From an optimization exercise on the open Yosys and OpenROAD flow, aimed at small area; shortcuts taken in it are not production practice. At most, simulation tests tie the RTL to the original design; equivalence was not proved. Not every run is shown, and edits may drop behaviour that the tests do not exercise. Function not checked in runs 12 to 15: the RTL went through the layout flow alone.

### The worst timing path, run 1

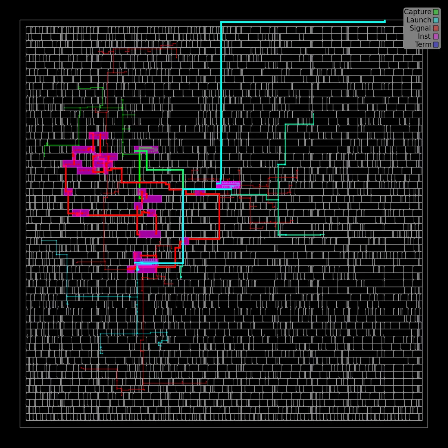
### The whole layout, all layers, run 1

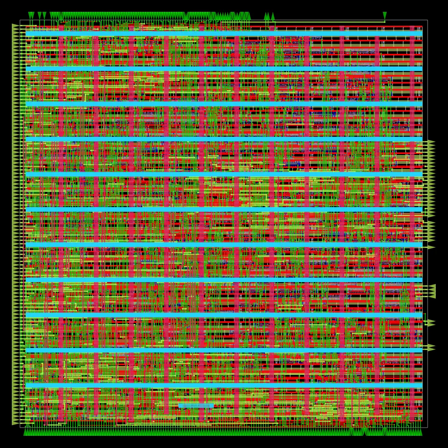
### Gate-type map, run 1

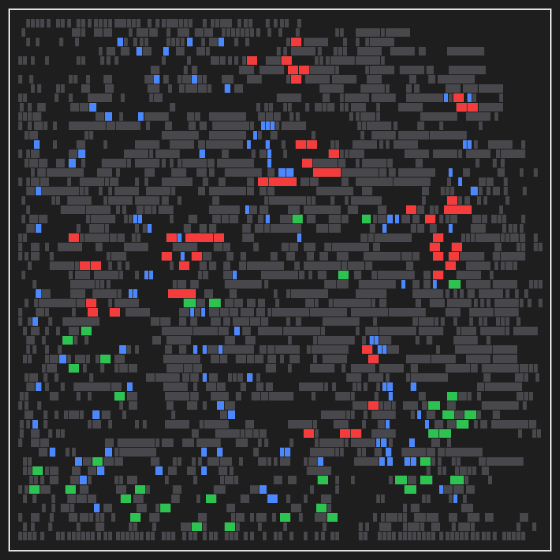
## flow/run.sh

```bash
#!/bin/bash
set -euo pipefail
cd "$(dirname "$0")/.."
bash standard.sh BUFFER_PORTS_ARGS="-buffer_cell sky130_fd_sc_hd__buf_1" finish > make_finish.log 2>&1
```

## standard.sh

```bash
#!/bin/bash
# synth_recipe.tcl (not shown) runs the flow's synth.tcl, then flattens the netlist and writes it again
# the make line also repeats each setting of config.mk as NAME=value (left out here)
make -C /OpenROAD-flow-scripts/flow DESIGN_CONFIG=/design/flow/config.mk WORK_HOME=/design/flow/orfs CLKGATE_MAP_FILE= SYNTH_SCRIPT=/design/flow/synth_recipe.tcl "${@:-finish}"
```

## config.mk

```make
export PLATFORM = sky130hd
export DESIGN_NAME = luFactorizer
export DESIGN_NICKNAME = luFactorizer
export VERILOG_FILES = /design/flow/design.v
export SDC_FILE = /design/flow/constraint.sdc
export NUM_CORES = 4
export LEC_CHECK = 0
export CAP_MARGIN = 20
export CORE_MARGIN = 2
export CORE_UTILIZATION = 40
export SLEW_MARGIN = 20
```

## constraint.sdc

```tcl
create_clock -name core_clock -period 8.0 [get_ports {clk}]
set_input_delay 1.6000 -clock core_clock [delete_from_list [all_inputs] [get_ports {clk}]]
set_output_delay 1.6000 -clock core_clock [all_outputs]
set_load 0.01 [all_outputs]
```

## design.v

```verilog
`timescale 1ns / 1ps
module globalCounter(count,clk,rst);
input clk;
input rst;
output [4:0]count;
parameter limit = 21;
reg [4:0]countReg;
always@(posedge clk)
begin
	if(rst)
		countReg <= 0;
	else if(countReg == limit)
		countReg <= 0;
	else
		countReg <= countReg + 1;
end
assign count = countReg;
endmodule
module luFactorizer(clk,rst,a11,a12,a13,a14,a21,a22,a23,a24,a25,a31,a32,a33,a34,a35,a36,a41,a42,a43,a44,a45,a46,a47,a52,a53,a54,a55,a56,a57,a58,a63,a64,a65,a66,a67,a68,a74,a75,a76,a77,a78,a85,a86,a87,a88,lL1,lL2,lL3,uL1,uL2,uL3,uL4);
input clk;
input rst;
input [7:0] a11,a12,a13,a14,a21,a22,a23,a24,a25,a31,a32,a33,a34,a35,a36,a41,a42,a43,a44,a45,a46,a47,a52,a53,a54,a55,a56,a57,a58,a63,a64,a65,a66,a67,a68,a74,a75,a76,a77,a78,a85,a86,a87,a88;
output [7:0] lL1,lL2,lL3,uL1,uL2,uL3,uL4;
reg [10:0] jq;
reg first;
wire [4:0] count;
always @(posedge clk) jq <= rst ? 11'd0 : {jq[9:0], ~jq[10]};
always @(posedge clk) first <= rst;
wire [5:0] st = {first,count};
wire s0 = (jq[6] & jq[6]) | (~jq[6] & jq[10]);
wire s1 = (jq[6] & ~jq[7]) | (jq[9] & ~jq[10]) | (~jq[1] & jq[2]) | (~jq[4] & jq[5]) | (~jq[7] & jq[8]);
wire s2 = (jq[7] & ~jq[8]) | (jq[10] & jq[0]) | (~jq[2] & jq[3]) | (~jq[5] & jq[6]) | (~jq[8] & jq[9]);
wire s3 = (jq[8] & ~jq[9]) | (~jq[0] & jq[1]) | (~jq[3] & jq[4]) | (~jq[6] & jq[7]) | (~jq[9] & jq[10]);
wire s4 = (jq[6] & ~jq[7]);
wire s5 = (jq[7] & ~jq[8]);
wire s6 = (jq[8] & ~jq[9]);
wire s7 = (jq[9] & ~jq[10]);
wire s8 = (jq[10] & jq[0]);
wire s9 = (~jq[0] & jq[1]);
wire s10 = (~jq[1] & jq[2]);
wire s11 = (~jq[2] & jq[3]);
wire s12 = (~jq[3] & jq[4]);
wire s13 = (~jq[4] & jq[5]);
wire s14 = (~jq[5] & jq[6]);
wire s15 = (~jq[6] & jq[7]);
wire s16 = (~jq[7] & jq[8]);
wire s17 = (~jq[8] & jq[9]);
wire s18 = (~jq[9] & jq[10]);
wire s19 = (jq[1] & ~jq[2]);
wire s20 = (jq[2] & ~jq[3]);
wire s21 = (jq[3] & ~jq[4]);
wire s22 = (jq[4] & ~jq[5]);
wire s23 = (jq[5] & ~jq[6]);
wire s24 = (jq[0] & ~jq[1]) | (jq[4] & ~jq[5]) | (jq[7] & ~jq[8]) | (jq[10] & jq[0]) | (~jq[2] & jq[3]) | (~jq[5] & jq[6]) | (~jq[8] & jq[9]);
wire s25 = (jq[5] & ~jq[6]) | (jq[8] & ~jq[9]) | (~jq[0] & jq[1]) | (~jq[3] & jq[4]) | (~jq[6] & jq[7]) | (~jq[9] & jq[10]);
wire s26 = (jq[0] & ~jq[1]) | (jq[4] & jq[4]) | (~jq[4] & jq[10]);
wire s27 = (jq[0] & ~jq[1]) | (jq[2] & ~jq[3]) | (jq[4] & ~jq[6]) | (jq[7] & ~jq[9]) | (jq[10] & jq[1]) | (~jq[2] & jq[4]) | (~jq[5] & jq[7]) | (~jq[8] & jq[10]);
wire s28 = (jq[6] & ~jq[7]) | (jq[9] & ~jq[10]) | (~jq[1] & jq[2]) | (~jq[4] & jq[5]) | (~jq[7] & jq[8]) | ((~jq[10] & ~jq[0]) & ~first);
wire s29 = (jq[5] & jq[5]) | (~jq[5] & jq[10]) | ((~jq[10] & ~jq[0]) & ~first);
wire s30 = (jq[2] & ~jq[4]) | (jq[5] & ~jq[7]) | (jq[8] & ~jq[10]) | (~jq[0] & jq[2]) | (~jq[3] & jq[5]) | (~jq[6] & jq[8]) | (~jq[9] & jq[10]) | ((~jq[10] & ~jq[0]) & ~first);
wire s31 = (jq[3] & ~jq[5]) | (jq[6] & ~jq[8]) | (jq[9] & jq[0]) | (~jq[1] & jq[3]) | (~jq[4] & jq[6]) | (~jq[7] & jq[9]) | ((~jq[10] & ~jq[0]) & ~first);
wire s32 = (jq[3] & jq[3]) | (~jq[3] & jq[9]) | ((~jq[10] & ~jq[0]) & ~first);
wire s33 = (jq[1] & jq[1]) | (~jq[1] & jq[10]);
wire s34 = (jq[0] & jq[0]) | (~jq[0] & jq[10]);
wire s35 = (jq[1] & jq[1]) | (~jq[1] & ~jq[0]);
wire s36 = (~jq[10] & ~jq[0]);
wire s37 = (~jq[10] & ~jq[0]) | (jq[5] & ~jq[6]) | (jq[8] & ~jq[9]) | (~jq[0] & jq[1]) | (~jq[3] & jq[4]) | (~jq[6] & jq[7]);
wire s38 = (jq[5] & ~jq[6]) | (jq[8] & ~jq[9]) | (~jq[0] & jq[1]) | (~jq[3] & jq[4]) | (~jq[6] & jq[7]);
wire s39 = (jq[4] & ~jq[5]) | (jq[7] & ~jq[8]) | (jq[10] & jq[0]) | (~jq[2] & jq[3]) | (~jq[5] & jq[6]) | (~jq[8] & jq[9]);
wire s40 = (~jq[10] & ~jq[0]) | (jq[3] & ~jq[4]) | (jq[6] & ~jq[7]) | (jq[9] & ~jq[10]) | (~jq[1] & jq[2]) | (~jq[4] & jq[5]) | (~jq[7] & jq[8]);
wire s41 = (jq[3] & ~jq[4]) | (jq[6] & ~jq[7]) | (jq[9] & ~jq[10]) | (~jq[1] & jq[2]) | (~jq[4] & jq[5]) | (~jq[7] & jq[8]) | ((~jq[10] & ~jq[0]) & ~first);
wire s42 = (jq[1] & ~jq[3]) | (jq[5] & ~jq[6]) | (jq[8] & ~jq[9]) | (~jq[0] & jq[1]) | (~jq[3] & jq[4]) | (~jq[6] & jq[7]) | (~jq[9] & jq[10]);
wire s43 = (jq[2] & ~jq[4]) | (jq[6] & ~jq[7]) | (jq[9] & ~jq[10]) | (~jq[1] & jq[2]) | (~jq[4] & jq[5]) | (~jq[7] & jq[8]) | ((~jq[10] & ~jq[0]) & ~first);
reg [7:0] ACC1;
reg [7:0] ACC2;
reg [7:0] ACC3;
reg [7:0] H7;
reg [7:0] HY3;
reg [7:0] HY6;
reg [7:0] HY9;
reg [7:0] HZ6;
reg [7:0] HZ8;
reg [7:0] HZ9;
wire [7:0] U1_x = ({8{s0}} & H7);
wire [7:0] U1_y = ({8{s1}} & HY9) | ({8{s2}} & HY6) | ({8{s3}} & HY3);
wire [7:0] U1_zi = ({8{s4}} & a24) | ({8{s5}} & a34) | ({8{s6}} & a44) | ({8{s7}} & a35) | ({8{s8}} & a45) | ({8{s9}} & a55) | ({8{s10}} & a46) | ({8{s11}} & a56) | ({8{s12}} & a66) | ({8{s13}} & a57) | ({8{s14}} & a67) | ({8{s15}} & a77) | ({8{s16}} & a68) | ({8{s17}} & a78) | ({8{s18}} & a88) | ({8{s19}} & a12) | ({8{s20}} & a22) | ({8{s21}} & a13) | ({8{s22}} & a23) | ({8{s23}} & a33);
wire U1_n = 1'b0;
wire [7:0] U1_r;
wire U1_w1 = 1'b1 ^ U1_zi[0] ^ ~(U1_x[0] & U1_y[0]); wire U1_w2 = (1'b1 & U1_zi[0]) | (1'b1 & ~(U1_x[0] & U1_y[0])) | (U1_zi[0] & ~(U1_x[0] & U1_y[0]));
assign U1_r[0] = U1_w1;
wire U1_w3 = 1'b1 ^ U1_zi[1] ^ ~(U1_x[0] & U1_y[1]); wire U1_w4 = (1'b1 & U1_zi[1]) | (1'b1 & ~(U1_x[0] & U1_y[1])) | (U1_zi[1] & ~(U1_x[0] & U1_y[1]));
wire U1_w5 = ~(U1_x[1] & U1_y[0]) ^ U1_w2 ^ U1_w3; wire U1_w6 = (~(U1_x[1] & U1_y[0]) & U1_w2) | (~(U1_x[1] & U1_y[0]) & U1_w3) | (U1_w2 & U1_w3);
assign U1_r[1] = U1_w5;
wire U1_w7 = 1'b1 ^ U1_zi[2] ^ ~(U1_x[0] & U1_y[2]); wire U1_w8 = (1'b1 & U1_zi[2]) | (1'b1 & ~(U1_x[0] & U1_y[2])) | (U1_zi[2] & ~(U1_x[0] & U1_y[2]));
wire U1_w9 = ~(U1_x[1] & U1_y[1]) ^ ~(U1_x[2] & U1_y[0]) ^ U1_w4; wire U1_w10 = (~(U1_x[1] & U1_y[1]) & ~(U1_x[2] & U1_y[0])) | (~(U1_x[1] & U1_y[1]) & U1_w4) | (~(U1_x[2] & U1_y[0]) & U1_w4);
wire U1_w11 = U1_w7 ^ U1_w6 ^ U1_w9; wire U1_w12 = (U1_w7 & U1_w6) | (U1_w7 & U1_w9) | (U1_w6 & U1_w9);
assign U1_r[2] = U1_w11;
wire U1_w13 = 1'b1 ^ U1_zi[3] ^ ~(U1_x[0] & U1_y[3]); wire U1_w14 = (1'b1 & U1_zi[3]) | (1'b1 & ~(U1_x[0] & U1_y[3])) | (U1_zi[3] & ~(U1_x[0] & U1_y[3]));
wire U1_w15 = ~(U1_x[1] & U1_y[2]) ^ ~(U1_x[2] & U1_y[1]) ^ ~(U1_x[3] & U1_y[0]); wire U1_w16 = (~(U1_x[1] & U1_y[2]) & ~(U1_x[2] & U1_y[1])) | (~(U1_x[1] & U1_y[2]) & ~(U1_x[3] & U1_y[0])) | (~(U1_x[2] & U1_y[1]) & ~(U1_x[3] & U1_y[0]));
wire U1_w17 = U1_w8 ^ U1_w13 ^ U1_w15; wire U1_w18 = (U1_w8 & U1_w13) | (U1_w8 & U1_w15) | (U1_w13 & U1_w15);
wire U1_w19 = U1_w10 ^ U1_w17 ^ U1_w12; wire U1_w20 = (U1_w10 & U1_w17) | (U1_w10 & U1_w12) | (U1_w17 & U1_w12);
assign U1_r[3] = U1_w19;
wire U1_w21 = 1'b1 ^ U1_zi[4] ^ ~(U1_x[0] & U1_y[4]); wire U1_w22 = (1'b1 & U1_zi[4]) | (1'b1 & ~(U1_x[0] & U1_y[4])) | (U1_zi[4] & ~(U1_x[0] & U1_y[4]));
wire U1_w23 = ~(U1_x[1] & U1_y[3]) ^ ~(U1_x[2] & U1_y[2]) ^ ~(U1_x[3] & U1_y[1]); wire U1_w24 = (~(U1_x[1] & U1_y[3]) & ~(U1_x[2] & U1_y[2])) | (~(U1_x[1] & U1_y[3]) & ~(U1_x[3] & U1_y[1])) | (~(U1_x[2] & U1_y[2]) & ~(U1_x[3] & U1_y[1]));
wire U1_w25 = ~(U1_x[4] & U1_y[0]) ^ U1_w14 ^ U1_w16; wire U1_w26 = (~(U1_x[4] & U1_y[0]) & U1_w14) | (~(U1_x[4] & U1_y[0]) & U1_w16) | (U1_w14 & U1_w16);
wire U1_w27 = U1_w21 ^ U1_w23 ^ U1_w18; wire U1_w28 = (U1_w21 & U1_w23) | (U1_w21 & U1_w18) | (U1_w23 & U1_w18);
wire U1_w29 = U1_w25 ^ U1_w27 ^ U1_w20; wire U1_w30 = (U1_w25 & U1_w27) | (U1_w25 & U1_w20) | (U1_w27 & U1_w20);
assign U1_r[4] = U1_w29;
wire U1_w31 = 1'b1 ^ U1_zi[5] ^ ~(U1_x[0] & U1_y[5]); wire U1_w32 = (1'b1 & U1_zi[5]) | (1'b1 & ~(U1_x[0] & U1_y[5])) | (U1_zi[5] & ~(U1_x[0] & U1_y[5]));
wire U1_w33 = ~(U1_x[1] & U1_y[4]) ^ ~(U1_x[2] & U1_y[3]) ^ ~(U1_x[3] & U1_y[2]); wire U1_w34 = (~(U1_x[1] & U1_y[4]) & ~(U1_x[2] & U1_y[3])) | (~(U1_x[1] & U1_y[4]) & ~(U1_x[3] & U1_y[2])) | (~(U1_x[2] & U1_y[3]) & ~(U1_x[3] & U1_y[2]));
wire U1_w35 = ~(U1_x[4] & U1_y[1]) ^ ~(U1_x[5] & U1_y[0]) ^ U1_w22; wire U1_w36 = (~(U1_x[4] & U1_y[1]) & ~(U1_x[5] & U1_y[0])) | (~(U1_x[4] & U1_y[1]) & U1_w22) | (~(U1_x[5] & U1_y[0]) & U1_w22);
wire U1_w37 = U1_w24 ^ U1_w31 ^ U1_w33; wire U1_w38 = (U1_w24 & U1_w31) | (U1_w24 & U1_w33) | (U1_w31 & U1_w33);
wire U1_w39 = U1_w26 ^ U1_w35 ^ U1_w37; wire U1_w40 = (U1_w26 & U1_w35) | (U1_w26 & U1_w37) | (U1_w35 & U1_w37);
wire U1_w41 = U1_w28 ^ U1_w39 ^ U1_w30; wire U1_w42 = (U1_w28 & U1_w39) | (U1_w28 & U1_w30) | (U1_w39 & U1_w30);
assign U1_r[5] = U1_w41;
wire U1_w43 = 1'b1 ^ U1_zi[6] ^ ~(U1_x[0] & U1_y[6]); wire U1_w44 = (1'b1 & U1_zi[6]) | (1'b1 & ~(U1_x[0] & U1_y[6])) | (U1_zi[6] & ~(U1_x[0] & U1_y[6]));
wire U1_w45 = ~(U1_x[1] & U1_y[5]) ^ ~(U1_x[2] & U1_y[4]) ^ ~(U1_x[3] & U1_y[3]); wire U1_w46 = (~(U1_x[1] & U1_y[5]) & ~(U1_x[2] & U1_y[4])) | (~(U1_x[1] & U1_y[5]) & ~(U1_x[3] & U1_y[3])) | (~(U1_x[2] & U1_y[4]) & ~(U1_x[3] & U1_y[3]));
wire U1_w47 = ~(U1_x[4] & U1_y[2]) ^ ~(U1_x[5] & U1_y[1]) ^ ~(U1_x[6] & U1_y[0]); wire U1_w48 = (~(U1_x[4] & U1_y[2]) & ~(U1_x[5] & U1_y[1])) | (~(U1_x[4] & U1_y[2]) & ~(U1_x[6] & U1_y[0])) | (~(U1_x[5] & U1_y[1]) & ~(U1_x[6] & U1_y[0]));
wire U1_w49 = U1_w32 ^ U1_w34 ^ U1_w43; wire U1_w50 = (U1_w32 & U1_w34) | (U1_w32 & U1_w43) | (U1_w34 & U1_w43);
wire U1_w51 = U1_w45 ^ U1_w47 ^ U1_w36; wire U1_w52 = (U1_w45 & U1_w47) | (U1_w45 & U1_w36) | (U1_w47 & U1_w36);
wire U1_w53 = U1_w38 ^ U1_w49 ^ U1_w51; wire U1_w54 = (U1_w38 & U1_w49) | (U1_w38 & U1_w51) | (U1_w49 & U1_w51);
wire U1_w55 = U1_w40 ^ U1_w53 ^ U1_w42; wire U1_w56 = (U1_w40 & U1_w53) | (U1_w40 & U1_w42) | (U1_w53 & U1_w42);
assign U1_r[6] = U1_w55;
wire U1_w57 = 1'b1 ^ U1_zi[7] ^ ~(U1_x[0] & U1_y[7]);
wire U1_w58 = ~(U1_x[1] & U1_y[6]) ^ ~(U1_x[2] & U1_y[5]) ^ ~(U1_x[3] & U1_y[4]);
wire U1_w59 = ~(U1_x[4] & U1_y[3]) ^ ~(U1_x[5] & U1_y[2]) ^ ~(U1_x[6] & U1_y[1]);
wire U1_w60 = ~(U1_x[7] & U1_y[0]) ^ U1_w44 ^ U1_w46;
wire U1_w61 = U1_w48 ^ U1_w57 ^ U1_w58;
wire U1_w62 = U1_w59 ^ U1_w50 ^ U1_w60;
wire U1_w63 = U1_w61 ^ U1_w52 ^ U1_w62;
wire U1_w64 = U1_w54 ^ U1_w63 ^ U1_w56;
assign U1_r[7] = U1_w64;
wire [7:0] U1_o = U1_r;
wire [7:0] U2_x = ({8{s24}} & HY9) | ({8{s25}} & HY6) | ({8{s1}} & HY3);
wire [7:0] U2_y = ({8{s26}} & HZ8);
wire [7:0] U2_zi = ({8{s27}} & ACC3) | ({8{s4}} & a42) | ({8{s7}} & a53) | ({8{s10}} & a64) | ({8{s13}} & a75) | ({8{s16}} & a86) | ({8{s19}} & H7) | ({8{s21}} & a31);
wire U2_n = 1'b0;
wire [7:0] U2_r;
wire U2_w1 = 1'b1 ^ U2_zi[0] ^ ~(U2_x[0] & U2_y[0]); wire U2_w2 = (1'b1 & U2_zi[0]) | (1'b1 & ~(U2_x[0] & U2_y[0])) | (U2_zi[0] & ~(U2_x[0] & U2_y[0]));
assign U2_r[0] = U2_w1;
wire U2_w3 = 1'b1 ^ U2_zi[1] ^ ~(U2_x[0] & U2_y[1]); wire U2_w4 = (1'b1 & U2_zi[1]) | (1'b1 & ~(U2_x[0] & U2_y[1])) | (U2_zi[1] & ~(U2_x[0] & U2_y[1]));
wire U2_w5 = ~(U2_x[1] & U2_y[0]) ^ U2_w2 ^ U2_w3; wire U2_w6 = (~(U2_x[1] & U2_y[0]) & U2_w2) | (~(U2_x[1] & U2_y[0]) & U2_w3) | (U2_w2 & U2_w3);
assign U2_r[1] = U2_w5;
wire U2_w7 = 1'b1 ^ U2_zi[2] ^ ~(U2_x[0] & U2_y[2]); wire U2_w8 = (1'b1 & U2_zi[2]) | (1'b1 & ~(U2_x[0] & U2_y[2])) | (U2_zi[2] & ~(U2_x[0] & U2_y[2]));
wire U2_w9 = ~(U2_x[1] & U2_y[1]) ^ ~(U2_x[2] & U2_y[0]) ^ U2_w4; wire U2_w10 = (~(U2_x[1] & U2_y[1]) & ~(U2_x[2] & U2_y[0])) | (~(U2_x[1] & U2_y[1]) & U2_w4) | (~(U2_x[2] & U2_y[0]) & U2_w4);
wire U2_w11 = U2_w7 ^ U2_w6 ^ U2_w9; wire U2_w12 = (U2_w7 & U2_w6) | (U2_w7 & U2_w9) | (U2_w6 & U2_w9);
assign U2_r[2] = U2_w11;
wire U2_w13 = 1'b1 ^ U2_zi[3] ^ ~(U2_x[0] & U2_y[3]); wire U2_w14 = (1'b1 & U2_zi[3]) | (1'b1 & ~(U2_x[0] & U2_y[3])) | (U2_zi[3] & ~(U2_x[0] & U2_y[3]));
wire U2_w15 = ~(U2_x[1] & U2_y[2]) ^ ~(U2_x[2] & U2_y[1]) ^ ~(U2_x[3] & U2_y[0]); wire U2_w16 = (~(U2_x[1] & U2_y[2]) & ~(U2_x[2] & U2_y[1])) | (~(U2_x[1] & U2_y[2]) & ~(U2_x[3] & U2_y[0])) | (~(U2_x[2] & U2_y[1]) & ~(U2_x[3] & U2_y[0]));
wire U2_w17 = U2_w8 ^ U2_w13 ^ U2_w15; wire U2_w18 = (U2_w8 & U2_w13) | (U2_w8 & U2_w15) | (U2_w13 & U2_w15);
wire U2_w19 = U2_w10 ^ U2_w17 ^ U2_w12; wire U2_w20 = (U2_w10 & U2_w17) | (U2_w10 & U2_w12) | (U2_w17 & U2_w12);
assign U2_r[3] = U2_w19;
wire U2_w21 = 1'b1 ^ U2_zi[4] ^ ~(U2_x[0] & U2_y[4]); wire U2_w22 = (1'b1 & U2_zi[4]) | (1'b1 & ~(U2_x[0] & U2_y[4])) | (U2_zi[4] & ~(U2_x[0] & U2_y[4]));
wire U2_w23 = ~(U2_x[1] & U2_y[3]) ^ ~(U2_x[2] & U2_y[2]) ^ ~(U2_x[3] & U2_y[1]); wire U2_w24 = (~(U2_x[1] & U2_y[3]) & ~(U2_x[2] & U2_y[2])) | (~(U2_x[1] & U2_y[3]) & ~(U2_x[3] & U2_y[1])) | (~(U2_x[2] & U2_y[2]) & ~(U2_x[3] & U2_y[1]));
wire U2_w25 = ~(U2_x[4] & U2_y[0]) ^ U2_w14 ^ U2_w16; wire U2_w26 = (~(U2_x[4] & U2_y[0]) & U2_w14) | (~(U2_x[4] & U2_y[0]) & U2_w16) | (U2_w14 & U2_w16);
wire U2_w27 = U2_w21 ^ U2_w23 ^ U2_w18; wire U2_w28 = (U2_w21 & U2_w23) | (U2_w21 & U2_w18) | (U2_w23 & U2_w18);
wire U2_w29 = U2_w25 ^ U2_w27 ^ U2_w20; wire U2_w30 = (U2_w25 & U2_w27) | (U2_w25 & U2_w20) | (U2_w27 & U2_w20);
assign U2_r[4] = U2_w29;
wire U2_w31 = 1'b1 ^ U2_zi[5] ^ ~(U2_x[0] & U2_y[5]); wire U2_w32 = (1'b1 & U2_zi[5]) | (1'b1 & ~(U2_x[0] & U2_y[5])) | (U2_zi[5] & ~(U2_x[0] & U2_y[5]));
wire U2_w33 = ~(U2_x[1] & U2_y[4]) ^ ~(U2_x[2] & U2_y[3]) ^ ~(U2_x[3] & U2_y[2]); wire U2_w34 = (~(U2_x[1] & U2_y[4]) & ~(U2_x[2] & U2_y[3])) | (~(U2_x[1] & U2_y[4]) & ~(U2_x[3] & U2_y[2])) | (~(U2_x[2] & U2_y[3]) & ~(U2_x[3] & U2_y[2]));
wire U2_w35 = ~(U2_x[4] & U2_y[1]) ^ ~(U2_x[5] & U2_y[0]) ^ U2_w22; wire U2_w36 = (~(U2_x[4] & U2_y[1]) & ~(U2_x[5] & U2_y[0])) | (~(U2_x[4] & U2_y[1]) & U2_w22) | (~(U2_x[5] & U2_y[0]) & U2_w22);
wire U2_w37 = U2_w24 ^ U2_w31 ^ U2_w33; wire U2_w38 = (U2_w24 & U2_w31) | (U2_w24 & U2_w33) | (U2_w31 & U2_w33);
wire U2_w39 = U2_w26 ^ U2_w35 ^ U2_w37; wire U2_w40 = (U2_w26 & U2_w35) | (U2_w26 & U2_w37) | (U2_w35 & U2_w37);
wire U2_w41 = U2_w28 ^ U2_w39 ^ U2_w30; wire U2_w42 = (U2_w28 & U2_w39) | (U2_w28 & U2_w30) | (U2_w39 & U2_w30);
assign U2_r[5] = U2_w41;
wire U2_w43 = 1'b1 ^ U2_zi[6] ^ ~(U2_x[0] & U2_y[6]); wire U2_w44 = (1'b1 & U2_zi[6]) | (1'b1 & ~(U2_x[0] & U2_y[6])) | (U2_zi[6] & ~(U2_x[0] & U2_y[6]));
wire U2_w45 = ~(U2_x[1] & U2_y[5]) ^ ~(U2_x[2] & U2_y[4]) ^ ~(U2_x[3] & U2_y[3]); wire U2_w46 = (~(U2_x[1] & U2_y[5]) & ~(U2_x[2] & U2_y[4])) | (~(U2_x[1] & U2_y[5]) & ~(U2_x[3] & U2_y[3])) | (~(U2_x[2] & U2_y[4]) & ~(U2_x[3] & U2_y[3]));
wire U2_w47 = ~(U2_x[4] & U2_y[2]) ^ ~(U2_x[5] & U2_y[1]) ^ ~(U2_x[6] & U2_y[0]); wire U2_w48 = (~(U2_x[4] & U2_y[2]) & ~(U2_x[5] & U2_y[1])) | (~(U2_x[4] & U2_y[2]) & ~(U2_x[6] & U2_y[0])) | (~(U2_x[5] & U2_y[1]) & ~(U2_x[6] & U2_y[0]));
wire U2_w49 = U2_w32 ^ U2_w34 ^ U2_w43; wire U2_w50 = (U2_w32 & U2_w34) | (U2_w32 & U2_w43) | (U2_w34 & U2_w43);
wire U2_w51 = U2_w45 ^ U2_w47 ^ U2_w36; wire U2_w52 = (U2_w45 & U2_w47) | (U2_w45 & U2_w36) | (U2_w47 & U2_w36);
wire U2_w53 = U2_w38 ^ U2_w49 ^ U2_w51; wire U2_w54 = (U2_w38 & U2_w49) | (U2_w38 & U2_w51) | (U2_w49 & U2_w51);
wire U2_w55 = U2_w40 ^ U2_w53 ^ U2_w42; wire U2_w56 = (U2_w40 & U2_w53) | (U2_w40 & U2_w42) | (U2_w53 & U2_w42);
assign U2_r[6] = U2_w55;
wire U2_w57 = 1'b1 ^ U2_zi[7] ^ ~(U2_x[0] & U2_y[7]);
wire U2_w58 = ~(U2_x[1] & U2_y[6]) ^ ~(U2_x[2] & U2_y[5]) ^ ~(U2_x[3] & U2_y[4]);
wire U2_w59 = ~(U2_x[4] & U2_y[3]) ^ ~(U2_x[5] & U2_y[2]) ^ ~(U2_x[6] & U2_y[1]);
wire U2_w60 = ~(U2_x[7] & U2_y[0]) ^ U2_w44 ^ U2_w46;
wire U2_w61 = U2_w48 ^ U2_w57 ^ U2_w58;
wire U2_w62 = U2_w59 ^ U2_w50 ^ U2_w60;
wire U2_w63 = U2_w61 ^ U2_w52 ^ U2_w62;
wire U2_w64 = U2_w54 ^ U2_w63 ^ U2_w56;
assign U2_r[7] = U2_w64;
wire [7:0] U2_o = U2_r;
wire [7:0] U3_x = ({8{s28}} & HY6) | ({8{s25}} & HY9) | ({8{s2}} & HY3);
wire [7:0] U3_y = ({8{s29}} & HZ6);
wire [7:0] U3_zi = ({8{s30}} & ACC1) | ({8{s5}} & a43) | ({8{s8}} & a54) | ({8{s11}} & a65) | ({8{s14}} & a76) | ({8{s17}} & a87) | ({8{s19}} & a21) | ({8{s22}} & a32);
wire U3_n = 1'b0;
wire [7:0] U3_r;
wire U3_w1 = 1'b1 ^ U3_zi[0] ^ ~(U3_x[0] & U3_y[0]); wire U3_w2 = (1'b1 & U3_zi[0]) | (1'b1 & ~(U3_x[0] & U3_y[0])) | (U3_zi[0] & ~(U3_x[0] & U3_y[0]));
assign U3_r[0] = U3_w1;
wire U3_w3 = 1'b1 ^ U3_zi[1] ^ ~(U3_x[0] & U3_y[1]); wire U3_w4 = (1'b1 & U3_zi[1]) | (1'b1 & ~(U3_x[0] & U3_y[1])) | (U3_zi[1] & ~(U3_x[0] & U3_y[1]));
wire U3_w5 = ~(U3_x[1] & U3_y[0]) ^ U3_w2 ^ U3_w3; wire U3_w6 = (~(U3_x[1] & U3_y[0]) & U3_w2) | (~(U3_x[1] & U3_y[0]) & U3_w3) | (U3_w2 & U3_w3);
assign U3_r[1] = U3_w5;
wire U3_w7 = 1'b1 ^ U3_zi[2] ^ ~(U3_x[0] & U3_y[2]); wire U3_w8 = (1'b1 & U3_zi[2]) | (1'b1 & ~(U3_x[0] & U3_y[2])) | (U3_zi[2] & ~(U3_x[0] & U3_y[2]));
wire U3_w9 = ~(U3_x[1] & U3_y[1]) ^ ~(U3_x[2] & U3_y[0]) ^ U3_w4; wire U3_w10 = (~(U3_x[1] & U3_y[1]) & ~(U3_x[2] & U3_y[0])) | (~(U3_x[1] & U3_y[1]) & U3_w4) | (~(U3_x[2] & U3_y[0]) & U3_w4);
wire U3_w11 = U3_w7 ^ U3_w6 ^ U3_w9; wire U3_w12 = (U3_w7 & U3_w6) | (U3_w7 & U3_w9) | (U3_w6 & U3_w9);
assign U3_r[2] = U3_w11;
wire U3_w13 = 1'b1 ^ U3_zi[3] ^ ~(U3_x[0] & U3_y[3]); wire U3_w14 = (1'b1 & U3_zi[3]) | (1'b1 & ~(U3_x[0] & U3_y[3])) | (U3_zi[3] & ~(U3_x[0] & U3_y[3]));
wire U3_w15 = ~(U3_x[1] & U3_y[2]) ^ ~(U3_x[2] & U3_y[1]) ^ ~(U3_x[3] & U3_y[0]); wire U3_w16 = (~(U3_x[1] & U3_y[2]) & ~(U3_x[2] & U3_y[1])) | (~(U3_x[1] & U3_y[2]) & ~(U3_x[3] & U3_y[0])) | (~(U3_x[2] & U3_y[1]) & ~(U3_x[3] & U3_y[0]));
wire U3_w17 = U3_w8 ^ U3_w13 ^ U3_w15; wire U3_w18 = (U3_w8 & U3_w13) | (U3_w8 & U3_w15) | (U3_w13 & U3_w15);
wire U3_w19 = U3_w10 ^ U3_w17 ^ U3_w12; wire U3_w20 = (U3_w10 & U3_w17) | (U3_w10 & U3_w12) | (U3_w17 & U3_w12);
assign U3_r[3] = U3_w19;
wire U3_w21 = 1'b1 ^ U3_zi[4] ^ ~(U3_x[0] & U3_y[4]); wire U3_w22 = (1'b1 & U3_zi[4]) | (1'b1 & ~(U3_x[0] & U3_y[4])) | (U3_zi[4] & ~(U3_x[0] & U3_y[4]));
wire U3_w23 = ~(U3_x[1] & U3_y[3]) ^ ~(U3_x[2] & U3_y[2]) ^ ~(U3_x[3] & U3_y[1]); wire U3_w24 = (~(U3_x[1] & U3_y[3]) & ~(U3_x[2] & U3_y[2])) | (~(U3_x[1] & U3_y[3]) & ~(U3_x[3] & U3_y[1])) | (~(U3_x[2] & U3_y[2]) & ~(U3_x[3] & U3_y[1]));
wire U3_w25 = ~(U3_x[4] & U3_y[0]) ^ U3_w14 ^ U3_w16; wire U3_w26 = (~(U3_x[4] & U3_y[0]) & U3_w14) | (~(U3_x[4] & U3_y[0]) & U3_w16) | (U3_w14 & U3_w16);
wire U3_w27 = U3_w21 ^ U3_w23 ^ U3_w18; wire U3_w28 = (U3_w21 & U3_w23) | (U3_w21 & U3_w18) | (U3_w23 & U3_w18);
wire U3_w29 = U3_w25 ^ U3_w27 ^ U3_w20; wire U3_w30 = (U3_w25 & U3_w27) | (U3_w25 & U3_w20) | (U3_w27 & U3_w20);
assign U3_r[4] = U3_w29;
wire U3_w31 = 1'b1 ^ U3_zi[5] ^ ~(U3_x[0] & U3_y[5]); wire U3_w32 = (1'b1 & U3_zi[5]) | (1'b1 & ~(U3_x[0] & U3_y[5])) | (U3_zi[5] & ~(U3_x[0] & U3_y[5]));
wire U3_w33 = ~(U3_x[1] & U3_y[4]) ^ ~(U3_x[2] & U3_y[3]) ^ ~(U3_x[3] & U3_y[2]); wire U3_w34 = (~(U3_x[1] & U3_y[4]) & ~(U3_x[2] & U3_y[3])) | (~(U3_x[1] & U3_y[4]) & ~(U3_x[3] & U3_y[2])) | (~(U3_x[2] & U3_y[3]) & ~(U3_x[3] & U3_y[2]));
wire U3_w35 = ~(U3_x[4] & U3_y[1]) ^ ~(U3_x[5] & U3_y[0]) ^ U3_w22; wire U3_w36 = (~(U3_x[4] & U3_y[1]) & ~(U3_x[5] & U3_y[0])) | (~(U3_x[4] & U3_y[1]) & U3_w22) | (~(U3_x[5] & U3_y[0]) & U3_w22);
wire U3_w37 = U3_w24 ^ U3_w31 ^ U3_w33; wire U3_w38 = (U3_w24 & U3_w31) | (U3_w24 & U3_w33) | (U3_w31 & U3_w33);
wire U3_w39 = U3_w26 ^ U3_w35 ^ U3_w37; wire U3_w40 = (U3_w26 & U3_w35) | (U3_w26 & U3_w37) | (U3_w35 & U3_w37);
wire U3_w41 = U3_w28 ^ U3_w39 ^ U3_w30; wire U3_w42 = (U3_w28 & U3_w39) | (U3_w28 & U3_w30) | (U3_w39 & U3_w30);
assign U3_r[5] = U3_w41;
wire U3_w43 = 1'b1 ^ U3_zi[6] ^ ~(U3_x[0] & U3_y[6]); wire U3_w44 = (1'b1 & U3_zi[6]) | (1'b1 & ~(U3_x[0] & U3_y[6])) | (U3_zi[6] & ~(U3_x[0] & U3_y[6]));
wire U3_w45 = ~(U3_x[1] & U3_y[5]) ^ ~(U3_x[2] & U3_y[4]) ^ ~(U3_x[3] & U3_y[3]); wire U3_w46 = (~(U3_x[1] & U3_y[5]) & ~(U3_x[2] & U3_y[4])) | (~(U3_x[1] & U3_y[5]) & ~(U3_x[3] & U3_y[3])) | (~(U3_x[2] & U3_y[4]) & ~(U3_x[3] & U3_y[3]));
wire U3_w47 = ~(U3_x[4] & U3_y[2]) ^ ~(U3_x[5] & U3_y[1]) ^ ~(U3_x[6] & U3_y[0]); wire U3_w48 = (~(U3_x[4] & U3_y[2]) & ~(U3_x[5] & U3_y[1])) | (~(U3_x[4] & U3_y[2]) & ~(U3_x[6] & U3_y[0])) | (~(U3_x[5] & U3_y[1]) & ~(U3_x[6] & U3_y[0]));
wire U3_w49 = U3_w32 ^ U3_w34 ^ U3_w43; wire U3_w50 = (U3_w32 & U3_w34) | (U3_w32 & U3_w43) | (U3_w34 & U3_w43);
wire U3_w51 = U3_w45 ^ U3_w47 ^ U3_w36; wire U3_w52 = (U3_w45 & U3_w47) | (U3_w45 & U3_w36) | (U3_w47 & U3_w36);
wire U3_w53 = U3_w38 ^ U3_w49 ^ U3_w51; wire U3_w54 = (U3_w38 & U3_w49) | (U3_w38 & U3_w51) | (U3_w49 & U3_w51);
wire U3_w55 = U3_w40 ^ U3_w53 ^ U3_w42; wire U3_w56 = (U3_w40 & U3_w53) | (U3_w40 & U3_w42) | (U3_w53 & U3_w42);
assign U3_r[6] = U3_w55;
wire U3_w57 = 1'b1 ^ U3_zi[7] ^ ~(U3_x[0] & U3_y[7]);
wire U3_w58 = ~(U3_x[1] & U3_y[6]) ^ ~(U3_x[2] & U3_y[5]) ^ ~(U3_x[3] & U3_y[4]);
wire U3_w59 = ~(U3_x[4] & U3_y[3]) ^ ~(U3_x[5] & U3_y[2]) ^ ~(U3_x[6] & U3_y[1]);
wire U3_w60 = ~(U3_x[7] & U3_y[0]) ^ U3_w44 ^ U3_w46;
wire U3_w61 = U3_w48 ^ U3_w57 ^ U3_w58;
wire U3_w62 = U3_w59 ^ U3_w50 ^ U3_w60;
wire U3_w63 = U3_w61 ^ U3_w52 ^ U3_w62;
wire U3_w64 = U3_w54 ^ U3_w63 ^ U3_w56;
assign U3_r[7] = U3_w64;
wire [7:0] U3_o = U3_r;
wire [7:0] U4_x = ({8{s31}} & ACC2) | ({8{s23}} & a41) | ({8{s6}} & a52) | ({8{s9}} & a63) | ({8{s12}} & a74) | ({8{s15}} & a85);
wire [7:0] U4_y = ({8{s32}} & HZ9);
wire U4_n = 1'b0;
wire [7:0] U4_r;
assign U4_r[0] = ~(U4_x[0] & U4_y[0]);
wire U4_w1 = 1'b1 ^ ~(U4_x[0] & U4_y[1]) ^ ~(U4_x[1] & U4_y[0]); wire U4_w2 = (1'b1 & ~(U4_x[0] & U4_y[1])) | (1'b1 & ~(U4_x[1] & U4_y[0])) | (~(U4_x[0] & U4_y[1]) & ~(U4_x[1] & U4_y[0]));
assign U4_r[1] = U4_w1;
wire U4_w3 = 1'b1 ^ ~(U4_x[0] & U4_y[2]) ^ ~(U4_x[1] & U4_y[1]); wire U4_w4 = (1'b1 & ~(U4_x[0] & U4_y[2])) | (1'b1 & ~(U4_x[1] & U4_y[1])) | (~(U4_x[0] & U4_y[2]) & ~(U4_x[1] & U4_y[1]));
wire U4_w5 = ~(U4_x[2] & U4_y[0]) ^ U4_w2 ^ U4_w3; wire U4_w6 = (~(U4_x[2] & U4_y[0]) & U4_w2) | (~(U4_x[2] & U4_y[0]) & U4_w3) | (U4_w2 & U4_w3);
assign U4_r[2] = U4_w5;
wire U4_w7 = 1'b1 ^ ~(U4_x[0] & U4_y[3]) ^ ~(U4_x[1] & U4_y[2]); wire U4_w8 = (1'b1 & ~(U4_x[0] & U4_y[3])) | (1'b1 & ~(U4_x[1] & U4_y[2])) | (~(U4_x[0] & U4_y[3]) & ~(U4_x[1] & U4_y[2]));
wire U4_w9 = ~(U4_x[2] & U4_y[1]) ^ ~(U4_x[3] & U4_y[0]) ^ U4_w4; wire U4_w10 = (~(U4_x[2] & U4_y[1]) & ~(U4_x[3] & U4_y[0])) | (~(U4_x[2] & U4_y[1]) & U4_w4) | (~(U4_x[3] & U4_y[0]) & U4_w4);
wire U4_w11 = U4_w7 ^ U4_w6 ^ U4_w9; wire U4_w12 = (U4_w7 & U4_w6) | (U4_w7 & U4_w9) | (U4_w6 & U4_w9);
assign U4_r[3] = U4_w11;
wire U4_w13 = 1'b1 ^ ~(U4_x[0] & U4_y[4]) ^ ~(U4_x[1] & U4_y[3]); wire U4_w14 = (1'b1 & ~(U4_x[0] & U4_y[4])) | (1'b1 & ~(U4_x[1] & U4_y[3])) | (~(U4_x[0] & U4_y[4]) & ~(U4_x[1] & U4_y[3]));
wire U4_w15 = ~(U4_x[2] & U4_y[2]) ^ ~(U4_x[3] & U4_y[1]) ^ ~(U4_x[4] & U4_y[0]); wire U4_w16 = (~(U4_x[2] & U4_y[2]) & ~(U4_x[3] & U4_y[1])) | (~(U4_x[2] & U4_y[2]) & ~(U4_x[4] & U4_y[0])) | (~(U4_x[3] & U4_y[1]) & ~(U4_x[4] & U4_y[0]));
wire U4_w17 = U4_w8 ^ U4_w13 ^ U4_w15; wire U4_w18 = (U4_w8 & U4_w13) | (U4_w8 & U4_w15) | (U4_w13 & U4_w15);
wire U4_w19 = U4_w10 ^ U4_w17 ^ U4_w12; wire U4_w20 = (U4_w10 & U4_w17) | (U4_w10 & U4_w12) | (U4_w17 & U4_w12);
assign U4_r[4] = U4_w19;
wire U4_w21 = 1'b1 ^ ~(U4_x[0] & U4_y[5]) ^ ~(U4_x[1] & U4_y[4]); wire U4_w22 = (1'b1 & ~(U4_x[0] & U4_y[5])) | (1'b1 & ~(U4_x[1] & U4_y[4])) | (~(U4_x[0] & U4_y[5]) & ~(U4_x[1] & U4_y[4]));
wire U4_w23 = ~(U4_x[2] & U4_y[3]) ^ ~(U4_x[3] & U4_y[2]) ^ ~(U4_x[4] & U4_y[1]); wire U4_w24 = (~(U4_x[2] & U4_y[3]) & ~(U4_x[3] & U4_y[2])) | (~(U4_x[2] & U4_y[3]) & ~(U4_x[4] & U4_y[1])) | (~(U4_x[3] & U4_y[2]) & ~(U4_x[4] & U4_y[1]));
wire U4_w25 = ~(U4_x[5] & U4_y[0]) ^ U4_w14 ^ U4_w16; wire U4_w26 = (~(U4_x[5] & U4_y[0]) & U4_w14) | (~(U4_x[5] & U4_y[0]) & U4_w16) | (U4_w14 & U4_w16);
wire U4_w27 = U4_w21 ^ U4_w23 ^ U4_w18; wire U4_w28 = (U4_w21 & U4_w23) | (U4_w21 & U4_w18) | (U4_w23 & U4_w18);
wire U4_w29 = U4_w25 ^ U4_w27 ^ U4_w20; wire U4_w30 = (U4_w25 & U4_w27) | (U4_w25 & U4_w20) | (U4_w27 & U4_w20);
assign U4_r[5] = U4_w29;
wire U4_w31 = 1'b1 ^ ~(U4_x[0] & U4_y[6]) ^ ~(U4_x[1] & U4_y[5]); wire U4_w32 = (1'b1 & ~(U4_x[0] & U4_y[6])) | (1'b1 & ~(U4_x[1] & U4_y[5])) | (~(U4_x[0] & U4_y[6]) & ~(U4_x[1] & U4_y[5]));
wire U4_w33 = ~(U4_x[2] & U4_y[4]) ^ ~(U4_x[3] & U4_y[3]) ^ ~(U4_x[4] & U4_y[2]); wire U4_w34 = (~(U4_x[2] & U4_y[4]) & ~(U4_x[3] & U4_y[3])) | (~(U4_x[2] & U4_y[4]) & ~(U4_x[4] & U4_y[2])) | (~(U4_x[3] & U4_y[3]) & ~(U4_x[4] & U4_y[2]));
wire U4_w35 = ~(U4_x[5] & U4_y[1]) ^ ~(U4_x[6] & U4_y[0]) ^ U4_w22; wire U4_w36 = (~(U4_x[5] & U4_y[1]) & ~(U4_x[6] & U4_y[0])) | (~(U4_x[5] & U4_y[1]) & U4_w22) | (~(U4_x[6] & U4_y[0]) & U4_w22);
wire U4_w37 = U4_w24 ^ U4_w31 ^ U4_w33; wire U4_w38 = (U4_w24 & U4_w31) | (U4_w24 & U4_w33) | (U4_w31 & U4_w33);
wire U4_w39 = U4_w26 ^ U4_w35 ^ U4_w37; wire U4_w40 = (U4_w26 & U4_w35) | (U4_w26 & U4_w37) | (U4_w35 & U4_w37);
wire U4_w41 = U4_w28 ^ U4_w39 ^ U4_w30; wire U4_w42 = (U4_w28 & U4_w39) | (U4_w28 & U4_w30) | (U4_w39 & U4_w30);
assign U4_r[6] = U4_w41;
wire U4_w43 = 1'b1 ^ ~(U4_x[0] & U4_y[7]) ^ ~(U4_x[1] & U4_y[6]);
wire U4_w44 = ~(U4_x[2] & U4_y[5]) ^ ~(U4_x[3] & U4_y[4]) ^ ~(U4_x[4] & U4_y[3]);
wire U4_w45 = ~(U4_x[5] & U4_y[2]) ^ ~(U4_x[6] & U4_y[1]) ^ ~(U4_x[7] & U4_y[0]);
wire U4_w46 = U4_w32 ^ U4_w34 ^ U4_w43;
wire U4_w47 = U4_w44 ^ U4_w45 ^ U4_w36;
wire U4_w48 = U4_w38 ^ U4_w46 ^ U4_w47;
wire U4_w49 = U4_w40 ^ U4_w48 ^ U4_w42;
assign U4_r[7] = U4_w49;
wire [7:0] U4_o = ~U4_r;
wire [7:0] ACC1_d = ({8{s33}} & U1_o);
always @(posedge clk) ACC1 <= U1_o;
wire [7:0] ACC2_d = ({8{s34}} & U2_o);
always @(posedge clk) ACC2 <= U2_o;
wire [7:0] ACC3_d = ({8{s35}} & U3_o);
always @(posedge clk) ACC3 <= U3_o;
wire [7:0] H7_d = ({8{s36}} & a11) | ({8{s23}} & a14) | ({8{s6}} & a25) | ({8{s9}} & a36) | ({8{s12}} & a47) | ({8{s15}} & a58);
wire H7_en = s37;
always @(posedge clk) if (H7_en) H7 <= H7_d;
wire [7:0] HY3_d = ({8{s38}} & U4_o);
wire HY3_en = s38;
always @(posedge clk) if (HY3_en) HY3 <= HY3_d;
wire [7:0] HY6_d = ({8{s39}} & U4_o);
wire HY6_en = s39;
always @(posedge clk) if (HY6_en) HY6 <= HY6_d;
wire [7:0] HY9_d = ({8{s40}} & U4_o);
wire HY9_en = s40;
always @(posedge clk) if (HY9_en) HY9 <= HY9_d;
wire [7:0] HZ6_d = ({8{s39}} & ACC1);
wire HZ6_en = s39;
always @(posedge clk) if (HZ6_en) HZ6 <= HZ6_d;
wire [7:0] HZ8_d = ({8{s41}} & ACC3);
wire HZ8_en = s40;
always @(posedge clk) if (HZ8_en) HZ8 <= HZ8_d;
wire [7:0] HZ9_d = ({8{s42}} & ACC2);
wire HZ9_en = s42;
always @(posedge clk) if (HZ9_en) HZ9 <= HZ9_d;
wire [7:0] lL1_w = ({8{s1}} & HY3);
assign lL1 = lL1_w;
wire [7:0] lL2_w = ({8{s25}} & HY6);
assign lL2 = lL2_w;
wire [7:0] lL3_w = ({8{s24}} & HY9);
assign lL3 = lL3_w;
wire [7:0] uL1_w = ({8{s43}} & HZ9);
assign uL1 = uL1_w;
wire [7:0] uL2_w = ({8{s24}} & HZ8);
assign uL2 = uL2_w;
wire [7:0] uL3_w = ({8{s25}} & HZ6);
assign uL3 = uL3_w;
wire [7:0] uL4_w = ({8{s1}} & H7);
assign uL4 = uL4_w;
endmodule
```

==> qor.csv, run 1 <==
metric,value,unit
status,finished clean,
post_drt_wl_per_cell,25.98,um
clkSlewWorstSetupHoldPaths,0.07,ns
period_needed,7.081,ns
initial_utilization,40.42,%
syn_area,9432,sq um
slew_violations,0,
worst_path_max_delay_cell,a222oi_1,
yosysUniqueCellTypes,54,
synth_flop_cell,edfxtp_1,
track_usage,36.92,%
hpwl,37.90,mm
area_growth,23.77,%
end_kind,register,
crit_family,adder cells,
yosys.area.top_type,edfxtp_1,
final-setup-viol-count,0,
path_max_fanout,24,
place_ws,1.054,ns
cts_max_path_buffers,2,
drive_above_1_share,5.329,%
first_pass_iters,9,
clock_sinks,92,
async_flop_share,0,%
required,8.25,ns
cts_made_buffers,9,
## Picture notes: 'The worst timing path'
fin cells: 1768
final core occ: 50.03%
Final TNS setup: 0 ns
worst setup margin: 0.9190 ns

## Picture notes: 'The whole layout, all layers'
Cell Rows: 56
Detailed Route WL: 45.94 mm
full die area: 24820 sq um

## Picture notes: 'Gate-type map'
[xor and xnor cells] red | cells: 46 | most used: xnor2_1
[non-inverting ao/oa cells] green | cells: 38 | most used: a22o_1
[nand cells] blue | cells: 107 | most used: nand2_1 | where: all over the die

## run 1: per-stage QoR
stage               hold WS (ns)  instance area (sq um)  util (%)  std cells
floorplan                 0.4794                   9432         -       1061
global placement          0.5151                  11330     48.54       1748
detailed placement        0.5169                  11330     48.54       1748
CTS                       0.5319                  11660     49.97       1764
global route              0.5697                  11670     50.03       1768
finish                    0.5311                  11670     50.03       1768
## run 1: placed cells by master, fill, tap and decap left out, drive strengths merged, types with 13 or more instances in the layout
master	netlist	layout
a21oi	18	18
a221oi	23	23
a222oi	33	33
a22o	21	21
a22oi	107	107
and2	58	58
buf	16	437
dfxtp	36	36
edfxtp	56	56
fa	78	78
ha	27	27
inv	96	98
nand2	51	51
nand3	37	37
nand4	13	13
nor2	140	140
nor2b	46	46
o21ai	15	15
or2	15	15
xnor2	31	31
## run 1: kinds of logic (layout without fill, tap and decap cells)
| logic type | after synthesis | after routing | synth area share, % |
|---|---|---|---|
| buffers and inverters | 165 | 549 | 6.872 |
| other | 0 | 4 | 0 |
| AO/OA/AOI/OAI | 265 | 265 | 22.10 |
| AND/OR/NAND/NOR | 385 | 385 | 20.08 |
| multiplexers | 3 | 3 | 0.3317 |
| XOR/XNOR | 46 | 46 | 5.001 |
| adder cells (fa/ha/maj) | 105 | 105 | 20.14 |
| flip-flops | 92 | 92 | 25.47 |
## run 1: path summary, 6_finish.rpt
check / cells past startpoint / endpoint / slack (ns) / from
setup reg to reg: 21 / ACC1[7]$_DFF_P_ / 0.92 / jq[6]$_SDFF_PP0_
hold / removal: 1 / HZ6[0]$_DFFE_PP_ / 0.53 / ACC1[0]$_DFF_P_
hold reg to reg: 1 / HZ6[0]$_DFFE_PP_ / 0.53 / ACC1[0]$_DFF_P_
setup / recovery: 21 / ACC1[7]$_DFF_P_ / 0.92 / jq[6]$_SDFF_PP0_
## run 1: flip-flops by register name (all words and copies together) (netlist names)
signal  cells
ACC1        8
ACC2        8
ACC3        8
H7          8
HY3         8
HY6         8
HY9         8
HZ6         8
HZ8         8
HZ9         8
first       1
jq         11
## run 1: layer usage
metal	part of all wire, %	wire, um
met4	4.5	2075
met3	9.7	4452
met2	47	21790
met5	0.024	11
met1	38	17610
## run 1: area by class of cell
cell class,instances,share of cell area [%]
Clock inverter,6,0.8146
Sequential cell,92,20.58
Inverter,96,3.087
Tap cell,319,3.419
Clock buffer,10,2.047
Timing Repair Buffer,437,14.95
Antenna cell,4,0.08574
Multi-Input combinational cell,804,55.02
==> run 2, diff against run 1 <==
--- a/design.v
+++ b/design.v
@@ -28,62 +28,63 @@
 always @(posedge clk) first <= rst;
 wire [5:0] st = {first,count};
 wire s0 = (jq[6] & jq[6]) | (~jq[6] & jq[10]);
-wire s1 = (jq[6] & ~jq[7]) | (jq[9] & ~jq[10]) | (~jq[1] & jq[2]) | (~jq[4] & jq[5]) | (~jq[7] & jq[8]);
-wire s2 = (jq[7] & ~jq[8]) | (jq[10] & jq[0]) | (~jq[2] & jq[3]) | (~jq[5] & jq[6]) | (~jq[8] & jq[9]);
-wire s3 = (jq[8] & ~jq[9]) | (~jq[0] & jq[1]) | (~jq[3] & jq[4]) | (~jq[6] & jq[7]) | (~jq[9] & jq[10]);
-wire s4 = (jq[6] & ~jq[7]);
-wire s5 = (jq[7] & ~jq[8]);
-wire s6 = (jq[8] & ~jq[9]);
-wire s7 = (jq[9] & ~jq[10]);
-wire s8 = (jq[10] & jq[0]);
-wire s9 = (~jq[0] & jq[1]);
-wire s10 = (~jq[1] & jq[2]);
-wire s11 = (~jq[2] & jq[3]);
-wire s12 = (~jq[3] & jq[4]);
-wire s13 = (~jq[4] & jq[5]);
-wire s14 = (~jq[5] & jq[6]);
-wire s15 = (~jq[6] & jq[7]);
-wire s16 = (~jq[7] & jq[8]);
-wire s17 = (~jq[8] & jq[9]);
-wire s18 = (~jq[9] & jq[10]);
-wire s19 = (jq[1] & ~jq[2]);
-wire s20 = (jq[2] & ~jq[3]);
-wire s21 = (jq[3] & ~jq[4]);
-wire s22 = (jq[4] & ~jq[5]);
-wire s23 = (jq[5] & ~jq[6]);
-wire s24 = (jq[0] & ~jq[1]) | (jq[4] & ~jq[5]) | (jq[7] & ~jq[8]) | (jq[10] & jq[0]) | (~jq[2] & jq[3]) | (~jq[5] & jq[6]) | (~jq[8] & jq[9]);
-wire s25 = (jq[5] & ~jq[6]) | (jq[8] & ~jq[9]) | (~jq[0] & jq[1]) | (~jq[3] & jq[4]) | (~jq[6] & jq[7]) | (~jq[9] & jq[10]);
-wire s26 = (jq[0] & ~jq[1]) | (jq[4] & jq[4]) | (~jq[4] & jq[10]);
-wire s27 = (jq[0] & ~jq[1]) | (jq[2] & ~jq[3]) | (jq[4] & ~jq[6]) | (jq[7] & ~jq[9]) | (jq[10] & jq[1]) | (~jq[2] & jq[4]) | (~jq[5] & jq[7]) | (~jq[8] & jq[10]);
-wire s28 = (jq[6] & ~jq[7]) | (jq[9] & ~jq[10]) | (~jq[1] & jq[2]) | (~jq[4] & jq[5]) | (~jq[7] & jq[8]) | ((~jq[10] & ~jq[0]) & ~first);
-wire s29 = (jq[5] & jq[5]) | (~jq[5] & jq[10]) | ((~jq[10] & ~jq[0]) & ~first);
-wire s30 = (jq[2] & ~jq[4]) | (jq[5] & ~jq[7]) | (jq[8] & ~jq[10]) | (~jq[0] & jq[2]) | (~jq[3] & jq[5]) | (~jq[6] & jq[8]) | (~jq[9] & jq[10]) | ((~jq[10] & ~jq[0]) & ~first);
-wire s31 = (jq[3] & ~jq[5]) | (jq[6] & ~jq[8]) | (jq[9] & jq[0]) | (~jq[1] & jq[3]) | (~jq[4] & jq[6]) | (~jq[7] & jq[9]) | ((~jq[10] & ~jq[0]) & ~first);
-wire s32 = (jq[3] & jq[3]) | (~jq[3] & jq[9]) | ((~jq[10] & ~jq[0]) & ~first);
-wire s33 = (jq[1] & jq[1]) | (~jq[1] & jq[10]);
-wire s34 = (jq[0] & jq[0]) | (~jq[0] & jq[10]);
-wire s35 = (jq[1] & jq[1]) | (~jq[1] & ~jq[0]);
-wire s36 = (~jq[10] & ~jq[0]);
-wire s37 = (~jq[10] & ~jq[0]) | (jq[5] & ~jq[6]) | (jq[8] & ~jq[9]) | (~jq[0] & jq[1]) | (~jq[3] & jq[4]) | (~jq[6] & jq[7]);
-wire s38 = (jq[5] & ~jq[6]) | (jq[8] & ~jq[9]) | (~jq[0] & jq[1]) | (~jq[3] & jq[4]) | (~jq[6] & jq[7]);
-wire s39 = (jq[4] & ~jq[5]) | (jq[7] & ~jq[8]) | (jq[10] & jq[0]) | (~jq[2] & jq[3]) | (~jq[5] & jq[6]) | (~jq[8] & jq[9]);
-wire s40 = (~jq[10] & ~jq[0]) | (jq[3] & ~jq[4]) | (jq[6] & ~jq[7]) | (jq[9] & ~jq[10]) | (~jq[1] & jq[2]) | (~jq[4] & jq[5]) | (~jq[7] & jq[8]);
-wire s41 = (jq[3] & ~jq[4]) | (jq[6] & ~jq[7]) | (jq[9] & ~jq[10]) | (~jq[1] & jq[2]) | (~jq[4] & jq[5]) | (~jq[7] & jq[8]) | ((~jq[10] & ~jq[0]) & ~first);
-wire s42 = (jq[1] & ~jq[3]) | (jq[5] & ~jq[6]) | (jq[8] & ~jq[9]) | (~jq[0] & jq[1]) | (~jq[3] & jq[4]) | (~jq[6] & jq[7]) | (~jq[9] & jq[10]);
-wire s43 = (jq[2] & ~jq[4]) | (jq[6] & ~jq[7]) | (jq[9] & ~jq[10]) | (~jq[1] & jq[2]) | (~jq[4] & jq[5]) | (~jq[7] & jq[8]) | ((~jq[10] & ~jq[0]) & ~first);
+wire s1 = (jq[6] & ~jq[7]);
+wire s2 = (jq[7] & ~jq[8]);
+wire s3 = (jq[8] & ~jq[9]);
+wire s4 = (jq[9] & ~jq[10]);
+wire s5 = (jq[10] & jq[0]);
+wire s6 = (~jq[0] & jq[1]);
+wire s7 = (~jq[1] & jq[2]);
+wire s8 = (~jq[2] & jq[3]);
+wire s9 = (~jq[3] & jq[4]);
+wire s10 = (~jq[4] & jq[5]);
+wire s11 = (~jq[5] & jq[6]);
+wire s12 = (~jq[6] & jq[7]);
+wire s13 = (~jq[7] & jq[8]);
+wire s14 = (~jq[8] & jq[9]);
+wire s15 = (~jq[9] & jq[10]);
+wire s16 = (jq[1] & ~jq[2]);
+wire s17 = (jq[2] & ~jq[3]);
+wire s18 = (jq[3] & ~jq[4]);
+wire s19 = (jq[4] & ~jq[5]);
+wire s20 = (jq[5] & ~jq[6]);
+wire s21 = (jq[0] & ~jq[1]) | (jq[4] & jq[4]) | (~jq[4] & jq[10]);
+wire s22 = (jq[0] & ~jq[1]) | (jq[2] & ~jq[3]) | (jq[4] & ~jq[6]) | (jq[7] & ~jq[9]) | (jq[10] & jq[1]) | (~jq[2] & jq[4]) | (~jq[5] & jq[7]) | (~jq[8] & jq[10]);
+wire s23 = (jq[5] & jq[5]) | (~jq[5] & jq[10]) | ((~jq[10] & ~jq[0]) & ~first);
+wire s24 = (jq[2] & ~jq[4]) | (jq[5] & ~jq[7]) | (jq[8] & ~jq[10]) | (~jq[0] & jq[2]) | (~jq[3] & jq[5]) | (~jq[6] & jq[8]) | (~jq[9] & jq[10]) | ((~jq[10] & ~jq[0]) & ~first);
+wire s25 = (jq[3] & ~jq[5]) | (jq[6] & ~jq[8]) | (jq[9] & jq[0]) | (~jq[1] & jq[3]) | (~jq[4] & jq[6]) | (~jq[7] & jq[9]) | ((~jq[10] & ~jq[0]) & ~first);
+wire s26 = (jq[3] & jq[3]) | (~jq[3] & jq[9]) | ((~jq[10] & ~jq[0]) & ~first);
+wire s27 = (jq[1] & jq[1]) | (~jq[1] & jq[10]);
+wire s28 = (jq[0] & jq[0]) | (~jq[0] & jq[10]);
+wire s29 = (jq[1] & jq[1]) | (~jq[1] & ~jq[0]);
+wire s30 = (~jq[10] & ~jq[0]);
+wire s31 = (jq[0] & ~jq[1]) | (jq[6] & ~jq[8]) | (jq[9] & jq[0]) | (~jq[1] & jq[3]) | (~jq[4] & jq[6]) | (~jq[7] & jq[9]);
+wire s32 = (jq[4] & ~jq[5]) | (jq[7] & ~jq[8]) | (jq[10] & jq[0]) | (~jq[2] & jq[3]) | (~jq[5] & jq[6]) | (~jq[8] & jq[9]);
+wire s33 = (jq[5] & ~jq[7]) | (jq[8] & ~jq[10]) | (~jq[0] & jq[2]) | (~jq[3] & jq[5]) | (~jq[6] & jq[8]) | (~jq[9] & jq[10]);
+wire s34 = (jq[3] & ~jq[4]) | (jq[6] & ~jq[7]) | (jq[9] & ~jq[10]) | (~jq[1] & jq[2]) | (~jq[4] & jq[5]) | (~jq[7] & jq[8]) | ((~jq[10] & ~jq[0]) & ~first);
+wire s35 = (jq[4] & ~jq[6]) | (jq[7] & ~jq[9]) | (jq[10] & jq[1]) | (~jq[2] & jq[4]) | (~jq[5] & jq[7]) | (~jq[8] & jq[9]);
+wire s36 = (jq[1] & ~jq[3]) | (jq[5] & ~jq[6]) | (jq[8] & ~jq[9]) | (~jq[0] & jq[1]) | (~jq[3] & jq[4]) | (~jq[6] & jq[7]) | (~jq[9] & jq[10]);
+wire s37 = (jq[3] & ~jq[5]) | (jq[6] & ~jq[8]) | (jq[9] & jq[0]) | (~jq[1] & jq[3]) | (~jq[4] & jq[6]) | (~jq[7] & jq[8]);
+wire s38 = (~jq[10] & ~jq[0]) | (jq[3] & jq[3]) | (~jq[3] & jq[9]);
+wire s39 = (jq[5] & jq[5]) | (~jq[5] & jq[9]);
+wire s40 = (jq[4] & jq[4]) | (~jq[4] & jq[10]);
+wire s41 = (jq[6] & ~jq[7]) | (jq[9] & ~jq[10]) | (~jq[1] & jq[2]) | (~jq[4] & jq[5]) | (~jq[7] & jq[8]);
+wire s42 = (jq[5] & ~jq[6]) | (jq[8] & ~jq[9]) | (~jq[0] & jq[1]) | (~jq[3] & jq[4]) | (~jq[6] & jq[7]) | (~jq[9] & jq[10]);
+wire s43 = (jq[0] & ~jq[1]) | (jq[4] & ~jq[5]) | (jq[7] & ~jq[8]) | (jq[10] & jq[0]) | (~jq[2] & jq[3]) | (~jq[5] & jq[6]) | (~jq[8] & jq[9]);
+wire s44 = (jq[2] & ~jq[4]) | (jq[6] & ~jq[7]) | (jq[9] & ~jq[10]) | (~jq[1] & jq[2]) | (~jq[4] & jq[5]) | (~jq[7] & jq[8]) | ((~jq[10] & ~jq[0]) & ~first);
 reg [7:0] ACC1;
 reg [7:0] ACC2;
 reg [7:0] ACC3;
 reg [7:0] H7;
-reg [7:0] HY3;
-reg [7:0] HY6;
-reg [7:0] HY9;
 reg [7:0] HZ6;
 reg [7:0] HZ8;
 reg [7:0] HZ9;
+reg [7:0] YA;
+reg [7:0] YB;
+reg [7:0] YC;
 wire [7:0] U1_x = ({8{s0}} & H7);
-wire [7:0] U1_y = ({8{s1}} & HY9) | ({8{s2}} & HY6) | ({8{s3}} & HY3);
-wire [7:0] U1_zi = ({8{s4}} & a24) | ({8{s5}} & a34) | ({8{s6}} & a44) | ({8{s7}} & a35) | ({8{s8}} & a45) | ({8{s9}} & a55) | ({8{s10}} & a46) | ({8{s11}} & a56) | ({8{s12}} & a66) | ({8{s13}} & a57) | ({8{s14}} & a67) | ({8{s15}} & a77) | ({8{s16}} & a68) | ({8{s17}} & a78) | ({8{s18}} & a88) | ({8{s19}} & a12) | ({8{s20}} & a22) | ({8{s21}} & a13) | ({8{s22}} & a23) | ({8{s23}} & a33);
+wire [7:0] U1_y = ({8{s0}} & YB);
+wire [7:0] U1_zi = ({8{s1}} & a24) | ({8{s2}} & a34) | ({8{s3}} & a44) | ({8{s4}} & a35) | ({8{s5}} & a45) | ({8{s6}} & a55) | ({8{s7}} & a46) | ({8{s8}} & a56) | ({8{s9}} & a66) | ({8{s10}} & a57) | ({8{s11}} & a67) | ({8{s12}} & a77) | ({8{s13}} & a68) | ({8{s14}} & a78) | ({8{s15}} & a88) | ({8{s16}} & a12) | ({8{s17}} & a22) | ({8{s18}} & a13) | ({8{s19}} & a23) | ({8{s20}} & a33);
 wire U1_n = 1'b0;
 wire [7:0] U1_r;
 wire U1_w1 = 1'b1 ^ U1_zi[0] ^ ~(U1_x[0] & U1_y[0]); wire U1_w2 = (1'b1 & U1_zi[0]) | (1'b1 & ~(U1_x[0] & U1_y[0])) | (U1_zi[0] & ~(U1_x[0] & U1_y[0]));
@@ -131,9 +132,9 @@
 wire U1_w64 = U1_w54 ^ U1_w63 ^ U1_w56;
 assign U1_r[7] = U1_w64;
 wire [7:0] U1_o = U1_r;
-wire [7:0] U2_x = ({8{s24}} & HY9) | ({8{s25}} & HY6) | ({8{s1}} & HY3);
-wire [7:0] U2_y = ({8{s26}} & HZ8);
-wire [7:0] U2_zi = ({8{s27}} & ACC3) | ({8{s4}} & a42) | ({8{s7}} & a53) | ({8{s10}} & a64) | ({8{s13}} & a75) | ({8{s16}} & a86) | ({8{s19}} & H7) | ({8{s21}} & a31);
+wire [7:0] U2_x = ({8{s21}} & HZ8);
+wire [7:0] U2_y = ({8{s21}} & YA);
+wire [7:0] U2_zi = ({8{s22}} & ACC3) | ({8{s1}} & a42) | ({8{s4}} & a53) | ({8{s7}} & a64) | ({8{s10}} & a75) | ({8{s13}} & a86) | ({8{s16}} & H7) | ({8{s18}} & a31);
 wire U2_n = 1'b0;
 wire [7:0] U2_r;
 wire U2_w1 = 1'b1 ^ U2_zi[0] ^ ~(U2_x[0] & U2_y[0]); wire U2_w2 = (1'b1 & U2_zi[0]) | (1'b1 & ~(U2_x[0] & U2_y[0])) | (U2_zi[0] & ~(U2_x[0] & U2_y[0]));
@@ -181,9 +182,9 @@
 wire U2_w64 = U2_w54 ^ U2_w63 ^ U2_w56;
 assign U2_r[7] = U2_w64;
 wire [7:0] U2_o = U2_r;
-wire [7:0] U3_x = ({8{s28}} & HY6) | ({8{s25}} & HY9) | ({8{s2}} & HY3);
-wire [7:0] U3_y = ({8{s29}} & HZ6);
-wire [7:0] U3_zi = ({8{s30}} & ACC1) | ({8{s5}} & a43) | ({8{s8}} & a54) | ({8{s11}} & a65) | ({8{s14}} & a76) | ({8{s17}} & a87) | ({8{s19}} & a21) | ({8{s22}} & a32);
+wire [7:0] U3_x = ({8{s23}} & HZ6);
+wire [7:0] U3_y = ({8{s23}} & YC);
+wire [7:0] U3_zi = ({8{s24}} & ACC1) | ({8{s2}} & a43) | ({8{s5}} & a54) | ({8{s8}} & a65) | ({8{s11}} & a76) | ({8{s14}} & a87) | ({8{s16}} & a21) | ({8{s19}} & a32);
 wire U3_n = 1'b0;
 wire [7:0] U3_r;
 wire U3_w1 = 1'b1 ^ U3_zi[0] ^ ~(U3_x[0] & U3_y[0]); wire U3_w2 = (1'b1 & U3_zi[0]) | (1'b1 & ~(U3_x[0] & U3_y[0])) | (U3_zi[0] & ~(U3_x[0] & U3_y[0]));
@@ -231,8 +232,8 @@
 wire U3_w64 = U3_w54 ^ U3_w63 ^ U3_w56;
 assign U3_r[7] = U3_w64;
 wire [7:0] U3_o = U3_r;
-wire [7:0] U4_x = ({8{s31}} & ACC2) | ({8{s23}} & a41) | ({8{s6}} & a52) | ({8{s9}} & a63) | ({8{s12}} & a74) | ({8{s15}} & a85);
-wire [7:0] U4_y = ({8{s32}} & HZ9);
+wire [7:0] U4_x = ({8{s25}} & ACC2) | ({8{s20}} & a41) | ({8{s3}} & a52) | ({8{s6}} & a63) | ({8{s9}} & a74) | ({8{s12}} & a85);
+wire [7:0] U4_y = ({8{s26}} & HZ9);
 wire U4_n = 1'b0;
 wire [7:0] U4_r;
 assign U4_r[0] = ~(U4_x[0] & U4_y[0]);
@@ -272,45 +273,42 @@
 wire U4_w49 = U4_w40 ^ U4_w48 ^ U4_w42;
 assign U4_r[7] = U4_w49;
 wire [7:0] U4_o = ~U4_r;
-wire [7:0] ACC1_d = ({8{s33}} & U1_o);
+wire [7:0] ACC1_d = ({8{s27}} & U1_o);
 always @(posedge clk) ACC1 <= U1_o;
-wire [7:0] ACC2_d = ({8{s34}} & U2_o);
+wire [7:0] ACC2_d = ({8{s28}} & U2_o);
 always @(posedge clk) ACC2 <= U2_o;
-wire [7:0] ACC3_d = ({8{s35}} & U3_o);
+wire [7:0] ACC3_d = ({8{s29}} & U3_o);
 always @(posedge clk) ACC3 <= U3_o;
-wire [7:0] H7_d = ({8{s36}} & a11) | ({8{s23}} & a14) | ({8{s6}} & a25) | ({8{s9}} & a36) | ({8{s12}} & a47) | ({8{s15}} & a58);
-wire H7_en = s37;
+wire [7:0] H7_d = ({8{s30}} & a11) | ({8{s20}} & a14) | ({8{s3}} & a25) | ({8{s6}} & a36) | ({8{s9}} & a47) | ({8{s12}} & a58);
+wire H7_en = ~s31;
 always @(posedge clk) if (H7_en) H7 <= H7_d;
-wire [7:0] HY3_d = ({8{s38}} & U4_o);
-wire HY3_en = s38;
-always @(posedge clk) if (HY3_en) HY3 <= HY3_d;
-wire [7:0] HY6_d = ({8{s39}} & U4_o);
-wire HY6_en = s39;
-always @(posedge clk) if (HY6_en) HY6 <= HY6_d;
-wire [7:0] HY9_d = ({8{s40}} & U4_o);
-wire HY9_en = s40;
-always @(posedge clk) if (HY9_en) HY9 <= HY9_d;
-wire [7:0] HZ6_d = ({8{s39}} & ACC1);
-wire HZ6_en = s39;
+wire [7:0] HZ6_d = ({8{s32}} & ACC1);
+wire HZ6_en = ~s33;
 always @(posedge clk) if (HZ6_en) HZ6 <= HZ6_d;
-wire [7:0] HZ8_d = ({8{s41}} & ACC3);
-wire HZ8_en = s40;
+wire [7:0] HZ8_d = ({8{s34}} & ACC3);
+wire HZ8_en = ~s35;
 always @(posedge clk) if (HZ8_en) HZ8 <= HZ8_d;
-wire [7:0] HZ9_d = ({8{s42}} & ACC2);
-wire HZ9_en = s42;
+wire [7:0] HZ9_d = ({8{s36}} & ACC2);
+wire HZ9_en = ~s37;
 always @(posedge clk) if (HZ9_en) HZ9 <= HZ9_d;
-wire [7:0] lL1_w = ({8{s1}} & HY3);
+wire [7:0] YA_d = ({8{s38}} & U4_o);
+always @(posedge clk) YA <= U4_o;
+wire [7:0] YB_d = ({8{s39}} & YC);
+always @(posedge clk) YB <= YC;
+wire [7:0] YC_d = ({8{s40}} & YA);
+always @(posedge clk) YC <= YA;
+wire [7:0] lL1_w = ({8{s41}} & YA);
 assign lL1 = lL1_w;
-wire [7:0] lL2_w = ({8{s25}} & HY6);
+wire [7:0] lL2_w = ({8{s42}} & YA);
 assign lL2 = lL2_w;
-wire [7:0] lL3_w = ({8{s24}} & HY9);
+wire [7:0] lL3_w = ({8{s43}} & YA);
 assign lL3 = lL3_w;
-wire [7:0] uL1_w = ({8{s43}} & HZ9);
+wire [7:0] uL1_w = ({8{s44}} & HZ9);
 assign uL1 = uL1_w;
-wire [7:0] uL2_w = ({8{s24}} & HZ8);
+wire [7:0] uL2_w = ({8{s43}} & HZ8);
 assign uL2 = uL2_w;
-wire [7:0] uL3_w = ({8{s25}} & HZ6);
+wire [7:0] uL3_w = ({8{s42}} & HZ6);
 assign uL3 = uL3_w;
-wire [7:0] uL4_w = ({8{s1}} & H7);
+wire [7:0] uL4_w = ({8{s41}} & H7);
 assign uL4 = uL4_w;
 endmodule
==> qor.csv, run 2 <==
metric,value,unit
end_kind,register,
grt_pass1_wl,65.08,mm
fin_cells,1639,
dpl.cell_count,1614,
crit_path_end,ACC3[7]$_DFF_P_,
fin_ws,2.138,ns
r2r_start,jq[10]$_SDFF_PP0_,
hpwl,37.24,mm
first_pass_iters,6,
clkSlewWorstSetupHoldPaths,0.07,ns
track_usage,38.26,%
reg2regPathDepth,19,
path_max_fanout,11,
yosysUniqueCellTypes,48,
rrSetupSlack,2.14,ns
place_ws,1.834,ns
clock_sinks,92,
slew_violations,0,
required,8.29,ns
fin_area,10950,sq um
root_buffer,clkbuf_16,
drive_above_1_share,4.370,%
crit_type,register to register,
final-setup-viol-count,0,
worst_path_max_delay_cell,nor2_1,
initial_utilization,40.53,%
multi_input_area,6122,sq um
final_cell_mix,"409 x buf_1, 109 x a22oi_1, 82 x and3_1",
dieArea,23180,sq um
cts_made_buffers,9,
area_growth,24.55,%
worstHoldStart,YC[7]$_DFF_P_,
status,finished clean,
yosys.area.top_type,fa_1,
placed_cell_area,10600,sq um
period_needed,5.862,ns
final_common_cell,buf_1,
core-area,21690,sq um
worstReg2RegEnd,ACC3[7]$_DFF_P_,
synth_flop_cell,dfxtp_1,
setup.worst_path.start,jq[10]$_SDFF_PP0_,
cts_max_path_buffers,2,
regMostFlops,jq,
post_drt_wl_per_cell,27.64,um
async_flop_share,0,%
run 2: worst min-delay path by stage:
stage	endpoint	slack, ns	cells past startpoint
floorplan	YB[7]$_DFF_P_	0.33	0
global placement	YB[7]$_DFF_P_	0.39	0
detailed placement	YB[7]$_DFF_P_	0.38	0
CTS	YB[7]$_DFF_P_	0.40	0
global route	YB[7]$_DFF_P_	0.41	0
finish	YB[7]$_DFF_P_	0.40	0
run 2: per-stage QoR:
stage                     utilization [%]  hold WS [ns]
after CTS                           50.36        0.4027
after detailed placement            48.89        0.3798
after global placement              48.89        0.3947
after floorplan                         -        0.3311
final                               50.48        0.4046
after global routing                50.45        0.4120
run 2: kinds of logic after synthesis:
logic type / after synthesis / synth area share, %
buf+inv: 138 / 6.163
flops: 92 / 24.59
fa+ha+maj: 105 / 21.61
simple gates: 366 / 23.03
xor+xnor: 55 / 5.949
compound gates: 210 / 18.66
run 2: worst max-delay path: cells and delay by family, from the launching register on:
kind	cells	cell delay (ns)
simple gates	2	1.02
buf+inv	3	0.42
compound gates	2	0.22
flops	1	0.58
fa+ha+maj	7	2.72
xor+xnor	5	0.83
run 2: layout make-up:
type	instances	area share [%]
well taps	280	3.200
clock inverters	6	0.6171
clock buffers	10	2.285
inverters	77	2.640
diodes	9	0.2057
repair buffers	429	15.39
flip-flops and latches	92	19.75
multi-input cells	736	55.91
run 2: metal layers:
layer,part of all wire (%),up-vias,global-route usage (%),wire length (um)
met2,46,687,61.28,20840
met5,0.029,-,0,13
li1,-,4210,-,-
met4,4.9,2,17.22,2222
met3,11,112,8.732,4907
met1,38,4746,49.49,17320
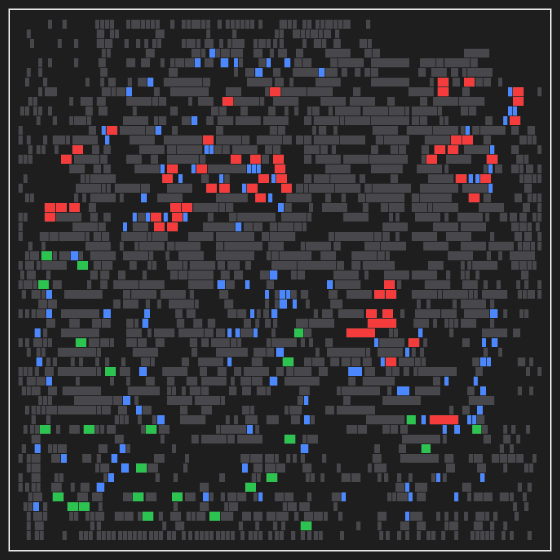
*Gate-type map, run 2*
[xor and xnor cells] red | cells: 55 | most used: xnor2_1
[nand cells] blue | cells: 116 | most used: nand2_1 | where: all over the die
[non-inverting ao/oa cells] green | cells: 25 | most used: a22o_1

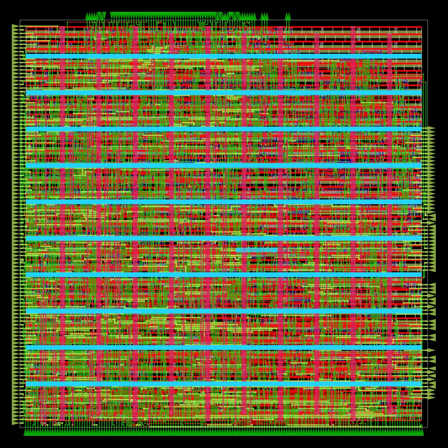
*The whole layout, all layers, run 2*
Detailed Route WL: 45.30 mm
Cell Rows: 54
# IOs: 410

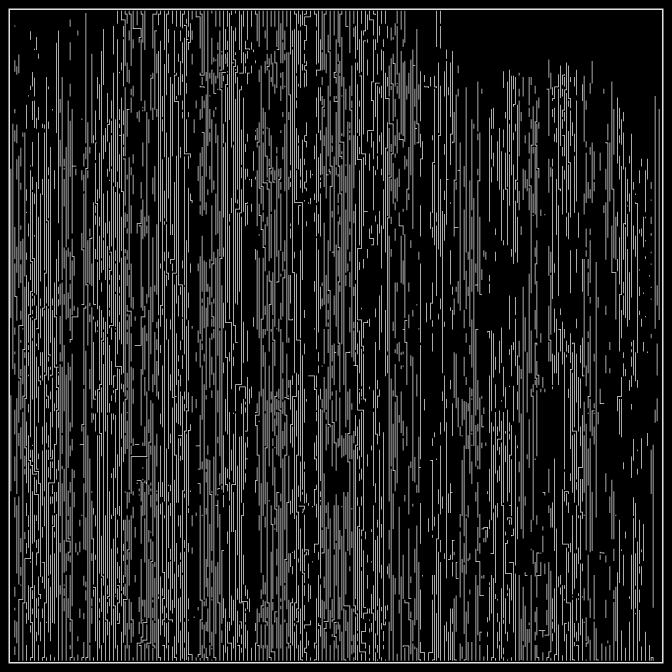
*M2 wires, run 2*
main direction: vertical
nets with wire on the layer: 1577
via count: 9757
GR Util met2: 61.28%

==> run 3, diff against run 2 <==
--- a/design.v
+++ b/design.v
@@ -43,35 +43,34 @@
 wire s13 = (~jq[7] & jq[8]);
 wire s14 = (~jq[8] & jq[9]);
 wire s15 = (~jq[9] & jq[10]);
-wire s16 = (jq[1] & ~jq[2]);
-wire s17 = (jq[2] & ~jq[3]);
-wire s18 = (jq[3] & ~jq[4]);
-wire s19 = (jq[4] & ~jq[5]);
-wire s20 = (jq[5] & ~jq[6]);
-wire s21 = (jq[0] & ~jq[1]) | (jq[4] & jq[4]) | (~jq[4] & jq[10]);
-wire s22 = (jq[0] & ~jq[1]) | (jq[2] & ~jq[3]) | (jq[4] & ~jq[6]) | (jq[7] & ~jq[9]) | (jq[10] & jq[1]) | (~jq[2] & jq[4]) | (~jq[5] & jq[7]) | (~jq[8] & jq[10]);
-wire s23 = (jq[5] & jq[5]) | (~jq[5] & jq[10]) | ((~jq[10] & ~jq[0]) & ~first);
-wire s24 = (jq[2] & ~jq[4]) | (jq[5] & ~jq[7]) | (jq[8] & ~jq[10]) | (~jq[0] & jq[2]) | (~jq[3] & jq[5]) | (~jq[6] & jq[8]) | (~jq[9] & jq[10]) | ((~jq[10] & ~jq[0]) & ~first);
-wire s25 = (jq[3] & ~jq[5]) | (jq[6] & ~jq[8]) | (jq[9] & jq[0]) | (~jq[1] & jq[3]) | (~jq[4] & jq[6]) | (~jq[7] & jq[9]) | ((~jq[10] & ~jq[0]) & ~first);
-wire s26 = (jq[3] & jq[3]) | (~jq[3] & jq[9]) | ((~jq[10] & ~jq[0]) & ~first);
-wire s27 = (jq[1] & jq[1]) | (~jq[1] & jq[10]);
+wire s16 = (~jq[10] & ~jq[0]);
+wire s17 = (jq[1] & ~jq[2]);
+wire s18 = (jq[2] & ~jq[3]);
+wire s19 = (jq[3] & ~jq[4]);
+wire s20 = (jq[4] & ~jq[5]);
+wire s21 = (jq[5] & ~jq[6]);
+wire s22 = (jq[0] & ~jq[1]) | (jq[4] & jq[4]) | (~jq[4] & jq[10]);
+wire s23 = (jq[0] & ~jq[3]) | (jq[4] & ~jq[6]) | (jq[7] & ~jq[9]) | (jq[10] & jq[1]) | (~jq[2] & jq[4]) | (~jq[5] & jq[7]) | (~jq[8] & jq[10]);
+wire s24 = (jq[5] & jq[5]) | (~jq[5] & jq[10]) | ((~jq[10] & ~jq[0]) & ~first);
+wire s25 = (jq[0] & ~jq[1]) | (jq[2] & ~jq[4]) | (jq[5] & ~jq[7]) | (jq[8] & ~jq[10]) | (~jq[0] & jq[2]) | (~jq[3] & jq[5]) | (~jq[6] & jq[8]) | (~jq[9] & jq[10]) | ((~jq[10] & ~jq[0]) & ~first);
+wire s26 = (jq[3] & ~jq[5]) | (jq[6] & ~jq[8]) | (jq[9] & jq[0]) | (~jq[1] & jq[3]) | (~jq[4] & jq[6]) | (~jq[7] & jq[9]) | ((~jq[10] & ~jq[0]) & ~first);
+wire s27 = (jq[1] & jq[1]) | (~jq[1] & ~jq[0]);
 wire s28 = (jq[0] & jq[0]) | (~jq[0] & jq[10]);
-wire s29 = (jq[1] & jq[1]) | (~jq[1] & ~jq[0]);
-wire s30 = (~jq[10] & ~jq[0]);
-wire s31 = (jq[0] & ~jq[1]) | (jq[6] & ~jq[8]) | (jq[9] & jq[0]) | (~jq[1] & jq[3]) | (~jq[4] & jq[6]) | (~jq[7] & jq[9]);
-wire s32 = (jq[4] & ~jq[5]) | (jq[7] & ~jq[8]) | (jq[10] & jq[0]) | (~jq[2] & jq[3]) | (~jq[5] & jq[6]) | (~jq[8] & jq[9]);
-wire s33 = (jq[5] & ~jq[7]) | (jq[8] & ~jq[10]) | (~jq[0] & jq[2]) | (~jq[3] & jq[5]) | (~jq[6] & jq[8]) | (~jq[9] & jq[10]);
-wire s34 = (jq[3] & ~jq[4]) | (jq[6] & ~jq[7]) | (jq[9] & ~jq[10]) | (~jq[1] & jq[2]) | (~jq[4] & jq[5]) | (~jq[7] & jq[8]) | ((~jq[10] & ~jq[0]) & ~first);
-wire s35 = (jq[4] & ~jq[6]) | (jq[7] & ~jq[9]) | (jq[10] & jq[1]) | (~jq[2] & jq[4]) | (~jq[5] & jq[7]) | (~jq[8] & jq[9]);
-wire s36 = (jq[1] & ~jq[3]) | (jq[5] & ~jq[6]) | (jq[8] & ~jq[9]) | (~jq[0] & jq[1]) | (~jq[3] & jq[4]) | (~jq[6] & jq[7]) | (~jq[9] & jq[10]);
-wire s37 = (jq[3] & ~jq[5]) | (jq[6] & ~jq[8]) | (jq[9] & jq[0]) | (~jq[1] & jq[3]) | (~jq[4] & jq[6]) | (~jq[7] & jq[8]);
-wire s38 = (~jq[10] & ~jq[0]) | (jq[3] & jq[3]) | (~jq[3] & jq[9]);
-wire s39 = (jq[5] & jq[5]) | (~jq[5] & jq[9]);
-wire s40 = (jq[4] & jq[4]) | (~jq[4] & jq[10]);
-wire s41 = (jq[6] & ~jq[7]) | (jq[9] & ~jq[10]) | (~jq[1] & jq[2]) | (~jq[4] & jq[5]) | (~jq[7] & jq[8]);
-wire s42 = (jq[5] & ~jq[6]) | (jq[8] & ~jq[9]) | (~jq[0] & jq[1]) | (~jq[3] & jq[4]) | (~jq[6] & jq[7]) | (~jq[9] & jq[10]);
-wire s43 = (jq[0] & ~jq[1]) | (jq[4] & ~jq[5]) | (jq[7] & ~jq[8]) | (jq[10] & jq[0]) | (~jq[2] & jq[3]) | (~jq[5] & jq[6]) | (~jq[8] & jq[9]);
-wire s44 = (jq[2] & ~jq[4]) | (jq[6] & ~jq[7]) | (jq[9] & ~jq[10]) | (~jq[1] & jq[2]) | (~jq[4] & jq[5]) | (~jq[7] & jq[8]) | ((~jq[10] & ~jq[0]) & ~first);
+wire s29 = 1'b1;
+wire s30 = (jq[6] & ~jq[8]) | (jq[9] & jq[0]) | (~jq[1] & jq[3]) | (~jq[4] & jq[6]) | (~jq[7] & jq[9]);
+wire s31 = (jq[4] & ~jq[5]) | (jq[7] & ~jq[8]) | (jq[10] & jq[0]) | (~jq[2] & jq[3]) | (~jq[5] & jq[6]) | (~jq[8] & jq[9]);
+wire s32 = (jq[5] & ~jq[7]) | (jq[8] & ~jq[10]) | (~jq[0] & jq[2]) | (~jq[3] & jq[5]) | (~jq[6] & jq[8]) | (~jq[9] & jq[10]);
+wire s33 = (jq[3] & ~jq[4]) | (jq[6] & ~jq[7]) | (jq[9] & ~jq[10]) | (~jq[1] & jq[2]) | (~jq[4] & jq[5]) | (~jq[7] & jq[8]) | ((~jq[10] & ~jq[0]) & ~first);
+wire s34 = (jq[4] & ~jq[6]) | (jq[7] & ~jq[9]) | (jq[10] & jq[1]) | (~jq[2] & jq[4]) | (~jq[5] & jq[7]) | (~jq[8] & jq[9]);
+wire s35 = (jq[1] & ~jq[3]) | (jq[5] & ~jq[6]) | (jq[8] & ~jq[9]) | (~jq[0] & jq[1]) | (~jq[3] & jq[4]) | (~jq[6] & jq[7]) | (~jq[9] & jq[10]);
+wire s36 = (jq[3] & ~jq[5]) | (jq[6] & ~jq[8]) | (jq[9] & jq[0]) | (~jq[1] & jq[3]) | (~jq[4] & jq[6]) | (~jq[7] & jq[8]);
+wire s37 = (~jq[10] & ~jq[0]) | (jq[3] & jq[3]) | (~jq[3] & jq[9]);
+wire s38 = (jq[5] & jq[5]) | (~jq[5] & jq[9]);
+wire s39 = (jq[4] & jq[4]) | (~jq[4] & jq[10]);
+wire s40 = (jq[6] & ~jq[7]) | (jq[9] & ~jq[10]) | (~jq[1] & jq[2]) | (~jq[4] & jq[5]) | (~jq[7] & jq[8]);
+wire s41 = (jq[5] & ~jq[6]) | (jq[8] & ~jq[9]) | (~jq[0] & jq[1]) | (~jq[3] & jq[4]) | (~jq[6] & jq[7]) | (~jq[9] & jq[10]);
+wire s42 = (jq[0] & ~jq[1]) | (jq[4] & ~jq[5]) | (jq[7] & ~jq[8]) | (jq[10] & jq[0]) | (~jq[2] & jq[3]) | (~jq[5] & jq[6]) | (~jq[8] & jq[9]);
+wire s43 = (jq[2] & ~jq[4]) | (jq[6] & ~jq[7]) | (jq[9] & ~jq[10]) | (~jq[1] & jq[2]) | (~jq[4] & jq[5]) | (~jq[7] & jq[8]) | ((~jq[10] & ~jq[0]) & ~first);
 reg [7:0] ACC1;
 reg [7:0] ACC2;
 reg [7:0] ACC3;
@@ -83,8 +82,8 @@
 reg [7:0] YB;
 reg [7:0] YC;
 wire [7:0] U1_x = ({8{s0}} & H7);
-wire [7:0] U1_y = ({8{s0}} & YB);
-wire [7:0] U1_zi = ({8{s1}} & a24) | ({8{s2}} & a34) | ({8{s3}} & a44) | ({8{s4}} & a35) | ({8{s5}} & a45) | ({8{s6}} & a55) | ({8{s7}} & a46) | ({8{s8}} & a56) | ({8{s9}} & a66) | ({8{s10}} & a57) | ({8{s11}} & a67) | ({8{s12}} & a77) | ({8{s13}} & a68) | ({8{s14}} & a78) | ({8{s15}} & a88) | ({8{s16}} & a12) | ({8{s17}} & a22) | ({8{s18}} & a13) | ({8{s19}} & a23) | ({8{s20}} & a33);
+wire [7:0] U1_y = YB;
+wire [7:0] U1_zi = ({8{s1}} & a24) | ({8{s2}} & a34) | ({8{s3}} & a44) | ({8{s4}} & a35) | ({8{s5}} & a45) | ({8{s6}} & a55) | ({8{s7}} & a46) | ({8{s8}} & a56) | ({8{s9}} & a66) | ({8{s10}} & a57) | ({8{s11}} & a67) | ({8{s12}} & a77) | ({8{s13}} & a68) | ({8{s14}} & a78) | ({8{s15}} & a88) | ({8{s16}} & a11) | ({8{s17}} & a12) | ({8{s18}} & a22) | ({8{s19}} & a13) | ({8{s20}} & a23) | ({8{s21}} & a33);
 wire U1_n = 1'b0;
 wire [7:0] U1_r;
 wire U1_w1 = 1'b1 ^ U1_zi[0] ^ ~(U1_x[0] & U1_y[0]); wire U1_w2 = (1'b1 & U1_zi[0]) | (1'b1 & ~(U1_x[0] & U1_y[0])) | (U1_zi[0] & ~(U1_x[0] & U1_y[0]));
@@ -132,9 +131,9 @@
 wire U1_w64 = U1_w54 ^ U1_w63 ^ U1_w56;
 assign U1_r[7] = U1_w64;
 wire [7:0] U1_o = U1_r;
-wire [7:0] U2_x = ({8{s21}} & HZ8);
-wire [7:0] U2_y = ({8{s21}} & YA);
-wire [7:0] U2_zi = ({8{s22}} & ACC3) | ({8{s1}} & a42) | ({8{s4}} & a53) | ({8{s7}} & a64) | ({8{s10}} & a75) | ({8{s13}} & a86) | ({8{s16}} & H7) | ({8{s18}} & a31);
+wire [7:0] U2_x = ({8{s22}} & HZ8);
+wire [7:0] U2_y = YA;
+wire [7:0] U2_zi = ({8{s23}} & ACC3) | ({8{s1}} & a42) | ({8{s4}} & a53) | ({8{s7}} & a64) | ({8{s10}} & a75) | ({8{s13}} & a86) | ({8{s19}} & a31);
 wire U2_n = 1'b0;
 wire [7:0] U2_r;
 wire U2_w1 = 1'b1 ^ U2_zi[0] ^ ~(U2_x[0] & U2_y[0]); wire U2_w2 = (1'b1 & U2_zi[0]) | (1'b1 & ~(U2_x[0] & U2_y[0])) | (U2_zi[0] & ~(U2_x[0] & U2_y[0]));
@@ -182,9 +181,9 @@
 wire U2_w64 = U2_w54 ^ U2_w63 ^ U2_w56;
 assign U2_r[7] = U2_w64;
 wire [7:0] U2_o = U2_r;
-wire [7:0] U3_x = ({8{s23}} & HZ6);
-wire [7:0] U3_y = ({8{s23}} & YC);
-wire [7:0] U3_zi = ({8{s24}} & ACC1) | ({8{s2}} & a43) | ({8{s5}} & a54) | ({8{s8}} & a65) | ({8{s11}} & a76) | ({8{s14}} & a87) | ({8{s16}} & a21) | ({8{s19}} & a32);
+wire [7:0] U3_x = ({8{s24}} & HZ6);
+wire [7:0] U3_y = YC;
+wire [7:0] U3_zi = ({8{s25}} & ACC1) | ({8{s2}} & a43) | ({8{s5}} & a54) | ({8{s8}} & a65) | ({8{s11}} & a76) | ({8{s14}} & a87) | ({8{s17}} & a21) | ({8{s20}} & a32);
 wire U3_n = 1'b0;
 wire [7:0] U3_r;
 wire U3_w1 = 1'b1 ^ U3_zi[0] ^ ~(U3_x[0] & U3_y[0]); wire U3_w2 = (1'b1 & U3_zi[0]) | (1'b1 & ~(U3_x[0] & U3_y[0])) | (U3_zi[0] & ~(U3_x[0] & U3_y[0]));
@@ -232,8 +231,8 @@
 wire U3_w64 = U3_w54 ^ U3_w63 ^ U3_w56;
 assign U3_r[7] = U3_w64;
 wire [7:0] U3_o = U3_r;
-wire [7:0] U4_x = ({8{s25}} & ACC2) | ({8{s20}} & a41) | ({8{s3}} & a52) | ({8{s6}} & a63) | ({8{s9}} & a74) | ({8{s12}} & a85);
-wire [7:0] U4_y = ({8{s26}} & HZ9);
+wire [7:0] U4_x = ({8{s26}} & ACC2) | ({8{s21}} & a41) | ({8{s3}} & a52) | ({8{s6}} & a63) | ({8{s9}} & a74) | ({8{s12}} & a85);
+wire [7:0] U4_y = HZ9;
 wire U4_n = 1'b0;
 wire [7:0] U4_r;
 assign U4_r[0] = ~(U4_x[0] & U4_y[0]);
@@ -279,36 +278,36 @@
 always @(posedge clk) ACC2 <= U2_o;
 wire [7:0] ACC3_d = ({8{s29}} & U3_o);
 always @(posedge clk) ACC3 <= U3_o;
-wire [7:0] H7_d = ({8{s30}} & a11) | ({8{s20}} & a14) | ({8{s3}} & a25) | ({8{s6}} & a36) | ({8{s9}} & a47) | ({8{s12}} & a58);
-wire H7_en = ~s31;
+wire [7:0] H7_d = ({8{s21}} & a14) | ({8{s3}} & a25) | ({8{s6}} & a36) | ({8{s9}} & a47) | ({8{s12}} & a58);
+wire H7_en = ~s30;
 always @(posedge clk) if (H7_en) H7 <= H7_d;
-wire [7:0] HZ6_d = ({8{s32}} & ACC1);
-wire HZ6_en = ~s33;
+wire [7:0] HZ6_d = ({8{s31}} & ACC1);
+wire HZ6_en = ~s32;
 always @(posedge clk) if (HZ6_en) HZ6 <= HZ6_d;
-wire [7:0] HZ8_d = ({8{s34}} & ACC3);
-wire HZ8_en = ~s35;
+wire [7:0] HZ8_d = ({8{s33}} & ACC3);
+wire HZ8_en = ~s34;
 always @(posedge clk) if (HZ8_en) HZ8 <= HZ8_d;
-wire [7:0] HZ9_d = ({8{s36}} & ACC2);
-wire HZ9_en = ~s37;
+wire [7:0] HZ9_d = ({8{s35}} & ACC2);
+wire HZ9_en = ~s36;
 always @(posedge clk) if (HZ9_en) HZ9 <= HZ9_d;
-wire [7:0] YA_d = ({8{s38}} & U4_o);
+wire [7:0] YA_d = ({8{s37}} & U4_o);
 always @(posedge clk) YA <= U4_o;
-wire [7:0] YB_d = ({8{s39}} & YC);
+wire [7:0] YB_d = ({8{s38}} & YC);
 always @(posedge clk) YB <= YC;
-wire [7:0] YC_d = ({8{s40}} & YA);
+wire [7:0] YC_d = ({8{s39}} & YA);
 always @(posedge clk) YC <= YA;
-wire [7:0] lL1_w = ({8{s41}} & YA);
+wire [7:0] lL1_w = ({8{s40}} & YA);
 assign lL1 = lL1_w;
-wire [7:0] lL2_w = ({8{s42}} & YA);
+wire [7:0] lL2_w = ({8{s41}} & YA);
 assign lL2 = lL2_w;
-wire [7:0] lL3_w = ({8{s43}} & YA);
+wire [7:0] lL3_w = ({8{s42}} & YA);
 assign lL3 = lL3_w;
-wire [7:0] uL1_w = ({8{s44}} & HZ9);
+wire [7:0] uL1_w = ({8{s43}} & HZ9);
 assign uL1 = uL1_w;
-wire [7:0] uL2_w = ({8{s43}} & HZ8);
+wire [7:0] uL2_w = ({8{s42}} & HZ8);
 assign uL2 = uL2_w;
-wire [7:0] uL3_w = ({8{s42}} & HZ6);
+wire [7:0] uL3_w = ({8{s41}} & HZ6);
 assign uL3 = uL3_w;
-wire [7:0] uL4_w = ({8{s41}} & H7);
+wire [7:0] uL4_w = ({8{s40}} & H7);
 assign uL4 = uL4_w;
 endmodule
--- a/config.mk
+++ b/config.mk
@@ -5,7 +5,8 @@
 export SDC_FILE = /design/flow/constraint.sdc
 export NUM_CORES = 4
 export LEC_CHECK = 0
-export CAP_MARGIN = 20
+export CAP_MARGIN = 10
 export CORE_MARGIN = 2
-export CORE_UTILIZATION = 40
-export SLEW_MARGIN = 20
+export CORE_UTILIZATION = 60
+export CTS_BUF_LIST = sky130_fd_sc_hd__clkbuf_8
+export SLEW_MARGIN = 10
==> qor.csv, run 3 <==
metric,value,unit
worstHoldStart,YC[7]$_DFF_P_,
synth-xor-area-share,6.052,%
row_count,43,
grt_pass1_wl,60.26,mm
setup.worst_path.start,jq[3]$_SDFF_PP0_,
reg2regPathDepth,19,
placed_cell_area,10400,sq um
yosysUniqueCellTypes,45,
syn_area,8662,sq um
cts_max_path_buffers,2,
final.setup.tns,0,ns
hold_path_end,YB[7]$_DFF_P_,
end_kind,register,
hold_depth,0,
clkSlewWorstSetupHoldPaths,0.09,ns
ios,410,
crit_type,register to register,
period_needed,5.980,ns
wl_met2,17.90,mm
slew_violations,0,
track_usage,55.87,%
wl_met1,13.65,mm
core-area,13990,sq um
synth_flop_cell,dfxtp_1,
first_pass_iters,10,
drt_wl_total,43.10,mm
final_cell_mix,"409 x buf_1, 132 x a22oi_1, 85 x inv_1",
wl_met3,7.303,mm
multi_input_area,6000,sq um
final-setup-viol-count,0,
synth_compound_area_share,18.36,%
initial_utilization,61.92,%
yosys.area.top_type,fa_1,
synth_fa_ha_area_share,21.93,%
root_buffer,clkbuf_8,
final_util,76.14,%
path_max_fanout,13,
hpwl,34.02,mm
status,finished clean,
dieArea,15410,sq um
drive_above_1_share,3.479,%
holdWs,0.4086,ns
vias,10370,
run 3: worst max-delay path, cell delays in order, from the launching register on:
cell and delay [ns]:
dfxtp_1 0.71, inv_1 0.31, nor2_1 0.59, buf_4 0.36, a22oi_1 0.09, nand4_1 0.13, a21oi_1 0.06, ha_1 0.24
fa_1 0.48, inv_1 0.05, fa_1 0.38, fa_1 0.39, fa_1 0.38, fa_1 0.38, fa_1 0.41, xor2_1 0.22
xnor2_1 0.16, xnor2_1 0.18, xnor2_1 0.18, xnor2_1 0.17
run 3: layout make-up:
cell class | count | area share, %
clock buffers | 11 | 1.421
inverters | 83 | 2.925
multi-input cells | 729 | 56.33
repair buffers | 431 | 15.96
clock inverters | 5 | 0.5051
diodes | 19 | 0.4464
flip-flops and latches | 92 | 20.30
well taps | 180 | 2.114
run 3: worst max-delay path by stage:
stage	end	cells after the start
after CTS	ACC3[7]$_DFF_P_	19
after detailed placement	ACC1[7]$_DFF_P_	22
after global placement	ACC1[7]$_DFF_P_	22
after floorplan	ACC1[7]$_DFF_P_	21
final	ACC3[7]$_DFF_P_	19
after global routing	ACC3[7]$_DFF_P_	19
run 3: routing by layer:
metal,track usage (%),up-vias
met4,42.06,4
met1,64.11,4777
met3,25.60,288
li1,-,4198
met2,80.74,1101
met5,4.514,-
run 3: cell families (layout without fill, tap and decap cells):
group	after synthesis	after routing
AO/OA/AOI/OAI	210	210
XOR/XNOR	55	55
adder cells (fa/ha/maj)	105	105
buffers and inverters	137	530
flip-flops	92	92
other	0	19
AND/OR/NAND/NOR	359	359
run 3: per-stage QoR:
step / setup WS, ns / cells
after floorplan: 2.403 / 958
after global placement: 2.074 / 1515
after detailed placement: 1.904 / 1515
after CTS: 2.245 / 1531
after global routing: 1.959 / 1542
final: 2.020 / 1550
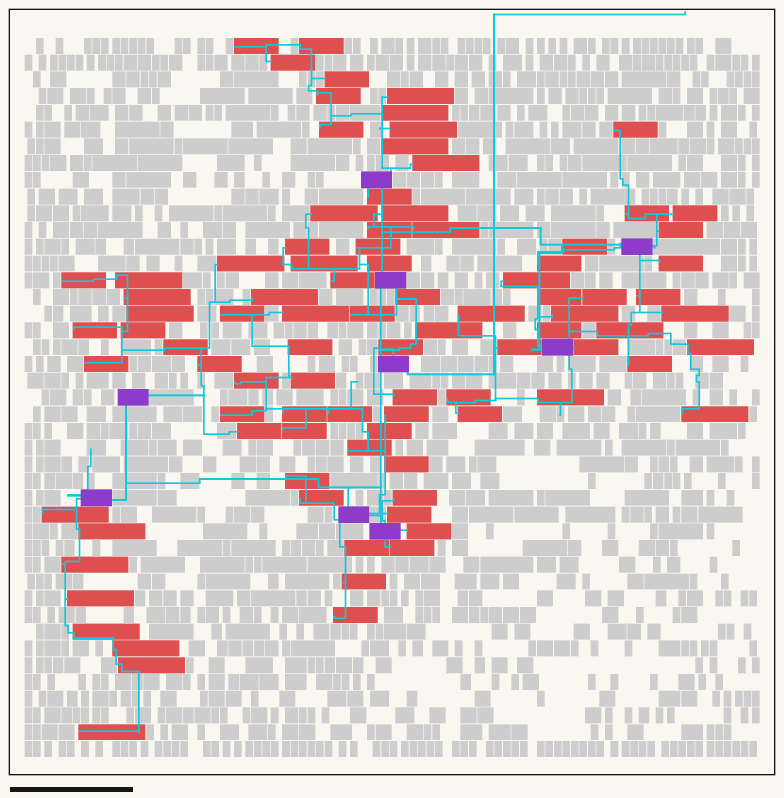
*Clock distribution, run 3*
Bar = 20 um.
[clock wires] cyan | length: 1090 um
[flip-flops] red | count: 92
[clock-net drivers] purple | count: 9
routed clock nets: 10

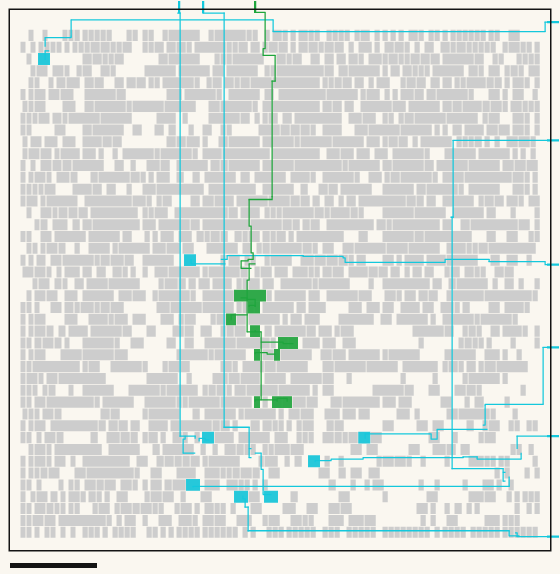
*Port wiring, run 3*
Bar = 20 um.
[rst] green | direction: input | edge: top | end cells: 12 | wire: 148 um
[a78] cyan | direction: input | edge: 6 right, 2 top | end cells: 8 | wire: 853 um

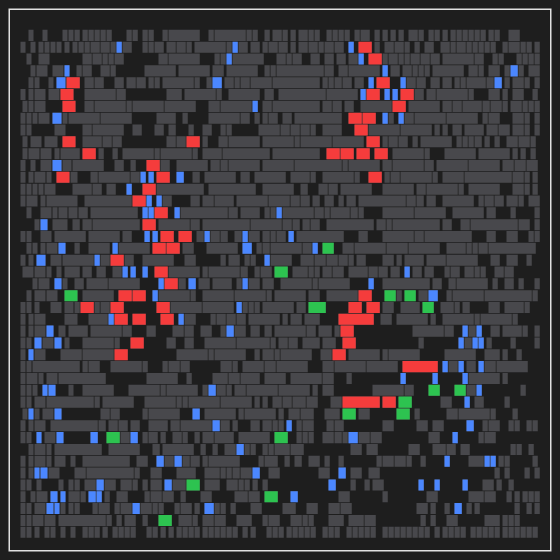
*Gate-type map, run 3*
multi-input gate share of the layout cell area: 56.33%
most common cell after layout, fill and taps aside: buf_1
fin cells: 1550

==> run 4, diff against run 3 <==
--- a/config.mk
+++ b/config.mk
@@ -5,8 +5,8 @@
 export SDC_FILE = /design/flow/constraint.sdc
 export NUM_CORES = 4
 export LEC_CHECK = 0
-export CAP_MARGIN = 10
+export CAP_MARGIN = 20
 export CORE_MARGIN = 2
-export CORE_UTILIZATION = 60
+export CORE_UTILIZATION = 40
 export CTS_BUF_LIST = sky130_fd_sc_hd__clkbuf_8
-export SLEW_MARGIN = 10
+export SLEW_MARGIN = 20
==> qor.csv, run 4 <==
metric,value,unit
ios,410,
worstReg2RegEnd,ACC1[7]$_DFF_P_,
rrSetupSlack,2.12,ns
regMostFlops,jq,
synth_flop_cell,dfxtp_1,
final_common_cell,buf_1,
status,finished clean,
placed_cell_area,10520,sq um
final.setup.tns,0,ns
async_flop_share,0,%
row_count,53,
vias,9314,
syn_area,8662,sq um
cts_max_path_buffers,2,
drt_wl_total,39.53,mm
final_cell_mix,"409 x buf_1, 132 x a22oi_1, 85 x inv_1",
end_kind,register,
worstHoldStart,YC[7]$_DFF_P_,
post_drt_wl_per_cell,24.30,um
dieArea,22850,sq um
clock_sinks,92,
slew_violations,0,
period_needed,5.884,ns
drive_above_1_share,3.855,%
core-area,21150,sq um
area_growth,23.93,%
final-setup-viol-count,0,
crit_type,register to register,
hold_depth,0,
clkSlewWorstSetupHoldPaths,0.09,ns
yosys.area.top_type,fa_1,
-- run 4: cell counts after synthesis --
No cell type changed its count.
-- run 4: layout make-up --
class                   count  share of cell area (%)
inverters                  83                   2.902
clock buffers               9                   1.154
repair buffers            429                   15.70
well taps                 275                   3.205
flip-flops and latches     92                   20.14
multi-input cells         729                   56.21
clock inverters             7                  0.6177
diodes                      3                 0.06993
-- run 4: per-stage QoR --
step | hold slack, ns | worst slack [ns] | std cells
3_5_place_dp | 0.3620 | 1.964 | 1608
4_1_cts | 0.3805 | 2.156 | 1624
2_1_floorplan | 0.3311 | 2.403 | 958
6_report | 0.3869 | 2.116 | 1627
3_3_place_gp | 0.3667 | 1.963 | 1608
5_1_grt | 0.3965 | 1.822 | 1625
-- run 4: worst max path at each step --
stage,end,depth (start not counted),startpoint
floorplan,ACC1[7]$_DFF_P_,21,a66[1]
global placement,ACC1[7]$_DFF_P_,22,a66[1]
detailed placement,ACC1[7]$_DFF_P_,22,a66[1]
CTS,ACC1[7]$_DFF_P_,21,jq[3]$_SDFF_PP0_
global route,ACC2[7]$_DFF_P_,19,jq[6]$_SDFF_PP0_
finish,ACC1[7]$_DFF_P_,21,jq[3]$_SDFF_PP0_
-- run 4: routing by layer --
layer  global-route usage (%)  share of wire [%]  vias up
li1                         -                  -     4169
met1                    41.85                 38     4543
met2                    59.61                 49      512
met3                    8.102                9.4       88
met4                    13.64                4.0        2
met5                        0              0.028        -
-- run 4: cell families (layout without fill, tap and decap cells) --
logic type,Yosys count,after routing,synth area share (%)
AND/OR/NAND/NOR,359,359,22.74
AO/OA/AOI/OAI,210,210,18.36
buffers and inverters,137,528,5.966
adder cells (fa/ha/maj),105,105,21.93
flip-flops,92,92,24.96
XOR/XNOR,55,55,6.052
other,0,3,0
-- run 4: worst max-delay path, cell delays in order, from the launching register on --
cell	delay, ns
dfxtp_1	0.79
inv_1	0.33
nor2_1	0.61
buf_4	0.33
a22oi_1	0.11
nand4_1	0.21
nor3_1	0.12
ha_1	0.32
fa_1	0.45
fa_1	0.44
fa_1	0.42
inv_1	0.09
fa_1	0.16
inv_1	0.05
fa_1	0.37
inv_1	0.07
fa_1	0.17
xor2_1	0.17
xnor2_1	0.15
xnor2_1	0.15
xnor2_1	0.15
xnor2_1	0.13
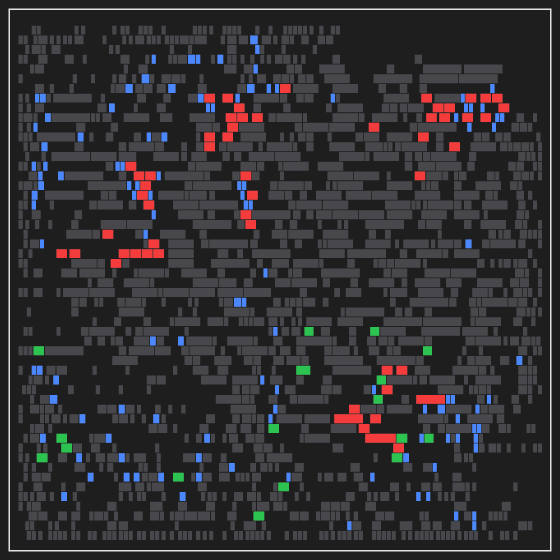
*Gate-type map, run 4*
[nand cells] blue | cells: 117 | most used: nand2_1 | where: all over the die
[xor and xnor cells] red | cells: 55 | most used: xnor2_1
[non-inverting ao/oa cells] green | cells: 17 | most used: a22o_1
multi-input gate share of the layout cell area: 56.21%
fin cells: 1627

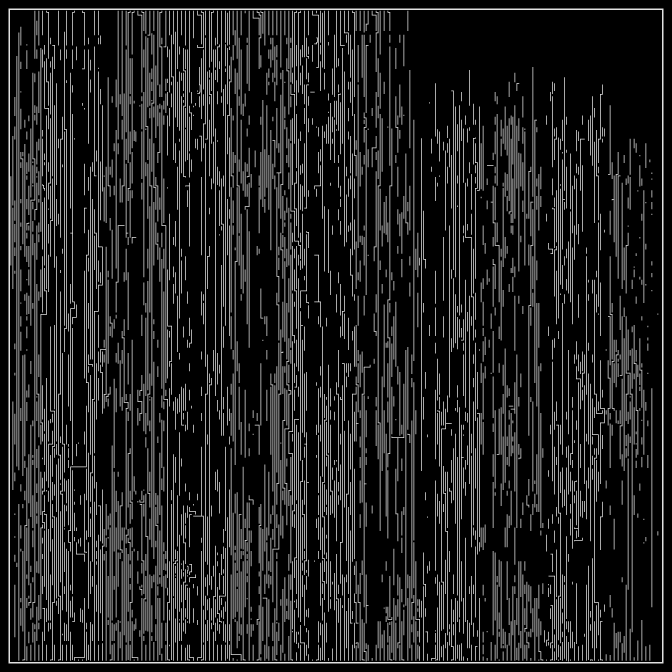
*M2 wires, run 4*
nets with wire on the layer: 1573
share of all routed wire: 49%

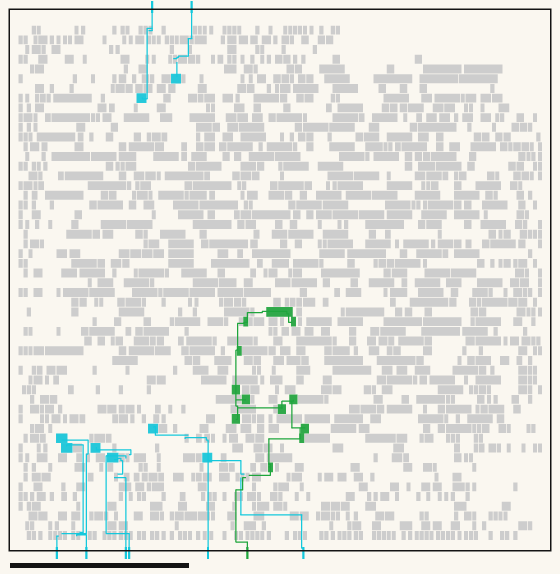
*Port wiring, run 4*
Bar = 50 um.
[rst] green | direction: input | edge: bottom | end cells: 12 | wire: 137 um
[a78] cyan | direction: input | edge: 6 bottom, 2 top | end cells: 8 | wire: 318 um
IO buf count: 409

==> run 5, diff against run 4 <==
==> flow/run.sh (replaced) <==
#!/bin/bash
set -euo pipefail
cd "$(dirname "$0")/.."
R="$PWD/orfs/results/sky130hd/luFactorizer/base"
bash standard.sh BUFFER_PORTS_ARGS="-buffer_cell sky130_fd_sc_hd__buf_1" synth > make_synth.log 2>&1
cp "$R/1_2_yosys.v" "$PWD/synth_standard.v"
if python3 flow/fapol.py "$PWD/synth_standard.v" "$PWD/synth_fapol.v" > fapol.log 2>&1; then
  cp "$PWD/synth_fapol.v" "$R/1_2_yosys.v"
  rm -f "$R/1_synth.odb" "$R/1_synth.sdc"
fi
bash standard.sh BUFFER_PORTS_ARGS="-buffer_cell sky130_fd_sc_hd__buf_1" finish > make_finish.log 2>&1
==> flow/fapol.py (new file) <==
#!/usr/bin/env python3
"""Flip the polarity of full-adder cells (FA(~a,~b,~c) = ~FA(a,b,c)) in a Yosys-written gate netlist
where that lowers the number of inverters; rewrites the netlist in place. Registers are untouched."""
import re, sys, collections, random
src, dst = sys.argv[1], sys.argv[2]
txt = open(src).read()
OUTP = {'X', 'Y', 'Q', 'Q_N', 'SUM', 'COUT'}
cell_re = re.compile(r'^  (sky130_fd_sc_hd__\w+) (\S+(?: )?) \(\n(.*?)\n  \);\n', re.S | re.M)
cells = []
for m in cell_re.finditer(txt):
    t, n, body = m.group(1), m.group(2), m.group(3)
    pins = re.findall(r'^\s+\.(\w+)\((.*)\),?$', body, re.M)
    cells.append({'type': t, 'name': n, 'pins': [(p, v.strip()) for p, v in pins], 'span': m.span()})
isinv = lambda c: re.match(r'sky130_fd_sc_hd__(clk)?inv_\d+$', c['type'])
isfa = lambda c: re.match(r'sky130_fd_sc_hd__fa_\d+$', c['type'])
drv = {}
for i, c in enumerate(cells):
    for p, v in c['pins']:
        if p in OUTP: drv[v] = (i, p)
# nets referenced outside cells (ports, assigns): treat as fixed sinks of their own polarity
body_wo_cells = cell_re.sub('', txt)
ext = set(re.findall(r'assign\s+(\S+)\s*=\s*(\S+?)\s*;', body_wo_cells))
portnames = set()
hdr = re.search(r'module\s+\w+\s*\((.*?)\);', txt, re.S).group(1)
for p in hdr.replace('\n', ' ').split(','): portnames.add(p.strip())
outports = set(re.findall(r'^\s*output\s+(?:\[\d+:\d+\]\s*)?(\w+);', txt, re.M))
def is_outport_net(v):
    b = re.sub(r'\[\d+\]$', '', v.strip())
    return b in outports
def root(v):
    pol = 0
    while v in drv and isinv(cells[drv[v][0]]):
        c = cells[drv[v][0]]
        v = dict(c['pins'])['A']; pol ^= 1
    return v, pol
# sinks: (cell index, pin, root, pol) for non-inverter cells
sinks = collections.defaultdict(list)
for i, c in enumerate(cells):
    if isinv(c): continue
    for p, v in c['pins']:
        if p in OUTP: continue
        r, pol = root(v)
        sinks[r].append((i, p, pol))
fixed_roots = set()
for v in list(drv):
    if is_outport_net(v): fixed_roots.add(root(v)[0])
fa = [i for i, c in enumerate(cells) if isfa(c)]
faout = {}
for i in fa:
    for p, v in cells[i]['pins']:
        if p in OUTP: faout[v] = i
# forbid flipping FAs whose outputs feed ports through inverters or directly
forbid = set(faout[r] for r in fixed_roots if r in faout)
flip = {}
def cost_root(r):
    prov = flip.get(faout[r], 0) if r in faout else 0
    need = set()
    for i, p, pol in sinks.get(r, []):
        need.add(pol ^ (flip.get(i, 0) if i in flip or isfa(cells[i]) else 0) ^ prov)
    return 1 if 1 in need else 0
def touched(i):
    rs = set()
    for p, v in cells[i]['pins']:
        rs.add(root(v)[0] if p not in OUTP else v)
    return rs
roots_of = {i: touched(i) for i in fa}
def total():
    return sum(cost_root(r) for r in sinks)
base = total()
best = base
random.seed(1)
order = [i for i in fa if i not in forbid]
for sweep in range(20):
    improved = False
    random.shuffle(order)
    for i in order:
        rs = roots_of[i]
        before = sum(cost_root(r) for r in rs)
        flip[i] = 1 - flip.get(i, 0)
        after = sum(cost_root(r) for r in rs)
        if after < before: improved = True
        else: flip[i] = 1 - flip[i]
    if not improved: break
flipped = [i for i in fa if flip.get(i, 0)]
final = total()
sys.stderr.write('fapol: inverter roots needed %d -> %d, flipped %d of %d full adders\n' % (base, final, len(flipped), len(fa)))
# ---- rebuild ----
affected = set()
for i in flipped:
    affected |= roots_of[i]
newwires = []
cnt = [0]
def newnet(prefix):
    cnt[0] += 1
    n = '_fapol_%s%d_' % (prefix, cnt[0]); newwires.append(n); return n
# flipped FA outputs drive new nets carrying the complement
provnet = {}   # root -> net carrying root value in provided polarity
provpol = {}
for r in affected:
    if r in faout and flip.get(faout[r], 0):
        provnet[r] = newnet('n'); provpol[r] = 1
    else:
        provnet[r] = r; provpol[r] = 0
invnet = {}
newcells = []
def get_pol(r, want):
    if want == provpol[r]: return provnet[r]
    if r not in invnet:
        invnet[r] = newnet('i')
        newcells.append(('sky130_fd_sc_hd__inv_1', '_fapol_inv%d_' % cnt[0], [('A', provnet[r]), ('Y', invnet[r])]))
    return invnet[r]
# rewrite pins
removed_inv = set()
for i, c in enumerate(cells):
    if isinv(c): continue
    newpins = []
    for p, v in c['pins']:
        if p in OUTP:
            if isfa(c) and flip.get(i, 0): v = provnet[v]
            newpins.append((p, v)); continue
        r, pol = root(v)
        if r in affected:
            want = pol ^ (1 if (isfa(c) and flip.get(i, 0)) else 0)
            v = get_pol(r, want)
        newpins.append((p, v))
    c['pins'] = newpins
# original inverters whose root is affected: drop them if their outputs are no longer used
used = collections.Counter()
for c in cells:
    for p, v in c['pins']:
        if p not in OUTP: used[v] += 1
for t, n, pins in newcells:
    for p, v in pins:
        if p not in OUTP: used[v] += 1
changed = True
keep = [True] * len(cells)
while changed:
    changed = False
    for i, c in enumerate(cells):
        if not keep[i] or not isinv(c): continue
        y = dict(c['pins'])['Y']; a = dict(c['pins'])['A']
        if used[y] == 0 and not is_outport_net(y) and root(y)[0] in affected:
            keep[i] = False; used[a] -= 1; changed = True
# original (unflipped-name) FA output nets that are no longer driven must not be loaded
out = []
pos = 0
def fmt(t, n, pins):
    esc = lambda v: v + ' ' if v.startswith('\\') else v
    return '  %s %s (\n%s\n  );\n' % (t, n, ',\n'.join('    .%s(%s)' % (p, esc(v)) for p, v in pins))
for i, c in enumerate(cells):
    s, e = c['span']
    out.append(txt[pos:s]); pos = e
    if keep[i]: out.append(fmt(c['type'], c['name'], c['pins']))
rest = txt[pos:]
idx = rest.rfind('endmodule')
out.append(rest[:idx])
for t, n, pins in newcells: out.append(fmt(t, n, pins))
out.append(rest[idx:])
res = ''.join(out)
# declare new wires after the module header's last declaration
decl = ''.join('  wire %s;\n' % w for w in newwires)
m = re.search(r'\);\n', res)
res = res[:m.end()] + decl + res[m.end():]
# drop declarations of nets that are no longer referenced by any cell
refs = collections.Counter(re.findall(r'\.\w+\(([^()]*)\)', res))
refs = set(v.strip() for v in refs)
def keepdecl(m):
    n = m.group(1).strip()
    return m.group(0) if (n in refs or not n.startswith('_')) else ''
res = re.sub(r'^  wire (\S+(?: )?);\n', keepdecl, res, flags=re.M)
open(dst, 'w').write(res)
kept_inv = sum(1 for i, c in enumerate(cells) if keep[i] and isinv(c)) + len(newcells)
sys.stderr.write('fapol: inverters %d -> %d\n' % (sum(1 for c in cells if isinv(c)), kept_inv))
==> qor.csv, run 5 <==
metric,value,unit
status,finished clean,
required,8.28,ns
row_count,53,
final_common_cell,buf_1,
crit_type,register to register,
hpwl,31.08,mm
final-setup-viol-count,0,
end_kind,register,
period_needed,6.034,ns
multi_input_area,6037,sq um
post_drt_wl_per_cell,24.37,um
fin_cells,1586,
portBuffers,409,
ios,410,
area_growth,24.47,%
root_buffer,clkbuf_8,
cts_made_buffers,9,
regMostFlops,jq,
cts_max_path_buffers,2,
slew_violations,0,
final_util,50.56,%
hold_viol,0,
first_pass_iters,6,
final.setup.tns,0,ns
path_max_fanout,16,
core-area,20960,sq um
syn_area,8512,sq um
grt_pass1_wl,55.52,mm
final_cell_mix,"409 x buf_1, 132 x a22oi_1, 83 x and3_1",
dpl.cell_count,1568,
clock_sinks,92,
track_usage,33.95,%
dieArea,22460,sq um
initial_utilization,40.62,%
run 5: critical path, stage by stage (launching register included):
cell and delay (ns):
dfxtp_1 0.82, a21boi_2 0.17, a2111o_1 0.50, or2_4 0.33, a21o_1 0.26, and2_1 0.19
ha_1 0.21, fa_1 0.52, fa_1 0.46, fa_1 0.46, fa_1 0.47, fa_1 0.45
xnor2_1 0.19, xnor2_1 0.11, xnor2_1 0.21, xnor2_1 0.15, xnor3_1 0.41
run 5: path summary, 6_finish.rpt:
kind | startpoint | to | slack, ns | depth (start not counted)
worst min-delay path | YC[7]$_DFF_P_ | YB[7]$_DFF_P_ | 0.40 | 0
worst max register to register | jq[4]$_SDFF_PP0_ | YA[7]$_DFF_P_ | 1.97 | 16
worst max-delay path | jq[4]$_SDFF_PP0_ | YA[7]$_DFF_P_ | 1.97 | 16
worst min register to register | YC[7]$_DFF_P_ | YB[7]$_DFF_P_ | 0.40 | 0
run 5: per-layer routing:
metal / share of wire (%) / global-route usage (%)
met1: 38 / 41.94
met2: 50 / 60.23
met3: 9.0 / 6.616
met4: 2.8 / 9.387
met5: 0 / 0
run 5: area by class of cell:
| cell class | count | area share (%) |
|---|---|---|
| Clock inverter | 7 | 0.7204 |
| Antenna cell | 2 | 0.04724 |
| Inverter | 43 | 1.523 |
| Clock buffer | 9 | 1.169 |
| Tap cell | 275 | 3.248 |
| Sequential cell | 92 | 20.41 |
| Timing Repair Buffer | 429 | 15.91 |
| Multi-Input combinational cell | 729 | 56.98 |
run 5: per-stage QoR:
stage          area [sq um]  setup WS [ns]
5_1_grt               10590          1.664
3_5_place_dp          10370          1.553
4_1_cts               10570          1.952
2_1_floorplan          8512          2.062
3_3_place_gp          10370          1.554
6_report              10600          1.966
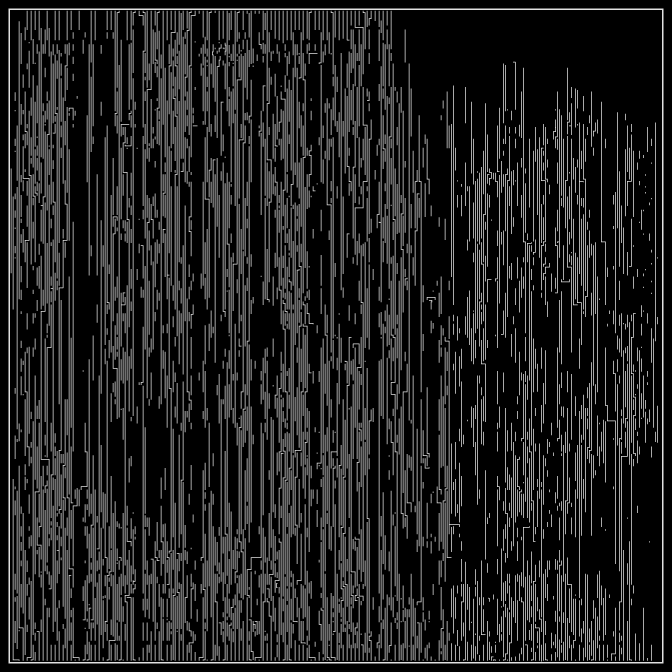
*M2 wires, run 5*
share of all routed wire: 50%
nets with wire on the layer: 1531
main direction: vertical
longest straight run: 81.9 um
wire length on this layer: 19400 um
GR Util met2: 60.23%
via count: 9188
Detailed Route WL: 38.66 mm

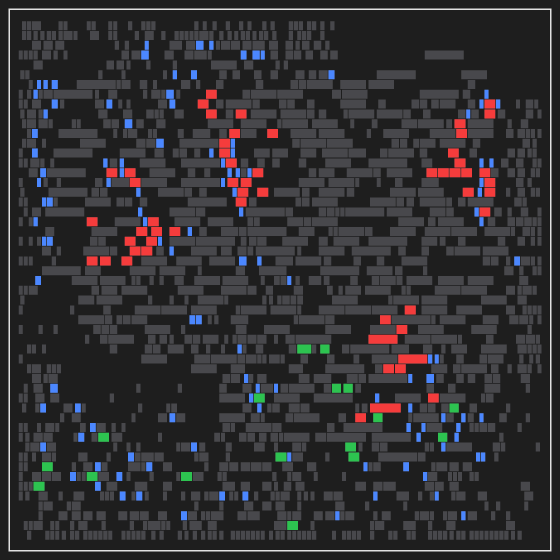
*Gate-type map, run 5*
[non-inverting ao/oa cells] green | cells: 17 | most used: a22o_1
[xor and xnor cells] red | cells: 55 | most used: xnor2_1
[nand cells] blue | cells: 117 | most used: nand2_1 | where: all over the die

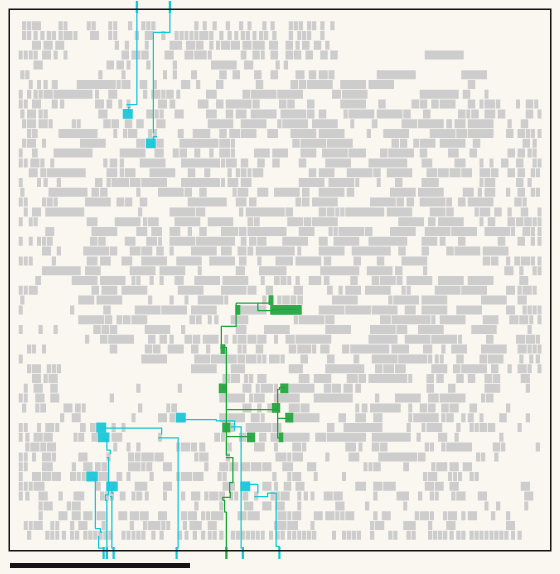
*Port wiring, run 5*
Bar = 50 um.

==> run 6, diff against run 5 <==
--- a/flow/run.sh
+++ b/flow/run.sh
@@ -1,5 +1,6 @@
 #!/bin/bash
 set -euo pipefail
+export CTS_ARGS="-sink_clustering_enable -repair_clock_nets -buf_list sky130_fd_sc_hd__clkbuf_8 -dont_use_dummy_load"
 cd "$(dirname "$0")/.."
 R="$PWD/orfs/results/sky130hd/luFactorizer/base"
 bash standard.sh BUFFER_PORTS_ARGS="-buffer_cell sky130_fd_sc_hd__buf_1" synth > make_synth.log 2>&1
--- a/flow/fapol.py
+++ b/flow/fapol.py
@@ -67,20 +67,25 @@
 def total():
     return sum(cost_root(r) for r in sinks)
 base = total()
-best = base
-random.seed(1)
-order = [i for i in fa if i not in forbid]
-for sweep in range(20):
-    improved = False
-    random.shuffle(order)
-    for i in order:
-        rs = roots_of[i]
-        before = sum(cost_root(r) for r in rs)
-        flip[i] = 1 - flip.get(i, 0)
-        after = sum(cost_root(r) for r in rs)
-        if after < before: improved = True
-        else: flip[i] = 1 - flip[i]
-    if not improved: break
+best = None
+for seed in range(1, 11):
+    random.seed(seed)
+    flip = {}
+    order = [i for i in fa if i not in forbid]
+    for sweep in range(20):
+        improved = False
+        random.shuffle(order)
+        for i in order:
+            rs = roots_of[i]
+            before = sum(cost_root(r) for r in rs)
+            flip[i] = 1 - flip.get(i, 0)
+            after = sum(cost_root(r) for r in rs)
+            if after < before: improved = True
+            else: flip[i] = 1 - flip[i]
+        if not improved: break
+    t = total()
+    if best is None or t < best[0]: best = (t, dict(flip))
+flip = best[1]
 flipped = [i for i in fa if flip.get(i, 0)]
 final = total()
 sys.stderr.write('fapol: inverter roots needed %d -> %d, flipped %d of %d full adders\n' % (base, final, len(flipped), len(fa)))
--- a/config.mk
+++ b/config.mk
@@ -5,8 +5,9 @@
 export SDC_FILE = /design/flow/constraint.sdc
 export NUM_CORES = 4
 export LEC_CHECK = 0
-export CAP_MARGIN = 20
+export CAP_MARGIN = 5
 export CORE_MARGIN = 2
 export CORE_UTILIZATION = 40
 export CTS_BUF_LIST = sky130_fd_sc_hd__clkbuf_8
-export SLEW_MARGIN = 20
+export GPL_TIMING_DRIVEN = 0
+export SLEW_MARGIN = 5
==> qor.csv, run 6 <==
metric,value,unit
status,finished clean,
clock_sinks,92,
path_max_fanout,10,
worst_path_max_delay_cell,clkbuf_1,
drive_above_1_share,1.498,%
clkSlewWorstSetupHoldPaths,0.11,ns
vias,9316,
area_growth,23.80,%
final.setup.tns,0,ns
slew_violations,0,
worst-path-stages,20,
track_usage,35.13,%
row_count,53,
post_drt_wl_per_cell,24.70,um
cts_max_path_buffers,2,
hold_viol,0,
portBuffers,409,
final_cell_mix,"410 x buf_1, 132 x a22oi_1, 83 x and3_1",
hpwl,32.76,mm
max_stage_delay,0.84,ns
root_buffer,clkbuf_8,
ios,410,
required,8.29,ns
syn_area,8504,sq um
reg2regPathDepth,20,
worst_path_most_repeated_cell,fa_1,
[run 6: cell count changes in the layout (fill, tap and decap cells not counted), moves of 3 or more]
cell | before | now
clkbuf_1 | 0 | 51
buf_4 | 20 | 0
nor2b_1 | 49 | 59
nor2b_2 | 10 | 0
buf_2 | 0 | 3
inv_1 | 44 | 41
[run 6: area by class of cell]
cell class	count	area (sq um)	share of cell area, %
antenna	1	2.502	0.02377
buffer	54	205.2	1.949
clock buffer	9	123.9	1.176
inverter	41	153.9	1.462
multi-input combinational	729	5997	56.96
sequential	92	2162	20.53
tap	275	344.1	3.268
timing repair buffer	410	1540	14.63
[run 6: per-stage QoR]
stage | utilization [%] | hold WS [ns] | area, sq um | setup slack [ns] | instances
4_1_cts | 50.23 | 0.4103 | 10530 | 1.023 | 1610
3_3_place_gp | 49.55 | 0.3767 | 10380 | 0.9928 | 1600
3_5_place_dp | 49.64 | 0.3667 | 10400 | 1.075 | 1601
6_report | 50.24 | 0.4130 | 10530 | 0.9903 | 1611
5_1_grt | 50.23 | 0.4226 | 10530 | 0.7082 | 1610
2_1_floorplan | - | 0.3311 | 8504 | 2.061 | 916
[run 6: final timing paths]
kind                                        from              end  slack, ns
worst max-delay path            jq[6]$_SDFF_PP0_  ACC1[7]$_DFF_P_       0.99
worst min register to register     YA[0]$_DFF_P_    YC[0]$_DFF_P_       0.41
worst min-delay path               YA[0]$_DFF_P_    YC[0]$_DFF_P_       0.41
worst max register to register  jq[6]$_SDFF_PP0_  ACC1[7]$_DFF_P_       0.99
[run 6: routing by layer]
| layer | wire length [um] | vias up | GRT usage (%) |
|---|---|---|---|
| li1 | - | 4157 | - |
| met3 | 3579 | 91 | 6.311 |
| met1 | 15370 | 4513 | 44.74 |
| met2 | 19040 | 555 | 58.81 |
| met5 | 0 | - | 0 |
| met4 | 1800 | 0 | 14.58 |
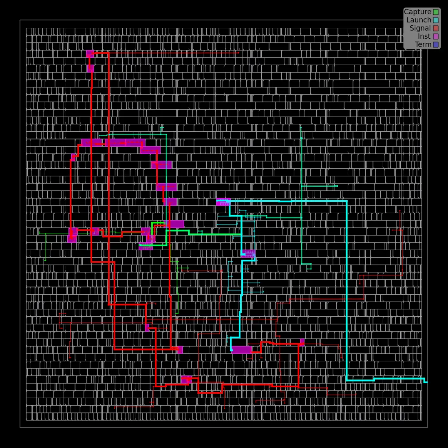
*The worst timing path, run 6*
minimum clock period: 7.010 ns
fin cells: 1611
worst setup margin: 0.9903 ns
final core occ: 50.24%

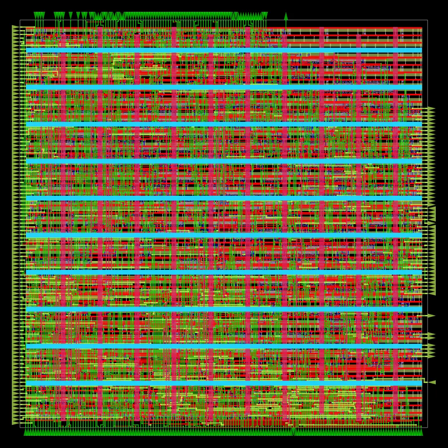
*The whole layout, all layers, run 6*
Detailed Route WL: 39.79 mm
full die area: 22440 sq um
post-route cell area: 10530 sq um
Die Width: 149.8 um
die height: 149.8 um

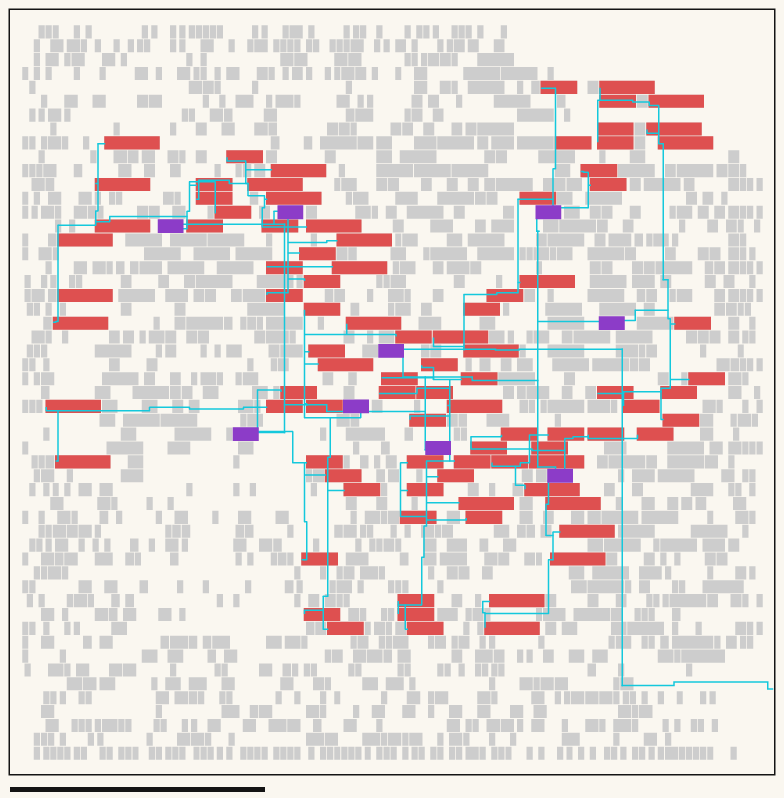
*Clock distribution, run 6*
Bar = 50 um.
[flip-flops] red | count: 92
[clock wires] cyan | length: 1280 um
[clock-net drivers] purple | count: 9
routed clock nets: 10
Worst Skew: 0.02905 ns
worst-skew pair later-pin latency: 0.38 ns

==> run 7, diff against run 6 <==
--- a/config.mk
+++ b/config.mk
@@ -5,9 +5,9 @@
 export SDC_FILE = /design/flow/constraint.sdc
 export NUM_CORES = 4
 export LEC_CHECK = 0
-export CAP_MARGIN = 5
+export CAP_MARGIN = 20
 export CORE_MARGIN = 2
 export CORE_UTILIZATION = 40
 export CTS_BUF_LIST = sky130_fd_sc_hd__clkbuf_8
 export GPL_TIMING_DRIVEN = 0
-export SLEW_MARGIN = 5
+export SLEW_MARGIN = 20
==> qor.csv, run 7 <==
metric,value,unit
regMostFlops,jq,
drive_above_1_share,1.647,%
required,8.29,ns
htree_levels,3,
status,finished clean,
initial_utilization,40.58,%
drt_wl_total,40.39,mm
hold_viol,0,
core-area,20960,sq um
final.setup.tns,0,ns
clock_sinks,92,
fp.dieW,149.8,um
antenna_found_initial,2,
cts_made_buffers,9,
root_buffer,clkbuf_8,
end_kind,register,
ios,410,
place_ws,1.149,ns
fin_skew,0.02695,ns
first_pass_iters,6,
vias,9323,
track_usage,35.48,%
cts_max_path_buffers,2,
clkSlewWorstSetupHoldPaths,0.10,ns
hpwl,33.25,mm
grt_pass1_wl,57.64,mm
worst_pin_slew,1.203,ns
die_h,149.8,um
crit_type,register to register,
final-setup-viol-count,0,
row_count,53,
largest_reg_flops,11,
portBuffers,409,
final_common_cell,buf_1,
area_growth,24.00,%
slew_violations,0,
final_cell_mix,"410 x buf_1, 132 x a22oi_1, 83 x and3_1",
worstSkewPairLatency,0.39,ns
maxCapViolations,0,
path_max_fanout,10,
syn_area,8504,sq um
dieArea,22440,sq um
==> run 7: changes by cell type in the layout (fill, tap and decap cells not counted), sizes merged <==
cell and change:
diode +2, buf +1
==> run 7: path summary, 6_finish.rpt <==
check | start | endpoint | slack (ns) | cells past startpoint
worst min register to register | YC[7]$_DFF_P_ | YB[7]$_DFF_P_ | 0.37 | 0
worst min-delay path | YC[7]$_DFF_P_ | YB[7]$_DFF_P_ | 0.37 | 0
worst max register to register | jq[6]$_SDFF_PP0_ | ACC1[7]$_DFF_P_ | 0.99 | 20
worst max-delay path | jq[6]$_SDFF_PP0_ | ACC1[7]$_DFF_P_ | 0.99 | 20
==> run 7: final cells by class <==
| cell class | instances | area (sq um) |
|---|---|---|
| multi-input combinational | 729 | 6003 |
| inverter | 41 | 153.9 |
| buffer | 54 | 205.2 |
| tap | 275 | 344.1 |
| fill | 2204 | 10410 |
| sequential | 92 | 2162 |
| antenna | 3 | 7.507 |
| timing repair buffer | 411 | 1545 |
| clock buffer | 9 | 123.9 |
==> run 7: metrics by stage <==
stage / util, % / instance area, sq um / std cells / hold WS, ns
after floorplan: - / 8504 / 916 / 0.3311
after global placement: 49.55 / 10380 / 1600 / 0.3592
after detailed placement: 49.67 / 10410 / 1602 / 0.3586
after CTS: 50.26 / 10530 / 1611 / 0.3758
after global routing: 50.30 / 10540 / 1612 / 0.3870
final: 50.32 / 10550 / 1614 / 0.3702
==> run 7: metal layers <==
metal  part of all wire, %  vias up  GRT usage [%]
met2                    48      544          60.50
met3                   9.2      102          8.262
li1                      -     4159              -
met5                     0        -              0
met1                    38     4518          43.48
met4                   4.2        0          13.73
==> run 7: critical path: stages, from the launching register on <==
cell and delay (ns):
dfxtp_1 0.44, clkbuf_1 0.50, nor2b_1 0.20, clkbuf_1 0.44
clkbuf_1 0.84, a22oi_1 0.21, nand4_1 0.32, nor3_1 0.13
ha_1 0.33, fa_1 0.45, fa_1 0.44, fa_1 0.46
fa_1 0.45, fa_1 0.41, fa_1 0.37, inv_1 0.09
xor2_1 0.18, xnor2_1 0.11, xnor2_1 0.24, xnor2_1 0.16
xnor2_1 0.13
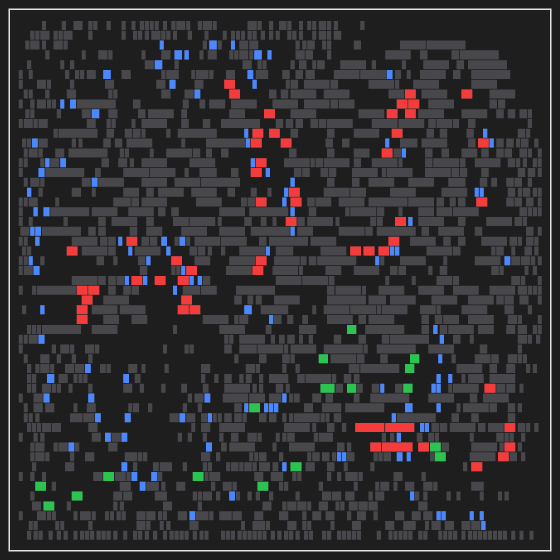
*Gate-type map, run 7*
fin cells: 1614
multi-input gate share of the layout cell area: 56.93%

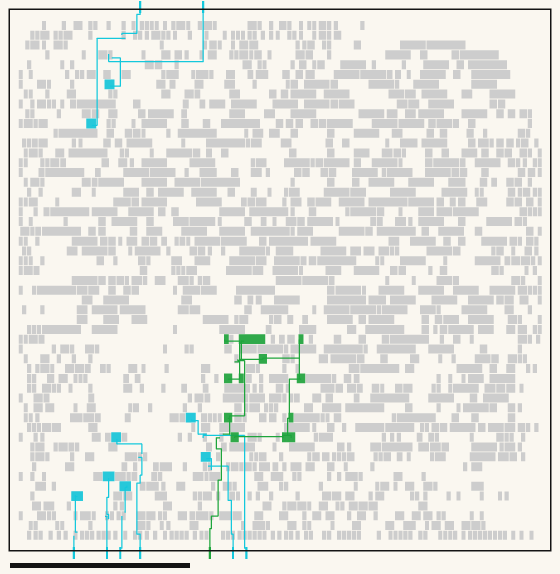
*Port wiring, run 7*
Bar = 50 um.
[rst] green | direction: input | edge: bottom | end cells: 12 | wire: 156 um
[a78] cyan | direction: input | edge: 6 bottom, 2 top | end cells: 8 | wire: 280 um

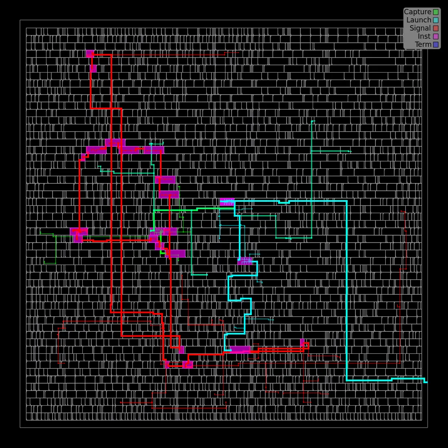
*The worst timing path, run 7*
final core occ: 50.32%
worst setup margin: 0.9930 ns
minimum clock period: 7.007 ns

==> run 8, diff against run 7 <==
--- a/config.mk
+++ b/config.mk
@@ -9,5 +9,4 @@
 export CORE_MARGIN = 2
 export CORE_UTILIZATION = 40
 export CTS_BUF_LIST = sky130_fd_sc_hd__clkbuf_8
-export GPL_TIMING_DRIVEN = 0
 export SLEW_MARGIN = 20
==> qor.csv, run 8 <==
metric,value,unit
final.setup.tns,0,ns
max_stage_delay,0.46,ns
holdWs,0.3512,ns
placed_cell_area,10370,sq um
dieArea,22440,sq um
clock_sinks,92,
end_kind,register,
htree_levels,3,
row_count,53,
status,finished clean,
track_usage,34.50,%
syn_area,8504,sq um
antenna_found_initial,2,
maxCapViolations,0,
core-area,20960,sq um
slew_violations,0,
clkSlewWorstSetupHoldPaths,0.08,ns
hpwl,31.55,mm
first_pass_iters,6,
area_growth,23.51,%
required,8.29,ns
dpl.cell_count,1567,
drive_above_1_share,3.766,%
grt_pass1_wl,56.39,mm
path_cells,"buf_1, a22o_1, a222oi_1, o21ai_0, nor3_1, ha_1, fa_1, fa_1, fa_1, fa_1, fa_1, fa_1, inv_1, xor2_1, xnor2_1, xnor2_1, xnor2_1, xnor2_1",
worst_path_max_delay_cell,fa_1,
path_max_fanout,1,
worst_path_most_repeated_cell,fa_1,
post_drt_wl_per_cell,24.73,um
portBuffers,409,
crit_type,input pin to register,
final-setup-viol-count,0,
final_cell_mix,"409 x buf_1, 132 x a22oi_1, 83 x and3_1",
worst_pin_slew,1.097,ns
initial_utilization,40.58,%
root_buffer,clkbuf_8,
## run 8: critical path, delay by kind of cell
| kind | cells | cell delay [ns] |
|---|---|---|
| XOR/XNOR | 5 | 0.76 |
| AND/OR/NAND/NOR | 1 | 0.24 |
| buffers and inverters | 2 | 0.15 |
| AO/OA/AOI/OAI | 3 | 0.70 |
| adder cells (fa/ha/maj) | 7 | 2.83 |
## run 8: area by class of cell
class                   instances  area [sq um]
inverters                      41         153.9
multi-input cells             729          6025
repair buffers                430          1693
fillers                      2170         10450
diodes                          1         2.502
flip-flops and latches         92          2162
clock buffers                   9         123.9
well taps                     275         344.1
## run 8: stage by stage
stage,setup slack (ns),utilization (%)
floorplan,2.061,-
global placement,1.706,49.50
detailed placement,1.616,49.50
CTS,2.002,50.09
global route,1.711,50.11
finish,1.995,50.13
## run 8: final timing paths
| kind | from | endpoint | slack [ns] | cells past startpoint |
|---|---|---|---|---|
| setup / recovery | a66[1] | ACC1[7]$_DFF_P_ | 2.00 | 18 |
| hold / removal | YC[7]$_DFF_P_ | YB[7]$_DFF_P_ | 0.35 | 0 |
| setup reg to reg | jq[10]$_SDFF_PP0_ | ACC3[7]$_DFF_P_ | 2.05 | 19 |
| hold reg to reg | YC[7]$_DFF_P_ | YB[7]$_DFF_P_ | 0.35 | 0 |
## run 8: routing by layer
layer	vias up	share of wire, %	global-route usage [%]
li1	4088	-	-
met1	4429	39	42.01
met2	512	49	59.34
met3	72	8.2	7.622
met4	2	3.7	13.54
met5	-	0.033	0
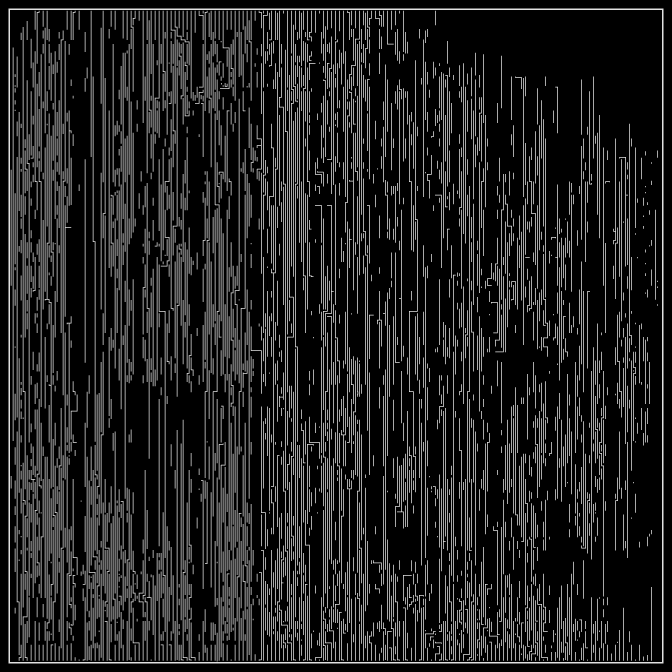
*M2 wires, run 8*
share of all routed wire: 49%
main direction: vertical
GR Util met2: 59.34%
Detailed Route WL: 39.00 mm
via count: 9103

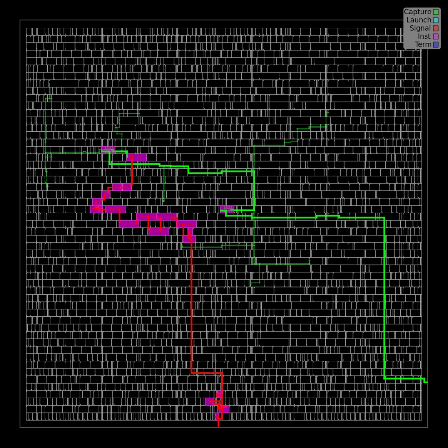
*The worst timing path, run 8*
minimum clock period: 6.005 ns
final core occ: 50.13%
fin cells: 1577
worst setup margin: 1.995 ns

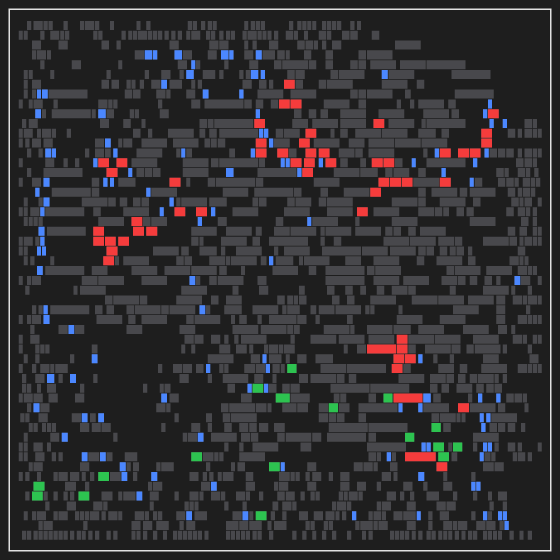
*Gate-type map, run 8*
multi-input gate share of the layout cell area: 57.36%

==> run 9, diff against run 8 <==
--- a/flow/run.sh
+++ b/flow/run.sh
@@ -1,6 +1,6 @@
 #!/bin/bash
 set -euo pipefail
-export CTS_ARGS="-sink_clustering_enable -repair_clock_nets -buf_list sky130_fd_sc_hd__clkbuf_8 -dont_use_dummy_load"
+export CTS_ARGS="-sink_clustering_enable -repair_clock_nets -sink_clustering_size 20 -buf_list sky130_fd_sc_hd__clkbuf_8 -dont_use_dummy_load"
 cd "$(dirname "$0")/.."
 R="$PWD/orfs/results/sky130hd/luFactorizer/base"
 bash standard.sh BUFFER_PORTS_ARGS="-buffer_cell sky130_fd_sc_hd__buf_1" synth > make_synth.log 2>&1
==> qor.csv, run 9 <==
metric,value,unit
ios,410,
end_kind,register,
core-area,20960,sq um
largest_reg_flops,11,
area_growth,23.57,%
final-setup-viol-count,0,
slew_violations,0,
worst_path_max_delay_cell,nor2_1,
cts_max_path_buffers,2,
antenna_found_initial,3,
clkSlewWorstSetupHoldPaths,0.08,ns
placed_cell_area,10370,sq um
hold_viol,0,
fp.dieW,149.8,um
grt_pass1_wl,56.24,mm
vias,9089,
place_ws,1.597,ns
worst_path_most_repeated_cell,fa_1,
status,finished clean,
regMostFlops,jq,
track_usage,34.56,%
hpwl,31.74,mm
final.setup.tns,0,ns
worstSkewPairLatency,0.38,ns
cts_made_buffers,9,
maxCapViolations,0,
required,8.30,ns
[run 9: cell types whose count changed in the layout (fill, tap and decap cells not counted)]
cell	delta
diode_2	+2
[run 9: worst max-delay path, delay by kind of cell (launching register included)]
kind            cells  cell delay (ns)
simple gates        2             0.98
xor+xnor            5             0.75
flops               1             0.61
buf+inv             3             0.46
fa+ha+maj           7             2.83
compound gates      2             0.28
[run 9: layout make-up]
cell class                 instances  area [sq um]
antenna                            3         7.507
clock buffer                       9         123.9
fill                            2140         10450
inverter                          41         153.9
multi-input combinational        729          6025
sequential                        92          2162
tap                              275         344.1
timing repair buffer             430          1693
[run 9: per-stage QoR]
| stage | hold WS [ns] | std cells |
|---|---|---|
| final | 0.3626 | 1579 |
| after global routing | 0.3776 | 1577 |
| after CTS | 0.3633 | 1576 |
| after detailed placement | 0.3387 | 1567 |
| after global placement | 0.3395 | 1567 |
| after floorplan | 0.3311 | 916 |
[run 9: worst paths after layout]
| check | to | start | slack [ns] | cells after the start |
|---|---|---|---|---|
| worst min register to register | YB[7]$_DFF_P_ | YC[7]$_DFF_P_ | 0.36 | 0 |
| worst max-delay path | ACC3[7]$_DFF_P_ | jq[10]$_SDFF_PP0_ | 1.98 | 19 |
| worst min-delay path | YB[7]$_DFF_P_ | YC[7]$_DFF_P_ | 0.36 | 0 |
| worst max register to register | ACC3[7]$_DFF_P_ | jq[10]$_SDFF_PP0_ | 1.98 | 19 |
[run 9: routing by layer]
metal	vias to the layer above	share of wire, %	global-route usage (%)
li1	4084	-	-
met1	4389	38	41.69
met2	532	49	59.57
met3	82	9.3	8.476
met4	2	3.6	13.02
met5	-	0.033	0
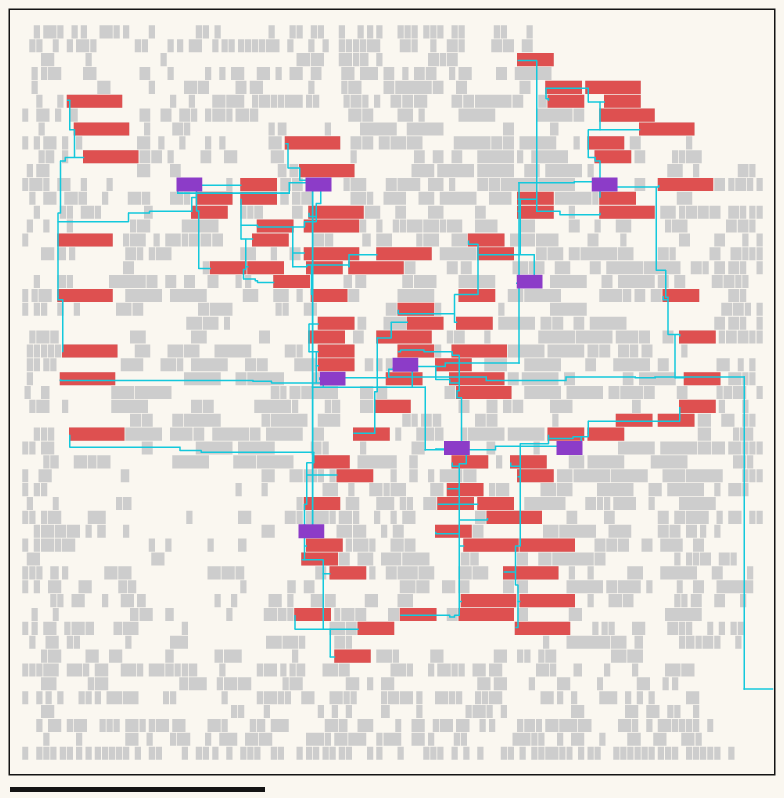
*Clock distribution, run 9*
Bar = 50 um.
[clock wires] cyan | length: 1260 um
[clock-net drivers] purple | count: 9
[flip-flops] red | count: 92
routed clock nets: 10

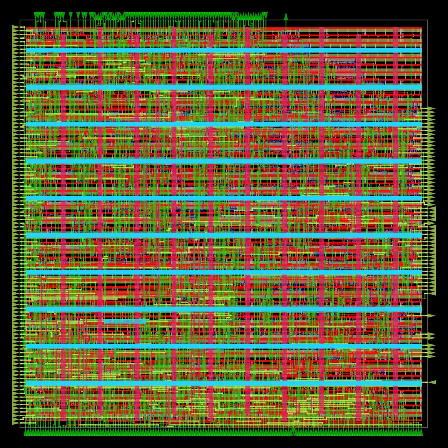
*The whole layout, all layers, run 9*
Cell Rows: 53
fin cells: 1579
Detailed Route WL: 39.24 mm
final core occ: 50.15%

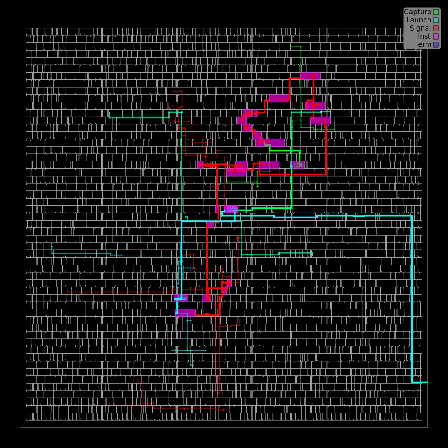
*The worst timing path, run 9*
worst setup margin: 1.983 ns
minimum clock period: 6.017 ns

==> run 10, diff against run 9 <==
--- a/flow/run.sh
+++ b/flow/run.sh
@@ -1,6 +1,6 @@
 #!/bin/bash
 set -euo pipefail
-export CTS_ARGS="-sink_clustering_enable -repair_clock_nets -sink_clustering_size 20 -buf_list sky130_fd_sc_hd__clkbuf_8 -dont_use_dummy_load"
+export CTS_ARGS="-sink_clustering_enable -repair_clock_nets -sink_clustering_size 30 -buf_list sky130_fd_sc_hd__clkbuf_16 -dont_use_dummy_load"
 cd "$(dirname "$0")/.."
 R="$PWD/orfs/results/sky130hd/luFactorizer/base"
 bash standard.sh BUFFER_PORTS_ARGS="-buffer_cell sky130_fd_sc_hd__buf_1" synth > make_synth.log 2>&1
==> qor.csv, run 10 <==
metric,value,unit
initial_utilization,40.58,%
drt_wl_total,39.07,mm
root_buffer,clkbuf_16,
cts_made_buffers,9,
antenna_found_initial,6,
portBuffers,409,
largest_reg_flops,11,
clock_sinks,92,
fp.dieW,149.8,um
maxCapViolations,0,
path_max_fanout,1,
hold_viol,0,
place_ws,1.600,ns
dieArea,22440,sq um
post_drt_wl_per_cell,24.76,um
grt_pass1_vias,9208,
core-area,20960,sq um
track_usage,34.75,%
final_common_cell,buf_1,
slew_violations,0,
clkSlewWorstSetupHoldPaths,0.06,ns
cts_max_path_buffers,2,
grtUsageMet1,41.21,%
final-setup-viol-count,0,
use_met2,59.57,%
area_growth,24.73,%
ios,410,
worst_pin_slew,1.042,ns
hpwl,31.67,mm
grtUsageMet3,10.30,%
final.setup.tns,0,ns
regMostFlops,jq,
final_cell_mix,"409 x buf_1, 132 x a22oi_1, 83 x and3_1",
grt_pass1_wl,56.51,mm
dpl.cell_count,1567,
fillers,2134,
required,8.27,ns
drive_above_1_share,3.766,%
end_kind,register,
htree_levels,3,
status,finished clean,
run 10: metrics by stage:
stage | area [sq um] | hold slack (ns)
3_5_place_dp | 10370 | 0.3430
3_3_place_gp | 10370 | 0.3394
2_1_floorplan | 8504 | 0.3311
4_1_cts | 10600 | 0.3505
6_report | 10610 | 0.3519
5_1_grt | 10600 | 0.3713
run 10: final timing paths:
kind | start | to | slack, ns | cells past startpoint
min reg2reg | YC[7]$_DFF_P_ | YB[7]$_DFF_P_ | 0.35 | 0
min | YC[7]$_DFF_P_ | YB[7]$_DFF_P_ | 0.35 | 0
max | a66[1] | ACC1[7]$_DFF_P_ | 1.96 | 18
max reg2reg | jq[4]$_SDFF_PP0_ | YA[7]$_DFF_P_ | 2.05 | 16
run 10: final cells by class:
cell class	count	area [sq um]	area share, %
inverters	41	153.9	1.451
clock buffers	9	225.2	2.123
repair buffers	430	1693	15.96
multi-input cells	729	6025	56.79
diodes	2	5.005	0.04718
flip-flops and latches	92	2162	20.38
well taps	275	344.1	3.244
run 10: routing by layer:
metal	vias to the layer above	part of all wire (%)	wire length, um
met2	523	49	19040
li1	4083	-	-
met1	4424	38	14770
met3	99	9.0	3530
met5	-	0.17	65
met4	10	4.3	1663
run 10: critical path, cell delays in order:
cell	delay, ns
buf_1	0.07
a22o_1	0.22
a222oi_1	0.21
o21ai_0	0.24
nor3_1	0.23
ha_1	0.28
fa_1	0.45
fa_1	0.43
fa_1	0.47
fa_1	0.48
fa_1	0.42
fa_1	0.36
inv_1	0.07
xor2_1	0.18
xnor2_1	0.15
xnor2_1	0.15
xnor2_1	0.15
xnor2_1	0.15
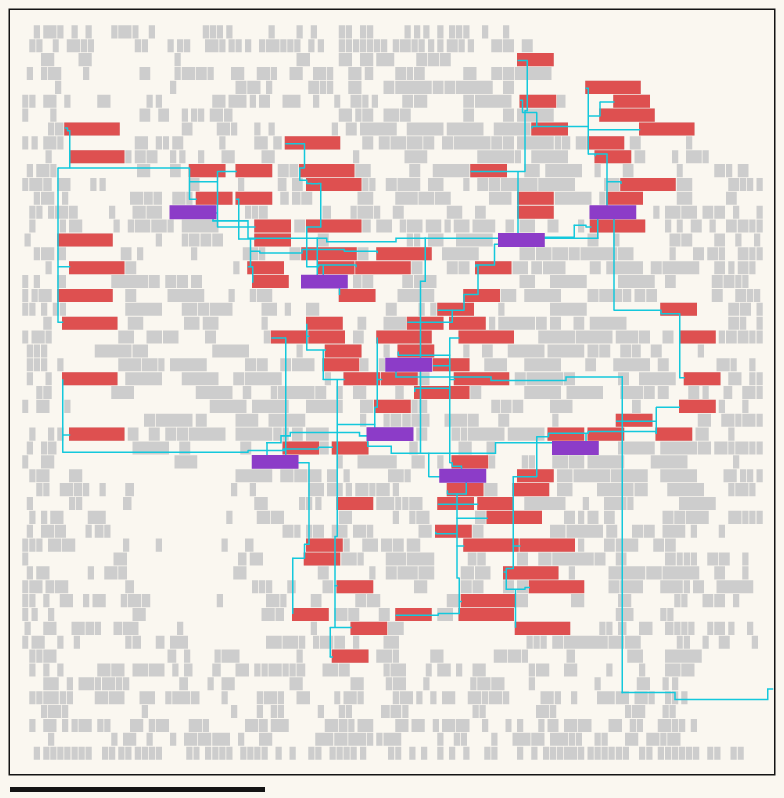
*Clock distribution, run 10*
Bar = 50 um.
[flip-flops] red | count: 92
[clock-net drivers] purple | count: 9
[clock wires] cyan | length: 1260 um
routed clock nets: 10

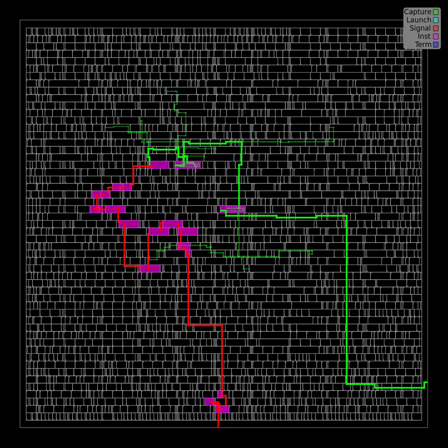
*The worst timing path, run 10*
fin cells: 1578
final core occ: 50.62%
worst setup margin: 1.964 ns
minimum clock period: 6.036 ns

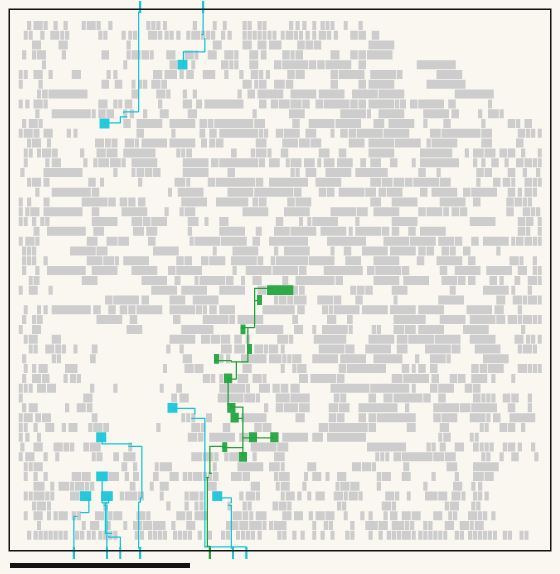
*Port wiring, run 10*
Bar = 50 um.
[a78] cyan | direction: input | edge: 6 bottom, 2 top | end cells: 8 | wire: 241 um
[rst] green | direction: input | edge: bottom | end cells: 12 | wire: 122 um

==> run 11, diff against run 10 <==
--- a/design.v
+++ b/design.v
@@ -23,10 +23,8 @@
 output [7:0] lL1,lL2,lL3,uL1,uL2,uL3,uL4;
 reg [10:0] jq;
 reg first;
-wire [4:0] count;
 always @(posedge clk) jq <= rst ? 11'd0 : {jq[9:0], ~jq[10]};
 always @(posedge clk) first <= rst;
-wire [5:0] st = {first,count};
 wire s0 = (jq[6] & jq[6]) | (~jq[6] & jq[10]);
 wire s1 = (jq[6] & ~jq[7]);
 wire s2 = (jq[7] & ~jq[8]);
@@ -54,23 +52,17 @@
 wire s24 = (jq[5] & jq[5]) | (~jq[5] & jq[10]) | ((~jq[10] & ~jq[0]) & ~first);
 wire s25 = (jq[0] & ~jq[1]) | (jq[2] & ~jq[4]) | (jq[5] & ~jq[7]) | (jq[8] & ~jq[10]) | (~jq[0] & jq[2]) | (~jq[3] & jq[5]) | (~jq[6] & jq[8]) | (~jq[9] & jq[10]) | ((~jq[10] & ~jq[0]) & ~first);
 wire s26 = (jq[3] & ~jq[5]) | (jq[6] & ~jq[8]) | (jq[9] & jq[0]) | (~jq[1] & jq[3]) | (~jq[4] & jq[6]) | (~jq[7] & jq[9]) | ((~jq[10] & ~jq[0]) & ~first);
-wire s27 = (jq[1] & jq[1]) | (~jq[1] & ~jq[0]);
-wire s28 = (jq[0] & jq[0]) | (~jq[0] & jq[10]);
-wire s29 = 1'b1;
-wire s30 = (jq[6] & ~jq[8]) | (jq[9] & jq[0]) | (~jq[1] & jq[3]) | (~jq[4] & jq[6]) | (~jq[7] & jq[9]);
-wire s31 = (jq[4] & ~jq[5]) | (jq[7] & ~jq[8]) | (jq[10] & jq[0]) | (~jq[2] & jq[3]) | (~jq[5] & jq[6]) | (~jq[8] & jq[9]);
-wire s32 = (jq[5] & ~jq[7]) | (jq[8] & ~jq[10]) | (~jq[0] & jq[2]) | (~jq[3] & jq[5]) | (~jq[6] & jq[8]) | (~jq[9] & jq[10]);
-wire s33 = (jq[3] & ~jq[4]) | (jq[6] & ~jq[7]) | (jq[9] & ~jq[10]) | (~jq[1] & jq[2]) | (~jq[4] & jq[5]) | (~jq[7] & jq[8]) | ((~jq[10] & ~jq[0]) & ~first);
-wire s34 = (jq[4] & ~jq[6]) | (jq[7] & ~jq[9]) | (jq[10] & jq[1]) | (~jq[2] & jq[4]) | (~jq[5] & jq[7]) | (~jq[8] & jq[9]);
-wire s35 = (jq[1] & ~jq[3]) | (jq[5] & ~jq[6]) | (jq[8] & ~jq[9]) | (~jq[0] & jq[1]) | (~jq[3] & jq[4]) | (~jq[6] & jq[7]) | (~jq[9] & jq[10]);
-wire s36 = (jq[3] & ~jq[5]) | (jq[6] & ~jq[8]) | (jq[9] & jq[0]) | (~jq[1] & jq[3]) | (~jq[4] & jq[6]) | (~jq[7] & jq[8]);
-wire s37 = (~jq[10] & ~jq[0]) | (jq[3] & jq[3]) | (~jq[3] & jq[9]);
-wire s38 = (jq[5] & jq[5]) | (~jq[5] & jq[9]);
-wire s39 = (jq[4] & jq[4]) | (~jq[4] & jq[10]);
-wire s40 = (jq[6] & ~jq[7]) | (jq[9] & ~jq[10]) | (~jq[1] & jq[2]) | (~jq[4] & jq[5]) | (~jq[7] & jq[8]);
-wire s41 = (jq[5] & ~jq[6]) | (jq[8] & ~jq[9]) | (~jq[0] & jq[1]) | (~jq[3] & jq[4]) | (~jq[6] & jq[7]) | (~jq[9] & jq[10]);
-wire s42 = (jq[0] & ~jq[1]) | (jq[4] & ~jq[5]) | (jq[7] & ~jq[8]) | (jq[10] & jq[0]) | (~jq[2] & jq[3]) | (~jq[5] & jq[6]) | (~jq[8] & jq[9]);
-wire s43 = (jq[2] & ~jq[4]) | (jq[6] & ~jq[7]) | (jq[9] & ~jq[10]) | (~jq[1] & jq[2]) | (~jq[4] & jq[5]) | (~jq[7] & jq[8]) | ((~jq[10] & ~jq[0]) & ~first);
+wire s27 = (jq[6] & ~jq[8]) | (jq[9] & jq[0]) | (~jq[1] & jq[3]) | (~jq[4] & jq[6]) | (~jq[7] & jq[9]);
+wire s28 = (jq[4] & ~jq[5]) | (jq[7] & ~jq[8]) | (jq[10] & jq[0]) | (~jq[2] & jq[3]) | (~jq[5] & jq[6]) | (~jq[8] & jq[9]);
+wire s29 = (jq[5] & ~jq[7]) | (jq[8] & ~jq[10]) | (~jq[0] & jq[2]) | (~jq[3] & jq[5]) | (~jq[6] & jq[8]) | (~jq[9] & jq[10]);
+wire s30 = (jq[3] & ~jq[4]) | (jq[6] & ~jq[7]) | (jq[9] & ~jq[10]) | (~jq[1] & jq[2]) | (~jq[4] & jq[5]) | (~jq[7] & jq[8]) | ((~jq[10] & ~jq[0]) & ~first);
+wire s31 = (jq[4] & ~jq[6]) | (jq[7] & ~jq[9]) | (jq[10] & jq[1]) | (~jq[2] & jq[4]) | (~jq[5] & jq[7]) | (~jq[8] & jq[9]);
+wire s32 = (jq[1] & ~jq[3]) | (jq[5] & ~jq[6]) | (jq[8] & ~jq[9]) | (~jq[0] & jq[1]) | (~jq[3] & jq[4]) | (~jq[6] & jq[7]) | (~jq[9] & jq[10]);
+wire s33 = (jq[3] & ~jq[5]) | (jq[6] & ~jq[8]) | (jq[9] & jq[0]) | (~jq[1] & jq[3]) | (~jq[4] & jq[6]) | (~jq[7] & jq[8]);
+wire s34 = (jq[6] & ~jq[7]) | (jq[9] & ~jq[10]) | (~jq[1] & jq[2]) | (~jq[4] & jq[5]) | (~jq[7] & jq[8]);
+wire s35 = (jq[5] & ~jq[6]) | (jq[8] & ~jq[9]) | (~jq[0] & jq[1]) | (~jq[3] & jq[4]) | (~jq[6] & jq[7]) | (~jq[9] & jq[10]);
+wire s36 = (jq[0] & ~jq[1]) | (jq[4] & ~jq[5]) | (jq[7] & ~jq[8]) | (jq[10] & jq[0]) | (~jq[2] & jq[3]) | (~jq[5] & jq[6]) | (~jq[8] & jq[9]);
+wire s37 = (jq[2] & ~jq[4]) | (jq[6] & ~jq[7]) | (jq[9] & ~jq[10]) | (~jq[1] & jq[2]) | (~jq[4] & jq[5]) | (~jq[7] & jq[8]) | ((~jq[10] & ~jq[0]) & ~first);
 reg [7:0] ACC1;
 reg [7:0] ACC2;
 reg [7:0] ACC3;
@@ -84,7 +76,6 @@
 wire [7:0] U1_x = ({8{s0}} & H7);
 wire [7:0] U1_y = YB;
 wire [7:0] U1_zi = ({8{s1}} & a24) | ({8{s2}} & a34) | ({8{s3}} & a44) | ({8{s4}} & a35) | ({8{s5}} & a45) | ({8{s6}} & a55) | ({8{s7}} & a46) | ({8{s8}} & a56) | ({8{s9}} & a66) | ({8{s10}} & a57) | ({8{s11}} & a67) | ({8{s12}} & a77) | ({8{s13}} & a68) | ({8{s14}} & a78) | ({8{s15}} & a88) | ({8{s16}} & a11) | ({8{s17}} & a12) | ({8{s18}} & a22) | ({8{s19}} & a13) | ({8{s20}} & a23) | ({8{s21}} & a33);
-wire U1_n = 1'b0;
 wire [7:0] U1_r;
 wire U1_w1 = 1'b1 ^ U1_zi[0] ^ ~(U1_x[0] & U1_y[0]); wire U1_w2 = (1'b1 & U1_zi[0]) | (1'b1 & ~(U1_x[0] & U1_y[0])) | (U1_zi[0] & ~(U1_x[0] & U1_y[0]));
 assign U1_r[0] = U1_w1;
@@ -134,7 +125,6 @@
 wire [7:0] U2_x = ({8{s22}} & HZ8);
 wire [7:0] U2_y = YA;
 wire [7:0] U2_zi = ({8{s23}} & ACC3) | ({8{s1}} & a42) | ({8{s4}} & a53) | ({8{s7}} & a64) | ({8{s10}} & a75) | ({8{s13}} & a86) | ({8{s19}} & a31);
-wire U2_n = 1'b0;
 wire [7:0] U2_r;
 wire U2_w1 = 1'b1 ^ U2_zi[0] ^ ~(U2_x[0] & U2_y[0]); wire U2_w2 = (1'b1 & U2_zi[0]) | (1'b1 & ~(U2_x[0] & U2_y[0])) | (U2_zi[0] & ~(U2_x[0] & U2_y[0]));
 assign U2_r[0] = U2_w1;
@@ -184,7 +174,6 @@
 wire [7:0] U3_x = ({8{s24}} & HZ6);
 wire [7:0] U3_y = YC;
 wire [7:0] U3_zi = ({8{s25}} & ACC1) | ({8{s2}} & a43) | ({8{s5}} & a54) | ({8{s8}} & a65) | ({8{s11}} & a76) | ({8{s14}} & a87) | ({8{s17}} & a21) | ({8{s20}} & a32);
-wire U3_n = 1'b0;
 wire [7:0] U3_r;
 wire U3_w1 = 1'b1 ^ U3_zi[0] ^ ~(U3_x[0] & U3_y[0]); wire U3_w2 = (1'b1 & U3_zi[0]) | (1'b1 & ~(U3_x[0] & U3_y[0])) | (U3_zi[0] & ~(U3_x[0] & U3_y[0]));
 assign U3_r[0] = U3_w1;
@@ -233,7 +222,6 @@
 wire [7:0] U3_o = U3_r;
 wire [7:0] U4_x = ({8{s26}} & ACC2) | ({8{s21}} & a41) | ({8{s3}} & a52) | ({8{s6}} & a63) | ({8{s9}} & a74) | ({8{s12}} & a85);
 wire [7:0] U4_y = HZ9;
-wire U4_n = 1'b0;
 wire [7:0] U4_r;
 assign U4_r[0] = ~(U4_x[0] & U4_y[0]);
 wire U4_w1 = 1'b1 ^ ~(U4_x[0] & U4_y[1]) ^ ~(U4_x[1] & U4_y[0]); wire U4_w2 = (1'b1 & ~(U4_x[0] & U4_y[1])) | (1'b1 & ~(U4_x[1] & U4_y[0])) | (~(U4_x[0] & U4_y[1]) & ~(U4_x[1] & U4_y[0]));
@@ -272,42 +260,36 @@
 wire U4_w49 = U4_w40 ^ U4_w48 ^ U4_w42;
 assign U4_r[7] = U4_w49;
 wire [7:0] U4_o = ~U4_r;
-wire [7:0] ACC1_d = ({8{s27}} & U1_o);
 always @(posedge clk) ACC1 <= U1_o;
-wire [7:0] ACC2_d = ({8{s28}} & U2_o);
 always @(posedge clk) ACC2 <= U2_o;
-wire [7:0] ACC3_d = ({8{s29}} & U3_o);
 always @(posedge clk) ACC3 <= U3_o;
 wire [7:0] H7_d = ({8{s21}} & a14) | ({8{s3}} & a25) | ({8{s6}} & a36) | ({8{s9}} & a47) | ({8{s12}} & a58);
-wire H7_en = ~s30;
-always @(posedge clk) if (H7_en) H7 <= H7_d;
-wire [7:0] HZ6_d = ({8{s31}} & ACC1);
-wire HZ6_en = ~s32;
-always @(posedge clk) if (HZ6_en) HZ6 <= HZ6_d;
-wire [7:0] HZ8_d = ({8{s33}} & ACC3);
-wire HZ8_en = ~s34;
-always @(posedge clk) if (HZ8_en) HZ8 <= HZ8_d;
-wire [7:0] HZ9_d = ({8{s35}} & ACC2);
-wire HZ9_en = ~s36;
-always @(posedge clk) if (HZ9_en) HZ9 <= HZ9_d;
-wire [7:0] YA_d = ({8{s37}} & U4_o);
+wire H7_en = ~s27;
+always @(posedge clk) H7 <= H7_d | ({8{~H7_en}} & H7);
+wire [7:0] HZ6_d = ({8{s28}} & ACC1);
+wire HZ6_en = ~s29;
+always @(posedge clk) HZ6 <= HZ6_d | ({8{~HZ6_en}} & HZ6);
+wire [7:0] HZ8_d = ({8{s30}} & ACC3);
+wire HZ8_en = ~s31;
+always @(posedge clk) HZ8 <= HZ8_d | ({8{~HZ8_en}} & HZ8);
+wire [7:0] HZ9_d = ({8{s32}} & ACC2);
+wire HZ9_en = ~s33;
+always @(posedge clk) HZ9 <= HZ9_d | ({8{~HZ9_en}} & HZ9);
 always @(posedge clk) YA <= U4_o;
-wire [7:0] YB_d = ({8{s38}} & YC);
 always @(posedge clk) YB <= YC;
-wire [7:0] YC_d = ({8{s39}} & YA);
 always @(posedge clk) YC <= YA;
-wire [7:0] lL1_w = ({8{s40}} & YA);
+wire [7:0] lL1_w = ({8{s34}} & YA);
 assign lL1 = lL1_w;
-wire [7:0] lL2_w = ({8{s41}} & YA);
+wire [7:0] lL2_w = ({8{s35}} & YA);
 assign lL2 = lL2_w;
-wire [7:0] lL3_w = ({8{s42}} & YA);
+wire [7:0] lL3_w = ({8{s36}} & YA);
 assign lL3 = lL3_w;
-wire [7:0] uL1_w = ({8{s43}} & HZ9);
+wire [7:0] uL1_w = ({8{s37}} & HZ9);
 assign uL1 = uL1_w;
-wire [7:0] uL2_w = ({8{s42}} & HZ8);
+wire [7:0] uL2_w = ({8{s36}} & HZ8);
 assign uL2 = uL2_w;
-wire [7:0] uL3_w = ({8{s41}} & HZ6);
+wire [7:0] uL3_w = ({8{s35}} & HZ6);
 assign uL3 = uL3_w;
-wire [7:0] uL4_w = ({8{s40}} & H7);
+wire [7:0] uL4_w = ({8{s34}} & H7);
 assign uL4 = uL4_w;
 endmodule
--- a/flow/run.sh
+++ b/flow/run.sh
@@ -1,6 +1,6 @@
 #!/bin/bash
 set -euo pipefail
-export CTS_ARGS="-sink_clustering_enable -repair_clock_nets -sink_clustering_size 30 -buf_list sky130_fd_sc_hd__clkbuf_16 -dont_use_dummy_load"
+export CTS_ARGS="-sink_clustering_enable -repair_clock_nets -buf_list sky130_fd_sc_hd__clkbuf_8 -dont_use_dummy_load"
 cd "$(dirname "$0")/.."
 R="$PWD/orfs/results/sky130hd/luFactorizer/base"
 bash standard.sh BUFFER_PORTS_ARGS="-buffer_cell sky130_fd_sc_hd__buf_1" synth > make_synth.log 2>&1
==> qor.csv, run 11 <==
metric,value,unit
drive_above_1_share,3.972,%
final_cell_mix,"409 x buf_1, 129 x a22oi_1, 92 x dfxtp_1",
setup.worst_path.start,jq[9]$_SDFF_PP0_,
rrSetupSlack,1.84,ns
clkSlewWorstSetupHoldPaths,0.10,ns
final-setup-viol-count,0,
crit_path_end,ACC2[7]$_DFF_P_,
post_drt_wl_per_cell,24.97,um
track_usage,35.46,%
path_max_fanout,10,
clock_sinks,92,
r2r_start,jq[9]$_SDFF_PP0_,
fillers,2057,
maxCapViolations,0,
htree_levels,3,
cts_max_path_buffers,2,
first_pass_iters,9,
grt_pass1_wl,57.93,mm
fin_cells,1580,
drt_wl_total,39.45,mm
root_buffer,clkbuf_8,
worstSkewPairLatency,0.38,ns
portBuffers,409,
area_growth,23.46,%
antenna_found_initial,5,
required,8.30,ns
final.setup.tns,0,ns
fin_ws,1.837,ns
initial_utilization,40.91,%
dieArea,22000,sq um
status,finished clean,
core-area,20360,sq um
row_count,52,
run 11: cell types whose count changed in the layout (fill, tap and decap cells not counted), sizes merged, moves of 5 or more:
cell / delta
edfxtp: -32
o21ai: +8
o211ai: -6
nand4: +7
a22o: +21
a222oi: +5
dfxtp: +32
and2: -18
nor3: -8
a21oi: +5
run 11: worst min-delay path by stage:
stage / startpoint / to / slack (ns) / cells after the start
CTS: YC[7]$_DFF_P_ / YB[7]$_DFF_P_ / 0.34 / 0
global placement: YC[7]$_DFF_P_ / YB[7]$_DFF_P_ / 0.36 / 0
floorplan: YC[7]$_DFF_P_ / YB[7]$_DFF_P_ / 0.33 / 0
global route: YC[7]$_DFF_P_ / YB[7]$_DFF_P_ / 0.34 / 0
detailed placement: YC[7]$_DFF_P_ / YB[7]$_DFF_P_ / 0.36 / 0
finish: YC[7]$_DFF_P_ / YB[7]$_DFF_P_ / 0.34 / 0
run 11: per-stage QoR:
stage | hold WS [ns] | utilization (%)
2_1_floorplan | 0.3311 | -
5_1_grt | 0.3444 | 50.50
3_3_place_gp | 0.3605 | 49.86
4_1_cts | 0.3357 | 50.47
3_5_place_dp | 0.3577 | 49.86
6_report | 0.3352 | 50.51
run 11: layout make-up:
type / count / area, sq um / area share, %
Multi-Input combinational cell: 736 / 6122 / 59.52
Sequential cell: 92 / 1842 / 17.91
Timing Repair Buffer: 432 / 1708 / 16.60
Tap cell: 270 / 337.8 / 3.284
Inverter: 40 / 150.1 / 1.460
Clock buffer: 9 / 123.9 / 1.204
Antenna cell: 1 / 2.502 / 0.02433
run 11: critical path: stages, from the launching register on:
cell	delay, ns
dfxtp_1	0.61
clkinv_1	0.42
nor2_1	0.65
buf_4	0.38
a22oi_1	0.13
nand3_1	0.14
a21oi_1	0.07
ha_1	0.26
fa_1	0.43
fa_1	0.41
fa_1	0.39
fa_1	0.38
fa_1	0.40
fa_1	0.37
inv_1	0.07
xor2_1	0.19
xnor2_1	0.16
xnor2_1	0.17
xnor2_1	0.17
xnor2_1	0.16
xnor2_1	0.13
run 11: metal layers:
layer | vias to the layer above | global-route usage (%)
met1 | 4519 | 47.24
li1 | 4142 | -
met4 | 8 | 11.05
met3 | 83 | 9.356
met5 | - | 0
met2 | 580 | 56.60
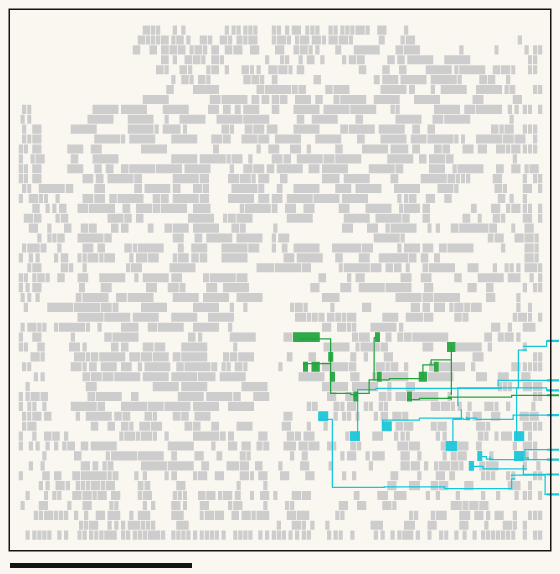
*Port wiring, run 11*
Bar = 50 um.
[a78] cyan | direction: input | edge: right | end cells: 8 | wire: 345 um
[rst] green | direction: input | edge: right | end cells: 12 | wire: 146 um

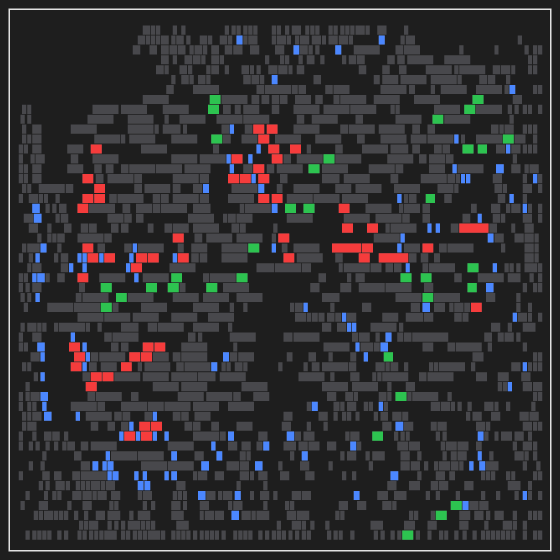
*Gate-type map, run 11*
[xor and xnor cells] red | cells: 55 | most used: xnor2_1
[nand cells] blue | cells: 119 | most used: nand2_1
[non-inverting ao/oa cells] green | cells: 34 | most used: a22o_1

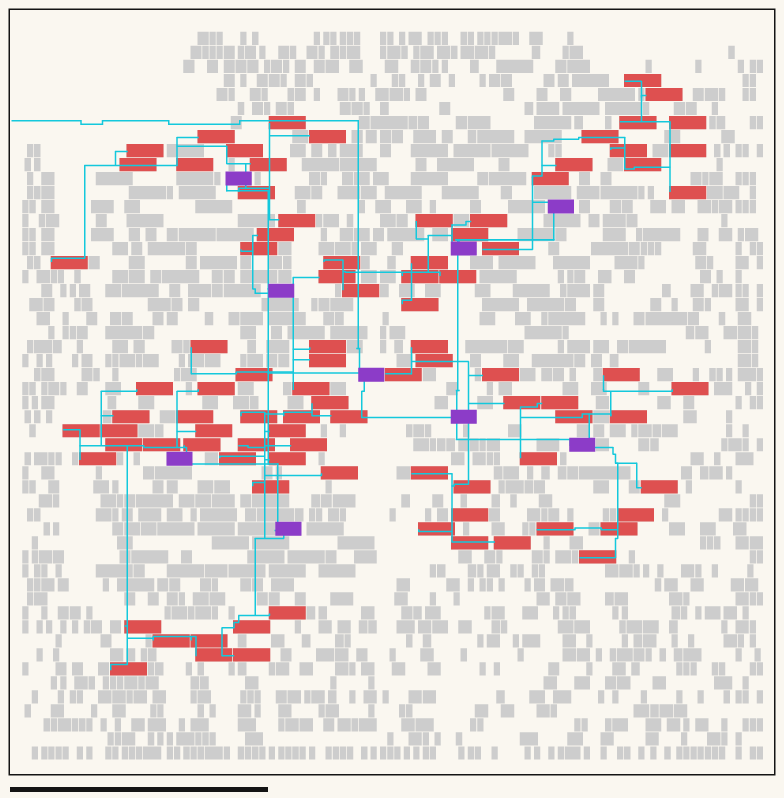
*Clock distribution, run 11*
Bar = 50 um.
[clock wires] cyan | length: 1220 um
[flip-flops] red | count: 92
[clock-net drivers] purple | count: 9
routed clock nets: 10
Worst Skew: 0.02885 ns

==> run 12, diff against run 11 <==
--- a/design.v
+++ b/design.v
@@ -222,59 +222,69 @@
 wire [7:0] U3_o = U3_r;
 wire [7:0] U4_x = ({8{s26}} & ACC2) | ({8{s21}} & a41) | ({8{s3}} & a52) | ({8{s6}} & a63) | ({8{s9}} & a74) | ({8{s12}} & a85);
 wire [7:0] U4_y = HZ9;
+wire [7:0] U4_zi = 8'd0;
+wire U4_n = 1'b0;
 wire [7:0] U4_r;
-assign U4_r[0] = ~(U4_x[0] & U4_y[0]);
-wire U4_w1 = 1'b1 ^ ~(U4_x[0] & U4_y[1]) ^ ~(U4_x[1] & U4_y[0]); wire U4_w2 = (1'b1 & ~(U4_x[0] & U4_y[1])) | (1'b1 & ~(U4_x[1] & U4_y[0])) | (~(U4_x[0] & U4_y[1]) & ~(U4_x[1] & U4_y[0]));
-assign U4_r[1] = U4_w1;
-wire U4_w3 = 1'b1 ^ ~(U4_x[0] & U4_y[2]) ^ ~(U4_x[1] & U4_y[1]); wire U4_w4 = (1'b1 & ~(U4_x[0] & U4_y[2])) | (1'b1 & ~(U4_x[1] & U4_y[1])) | (~(U4_x[0] & U4_y[2]) & ~(U4_x[1] & U4_y[1]));
-wire U4_w5 = ~(U4_x[2] & U4_y[0]) ^ U4_w2 ^ U4_w3; wire U4_w6 = (~(U4_x[2] & U4_y[0]) & U4_w2) | (~(U4_x[2] & U4_y[0]) & U4_w3) | (U4_w2 & U4_w3);
-assign U4_r[2] = U4_w5;
-wire U4_w7 = 1'b1 ^ ~(U4_x[0] & U4_y[3]) ^ ~(U4_x[1] & U4_y[2]); wire U4_w8 = (1'b1 & ~(U4_x[0] & U4_y[3])) | (1'b1 & ~(U4_x[1] & U4_y[2])) | (~(U4_x[0] & U4_y[3]) & ~(U4_x[1] & U4_y[2]));
-wire U4_w9 = ~(U4_x[2] & U4_y[1]) ^ ~(U4_x[3] & U4_y[0]) ^ U4_w4; wire U4_w10 = (~(U4_x[2] & U4_y[1]) & ~(U4_x[3] & U4_y[0])) | (~(U4_x[2] & U4_y[1]) & U4_w4) | (~(U4_x[3] & U4_y[0]) & U4_w4);
-wire U4_w11 = U4_w7 ^ U4_w6 ^ U4_w9; wire U4_w12 = (U4_w7 & U4_w6) | (U4_w7 & U4_w9) | (U4_w6 & U4_w9);
-assign U4_r[3] = U4_w11;
-wire U4_w13 = 1'b1 ^ ~(U4_x[0] & U4_y[4]) ^ ~(U4_x[1] & U4_y[3]); wire U4_w14 = (1'b1 & ~(U4_x[0] & U4_y[4])) | (1'b1 & ~(U4_x[1] & U4_y[3])) | (~(U4_x[0] & U4_y[4]) & ~(U4_x[1] & U4_y[3]));
-wire U4_w15 = ~(U4_x[2] & U4_y[2]) ^ ~(U4_x[3] & U4_y[1]) ^ ~(U4_x[4] & U4_y[0]); wire U4_w16 = (~(U4_x[2] & U4_y[2]) & ~(U4_x[3] & U4_y[1])) | (~(U4_x[2] & U4_y[2]) & ~(U4_x[4] & U4_y[0])) | (~(U4_x[3] & U4_y[1]) & ~(U4_x[4] & U4_y[0]));
-wire U4_w17 = U4_w8 ^ U4_w13 ^ U4_w15; wire U4_w18 = (U4_w8 & U4_w13) | (U4_w8 & U4_w15) | (U4_w13 & U4_w15);
-wire U4_w19 = U4_w10 ^ U4_w17 ^ U4_w12; wire U4_w20 = (U4_w10 & U4_w17) | (U4_w10 & U4_w12) | (U4_w17 & U4_w12);
-assign U4_r[4] = U4_w19;
-wire U4_w21 = 1'b1 ^ ~(U4_x[0] & U4_y[5]) ^ ~(U4_x[1] & U4_y[4]); wire U4_w22 = (1'b1 & ~(U4_x[0] & U4_y[5])) | (1'b1 & ~(U4_x[1] & U4_y[4])) | (~(U4_x[0] & U4_y[5]) & ~(U4_x[1] & U4_y[4]));
-wire U4_w23 = ~(U4_x[2] & U4_y[3]) ^ ~(U4_x[3] & U4_y[2]) ^ ~(U4_x[4] & U4_y[1]); wire U4_w24 = (~(U4_x[2] & U4_y[3]) & ~(U4_x[3] & U4_y[2])) | (~(U4_x[2] & U4_y[3]) & ~(U4_x[4] & U4_y[1])) | (~(U4_x[3] & U4_y[2]) & ~(U4_x[4] & U4_y[1]));
-wire U4_w25 = ~(U4_x[5] & U4_y[0]) ^ U4_w14 ^ U4_w16; wire U4_w26 = (~(U4_x[5] & U4_y[0]) & U4_w14) | (~(U4_x[5] & U4_y[0]) & U4_w16) | (U4_w14 & U4_w16);
-wire U4_w27 = U4_w21 ^ U4_w23 ^ U4_w18; wire U4_w28 = (U4_w21 & U4_w23) | (U4_w21 & U4_w18) | (U4_w23 & U4_w18);
-wire U4_w29 = U4_w25 ^ U4_w27 ^ U4_w20; wire U4_w30 = (U4_w25 & U4_w27) | (U4_w25 & U4_w20) | (U4_w27 & U4_w20);
-assign U4_r[5] = U4_w29;
-wire U4_w31 = 1'b1 ^ ~(U4_x[0] & U4_y[6]) ^ ~(U4_x[1] & U4_y[5]); wire U4_w32 = (1'b1 & ~(U4_x[0] & U4_y[6])) | (1'b1 & ~(U4_x[1] & U4_y[5])) | (~(U4_x[0] & U4_y[6]) & ~(U4_x[1] & U4_y[5]));
-wire U4_w33 = ~(U4_x[2] & U4_y[4]) ^ ~(U4_x[3] & U4_y[3]) ^ ~(U4_x[4] & U4_y[2]); wire U4_w34 = (~(U4_x[2] & U4_y[4]) & ~(U4_x[3] & U4_y[3])) | (~(U4_x[2] & U4_y[4]) & ~(U4_x[4] & U4_y[2])) | (~(U4_x[3] & U4_y[3]) & ~(U4_x[4] & U4_y[2]));
-wire U4_w35 = ~(U4_x[5] & U4_y[1]) ^ ~(U4_x[6] & U4_y[0]) ^ U4_w22; wire U4_w36 = (~(U4_x[5] & U4_y[1]) & ~(U4_x[6] & U4_y[0])) | (~(U4_x[5] & U4_y[1]) & U4_w22) | (~(U4_x[6] & U4_y[0]) & U4_w22);
-wire U4_w37 = U4_w24 ^ U4_w31 ^ U4_w33; wire U4_w38 = (U4_w24 & U4_w31) | (U4_w24 & U4_w33) | (U4_w31 & U4_w33);
-wire U4_w39 = U4_w26 ^ U4_w35 ^ U4_w37; wire U4_w40 = (U4_w26 & U4_w35) | (U4_w26 & U4_w37) | (U4_w35 & U4_w37);
-wire U4_w41 = U4_w28 ^ U4_w39 ^ U4_w30; wire U4_w42 = (U4_w28 & U4_w39) | (U4_w28 & U4_w30) | (U4_w39 & U4_w30);
-assign U4_r[6] = U4_w41;
-wire U4_w43 = 1'b1 ^ ~(U4_x[0] & U4_y[7]) ^ ~(U4_x[1] & U4_y[6]);
-wire U4_w44 = ~(U4_x[2] & U4_y[5]) ^ ~(U4_x[3] & U4_y[4]) ^ ~(U4_x[4] & U4_y[3]);
-wire U4_w45 = ~(U4_x[5] & U4_y[2]) ^ ~(U4_x[6] & U4_y[1]) ^ ~(U4_x[7] & U4_y[0]);
-wire U4_w46 = U4_w32 ^ U4_w34 ^ U4_w43;
-wire U4_w47 = U4_w44 ^ U4_w45 ^ U4_w36;
-wire U4_w48 = U4_w38 ^ U4_w46 ^ U4_w47;
-wire U4_w49 = U4_w40 ^ U4_w48 ^ U4_w42;
-assign U4_r[7] = U4_w49;
-wire [7:0] U4_o = ~U4_r;
+wire U4_w1 = U4_zi[0] ^ (U4_x[0] & U4_y[0]); wire U4_w2 = U4_zi[0] & (U4_x[0] & U4_y[0]);
+assign U4_r[0] = U4_w1;
+wire U4_w3 = U4_zi[1] ^ (U4_x[0] & U4_y[1]) ^ (U4_x[1] & U4_y[0]); wire U4_w4 = (U4_zi[1] & (U4_x[0] & U4_y[1])) | (U4_zi[1] & (U4_x[1] & U4_y[0])) | ((U4_x[0] & U4_y[1]) & (U4_x[1] & U4_y[0]));
+wire U4_w5 = U4_w2 ^ U4_w3; wire U4_w6 = U4_w2 & U4_w3;
+assign U4_r[1] = U4_w5;
+wire U4_w7 = U4_zi[2] ^ (U4_x[0] & U4_y[2]) ^ (U4_x[1] & U4_y[1]); wire U4_w8 = (U4_zi[2] & (U4_x[0] & U4_y[2])) | (U4_zi[2] & (U4_x[1] & U4_y[1])) | ((U4_x[0] & U4_y[2]) & (U4_x[1] & U4_y[1]));
+wire U4_w9 = (U4_x[2] & U4_y[0]) ^ U4_w4 ^ U4_w7; wire U4_w10 = ((U4_x[2] & U4_y[0]) & U4_w4) | ((U4_x[2] & U4_y[0]) & U4_w7) | (U4_w4 & U4_w7);
+wire U4_w11 = U4_w6 ^ U4_w9; wire U4_w12 = U4_w6 & U4_w9;
+assign U4_r[2] = U4_w11;
+wire U4_w13 = U4_zi[3] ^ (U4_x[0] & U4_y[3]) ^ (U4_x[1] & U4_y[2]); wire U4_w14 = (U4_zi[3] & (U4_x[0] & U4_y[3])) | (U4_zi[3] & (U4_x[1] & U4_y[2])) | ((U4_x[0] & U4_y[3]) & (U4_x[1] & U4_y[2]));
+wire U4_w15 = (U4_x[2] & U4_y[1]) ^ (U4_x[3] & U4_y[0]) ^ U4_w8; wire U4_w16 = ((U4_x[2] & U4_y[1]) & (U4_x[3] & U4_y[0])) | ((U4_x[2] & U4_y[1]) & U4_w8) | ((U4_x[3] & U4_y[0]) & U4_w8);
+wire U4_w17 = U4_w13 ^ U4_w10 ^ U4_w15; wire U4_w18 = (U4_w13 & U4_w10) | (U4_w13 & U4_w15) | (U4_w10 & U4_w15);
+wire U4_w19 = U4_w12 ^ U4_w17; wire U4_w20 = U4_w12 & U4_w17;
+assign U4_r[3] = U4_w19;
+wire U4_w21 = U4_zi[4] ^ (U4_x[0] & U4_y[4]) ^ (U4_x[1] & U4_y[3]); wire U4_w22 = (U4_zi[4] & (U4_x[0] & U4_y[4])) | (U4_zi[4] & (U4_x[1] & U4_y[3])) | ((U4_x[0] & U4_y[4]) & (U4_x[1] & U4_y[3]));
+wire U4_w23 = (U4_x[2] & U4_y[2]) ^ (U4_x[3] & U4_y[1]) ^ (U4_x[4] & U4_y[0]); wire U4_w24 = ((U4_x[2] & U4_y[2]) & (U4_x[3] & U4_y[1])) | ((U4_x[2] & U4_y[2]) & (U4_x[4] & U4_y[0])) | ((U4_x[3] & U4_y[1]) & (U4_x[4] & U4_y[0]));
+wire U4_w25 = U4_w14 ^ U4_w21 ^ U4_w23; wire U4_w26 = (U4_w14 & U4_w21) | (U4_w14 & U4_w23) | (U4_w21 & U4_w23);
+wire U4_w27 = U4_w16 ^ U4_w25 ^ U4_w18; wire U4_w28 = (U4_w16 & U4_w25) | (U4_w16 & U4_w18) | (U4_w25 & U4_w18);
+wire U4_w29 = U4_w20 ^ U4_w27; wire U4_w30 = U4_w20 & U4_w27;
+assign U4_r[4] = U4_w29;
+wire U4_w31 = U4_zi[5] ^ (U4_x[0] & U4_y[5]) ^ (U4_x[1] & U4_y[4]); wire U4_w32 = (U4_zi[5] & (U4_x[0] & U4_y[5])) | (U4_zi[5] & (U4_x[1] & U4_y[4])) | ((U4_x[0] & U4_y[5]) & (U4_x[1] & U4_y[4]));
+wire U4_w33 = (U4_x[2] & U4_y[3]) ^ (U4_x[3] & U4_y[2]) ^ (U4_x[4] & U4_y[1]); wire U4_w34 = ((U4_x[2] & U4_y[3]) & (U4_x[3] & U4_y[2])) | ((U4_x[2] & U4_y[3]) & (U4_x[4] & U4_y[1])) | ((U4_x[3] & U4_y[2]) & (U4_x[4] & U4_y[1]));
+wire U4_w35 = (U4_x[5] & U4_y[0]) ^ U4_w22 ^ U4_w24; wire U4_w36 = ((U4_x[5] & U4_y[0]) & U4_w22) | ((U4_x[5] & U4_y[0]) & U4_w24) | (U4_w22 & U4_w24);
+wire U4_w37 = U4_w31 ^ U4_w33 ^ U4_w26; wire U4_w38 = (U4_w31 & U4_w33) | (U4_w31 & U4_w26) | (U4_w33 & U4_w26);
+wire U4_w39 = U4_w35 ^ U4_w37 ^ U4_w28; wire U4_w40 = (U4_w35 & U4_w37) | (U4_w35 & U4_w28) | (U4_w37 & U4_w28);
+wire U4_w41 = U4_w30 ^ U4_w39; wire U4_w42 = U4_w30 & U4_w39;
+assign U4_r[5] = U4_w41;
+wire U4_w43 = U4_zi[6] ^ (U4_x[0] & U4_y[6]) ^ (U4_x[1] & U4_y[5]); wire U4_w44 = (U4_zi[6] & (U4_x[0] & U4_y[6])) | (U4_zi[6] & (U4_x[1] & U4_y[5])) | ((U4_x[0] & U4_y[6]) & (U4_x[1] & U4_y[5]));
+wire U4_w45 = (U4_x[2] & U4_y[4]) ^ (U4_x[3] & U4_y[3]) ^ (U4_x[4] & U4_y[2]); wire U4_w46 = ((U4_x[2] & U4_y[4]) & (U4_x[3] & U4_y[3])) | ((U4_x[2] & U4_y[4]) & (U4_x[4] & U4_y[2])) | ((U4_x[3] & U4_y[3]) & (U4_x[4] & U4_y[2]));
+wire U4_w47 = (U4_x[5] & U4_y[1]) ^ (U4_x[6] & U4_y[0]) ^ U4_w32; wire U4_w48 = ((U4_x[5] & U4_y[1]) & (U4_x[6] & U4_y[0])) | ((U4_x[5] & U4_y[1]) & U4_w32) | ((U4_x[6] & U4_y[0]) & U4_w32);
+wire U4_w49 = U4_w34 ^ U4_w43 ^ U4_w45; wire U4_w50 = (U4_w34 & U4_w43) | (U4_w34 & U4_w45) | (U4_w43 & U4_w45);
+wire U4_w51 = U4_w36 ^ U4_w47 ^ U4_w49; wire U4_w52 = (U4_w36 & U4_w47) | (U4_w36 & U4_w49) | (U4_w47 & U4_w49);
+wire U4_w53 = U4_w38 ^ U4_w51 ^ U4_w40; wire U4_w54 = (U4_w38 & U4_w51) | (U4_w38 & U4_w40) | (U4_w51 & U4_w40);
+wire U4_w55 = U4_w42 ^ U4_w53; wire U4_w56 = U4_w42 & U4_w53;
+assign U4_r[6] = U4_w55;
+wire U4_w57 = U4_zi[7] ^ (U4_x[0] & U4_y[7]) ^ (U4_x[1] & U4_y[6]);
+wire U4_w58 = (U4_x[2] & U4_y[5]) ^ (U4_x[3] & U4_y[4]) ^ (U4_x[4] & U4_y[3]);
+wire U4_w59 = (U4_x[5] & U4_y[2]) ^ (U4_x[6] & U4_y[1]) ^ (U4_x[7] & U4_y[0]);
+wire U4_w60 = U4_w44 ^ U4_w46 ^ U4_w57;
+wire U4_w61 = U4_w58 ^ U4_w59 ^ U4_w48;
+wire U4_w62 = U4_w50 ^ U4_w60 ^ U4_w61;
+wire U4_w63 = U4_w52 ^ U4_w62 ^ U4_w54;
+wire U4_w64 = U4_w56 ^ U4_w63;
+assign U4_r[7] = U4_w64;
+wire [7:0] U4_o = U4_r ^ {8{U4_n}};
 always @(posedge clk) ACC1 <= U1_o;
 always @(posedge clk) ACC2 <= U2_o;
 always @(posedge clk) ACC3 <= U3_o;
 wire [7:0] H7_d = ({8{s21}} & a14) | ({8{s3}} & a25) | ({8{s6}} & a36) | ({8{s9}} & a47) | ({8{s12}} & a58);
 wire H7_en = ~s27;
-always @(posedge clk) H7 <= H7_d | ({8{~H7_en}} & H7);
+always @(posedge clk) if (H7_en) H7 <= H7_d;
 wire [7:0] HZ6_d = ({8{s28}} & ACC1);
 wire HZ6_en = ~s29;
-always @(posedge clk) HZ6 <= HZ6_d | ({8{~HZ6_en}} & HZ6);
+always @(posedge clk) if (HZ6_en) HZ6 <= HZ6_d;
 wire [7:0] HZ8_d = ({8{s30}} & ACC3);
 wire HZ8_en = ~s31;
-always @(posedge clk) HZ8 <= HZ8_d | ({8{~HZ8_en}} & HZ8);
+always @(posedge clk) if (HZ8_en) HZ8 <= HZ8_d;
 wire [7:0] HZ9_d = ({8{s32}} & ACC2);
 wire HZ9_en = ~s33;
-always @(posedge clk) HZ9 <= HZ9_d | ({8{~HZ9_en}} & HZ9);
+always @(posedge clk) if (HZ9_en) HZ9 <= HZ9_d;
 always @(posedge clk) YA <= U4_o;
 always @(posedge clk) YB <= YC;
 always @(posedge clk) YC <= YA;
==> flow/run.sh (replaced) <==
#!/bin/bash
set -euo pipefail
cd "$(dirname "$0")/.."
bash standard.sh BUFFER_PORTS_ARGS="-buffer_cell sky130_fd_sc_hd__buf_1" finish > make_finish.log 2>&1
removed: flow/fapol.py
==> qor.csv, run 12 <==
metric,value,unit
status,finished clean,
antenna_found_initial,5,
synth_fa_ha_area_share,21.90,%
synthMuxAreaShare,0,%
root_buffer,clkbuf_8,
cts_max_path_buffers,2,
ios,410,
placed_cell_area,10570,sq um
post_drt_wl_per_cell,23.96,um
async_flop_share,0,%
path_cells,"a21boi_1, a2111oi_4, nand2_4, a21oi_1, and2b_1, fa_1, fa_1, fa_1, fa_1, fa_1, xnor2_1, xnor2_1, xnor2_1, xnor2_1, xnor3_1",
row_count,53,
final_cell_mix,"409 x buf_1, 123 x a22oi_1, 82 x and3_1",
final.setup.tns,0,ns
synth_top_family_by_area,simple AND/OR/NAND/NOR gates,
hold_viol,0,
portBuffers,409,
hold_depth,0,
track_usage,33.87,%
synth_simple_gate_area_share,22.89,%
yosysUniqueCellTypes,49,
largest_reg_flops,11,
clkSlewWorstSetupHoldPaths,0.11,ns
core-area,21150,sq um
regMostFlops,jq,
dpl.cell_count,1606,
slew_violations,0,
crit_type,register to register,
initial_utilization,41.00,%
fin_skew,0.01588,ns
drive_above_1_share,5.048,%
fp.dieW,151.3,um
fin_area,10790,sq um
end_kind,register,
htree_levels,3,
first_pass_iters,6,
hpwl,31.84,mm
dieArea,22880,sq um
worst_path_max_delay_cell,a2111oi_4,
syn_area,8673,sq um
synth_flop_cell,dfxtp_1,
clock_sinks,92,
worst_path_most_repeated_cell,fa_1,
area_growth,24.38,%
die_h,151.3,um
reg2regPathDepth,15,
synth-xor-area-share,6.030,%
final-setup-viol-count,0,
worstSkewPairLatency,0.39,ns
-- run 12: changes by cell type in the layout (fill, tap and decap cells not counted), sizes merged, moves of 10 or more --
cell    before  now
a22o        29   12
dfxtp       92   60
nand2       71   52
nor2b       59   69
inv         39   81
edfxtp       0   32
and2        40   50
nand3       32   42
nand4       15    4
-- run 12: kinds of logic (layout without fill, tap and decap cells) --
family / Yosys count / in the layout
AOI/OAI and AO/OA: 208 / 208
xor gates and xnor gates: 55 / 55
adders and majority gates: 105 / 105
buffers and inverters: 133 / 532
DFF: 92 / 92
other: 0 / 3
and+or+nand+nor: 355 / 355
-- run 12: layout make-up --
cell class / count / area [sq um]
clock buffers: 9 / 123.9
clock inverters: 7 / 75.07
multi-input cells: 723 / 6037
flip-flops and latches: 92 / 2162
fillers: 2171 / 10370
diodes: 3 / 7.507
repair buffers: 436 / 1738
well taps: 275 / 344.1
inverters: 80 / 300.3
-- run 12: per-stage QoR --
stage / setup slack (ns) / hold WS, ns
global placement: 1.939 / 0.3650
floorplan: 2.333 / 0.3311
CTS: 2.034 / 0.3838
finish: 1.994 / 0.3742
detailed placement: 1.892 / 0.3653
global route: 1.625 / 0.3931
-- run 12: final timing paths --
| path | from | endpoint | slack (ns) |
|---|---|---|---|
| setup reg to reg | jq[4]$_SDFF_PP0_ | YA[7]$_DFF_P_ | 1.99 |
| hold reg to reg | YC[7]$_DFF_P_ | YB[7]$_DFF_P_ | 0.37 |
| hold / removal | YC[7]$_DFF_P_ | YB[7]$_DFF_P_ | 0.37 |
| setup / recovery | jq[4]$_SDFF_PP0_ | YA[7]$_DFF_P_ | 1.99 |
-- run 12: worst max-delay path: cells and delay by family (launching register included) --
kind	cells	cell delay [ns]
XOR/XNOR	5	1.04
AO/OA/AOI/OAI	3	1.58
AND/OR/NAND/NOR	2	0.42
flip-flops	1	0.63
adder cells (fa/ha/maj)	5	2.21
-- run 12: layer usage --
| layer | track usage (%) | vias to the layer above | routed length (um) |
|---|---|---|---|
| met5 | 0 | - | 40 |
| met4 | 13.64 | 6 | 1616 |
| met3 | 8.855 | 87 | 3686 |
| met2 | 55.36 | 540 | 18380 |
| met1 | 42.68 | 4432 | 15210 |
| li1 | - | 4165 | - |
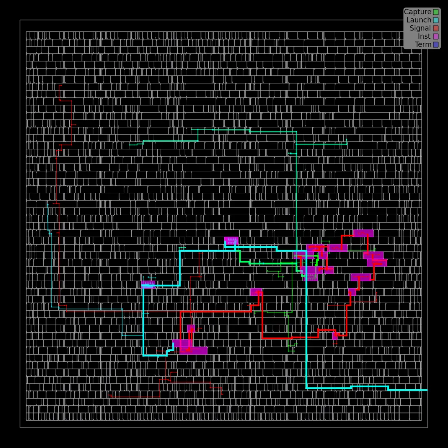
*The worst timing path, run 12*
worst setup margin: 1.994 ns
fin cells: 1625
final core occ: 51.00%
minimum clock period: 6.006 ns

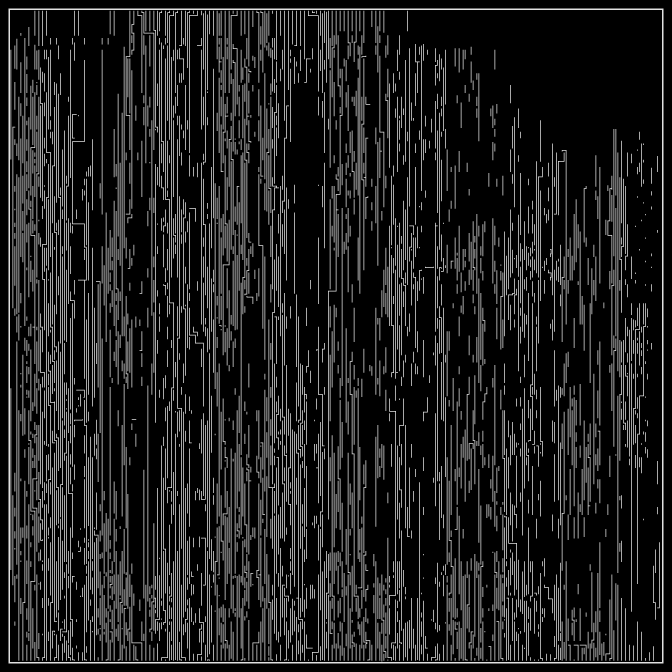
*M2 wires, run 12*
main direction: vertical
longest straight run: 66.6 um
Detailed Route WL: 38.94 mm
GR Util met2: 55.36%
via count: 9230

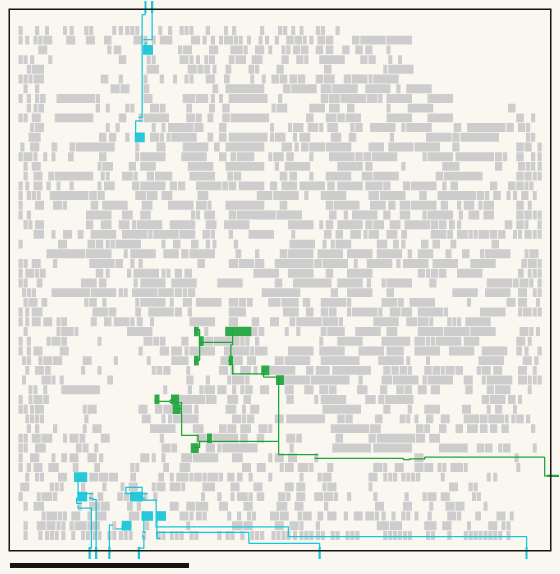
*Port wiring, run 12*
Bar = 50 um.
[rst] green | direction: input | edge: right | end cells: 12 | wire: 209 um
[a78] cyan | direction: input | edge: 6 bottom, 2 top | end cells: 8 | wire: 309 um

==> run 13, diff against run 12 <==
--- a/design.v
+++ b/design.v
@@ -21,61 +21,68 @@
 input rst;
 input [7:0] a11,a12,a13,a14,a21,a22,a23,a24,a25,a31,a32,a33,a34,a35,a36,a41,a42,a43,a44,a45,a46,a47,a52,a53,a54,a55,a56,a57,a58,a63,a64,a65,a66,a67,a68,a74,a75,a76,a77,a78,a85,a86,a87,a88;
 output [7:0] lL1,lL2,lL3,uL1,uL2,uL3,uL4;
-reg [10:0] jq;
+reg [21:0] oh;
 reg first;
-always @(posedge clk) jq <= rst ? 11'd0 : {jq[9:0], ~jq[10]};
+wire [4:0] count;
+always @(posedge clk) oh <= rst ? 22'd1 : {oh[20:0], oh[21]};
 always @(posedge clk) first <= rst;
-wire s0 = (jq[6] & jq[6]) | (~jq[6] & jq[10]);
-wire s1 = (jq[6] & ~jq[7]);
-wire s2 = (jq[7] & ~jq[8]);
-wire s3 = (jq[8] & ~jq[9]);
-wire s4 = (jq[9] & ~jq[10]);
-wire s5 = (jq[10] & jq[0]);
-wire s6 = (~jq[0] & jq[1]);
-wire s7 = (~jq[1] & jq[2]);
-wire s8 = (~jq[2] & jq[3]);
-wire s9 = (~jq[3] & jq[4]);
-wire s10 = (~jq[4] & jq[5]);
-wire s11 = (~jq[5] & jq[6]);
-wire s12 = (~jq[6] & jq[7]);
-wire s13 = (~jq[7] & jq[8]);
-wire s14 = (~jq[8] & jq[9]);
-wire s15 = (~jq[9] & jq[10]);
-wire s16 = (~jq[10] & ~jq[0]);
-wire s17 = (jq[1] & ~jq[2]);
-wire s18 = (jq[2] & ~jq[3]);
-wire s19 = (jq[3] & ~jq[4]);
-wire s20 = (jq[4] & ~jq[5]);
-wire s21 = (jq[5] & ~jq[6]);
-wire s22 = (jq[0] & ~jq[1]) | (jq[4] & jq[4]) | (~jq[4] & jq[10]);
-wire s23 = (jq[0] & ~jq[3]) | (jq[4] & ~jq[6]) | (jq[7] & ~jq[9]) | (jq[10] & jq[1]) | (~jq[2] & jq[4]) | (~jq[5] & jq[7]) | (~jq[8] & jq[10]);
-wire s24 = (jq[5] & jq[5]) | (~jq[5] & jq[10]) | ((~jq[10] & ~jq[0]) & ~first);
-wire s25 = (jq[0] & ~jq[1]) | (jq[2] & ~jq[4]) | (jq[5] & ~jq[7]) | (jq[8] & ~jq[10]) | (~jq[0] & jq[2]) | (~jq[3] & jq[5]) | (~jq[6] & jq[8]) | (~jq[9] & jq[10]) | ((~jq[10] & ~jq[0]) & ~first);
-wire s26 = (jq[3] & ~jq[5]) | (jq[6] & ~jq[8]) | (jq[9] & jq[0]) | (~jq[1] & jq[3]) | (~jq[4] & jq[6]) | (~jq[7] & jq[9]) | ((~jq[10] & ~jq[0]) & ~first);
-wire s27 = (jq[6] & ~jq[8]) | (jq[9] & jq[0]) | (~jq[1] & jq[3]) | (~jq[4] & jq[6]) | (~jq[7] & jq[9]);
-wire s28 = (jq[4] & ~jq[5]) | (jq[7] & ~jq[8]) | (jq[10] & jq[0]) | (~jq[2] & jq[3]) | (~jq[5] & jq[6]) | (~jq[8] & jq[9]);
-wire s29 = (jq[5] & ~jq[7]) | (jq[8] & ~jq[10]) | (~jq[0] & jq[2]) | (~jq[3] & jq[5]) | (~jq[6] & jq[8]) | (~jq[9] & jq[10]);
-wire s30 = (jq[3] & ~jq[4]) | (jq[6] & ~jq[7]) | (jq[9] & ~jq[10]) | (~jq[1] & jq[2]) | (~jq[4] & jq[5]) | (~jq[7] & jq[8]) | ((~jq[10] & ~jq[0]) & ~first);
-wire s31 = (jq[4] & ~jq[6]) | (jq[7] & ~jq[9]) | (jq[10] & jq[1]) | (~jq[2] & jq[4]) | (~jq[5] & jq[7]) | (~jq[8] & jq[9]);
-wire s32 = (jq[1] & ~jq[3]) | (jq[5] & ~jq[6]) | (jq[8] & ~jq[9]) | (~jq[0] & jq[1]) | (~jq[3] & jq[4]) | (~jq[6] & jq[7]) | (~jq[9] & jq[10]);
-wire s33 = (jq[3] & ~jq[5]) | (jq[6] & ~jq[8]) | (jq[9] & jq[0]) | (~jq[1] & jq[3]) | (~jq[4] & jq[6]) | (~jq[7] & jq[8]);
-wire s34 = (jq[6] & ~jq[7]) | (jq[9] & ~jq[10]) | (~jq[1] & jq[2]) | (~jq[4] & jq[5]) | (~jq[7] & jq[8]);
-wire s35 = (jq[5] & ~jq[6]) | (jq[8] & ~jq[9]) | (~jq[0] & jq[1]) | (~jq[3] & jq[4]) | (~jq[6] & jq[7]) | (~jq[9] & jq[10]);
-wire s36 = (jq[0] & ~jq[1]) | (jq[4] & ~jq[5]) | (jq[7] & ~jq[8]) | (jq[10] & jq[0]) | (~jq[2] & jq[3]) | (~jq[5] & jq[6]) | (~jq[8] & jq[9]);
-wire s37 = (jq[2] & ~jq[4]) | (jq[6] & ~jq[7]) | (jq[9] & ~jq[10]) | (~jq[1] & jq[2]) | (~jq[4] & jq[5]) | (~jq[7] & jq[8]) | ((~jq[10] & ~jq[0]) & ~first);
+wire [5:0] st = {first,count};
+wire s0 = (oh[0] & ~first) | oh[7] | oh[10] | oh[13] | oh[16] | oh[19];
+wire s1 = oh[1] | oh[5] | oh[8] | oh[11] | oh[14] | oh[17] | oh[20];
+wire s2 = oh[9] | oh[12] | oh[15] | oh[18] | oh[21];
+wire s3 = (oh[0] & ~first) | oh[1] | oh[4] | oh[5] | oh[7] | oh[8] | oh[10] | oh[11] | oh[13] | oh[14] | oh[16] | oh[17] | oh[19] | oh[20];
+wire s4 = oh[9];
+wire s5 = oh[12];
+wire s6 = oh[15];
+wire s7 = oh[18];
+wire s8 = oh[21];
+wire s9 = oh[2];
+wire s10 = oh[3];
+wire s11 = oh[6];
+wire s12 = oh[6] | oh[9] | oh[12] | oh[15] | oh[18] | oh[21];
+wire s13 = oh[7] | oh[8] | oh[10] | oh[11] | oh[13] | oh[14] | oh[16] | oh[17] | oh[19] | oh[20];
+wire s14 = oh[6] | oh[7] | oh[9] | oh[10] | oh[12] | oh[13] | oh[15] | oh[16] | oh[18] | oh[19] | oh[21];
+wire s15 = oh[8] | oh[11] | oh[14] | oh[17] | oh[20];
+wire s16 = oh[3] | oh[6] | oh[9] | oh[12] | oh[15] | oh[18] | oh[21];
+wire s17 = oh[7];
+wire s18 = oh[8];
+wire s19 = oh[10];
+wire s20 = oh[11];
+wire s21 = oh[13];
+wire s22 = oh[14];
+wire s23 = oh[16];
+wire s24 = oh[17];
+wire s25 = oh[19];
+wire s26 = oh[20];
+wire s27 = oh[4];
+wire s28 = oh[5];
+wire s29 = (oh[0] & ~first) | oh[4] | oh[5] | oh[7] | oh[8] | oh[10] | oh[11] | oh[13] | oh[14] | oh[16] | oh[17] | oh[19] | oh[20];
+wire s30 = (oh[0] & ~first) | oh[4] | oh[5] | oh[6] | oh[7] | oh[8] | oh[9] | oh[10] | oh[11] | oh[12] | oh[13] | oh[14] | oh[15] | oh[16] | oh[17] | oh[18] | oh[19] | oh[20];
+wire s31 = oh[0] | oh[1] | oh[2] | oh[3] | oh[4] | oh[5] | oh[6] | oh[7] | oh[8] | oh[9] | oh[10] | oh[11] | oh[12] | oh[13] | oh[14] | oh[15] | oh[16] | oh[17] | oh[18] | oh[19] | oh[20] | oh[21];
+wire s32 = oh[2] | oh[3] | oh[4] | oh[5] | oh[6] | oh[7] | oh[8] | oh[9] | oh[10] | oh[11] | oh[12] | oh[13] | oh[14] | oh[15] | oh[16] | oh[17] | oh[18] | oh[19] | oh[20] | oh[21];
+wire s33 = oh[0];
+wire s34 = oh[0] | oh[6] | oh[9] | oh[12] | oh[15] | oh[18];
+wire s35 = oh[6] | oh[9] | oh[12] | oh[15] | oh[18];
+wire s36 = oh[5] | oh[8] | oh[11] | oh[14] | oh[17] | oh[20];
+wire s37 = oh[0] | oh[4] | oh[7] | oh[10] | oh[13] | oh[16] | oh[19];
+wire s38 = (oh[0] & ~first) | oh[4] | oh[7] | oh[10] | oh[13] | oh[16] | oh[19];
+wire s39 = oh[2] | oh[3] | oh[6] | oh[9] | oh[12] | oh[15] | oh[18] | oh[21];
+wire s40 = oh[7] | oh[10] | oh[13] | oh[16] | oh[19];
+wire s41 = (oh[0] & ~first) | oh[3] | oh[4] | oh[7] | oh[10] | oh[13] | oh[16] | oh[19];
 reg [7:0] ACC1;
 reg [7:0] ACC2;
 reg [7:0] ACC3;
 reg [7:0] H7;
+reg [7:0] HY3;
+reg [7:0] HY6;
+reg [7:0] HY9;
 reg [7:0] HZ6;
 reg [7:0] HZ8;
 reg [7:0] HZ9;
-reg [7:0] YA;
-reg [7:0] YB;
-reg [7:0] YC;
-wire [7:0] U1_x = ({8{s0}} & H7);
-wire [7:0] U1_y = YB;
-wire [7:0] U1_zi = ({8{s1}} & a24) | ({8{s2}} & a34) | ({8{s3}} & a44) | ({8{s4}} & a35) | ({8{s5}} & a45) | ({8{s6}} & a55) | ({8{s7}} & a46) | ({8{s8}} & a56) | ({8{s9}} & a66) | ({8{s10}} & a57) | ({8{s11}} & a67) | ({8{s12}} & a77) | ({8{s13}} & a68) | ({8{s14}} & a78) | ({8{s15}} & a88) | ({8{s16}} & a11) | ({8{s17}} & a12) | ({8{s18}} & a22) | ({8{s19}} & a13) | ({8{s20}} & a23) | ({8{s21}} & a33);
+wire [7:0] U1_x = ({8{s0}} & HZ6) | ({8{s1}} & HZ8) | ({8{s2}} & H7);
+wire [7:0] U1_y = ({8{s0}} & HY6) | ({8{s1}} & HY9) | ({8{s2}} & HY3);
+wire [7:0] U1_zi = ({8{s3}} & ACC1) | ({8{s4}} & a44) | ({8{s5}} & a55) | ({8{s6}} & a66) | ({8{s7}} & a77) | ({8{s8}} & a88) | ({8{s9}} & H7) | ({8{s10}} & a22) | ({8{s11}} & a33);
+wire U1_n = 1'b0;
 wire [7:0] U1_r;
 wire U1_w1 = 1'b1 ^ U1_zi[0] ^ ~(U1_x[0] & U1_y[0]); wire U1_w2 = (1'b1 & U1_zi[0]) | (1'b1 & ~(U1_x[0] & U1_y[0])) | (U1_zi[0] & ~(U1_x[0] & U1_y[0]));
 assign U1_r[0] = U1_w1;
@@ -122,9 +129,10 @@
 wire U1_w64 = U1_w54 ^ U1_w63 ^ U1_w56;
 assign U1_r[7] = U1_w64;
 wire [7:0] U1_o = U1_r;
-wire [7:0] U2_x = ({8{s22}} & HZ8);
-wire [7:0] U2_y = YA;
-wire [7:0] U2_zi = ({8{s23}} & ACC3) | ({8{s1}} & a42) | ({8{s4}} & a53) | ({8{s7}} & a64) | ({8{s10}} & a75) | ({8{s13}} & a86) | ({8{s19}} & a31);
+wire [7:0] U2_x = ({8{s12}} & HY6) | ({8{s13}} & HY3);
+wire [7:0] U2_y = ({8{s14}} & HZ8) | ({8{s15}} & HZ6);
+wire [7:0] U2_zi = ({8{s16}} & ACC2) | ({8{s17}} & a42) | ({8{s18}} & a43) | ({8{s19}} & a53) | ({8{s20}} & a54) | ({8{s21}} & a64) | ({8{s22}} & a65) | ({8{s23}} & a75) | ({8{s24}} & a76) | ({8{s25}} & a86) | ({8{s26}} & a87) | ({8{s9}} & a21) | ({8{s27}} & a31) | ({8{s28}} & a32);
+wire U2_n = 1'b0;
 wire [7:0] U2_r;
 wire U2_w1 = 1'b1 ^ U2_zi[0] ^ ~(U2_x[0] & U2_y[0]); wire U2_w2 = (1'b1 & U2_zi[0]) | (1'b1 & ~(U2_x[0] & U2_y[0])) | (U2_zi[0] & ~(U2_x[0] & U2_y[0]));
 assign U2_r[0] = U2_w1;
@@ -171,9 +179,10 @@
 wire U2_w64 = U2_w54 ^ U2_w63 ^ U2_w56;
 assign U2_r[7] = U2_w64;
 wire [7:0] U2_o = U2_r;
-wire [7:0] U3_x = ({8{s24}} & HZ6);
-wire [7:0] U3_y = YC;
-wire [7:0] U3_zi = ({8{s25}} & ACC1) | ({8{s2}} & a43) | ({8{s5}} & a54) | ({8{s8}} & a65) | ({8{s11}} & a76) | ({8{s14}} & a87) | ({8{s17}} & a21) | ({8{s20}} & a32);
+wire [7:0] U3_x = ({8{s12}} & HZ6) | ({8{s13}} & H7);
+wire [7:0] U3_y = ({8{s14}} & HY9) | ({8{s15}} & HY6);
+wire [7:0] U3_zi = ({8{s16}} & ACC3) | ({8{s17}} & a24) | ({8{s18}} & a34) | ({8{s19}} & a35) | ({8{s20}} & a45) | ({8{s21}} & a46) | ({8{s22}} & a56) | ({8{s23}} & a57) | ({8{s24}} & a67) | ({8{s25}} & a68) | ({8{s26}} & a78) | ({8{s9}} & a12) | ({8{s27}} & a13) | ({8{s28}} & a23);
+wire U3_n = 1'b0;
 wire [7:0] U3_r;
 wire U3_w1 = 1'b1 ^ U3_zi[0] ^ ~(U3_x[0] & U3_y[0]); wire U3_w2 = (1'b1 & U3_zi[0]) | (1'b1 & ~(U3_x[0] & U3_y[0])) | (U3_zi[0] & ~(U3_x[0] & U3_y[0]));
 assign U3_r[0] = U3_w1;
@@ -220,8 +229,8 @@
 wire U3_w64 = U3_w54 ^ U3_w63 ^ U3_w56;
 assign U3_r[7] = U3_w64;
 wire [7:0] U3_o = U3_r;
-wire [7:0] U4_x = ({8{s26}} & ACC2) | ({8{s21}} & a41) | ({8{s3}} & a52) | ({8{s6}} & a63) | ({8{s9}} & a74) | ({8{s12}} & a85);
-wire [7:0] U4_y = HZ9;
+wire [7:0] U4_x = ({8{s29}} & ACC2) | ({8{s11}} & a41) | ({8{s4}} & a52) | ({8{s5}} & a63) | ({8{s6}} & a74) | ({8{s7}} & a85);
+wire [7:0] U4_y = ({8{s30}} & HZ9);
 wire [7:0] U4_zi = 8'd0;
 wire U4_n = 1'b0;
 wire [7:0] U4_r;
@@ -270,36 +279,45 @@
 wire U4_w64 = U4_w56 ^ U4_w63;
 assign U4_r[7] = U4_w64;
 wire [7:0] U4_o = U4_r ^ {8{U4_n}};
+wire [7:0] ACC1_d = ({8{s31}} & U1_o);
 always @(posedge clk) ACC1 <= U1_o;
+wire [7:0] ACC2_d = ({8{s32}} & U2_o);
 always @(posedge clk) ACC2 <= U2_o;
+wire [7:0] ACC3_d = ({8{s32}} & U3_o);
 always @(posedge clk) ACC3 <= U3_o;
-wire [7:0] H7_d = ({8{s21}} & a14) | ({8{s3}} & a25) | ({8{s6}} & a36) | ({8{s9}} & a47) | ({8{s12}} & a58);
-wire H7_en = ~s27;
+wire [7:0] H7_d = ({8{s33}} & a11) | ({8{s11}} & a14) | ({8{s4}} & a25) | ({8{s5}} & a36) | ({8{s6}} & a47) | ({8{s7}} & a58);
+wire H7_en = s34;
 always @(posedge clk) if (H7_en) H7 <= H7_d;
-wire [7:0] HZ6_d = ({8{s28}} & ACC1);
-wire HZ6_en = ~s29;
+wire [7:0] HY3_d = ({8{s35}} & U4_o);
+wire HY3_en = s35;
+always @(posedge clk) if (HY3_en) HY3 <= HY3_d;
+wire [7:0] HY6_d = ({8{s36}} & U4_o);
+wire HY6_en = s36;
+always @(posedge clk) if (HY6_en) HY6 <= HY6_d;
+wire [7:0] HY9_d = ({8{s37}} & U4_o);
+wire HY9_en = s37;
+always @(posedge clk) if (HY9_en) HY9 <= HY9_d;
+wire [7:0] HZ6_d = ({8{s36}} & ACC3);
+wire HZ6_en = s36;
 always @(posedge clk) if (HZ6_en) HZ6 <= HZ6_d;
-wire [7:0] HZ8_d = ({8{s30}} & ACC3);
-wire HZ8_en = ~s31;
+wire [7:0] HZ8_d = ({8{s38}} & ACC3);
+wire HZ8_en = s37;
 always @(posedge clk) if (HZ8_en) HZ8 <= HZ8_d;
-wire [7:0] HZ9_d = ({8{s32}} & ACC2);
-wire HZ9_en = ~s33;
+wire [7:0] HZ9_d = ({8{s39}} & ACC1);
+wire HZ9_en = s39;
 always @(posedge clk) if (HZ9_en) HZ9 <= HZ9_d;
-always @(posedge clk) YA <= U4_o;
-always @(posedge clk) YB <= YC;
-always @(posedge clk) YC <= YA;
-wire [7:0] lL1_w = ({8{s34}} & YA);
+wire [7:0] lL1_w = ({8{s40}} & HY3);
 assign lL1 = lL1_w;
-wire [7:0] lL2_w = ({8{s35}} & YA);
+wire [7:0] lL2_w = ({8{s12}} & HY6);
 assign lL2 = lL2_w;
-wire [7:0] lL3_w = ({8{s36}} & YA);
+wire [7:0] lL3_w = ({8{s1}} & HY9);
 assign lL3 = lL3_w;
-wire [7:0] uL1_w = ({8{s37}} & HZ9);
+wire [7:0] uL1_w = ({8{s41}} & HZ9);
 assign uL1 = uL1_w;
-wire [7:0] uL2_w = ({8{s36}} & HZ8);
+wire [7:0] uL2_w = ({8{s1}} & HZ8);
 assign uL2 = uL2_w;
-wire [7:0] uL3_w = ({8{s35}} & HZ6);
+wire [7:0] uL3_w = ({8{s12}} & HZ6);
 assign uL3 = uL3_w;
-wire [7:0] uL4_w = ({8{s34}} & H7);
+wire [7:0] uL4_w = ({8{s40}} & H7);
 assign uL4 = uL4_w;
 endmodule
--- a/config.mk
+++ b/config.mk
@@ -8,5 +8,4 @@
 export CAP_MARGIN = 20
 export CORE_MARGIN = 2
 export CORE_UTILIZATION = 40
-export CTS_BUF_LIST = sky130_fd_sc_hd__clkbuf_8
 export SLEW_MARGIN = 20
==> qor.csv, run 13 <==
metric,value,unit
htree_levels,3,
final_cell_mix,"409 x buf_1, 136 x nor2_1, 130 x a22oi_1",
vias,9870,
final-setup-viol-count,0,
worst_pin_slew,0.9670,ns
yosysUniqueCellTypes,41,
worstSkewPairLatency,0.37,ns
required,8.25,ns
path_max_fanout,33,
core-area,23260,sq um
slew_violations,0,
hpwl,31.78,mm
first_pass_iters,9,
grt_pass1_wl,58.31,mm
hold_viol,0,
row_count,56,
cts_max_path_buffers,2,
async_flop_share,0,%
fin_skew,0.01036,ns
cts_made_buffers,9,
drt_wl_total,40.37,mm
syn_area,9388,sq um
regMostFlops,oh,
ios,410,
antenna_found_initial,0,
fp.dieW,157.2,um
status,finished clean,
maxCapViolations,0,
yosys.area.top_type,edfxtp_1,
end_kind,register,
largest_reg_flops,22,
grt_pass1_vias,9789,
portBuffers,409,
-- run 13: final timing paths --
check,startpoint,to,slack [ns],cells past startpoint
setup / recovery,oh[11]$_SDFF_PP0_,ACC1[7]$_DFF_P_,1.17,18
hold / removal,oh[1]$_SDFF_PP0_,oh[2]$_SDFF_PP0_,0.48,1
setup reg to reg,oh[11]$_SDFF_PP0_,ACC1[7]$_DFF_P_,1.17,18
hold reg to reg,oh[1]$_SDFF_PP0_,oh[2]$_SDFF_PP0_,0.48,1
-- run 13: cells by family (layout without fill, tap and decap cells) --
family / count (synthesis) / count (layout) / share of synthesized area, %
and+or+nand+nor: 359 / 359 / 19.54
AOI/OAI and AO/OA: 250 / 250 / 20.80
buffers and inverters: 140 / 529 / 5.864
adders and majority gates: 105 / 105 / 20.23
DFF: 103 / 103 / 27.94
xor gates and xnor gates: 54 / 54 / 5.624
-- run 13: layout make-up --
class,count,area (sq um)
timing repair buffer,442,1783
clock inverter,7,73.82
fill,2312,11680
clock buffer,9,225.2
tap,319,399.1
inverter,71,266.5
sequential,103,2623
multi-input combinational,768,6215
-- run 13: metal layers --
metal  wire, um  vias up  global-route usage (%)
li1           -     4404                       -
met1      16360     4772                   42.88
met2      18940      618                   53.23
met3       4009       76                   7.379
met4       1060        0                   9.567
met5          0        -                       0
-- run 13: per-stage QoR --
step	instances	hold WS, ns	area [sq um]	utilization [%]
finish	1719	0.4812	11580	49.80
global route	1719	0.4971	11580	49.80
CTS	1719	0.4824	11580	49.80
detailed placement	1703	0.4713	11290	48.52
global placement	1703	0.4731	11290	48.52
floorplan	1011	0.4309	9388	-
-- run 13: critical path, cell delays in order, from the launching register on --
cell and delay [ns]:
dfxtp_1 0.33, nor4_4 0.32, nand2_2 0.26, or3_1 0.75
a222oi_1 0.91, nor2_1 0.12, fa_1 0.52, inv_1 0.06
fa_1 0.44, fa_1 0.51, fa_1 0.43, fa_1 0.46
fa_1 0.44, xor2_1 0.16, xnor2_1 0.14, xnor2_1 0.22
xnor2_1 0.17, xnor3_1 0.34, xnor2_1 0.13
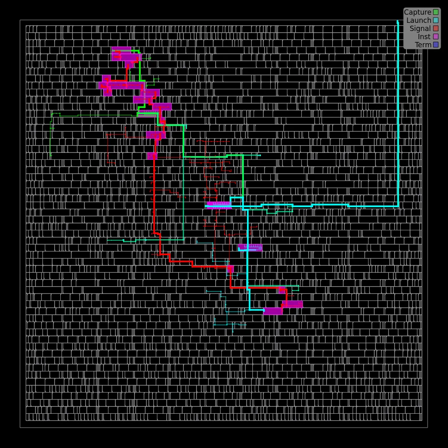
*The worst timing path, run 13*
worst setup margin: 1.172 ns
final core occ: 49.80%

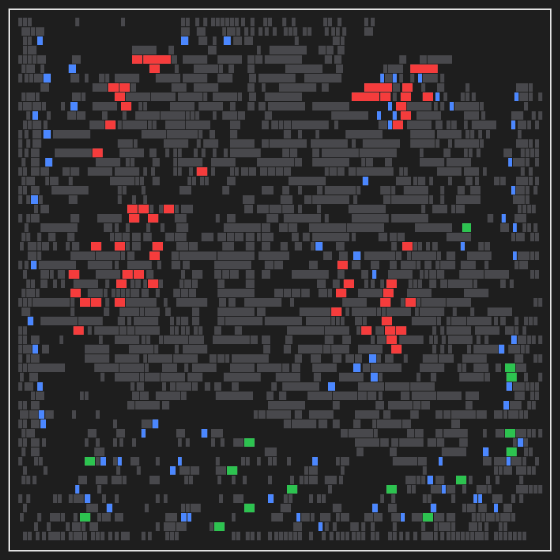
*Gate-type map, run 13*
multi-input gate share of the layout cell area: 53.64%
fin cells: 1719

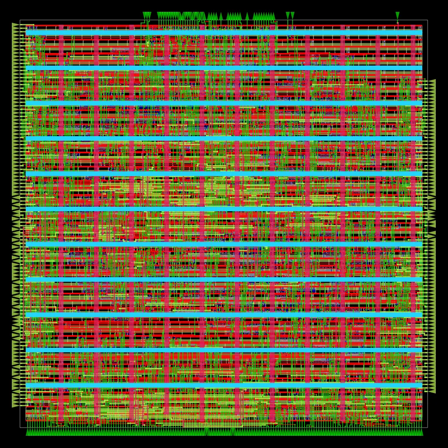
*The whole layout, all layers, run 13*
full die area: 24710 sq um
post-route cell area: 11580 sq um

==> run 14, diff against run 13 <==
--- a/design.v
+++ b/design.v
@@ -21,54 +21,53 @@
 input rst;
 input [7:0] a11,a12,a13,a14,a21,a22,a23,a24,a25,a31,a32,a33,a34,a35,a36,a41,a42,a43,a44,a45,a46,a47,a52,a53,a54,a55,a56,a57,a58,a63,a64,a65,a66,a67,a68,a74,a75,a76,a77,a78,a85,a86,a87,a88;
 output [7:0] lL1,lL2,lL3,uL1,uL2,uL3,uL4;
-reg [21:0] oh;
-reg first;
 wire [4:0] count;
-always @(posedge clk) oh <= rst ? 22'd1 : {oh[20:0], oh[21]};
+reg first;
+globalCounter g1(count,clk,rst);
 always @(posedge clk) first <= rst;
 wire [5:0] st = {first,count};
-wire s0 = (oh[0] & ~first) | oh[7] | oh[10] | oh[13] | oh[16] | oh[19];
-wire s1 = oh[1] | oh[5] | oh[8] | oh[11] | oh[14] | oh[17] | oh[20];
-wire s2 = oh[9] | oh[12] | oh[15] | oh[18] | oh[21];
-wire s3 = (oh[0] & ~first) | oh[1] | oh[4] | oh[5] | oh[7] | oh[8] | oh[10] | oh[11] | oh[13] | oh[14] | oh[16] | oh[17] | oh[19] | oh[20];
-wire s4 = oh[9];
-wire s5 = oh[12];
-wire s6 = oh[15];
-wire s7 = oh[18];
-wire s8 = oh[21];
-wire s9 = oh[2];
-wire s10 = oh[3];
-wire s11 = oh[6];
-wire s12 = oh[6] | oh[9] | oh[12] | oh[15] | oh[18] | oh[21];
-wire s13 = oh[7] | oh[8] | oh[10] | oh[11] | oh[13] | oh[14] | oh[16] | oh[17] | oh[19] | oh[20];
-wire s14 = oh[6] | oh[7] | oh[9] | oh[10] | oh[12] | oh[13] | oh[15] | oh[16] | oh[18] | oh[19] | oh[21];
-wire s15 = oh[8] | oh[11] | oh[14] | oh[17] | oh[20];
-wire s16 = oh[3] | oh[6] | oh[9] | oh[12] | oh[15] | oh[18] | oh[21];
-wire s17 = oh[7];
-wire s18 = oh[8];
-wire s19 = oh[10];
-wire s20 = oh[11];
-wire s21 = oh[13];
-wire s22 = oh[14];
-wire s23 = oh[16];
-wire s24 = oh[17];
-wire s25 = oh[19];
-wire s26 = oh[20];
-wire s27 = oh[4];
-wire s28 = oh[5];
-wire s29 = (oh[0] & ~first) | oh[4] | oh[5] | oh[7] | oh[8] | oh[10] | oh[11] | oh[13] | oh[14] | oh[16] | oh[17] | oh[19] | oh[20];
-wire s30 = (oh[0] & ~first) | oh[4] | oh[5] | oh[6] | oh[7] | oh[8] | oh[9] | oh[10] | oh[11] | oh[12] | oh[13] | oh[14] | oh[15] | oh[16] | oh[17] | oh[18] | oh[19] | oh[20];
-wire s31 = oh[0] | oh[1] | oh[2] | oh[3] | oh[4] | oh[5] | oh[6] | oh[7] | oh[8] | oh[9] | oh[10] | oh[11] | oh[12] | oh[13] | oh[14] | oh[15] | oh[16] | oh[17] | oh[18] | oh[19] | oh[20] | oh[21];
-wire s32 = oh[2] | oh[3] | oh[4] | oh[5] | oh[6] | oh[7] | oh[8] | oh[9] | oh[10] | oh[11] | oh[12] | oh[13] | oh[14] | oh[15] | oh[16] | oh[17] | oh[18] | oh[19] | oh[20] | oh[21];
-wire s33 = oh[0];
-wire s34 = oh[0] | oh[6] | oh[9] | oh[12] | oh[15] | oh[18];
-wire s35 = oh[6] | oh[9] | oh[12] | oh[15] | oh[18];
-wire s36 = oh[5] | oh[8] | oh[11] | oh[14] | oh[17] | oh[20];
-wire s37 = oh[0] | oh[4] | oh[7] | oh[10] | oh[13] | oh[16] | oh[19];
-wire s38 = (oh[0] & ~first) | oh[4] | oh[7] | oh[10] | oh[13] | oh[16] | oh[19];
-wire s39 = oh[2] | oh[3] | oh[6] | oh[9] | oh[12] | oh[15] | oh[18] | oh[21];
-wire s40 = oh[7] | oh[10] | oh[13] | oh[16] | oh[19];
-wire s41 = (oh[0] & ~first) | oh[3] | oh[4] | oh[7] | oh[10] | oh[13] | oh[16] | oh[19];
+wire s0 = (st == 6'd0) | (st == 6'd10) | (st == 6'd13) | (st == 6'd16) | (st == 6'd19) | (st == 6'd7);
+wire s1 = (st == 6'd1) | (st == 6'd11) | (st == 6'd14) | (st == 6'd17) | (st == 6'd20) | (st == 6'd5) | (st == 6'd8);
+wire s2 = (st == 6'd12) | (st == 6'd15) | (st == 6'd18) | (st == 6'd21) | (st == 6'd9);
+wire s3 = (st == 6'd0) | (st == 6'd1) | (st == 6'd10) | (st == 6'd11) | (st == 6'd13) | (st == 6'd14) | (st == 6'd16) | (st == 6'd17) | (st == 6'd19) | (st == 6'd20) | (st == 6'd4) | (st == 6'd5) | (st == 6'd7) | (st == 6'd8);
+wire s4 = (st == 6'd9);
+wire s5 = (st == 6'd12);
+wire s6 = (st == 6'd15);
+wire s7 = (st == 6'd18);
+wire s8 = (st == 6'd21);
+wire s9 = (st == 6'd2);
+wire s10 = (st == 6'd3);
+wire s11 = (st == 6'd6);
+wire s12 = (st == 6'd12) | (st == 6'd15) | (st == 6'd18) | (st == 6'd21) | (st == 6'd6) | (st == 6'd9);
+wire s13 = (st == 6'd10) | (st == 6'd11) | (st == 6'd13) | (st == 6'd14) | (st == 6'd16) | (st == 6'd17) | (st == 6'd19) | (st == 6'd20) | (st == 6'd7) | (st == 6'd8);
+wire s14 = (st == 6'd10) | (st == 6'd12) | (st == 6'd13) | (st == 6'd15) | (st == 6'd16) | (st == 6'd18) | (st == 6'd19) | (st == 6'd21) | (st == 6'd6) | (st == 6'd7) | (st == 6'd9);
+wire s15 = (st == 6'd11) | (st == 6'd14) | (st == 6'd17) | (st == 6'd20) | (st == 6'd8);
+wire s16 = (st == 6'd12) | (st == 6'd15) | (st == 6'd18) | (st == 6'd21) | (st == 6'd3) | (st == 6'd6) | (st == 6'd9);
+wire s17 = (st == 6'd7);
+wire s18 = (st == 6'd8);
+wire s19 = (st == 6'd10);
+wire s20 = (st == 6'd11);
+wire s21 = (st == 6'd13);
+wire s22 = (st == 6'd14);
+wire s23 = (st == 6'd16);
+wire s24 = (st == 6'd17);
+wire s25 = (st == 6'd19);
+wire s26 = (st == 6'd20);
+wire s27 = (st == 6'd4);
+wire s28 = (st == 6'd5);
+wire s29 = (st == 6'd0) | (st == 6'd10) | (st == 6'd11) | (st == 6'd13) | (st == 6'd14) | (st == 6'd16) | (st == 6'd17) | (st == 6'd19) | (st == 6'd20) | (st == 6'd4) | (st == 6'd5) | (st == 6'd7) | (st == 6'd8);
+wire s30 = (st == 6'd0) | (st == 6'd10) | (st == 6'd11) | (st == 6'd12) | (st == 6'd13) | (st == 6'd14) | (st == 6'd15) | (st == 6'd16) | (st == 6'd17) | (st == 6'd18) | (st == 6'd19) | (st == 6'd20) | (st == 6'd4) | (st == 6'd5) | (st == 6'd6) | (st == 6'd7) | (st == 6'd8) | (st == 6'd9);
+wire s31 = (st == 6'd0) | (st == 6'b100000) | (st == 6'd1) | (st == 6'd10) | (st == 6'd11) | (st == 6'd12) | (st == 6'd13) | (st == 6'd14) | (st == 6'd15) | (st == 6'd16) | (st == 6'd17) | (st == 6'd18) | (st == 6'd19) | (st == 6'd2) | (st == 6'd20) | (st == 6'd21) | (st == 6'd3) | (st == 6'd4) | (st == 6'd5) | (st == 6'd6) | (st == 6'd7) | (st == 6'd8) | (st == 6'd9);
+wire s32 = (st == 6'd10) | (st == 6'd11) | (st == 6'd12) | (st == 6'd13) | (st == 6'd14) | (st == 6'd15) | (st == 6'd16) | (st == 6'd17) | (st == 6'd18) | (st == 6'd19) | (st == 6'd2) | (st == 6'd20) | (st == 6'd21) | (st == 6'd3) | (st == 6'd4) | (st == 6'd5) | (st == 6'd6) | (st == 6'd7) | (st == 6'd8) | (st == 6'd9);
+wire s33 = (st == 6'd0) | (st == 6'b100000);
+wire s34 = (st == 6'd0) | (st == 6'b100000) | (st == 6'd12) | (st == 6'd15) | (st == 6'd18) | (st == 6'd6) | (st == 6'd9);
+wire s35 = (st == 6'd12) | (st == 6'd15) | (st == 6'd18) | (st == 6'd6) | (st == 6'd9);
+wire s36 = (st == 6'd11) | (st == 6'd14) | (st == 6'd17) | (st == 6'd20) | (st == 6'd5) | (st == 6'd8);
+wire s37 = (st == 6'd0) | (st == 6'b100000) | (st == 6'd10) | (st == 6'd13) | (st == 6'd16) | (st == 6'd19) | (st == 6'd4) | (st == 6'd7);
+wire s38 = (st == 6'd0) | (st == 6'd10) | (st == 6'd13) | (st == 6'd16) | (st == 6'd19) | (st == 6'd4) | (st == 6'd7);
+wire s39 = (st == 6'd12) | (st == 6'd15) | (st == 6'd18) | (st == 6'd2) | (st == 6'd21) | (st == 6'd3) | (st == 6'd6) | (st == 6'd9);
+wire s40 = (st == 6'd10) | (st == 6'd13) | (st == 6'd16) | (st == 6'd19) | (st == 6'd7);
+wire s41 = (st == 6'd0) | (st == 6'd10) | (st == 6'd13) | (st == 6'd16) | (st == 6'd19) | (st == 6'd3) | (st == 6'd4) | (st == 6'd7);
 reg [7:0] ACC1;
 reg [7:0] ACC2;
 reg [7:0] ACC3;
==> qor.csv, run 14 <==
metric,value,unit
status,finished clean,
place_ws,1.149,ns
dieArea,24830,sq um
crit_type,register to register,
cts_made_buffers,9,
required,8.24,ns
crit_path_end,ACC3[7]$_DFF_P_,
grt_pass1_wl,58.02,mm
worst_pin_slew,0.9192,ns
final_common_cell,buf_1,
worstSkewPairLatency,0.36,ns
post_drt_wl_per_cell,22.83,um
die_h,157.6,um
fp.dieW,157.6,um
rrSetupSlack,1.14,ns
async_flop_share,0,%
setup.worst_path.start,g1.countReg[3]$_SDFF_PP0_,
final_cell_mix,"409 x buf_1, 129 x nor2_1, 123 x a22oi_1",
yosysUniqueCellTypes,64,
worstReg2RegEnd,ACC3[7]$_DFF_P_,
r2r_start,g1.countReg[3]$_SDFF_PP0_,
hpwl,32.96,mm
ios,410,
final-setup-viol-count,0,
syn_area,9435,sq um
synth_nets,1504,
track_usage,31.62,%
dpl.cell_count,1744,
viasPerCell,5.776,
drt_wl_total,40.23,mm
grt_pass1_vias,9680,
row_count,56,
fin_ws,1.141,ns
antenna_found_initial,1,
cts_resized,0,
yosys.area.top_type,edfxtp_1,
area_growth,24.15,%
reg2regPathDepth,20,
final.setup.tns,0,ns
htree_levels,3,
slew_violations,0,
portBuffers,409,
path_max_fanout,21,
fillers,2294,
first_pass_iters,11,
root_buffer,clkbuf_16,
multi_input_area,6631,sq um
clkSlewWorstSetupHoldPaths,0.07,ns
clock_sinks,86,
seq_area,2282,sq um
maxCapViolations,0,
vias,10180,
synth_flop_cell,edfxtp_1,
cts_max_path_buffers,2,
end_kind,register,
core-area,23330,sq um
## run 14: cell types whose count changed after synthesis, moves of 10 or more
cell | previous run | this run
a222oi_1 | 40 | 30
and2_1 | 47 | 93
clkbuf_1 | 57 | 38
dfxtp_1 | 47 | 30
nand3_1 | 27 | 38
nor2b_1 | 68 | 15
or2_2 | 23 | 12
## run 14: kinds of logic after synthesis
| logic type | after synthesis | synth area share [%] |
|---|---|---|
| compound gates | 276 | 22.56 |
| fa+ha+maj | 109 | 20.66 |
| buf+inv | 132 | 5.755 |
| mux | 3 | 0.4244 |
| simple gates | 376 | 20.65 |
| flops | 86 | 24.19 |
| xor+xnor | 59 | 5.768 |
## run 14: how the worst min path moves through the flow
stage | startpoint | endpoint | slack [ns] | cells past startpoint
after detailed placement | g1.countReg[0]$_SDFF_PP0_ | g1.countReg[0]$_SDFF_PP0_ | 0.47 | 1
final | g1.countReg[0]$_SDFF_PP0_ | g1.countReg[0]$_SDFF_PP0_ | 0.49 | 1
after CTS | g1.countReg[0]$_SDFF_PP0_ | g1.countReg[0]$_SDFF_PP0_ | 0.49 | 1
after floorplan | g1.countReg[0]$_SDFF_PP0_ | g1.countReg[0]$_SDFF_PP0_ | 0.44 | 1
after global placement | g1.countReg[0]$_SDFF_PP0_ | g1.countReg[0]$_SDFF_PP0_ | 0.46 | 1
after global routing | g1.countReg[0]$_SDFF_PP0_ | g1.countReg[0]$_SDFF_PP0_ | 0.53 | 1
## run 14: worst max-delay path: stages, from the launching register on
cell and delay (ns):
dfxtp_1 0.87, mux2_4 0.37, a22oi_4 0.23, nand4_1 0.67, a21oi_1 0.75, nor2_1 0.12
ha_1 0.23, fa_1 0.48, inv_1 0.05, fa_1 0.37, fa_1 0.38, fa_1 0.38
fa_1 0.38, fa_1 0.38, xnor2_1 0.22, xnor2_1 0.16, xnor2_1 0.16, xnor2_1 0.15
xnor2_1 0.15, xnor2_1 0.16, xnor2_1 0.09
## run 14: metrics by stage
stage / instance area [sq um] / hold slack (ns)
after global routing: 11710 / 0.5280
final: 11710 / 0.4921
after global placement: 11380 / 0.4636
after CTS: 11710 / 0.4899
after detailed placement: 11380 / 0.4739
after floorplan: 9435 / 0.4444
## run 14: final cells by class
class	instances	share of cell area [%]
sequential	86	19.48
antenna	2	0.04273
tap	319	3.407
clock buffer	9	1.923
clock inverter	7	0.8759
inverter	72	2.307
timing repair buffer	444	15.35
multi-input combinational	823	56.61
## run 14: layer usage
metal | track usage (%) | share of wire, % | up-vias
met5 | 0 | 0 | -
met4 | 8.009 | 2.7 | 0
met3 | 9.307 | 12 | 69
met2 | 46.45 | 43 | 672
met1 | 45.53 | 42 | 4863
li1 | - | - | 4573
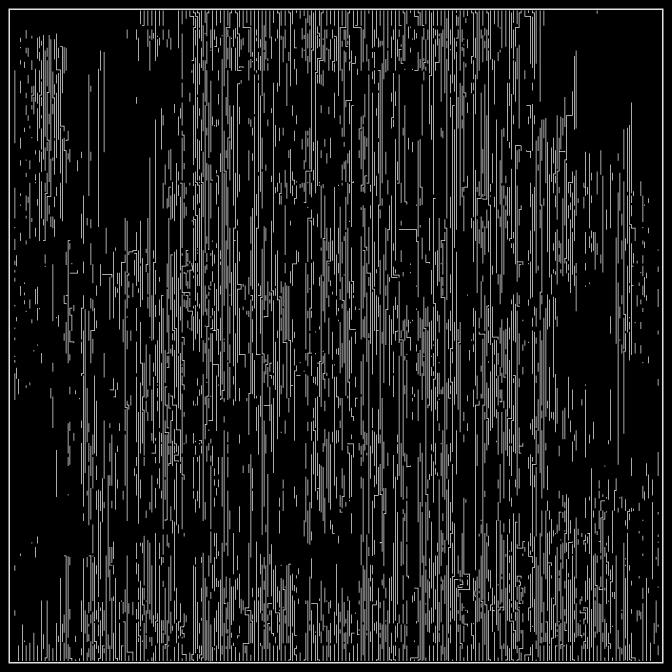
*M2 wires, run 14*
longest straight run: 78.5 um
share of all routed wire: 43%
wire length on this layer: 17300 um

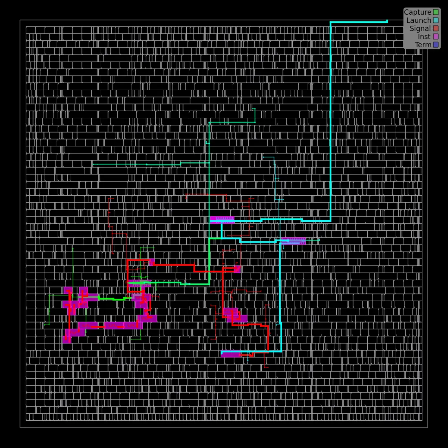
*The worst timing path, run 14*
fin cells: 1762
minimum clock period: 6.859 ns
final core occ: 50.20%

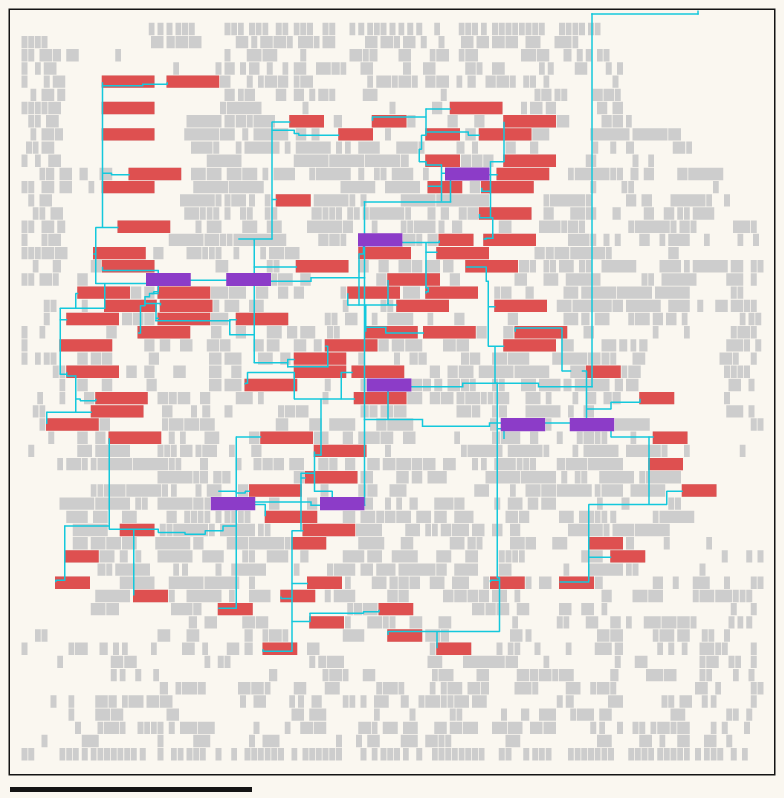
*Clock distribution, run 14*
Bar = 50 um.
Worst Skew: 0.01460 ns

==> run 15, diff against run 14 <==
--- a/config.mk
+++ b/config.mk
@@ -8,4 +8,5 @@
 export CAP_MARGIN = 20
 export CORE_MARGIN = 2
 export CORE_UTILIZATION = 40
+export CTS_BUF_LIST = sky130_fd_sc_hd__clkbuf_8
 export SLEW_MARGIN = 20
==> qor.csv, run 15 <==
metric,value,unit
clkSlewWorstSetupHoldPaths,0.10,ns
grt_pass1_wl,57.90,mm
final_common_cell,buf_1,
ios,410,
cts_made_buffers,9,
hold_path_end,g1.countReg[0]$_SDFF_PP0_,
final.setup.tns,0,ns
fin_skew,0.01872,ns
fillers,2316,
vias,10130,
synth_flop_cell,edfxtp_1,
clock_sinks,86,
worstReg2RegEnd,ACC3[7]$_DFF_P_,
syn_area,9435,sq um
multi_input_area,6631,sq um
post_drt_wl_per_cell,22.80,um
slew_violations,0,
final_cell_mix,"409 x buf_1, 129 x nor2_1, 123 x a22oi_1",
initial_utilization,40.44,%
hold_viol,0,
worstHoldStart,g1.countReg[0]$_SDFF_PP0_,
htree_levels,3,
yosysUniqueCellTypes,64,
first_pass_iters,9,
core-area,23330,sq um
cts_max_path_buffers,2,
status,finished clean,
cts_resized,0,
antenna_found_initial,1,
crit_type,register to register,
async_flop_share,0,%
reg2regPathDepth,20,
end_kind,register,
## run 15: cell counts after synthesis
No cell type changed its count.
## run 15: area by class of cell
type / instances / area share [%]
repair buffers: 444 / 15.49
flip-flops and latches: 86 / 19.66
clock buffers: 9 / 1.067
diodes: 1 / 0.02155
clock inverters: 7 / 0.8837
inverters: 72 / 2.328
well taps: 319 / 3.438
multi-input cells: 823 / 57.12
## run 15: cells by family after synthesis
group                      count (synthesis)  synth area share (%)
and+or+nand+nor                          376                 20.65
DFF                                       86                 24.19
xor gates and xnor gates                  59                 5.768
AOI/OAI and AO/OA                        276                 22.56
muxes                                      3                0.4244
adders and majority gates                109                 20.66
buffers and inverters                    132                 5.755
## run 15: stage by stage
stage               cells  cell area (sq um)
floorplan            1041               9435
global placement     1744              11380
detailed placement   1744              11380
CTS                  1760              11610
global route         1760              11610
finish               1761              11610
## run 15: worst max-delay path, stage by stage, from the launching register on
cell and delay (ns):
dfxtp_1 0.88, mux2_4 0.37, a22oi_4 0.23, nand4_1 0.68
a21oi_1 0.76, nor2_1 0.12, ha_1 0.23, fa_1 0.48
inv_1 0.05, fa_1 0.37, fa_1 0.38, fa_1 0.38
fa_1 0.38, fa_1 0.38, xnor2_1 0.22, xnor2_1 0.16
xnor2_1 0.16, xnor2_1 0.15, xnor2_1 0.15, xnor2_1 0.16
xnor2_1 0.09
## run 15: per-layer routing
layer / part of all wire [%] / vias to the layer above / global-route usage (%)
li1: - / 4572 / -
met4: 2.3 / 0 / 7.532
met5: 0 / - / 0
met3: 12 / 66 / 9.362
met2: 44 / 658 / 46.66
met1: 42 / 4830 / 45.21
## run 15: worst max-delay path by stage
stage | start | to | cells past startpoint
5_1_grt | g1.countReg[3]$_SDFF_PP0_ | ACC3[7]$_DFF_P_ | 20
3_3_place_gp | g1.countReg[3]$_SDFF_PP0_ | ACC3[7]$_DFF_P_ | 20
3_5_place_dp | g1.countReg[3]$_SDFF_PP0_ | ACC3[7]$_DFF_P_ | 20
4_1_cts | g1.countReg[3]$_SDFF_PP0_ | ACC3[7]$_DFF_P_ | 20
2_1_floorplan | g1.countReg[0]$_SDFF_PP0_ | ACC2[7]$_DFF_P_ | 23
6_report | g1.countReg[3]$_SDFF_PP0_ | ACC3[7]$_DFF_P_ | 20
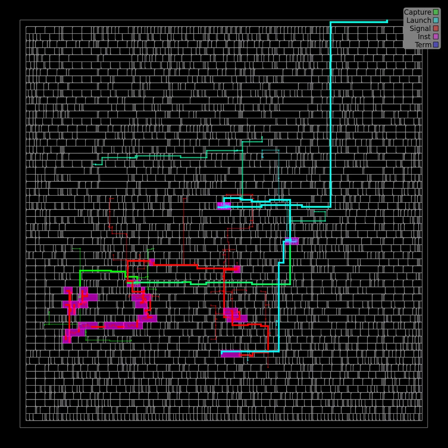
*The worst timing path, run 15*
worst setup margin: 1.106 ns
fin cells: 1761
minimum clock period: 6.894 ns
final core occ: 49.76%

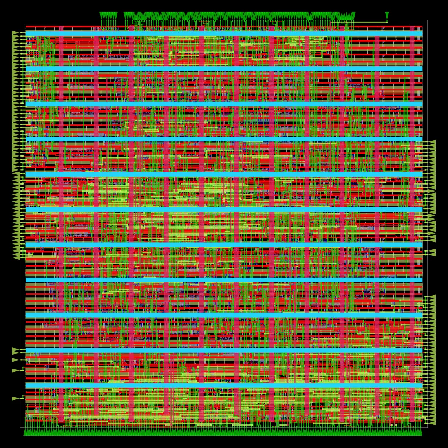
*The whole layout, all layers, run 15*
Detailed Route WL: 40.15 mm
Die Width: 157.6 um
Cell Rows: 56
full die area: 24830 sq um

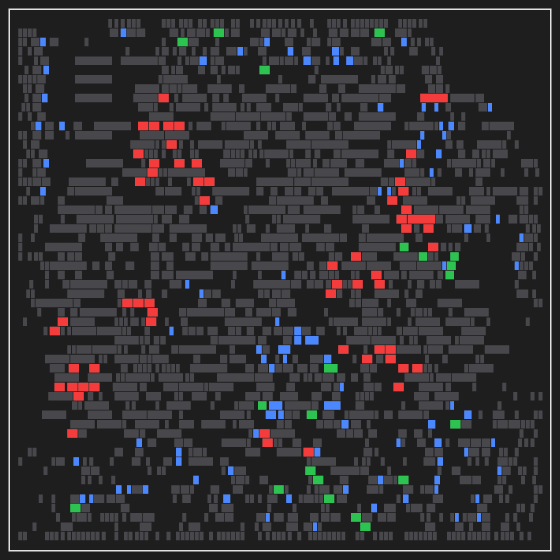
*Gate-type map, run 15*
multi-input gate share of the layout cell area: 57.12%


==> screenshots <==
Port wiring.
Bar = 50 um.
picture 1
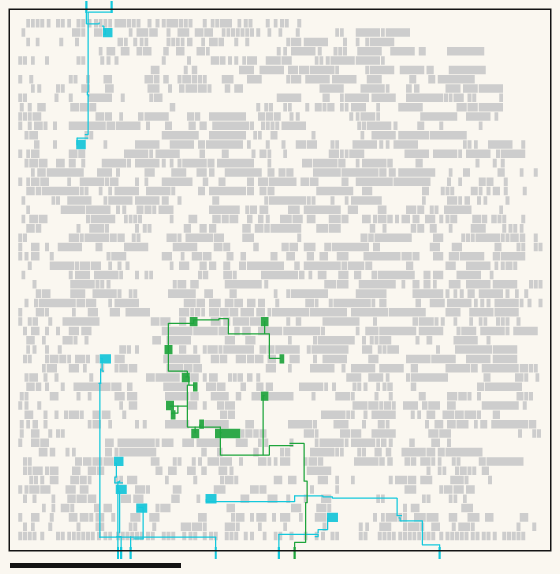
picture 2
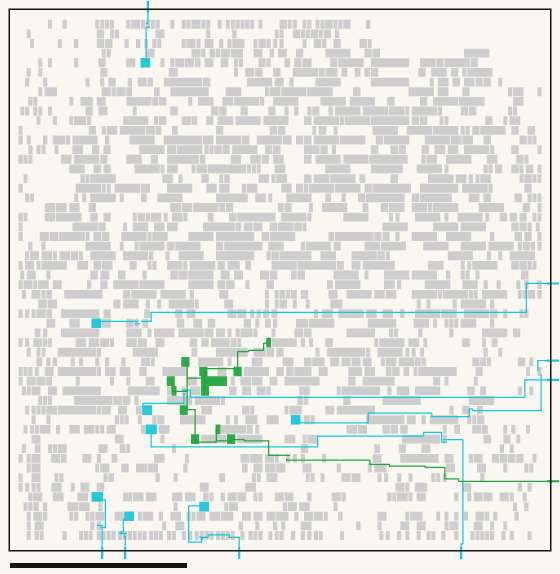
picture 3
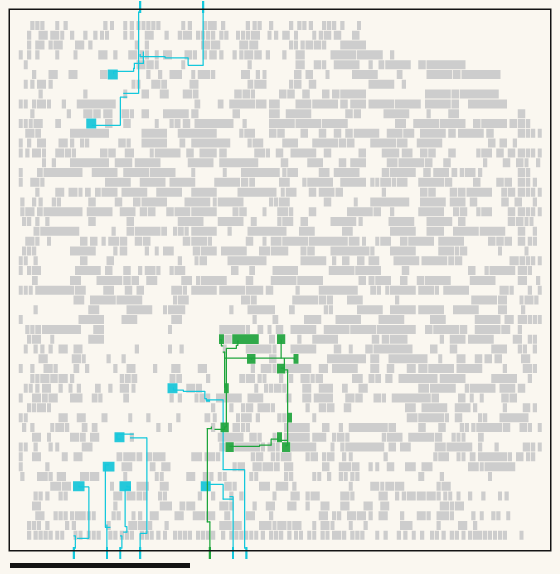
picture 4
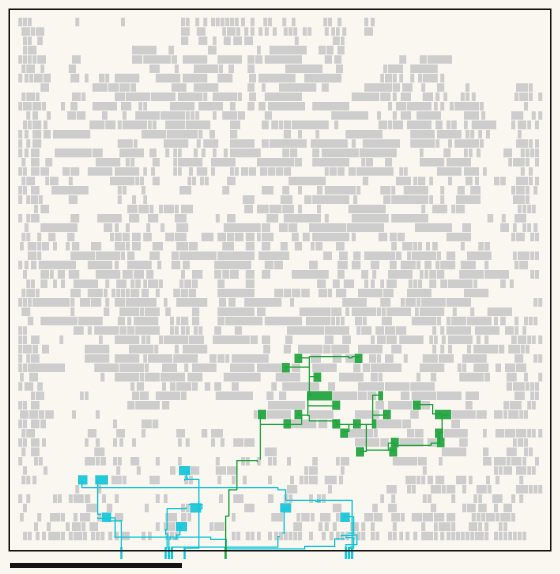
picture 5
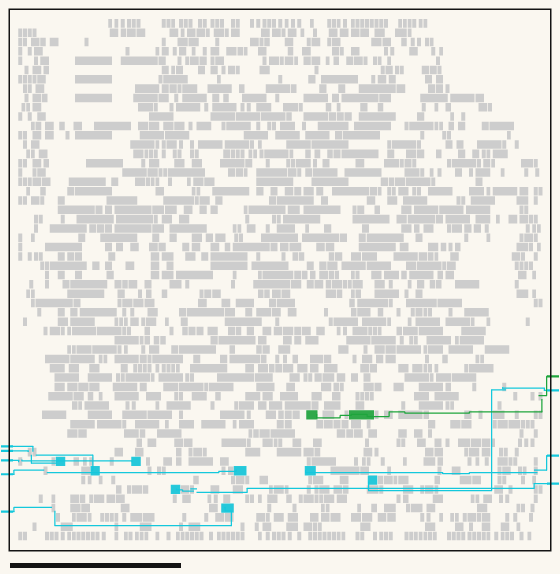
Picture 4 comes from run 13.
Picture 2 comes from run 2.
Picture 1 comes from run 1.
Picture 3 comes from run 6.
Picture 5 comes from run 14.

Key to picture 3:
[rst] green | direction: input | edge: bottom | end cells: 12 | wire: 151 um
[a78] cyan | direction: input | edge: 6 bottom, 2 top | end cells: 8 | wire: 305 um


==> screenshots <==
The whole layout, all layers.
shot_01.png
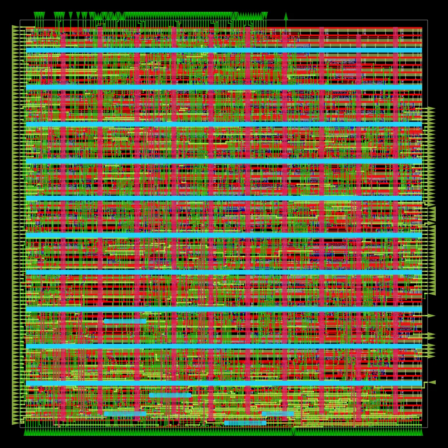
shot_02.png
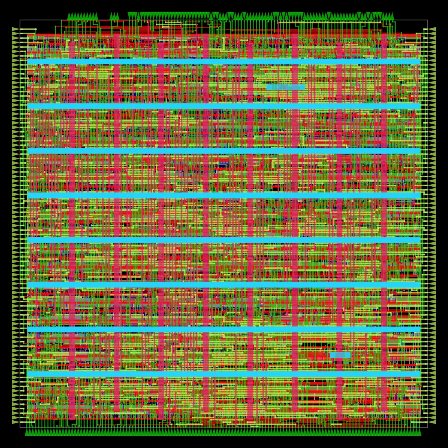
shot_03.png
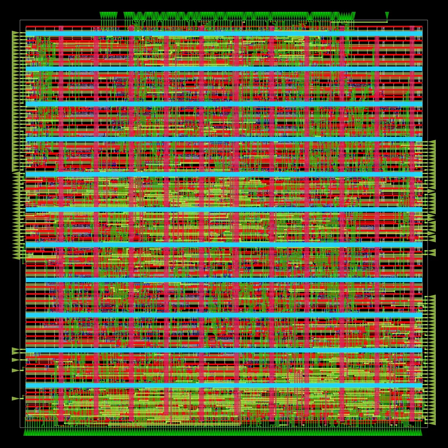
shot_04.png
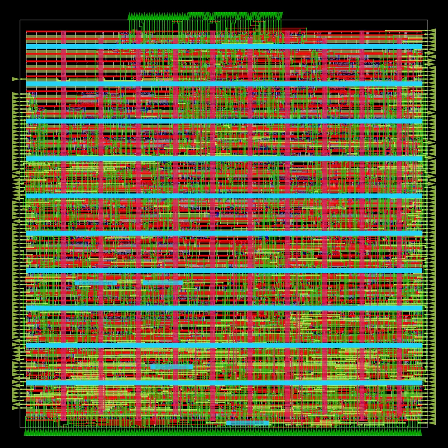
| picture | from |
|---|---|
| shot_03.png | run 14 |
| shot_02.png | run 3 |
| shot_04.png | run 11 |
| shot_01.png | run 10 |
The one with the highest utilization is shot_02.png.
The one with the smallest die is shot_02.png.

## separate check: timing with driven ports
The results above use ideal ports. As a check the final layouts listed here were re-extracted and re-timed, cells and wires unchanged. Step 1 sets driving cells, clkbuf_16 on the clock port and buf_2 on the other inputs (assumed; they add their load-dependent delay and slew). Step 2 also shifts input and output timing later by t, the mid clock arrival at the registers, as if the neighbouring blocks saw the same clock. Slacks: ideal / step 1 / step 2; pairs: ideal / step 1.
run	t, ns	setup WS [ns]	latest minus earliest clock arrival (ns)	worst data-port slew with drivers (ns)
run 1	0.389	0.919 / 0.919 / 0.919	0.011 / 0.010	0.13
run 2	0.400	2.138 / 2.138 / 1.802	0.007 / 0.007	0.14
run 3	0.413	2.020 / 2.020 / 1.796	0.021 / 0.021	0.17
run 4	0.418	2.116 / 2.116 / 1.904	0.014 / 0.015	0.14
run 5	0.426	1.966 / 1.966 / 1.576	0.016 / 0.016	0.11
run 6	0.413	0.990 / 0.990 / 0.990	0.030 / 0.029	0.13
run 7	0.419	0.993 / 0.993 / 0.993	0.027 / 0.027	0.13
run 8	0.408	1.995 / 2.018 / 1.610	0.016 / 0.016	0.13
run 9	0.416	1.983 / 1.983 / 1.610	0.014 / 0.014	0.14
run 10	0.391	1.964 / 1.989 / 1.599	0.011 / 0.011	0.14
run 11	0.403	1.837 / 1.837 / 1.510	0.030 / 0.030	0.09
run 12	0.420	1.994 / 1.994 / 1.907	0.018 / 0.017	0.16
run 13	0.414	1.172 / 1.172 / 1.172	0.010 / 0.010	0.08
run 14	0.400	1.141 / 1.141 / 1.141	0.015 / 0.014	0.14
run 15	0.432	1.106 / 1.106 / 1.106	0.019 / 0.019	0.14
After both steps setup and hold are still met in every run listed. For run 5, which loses most, drivers alone change the setup slack by 0.000 ns; drivers and shift together by -0.390 ns.
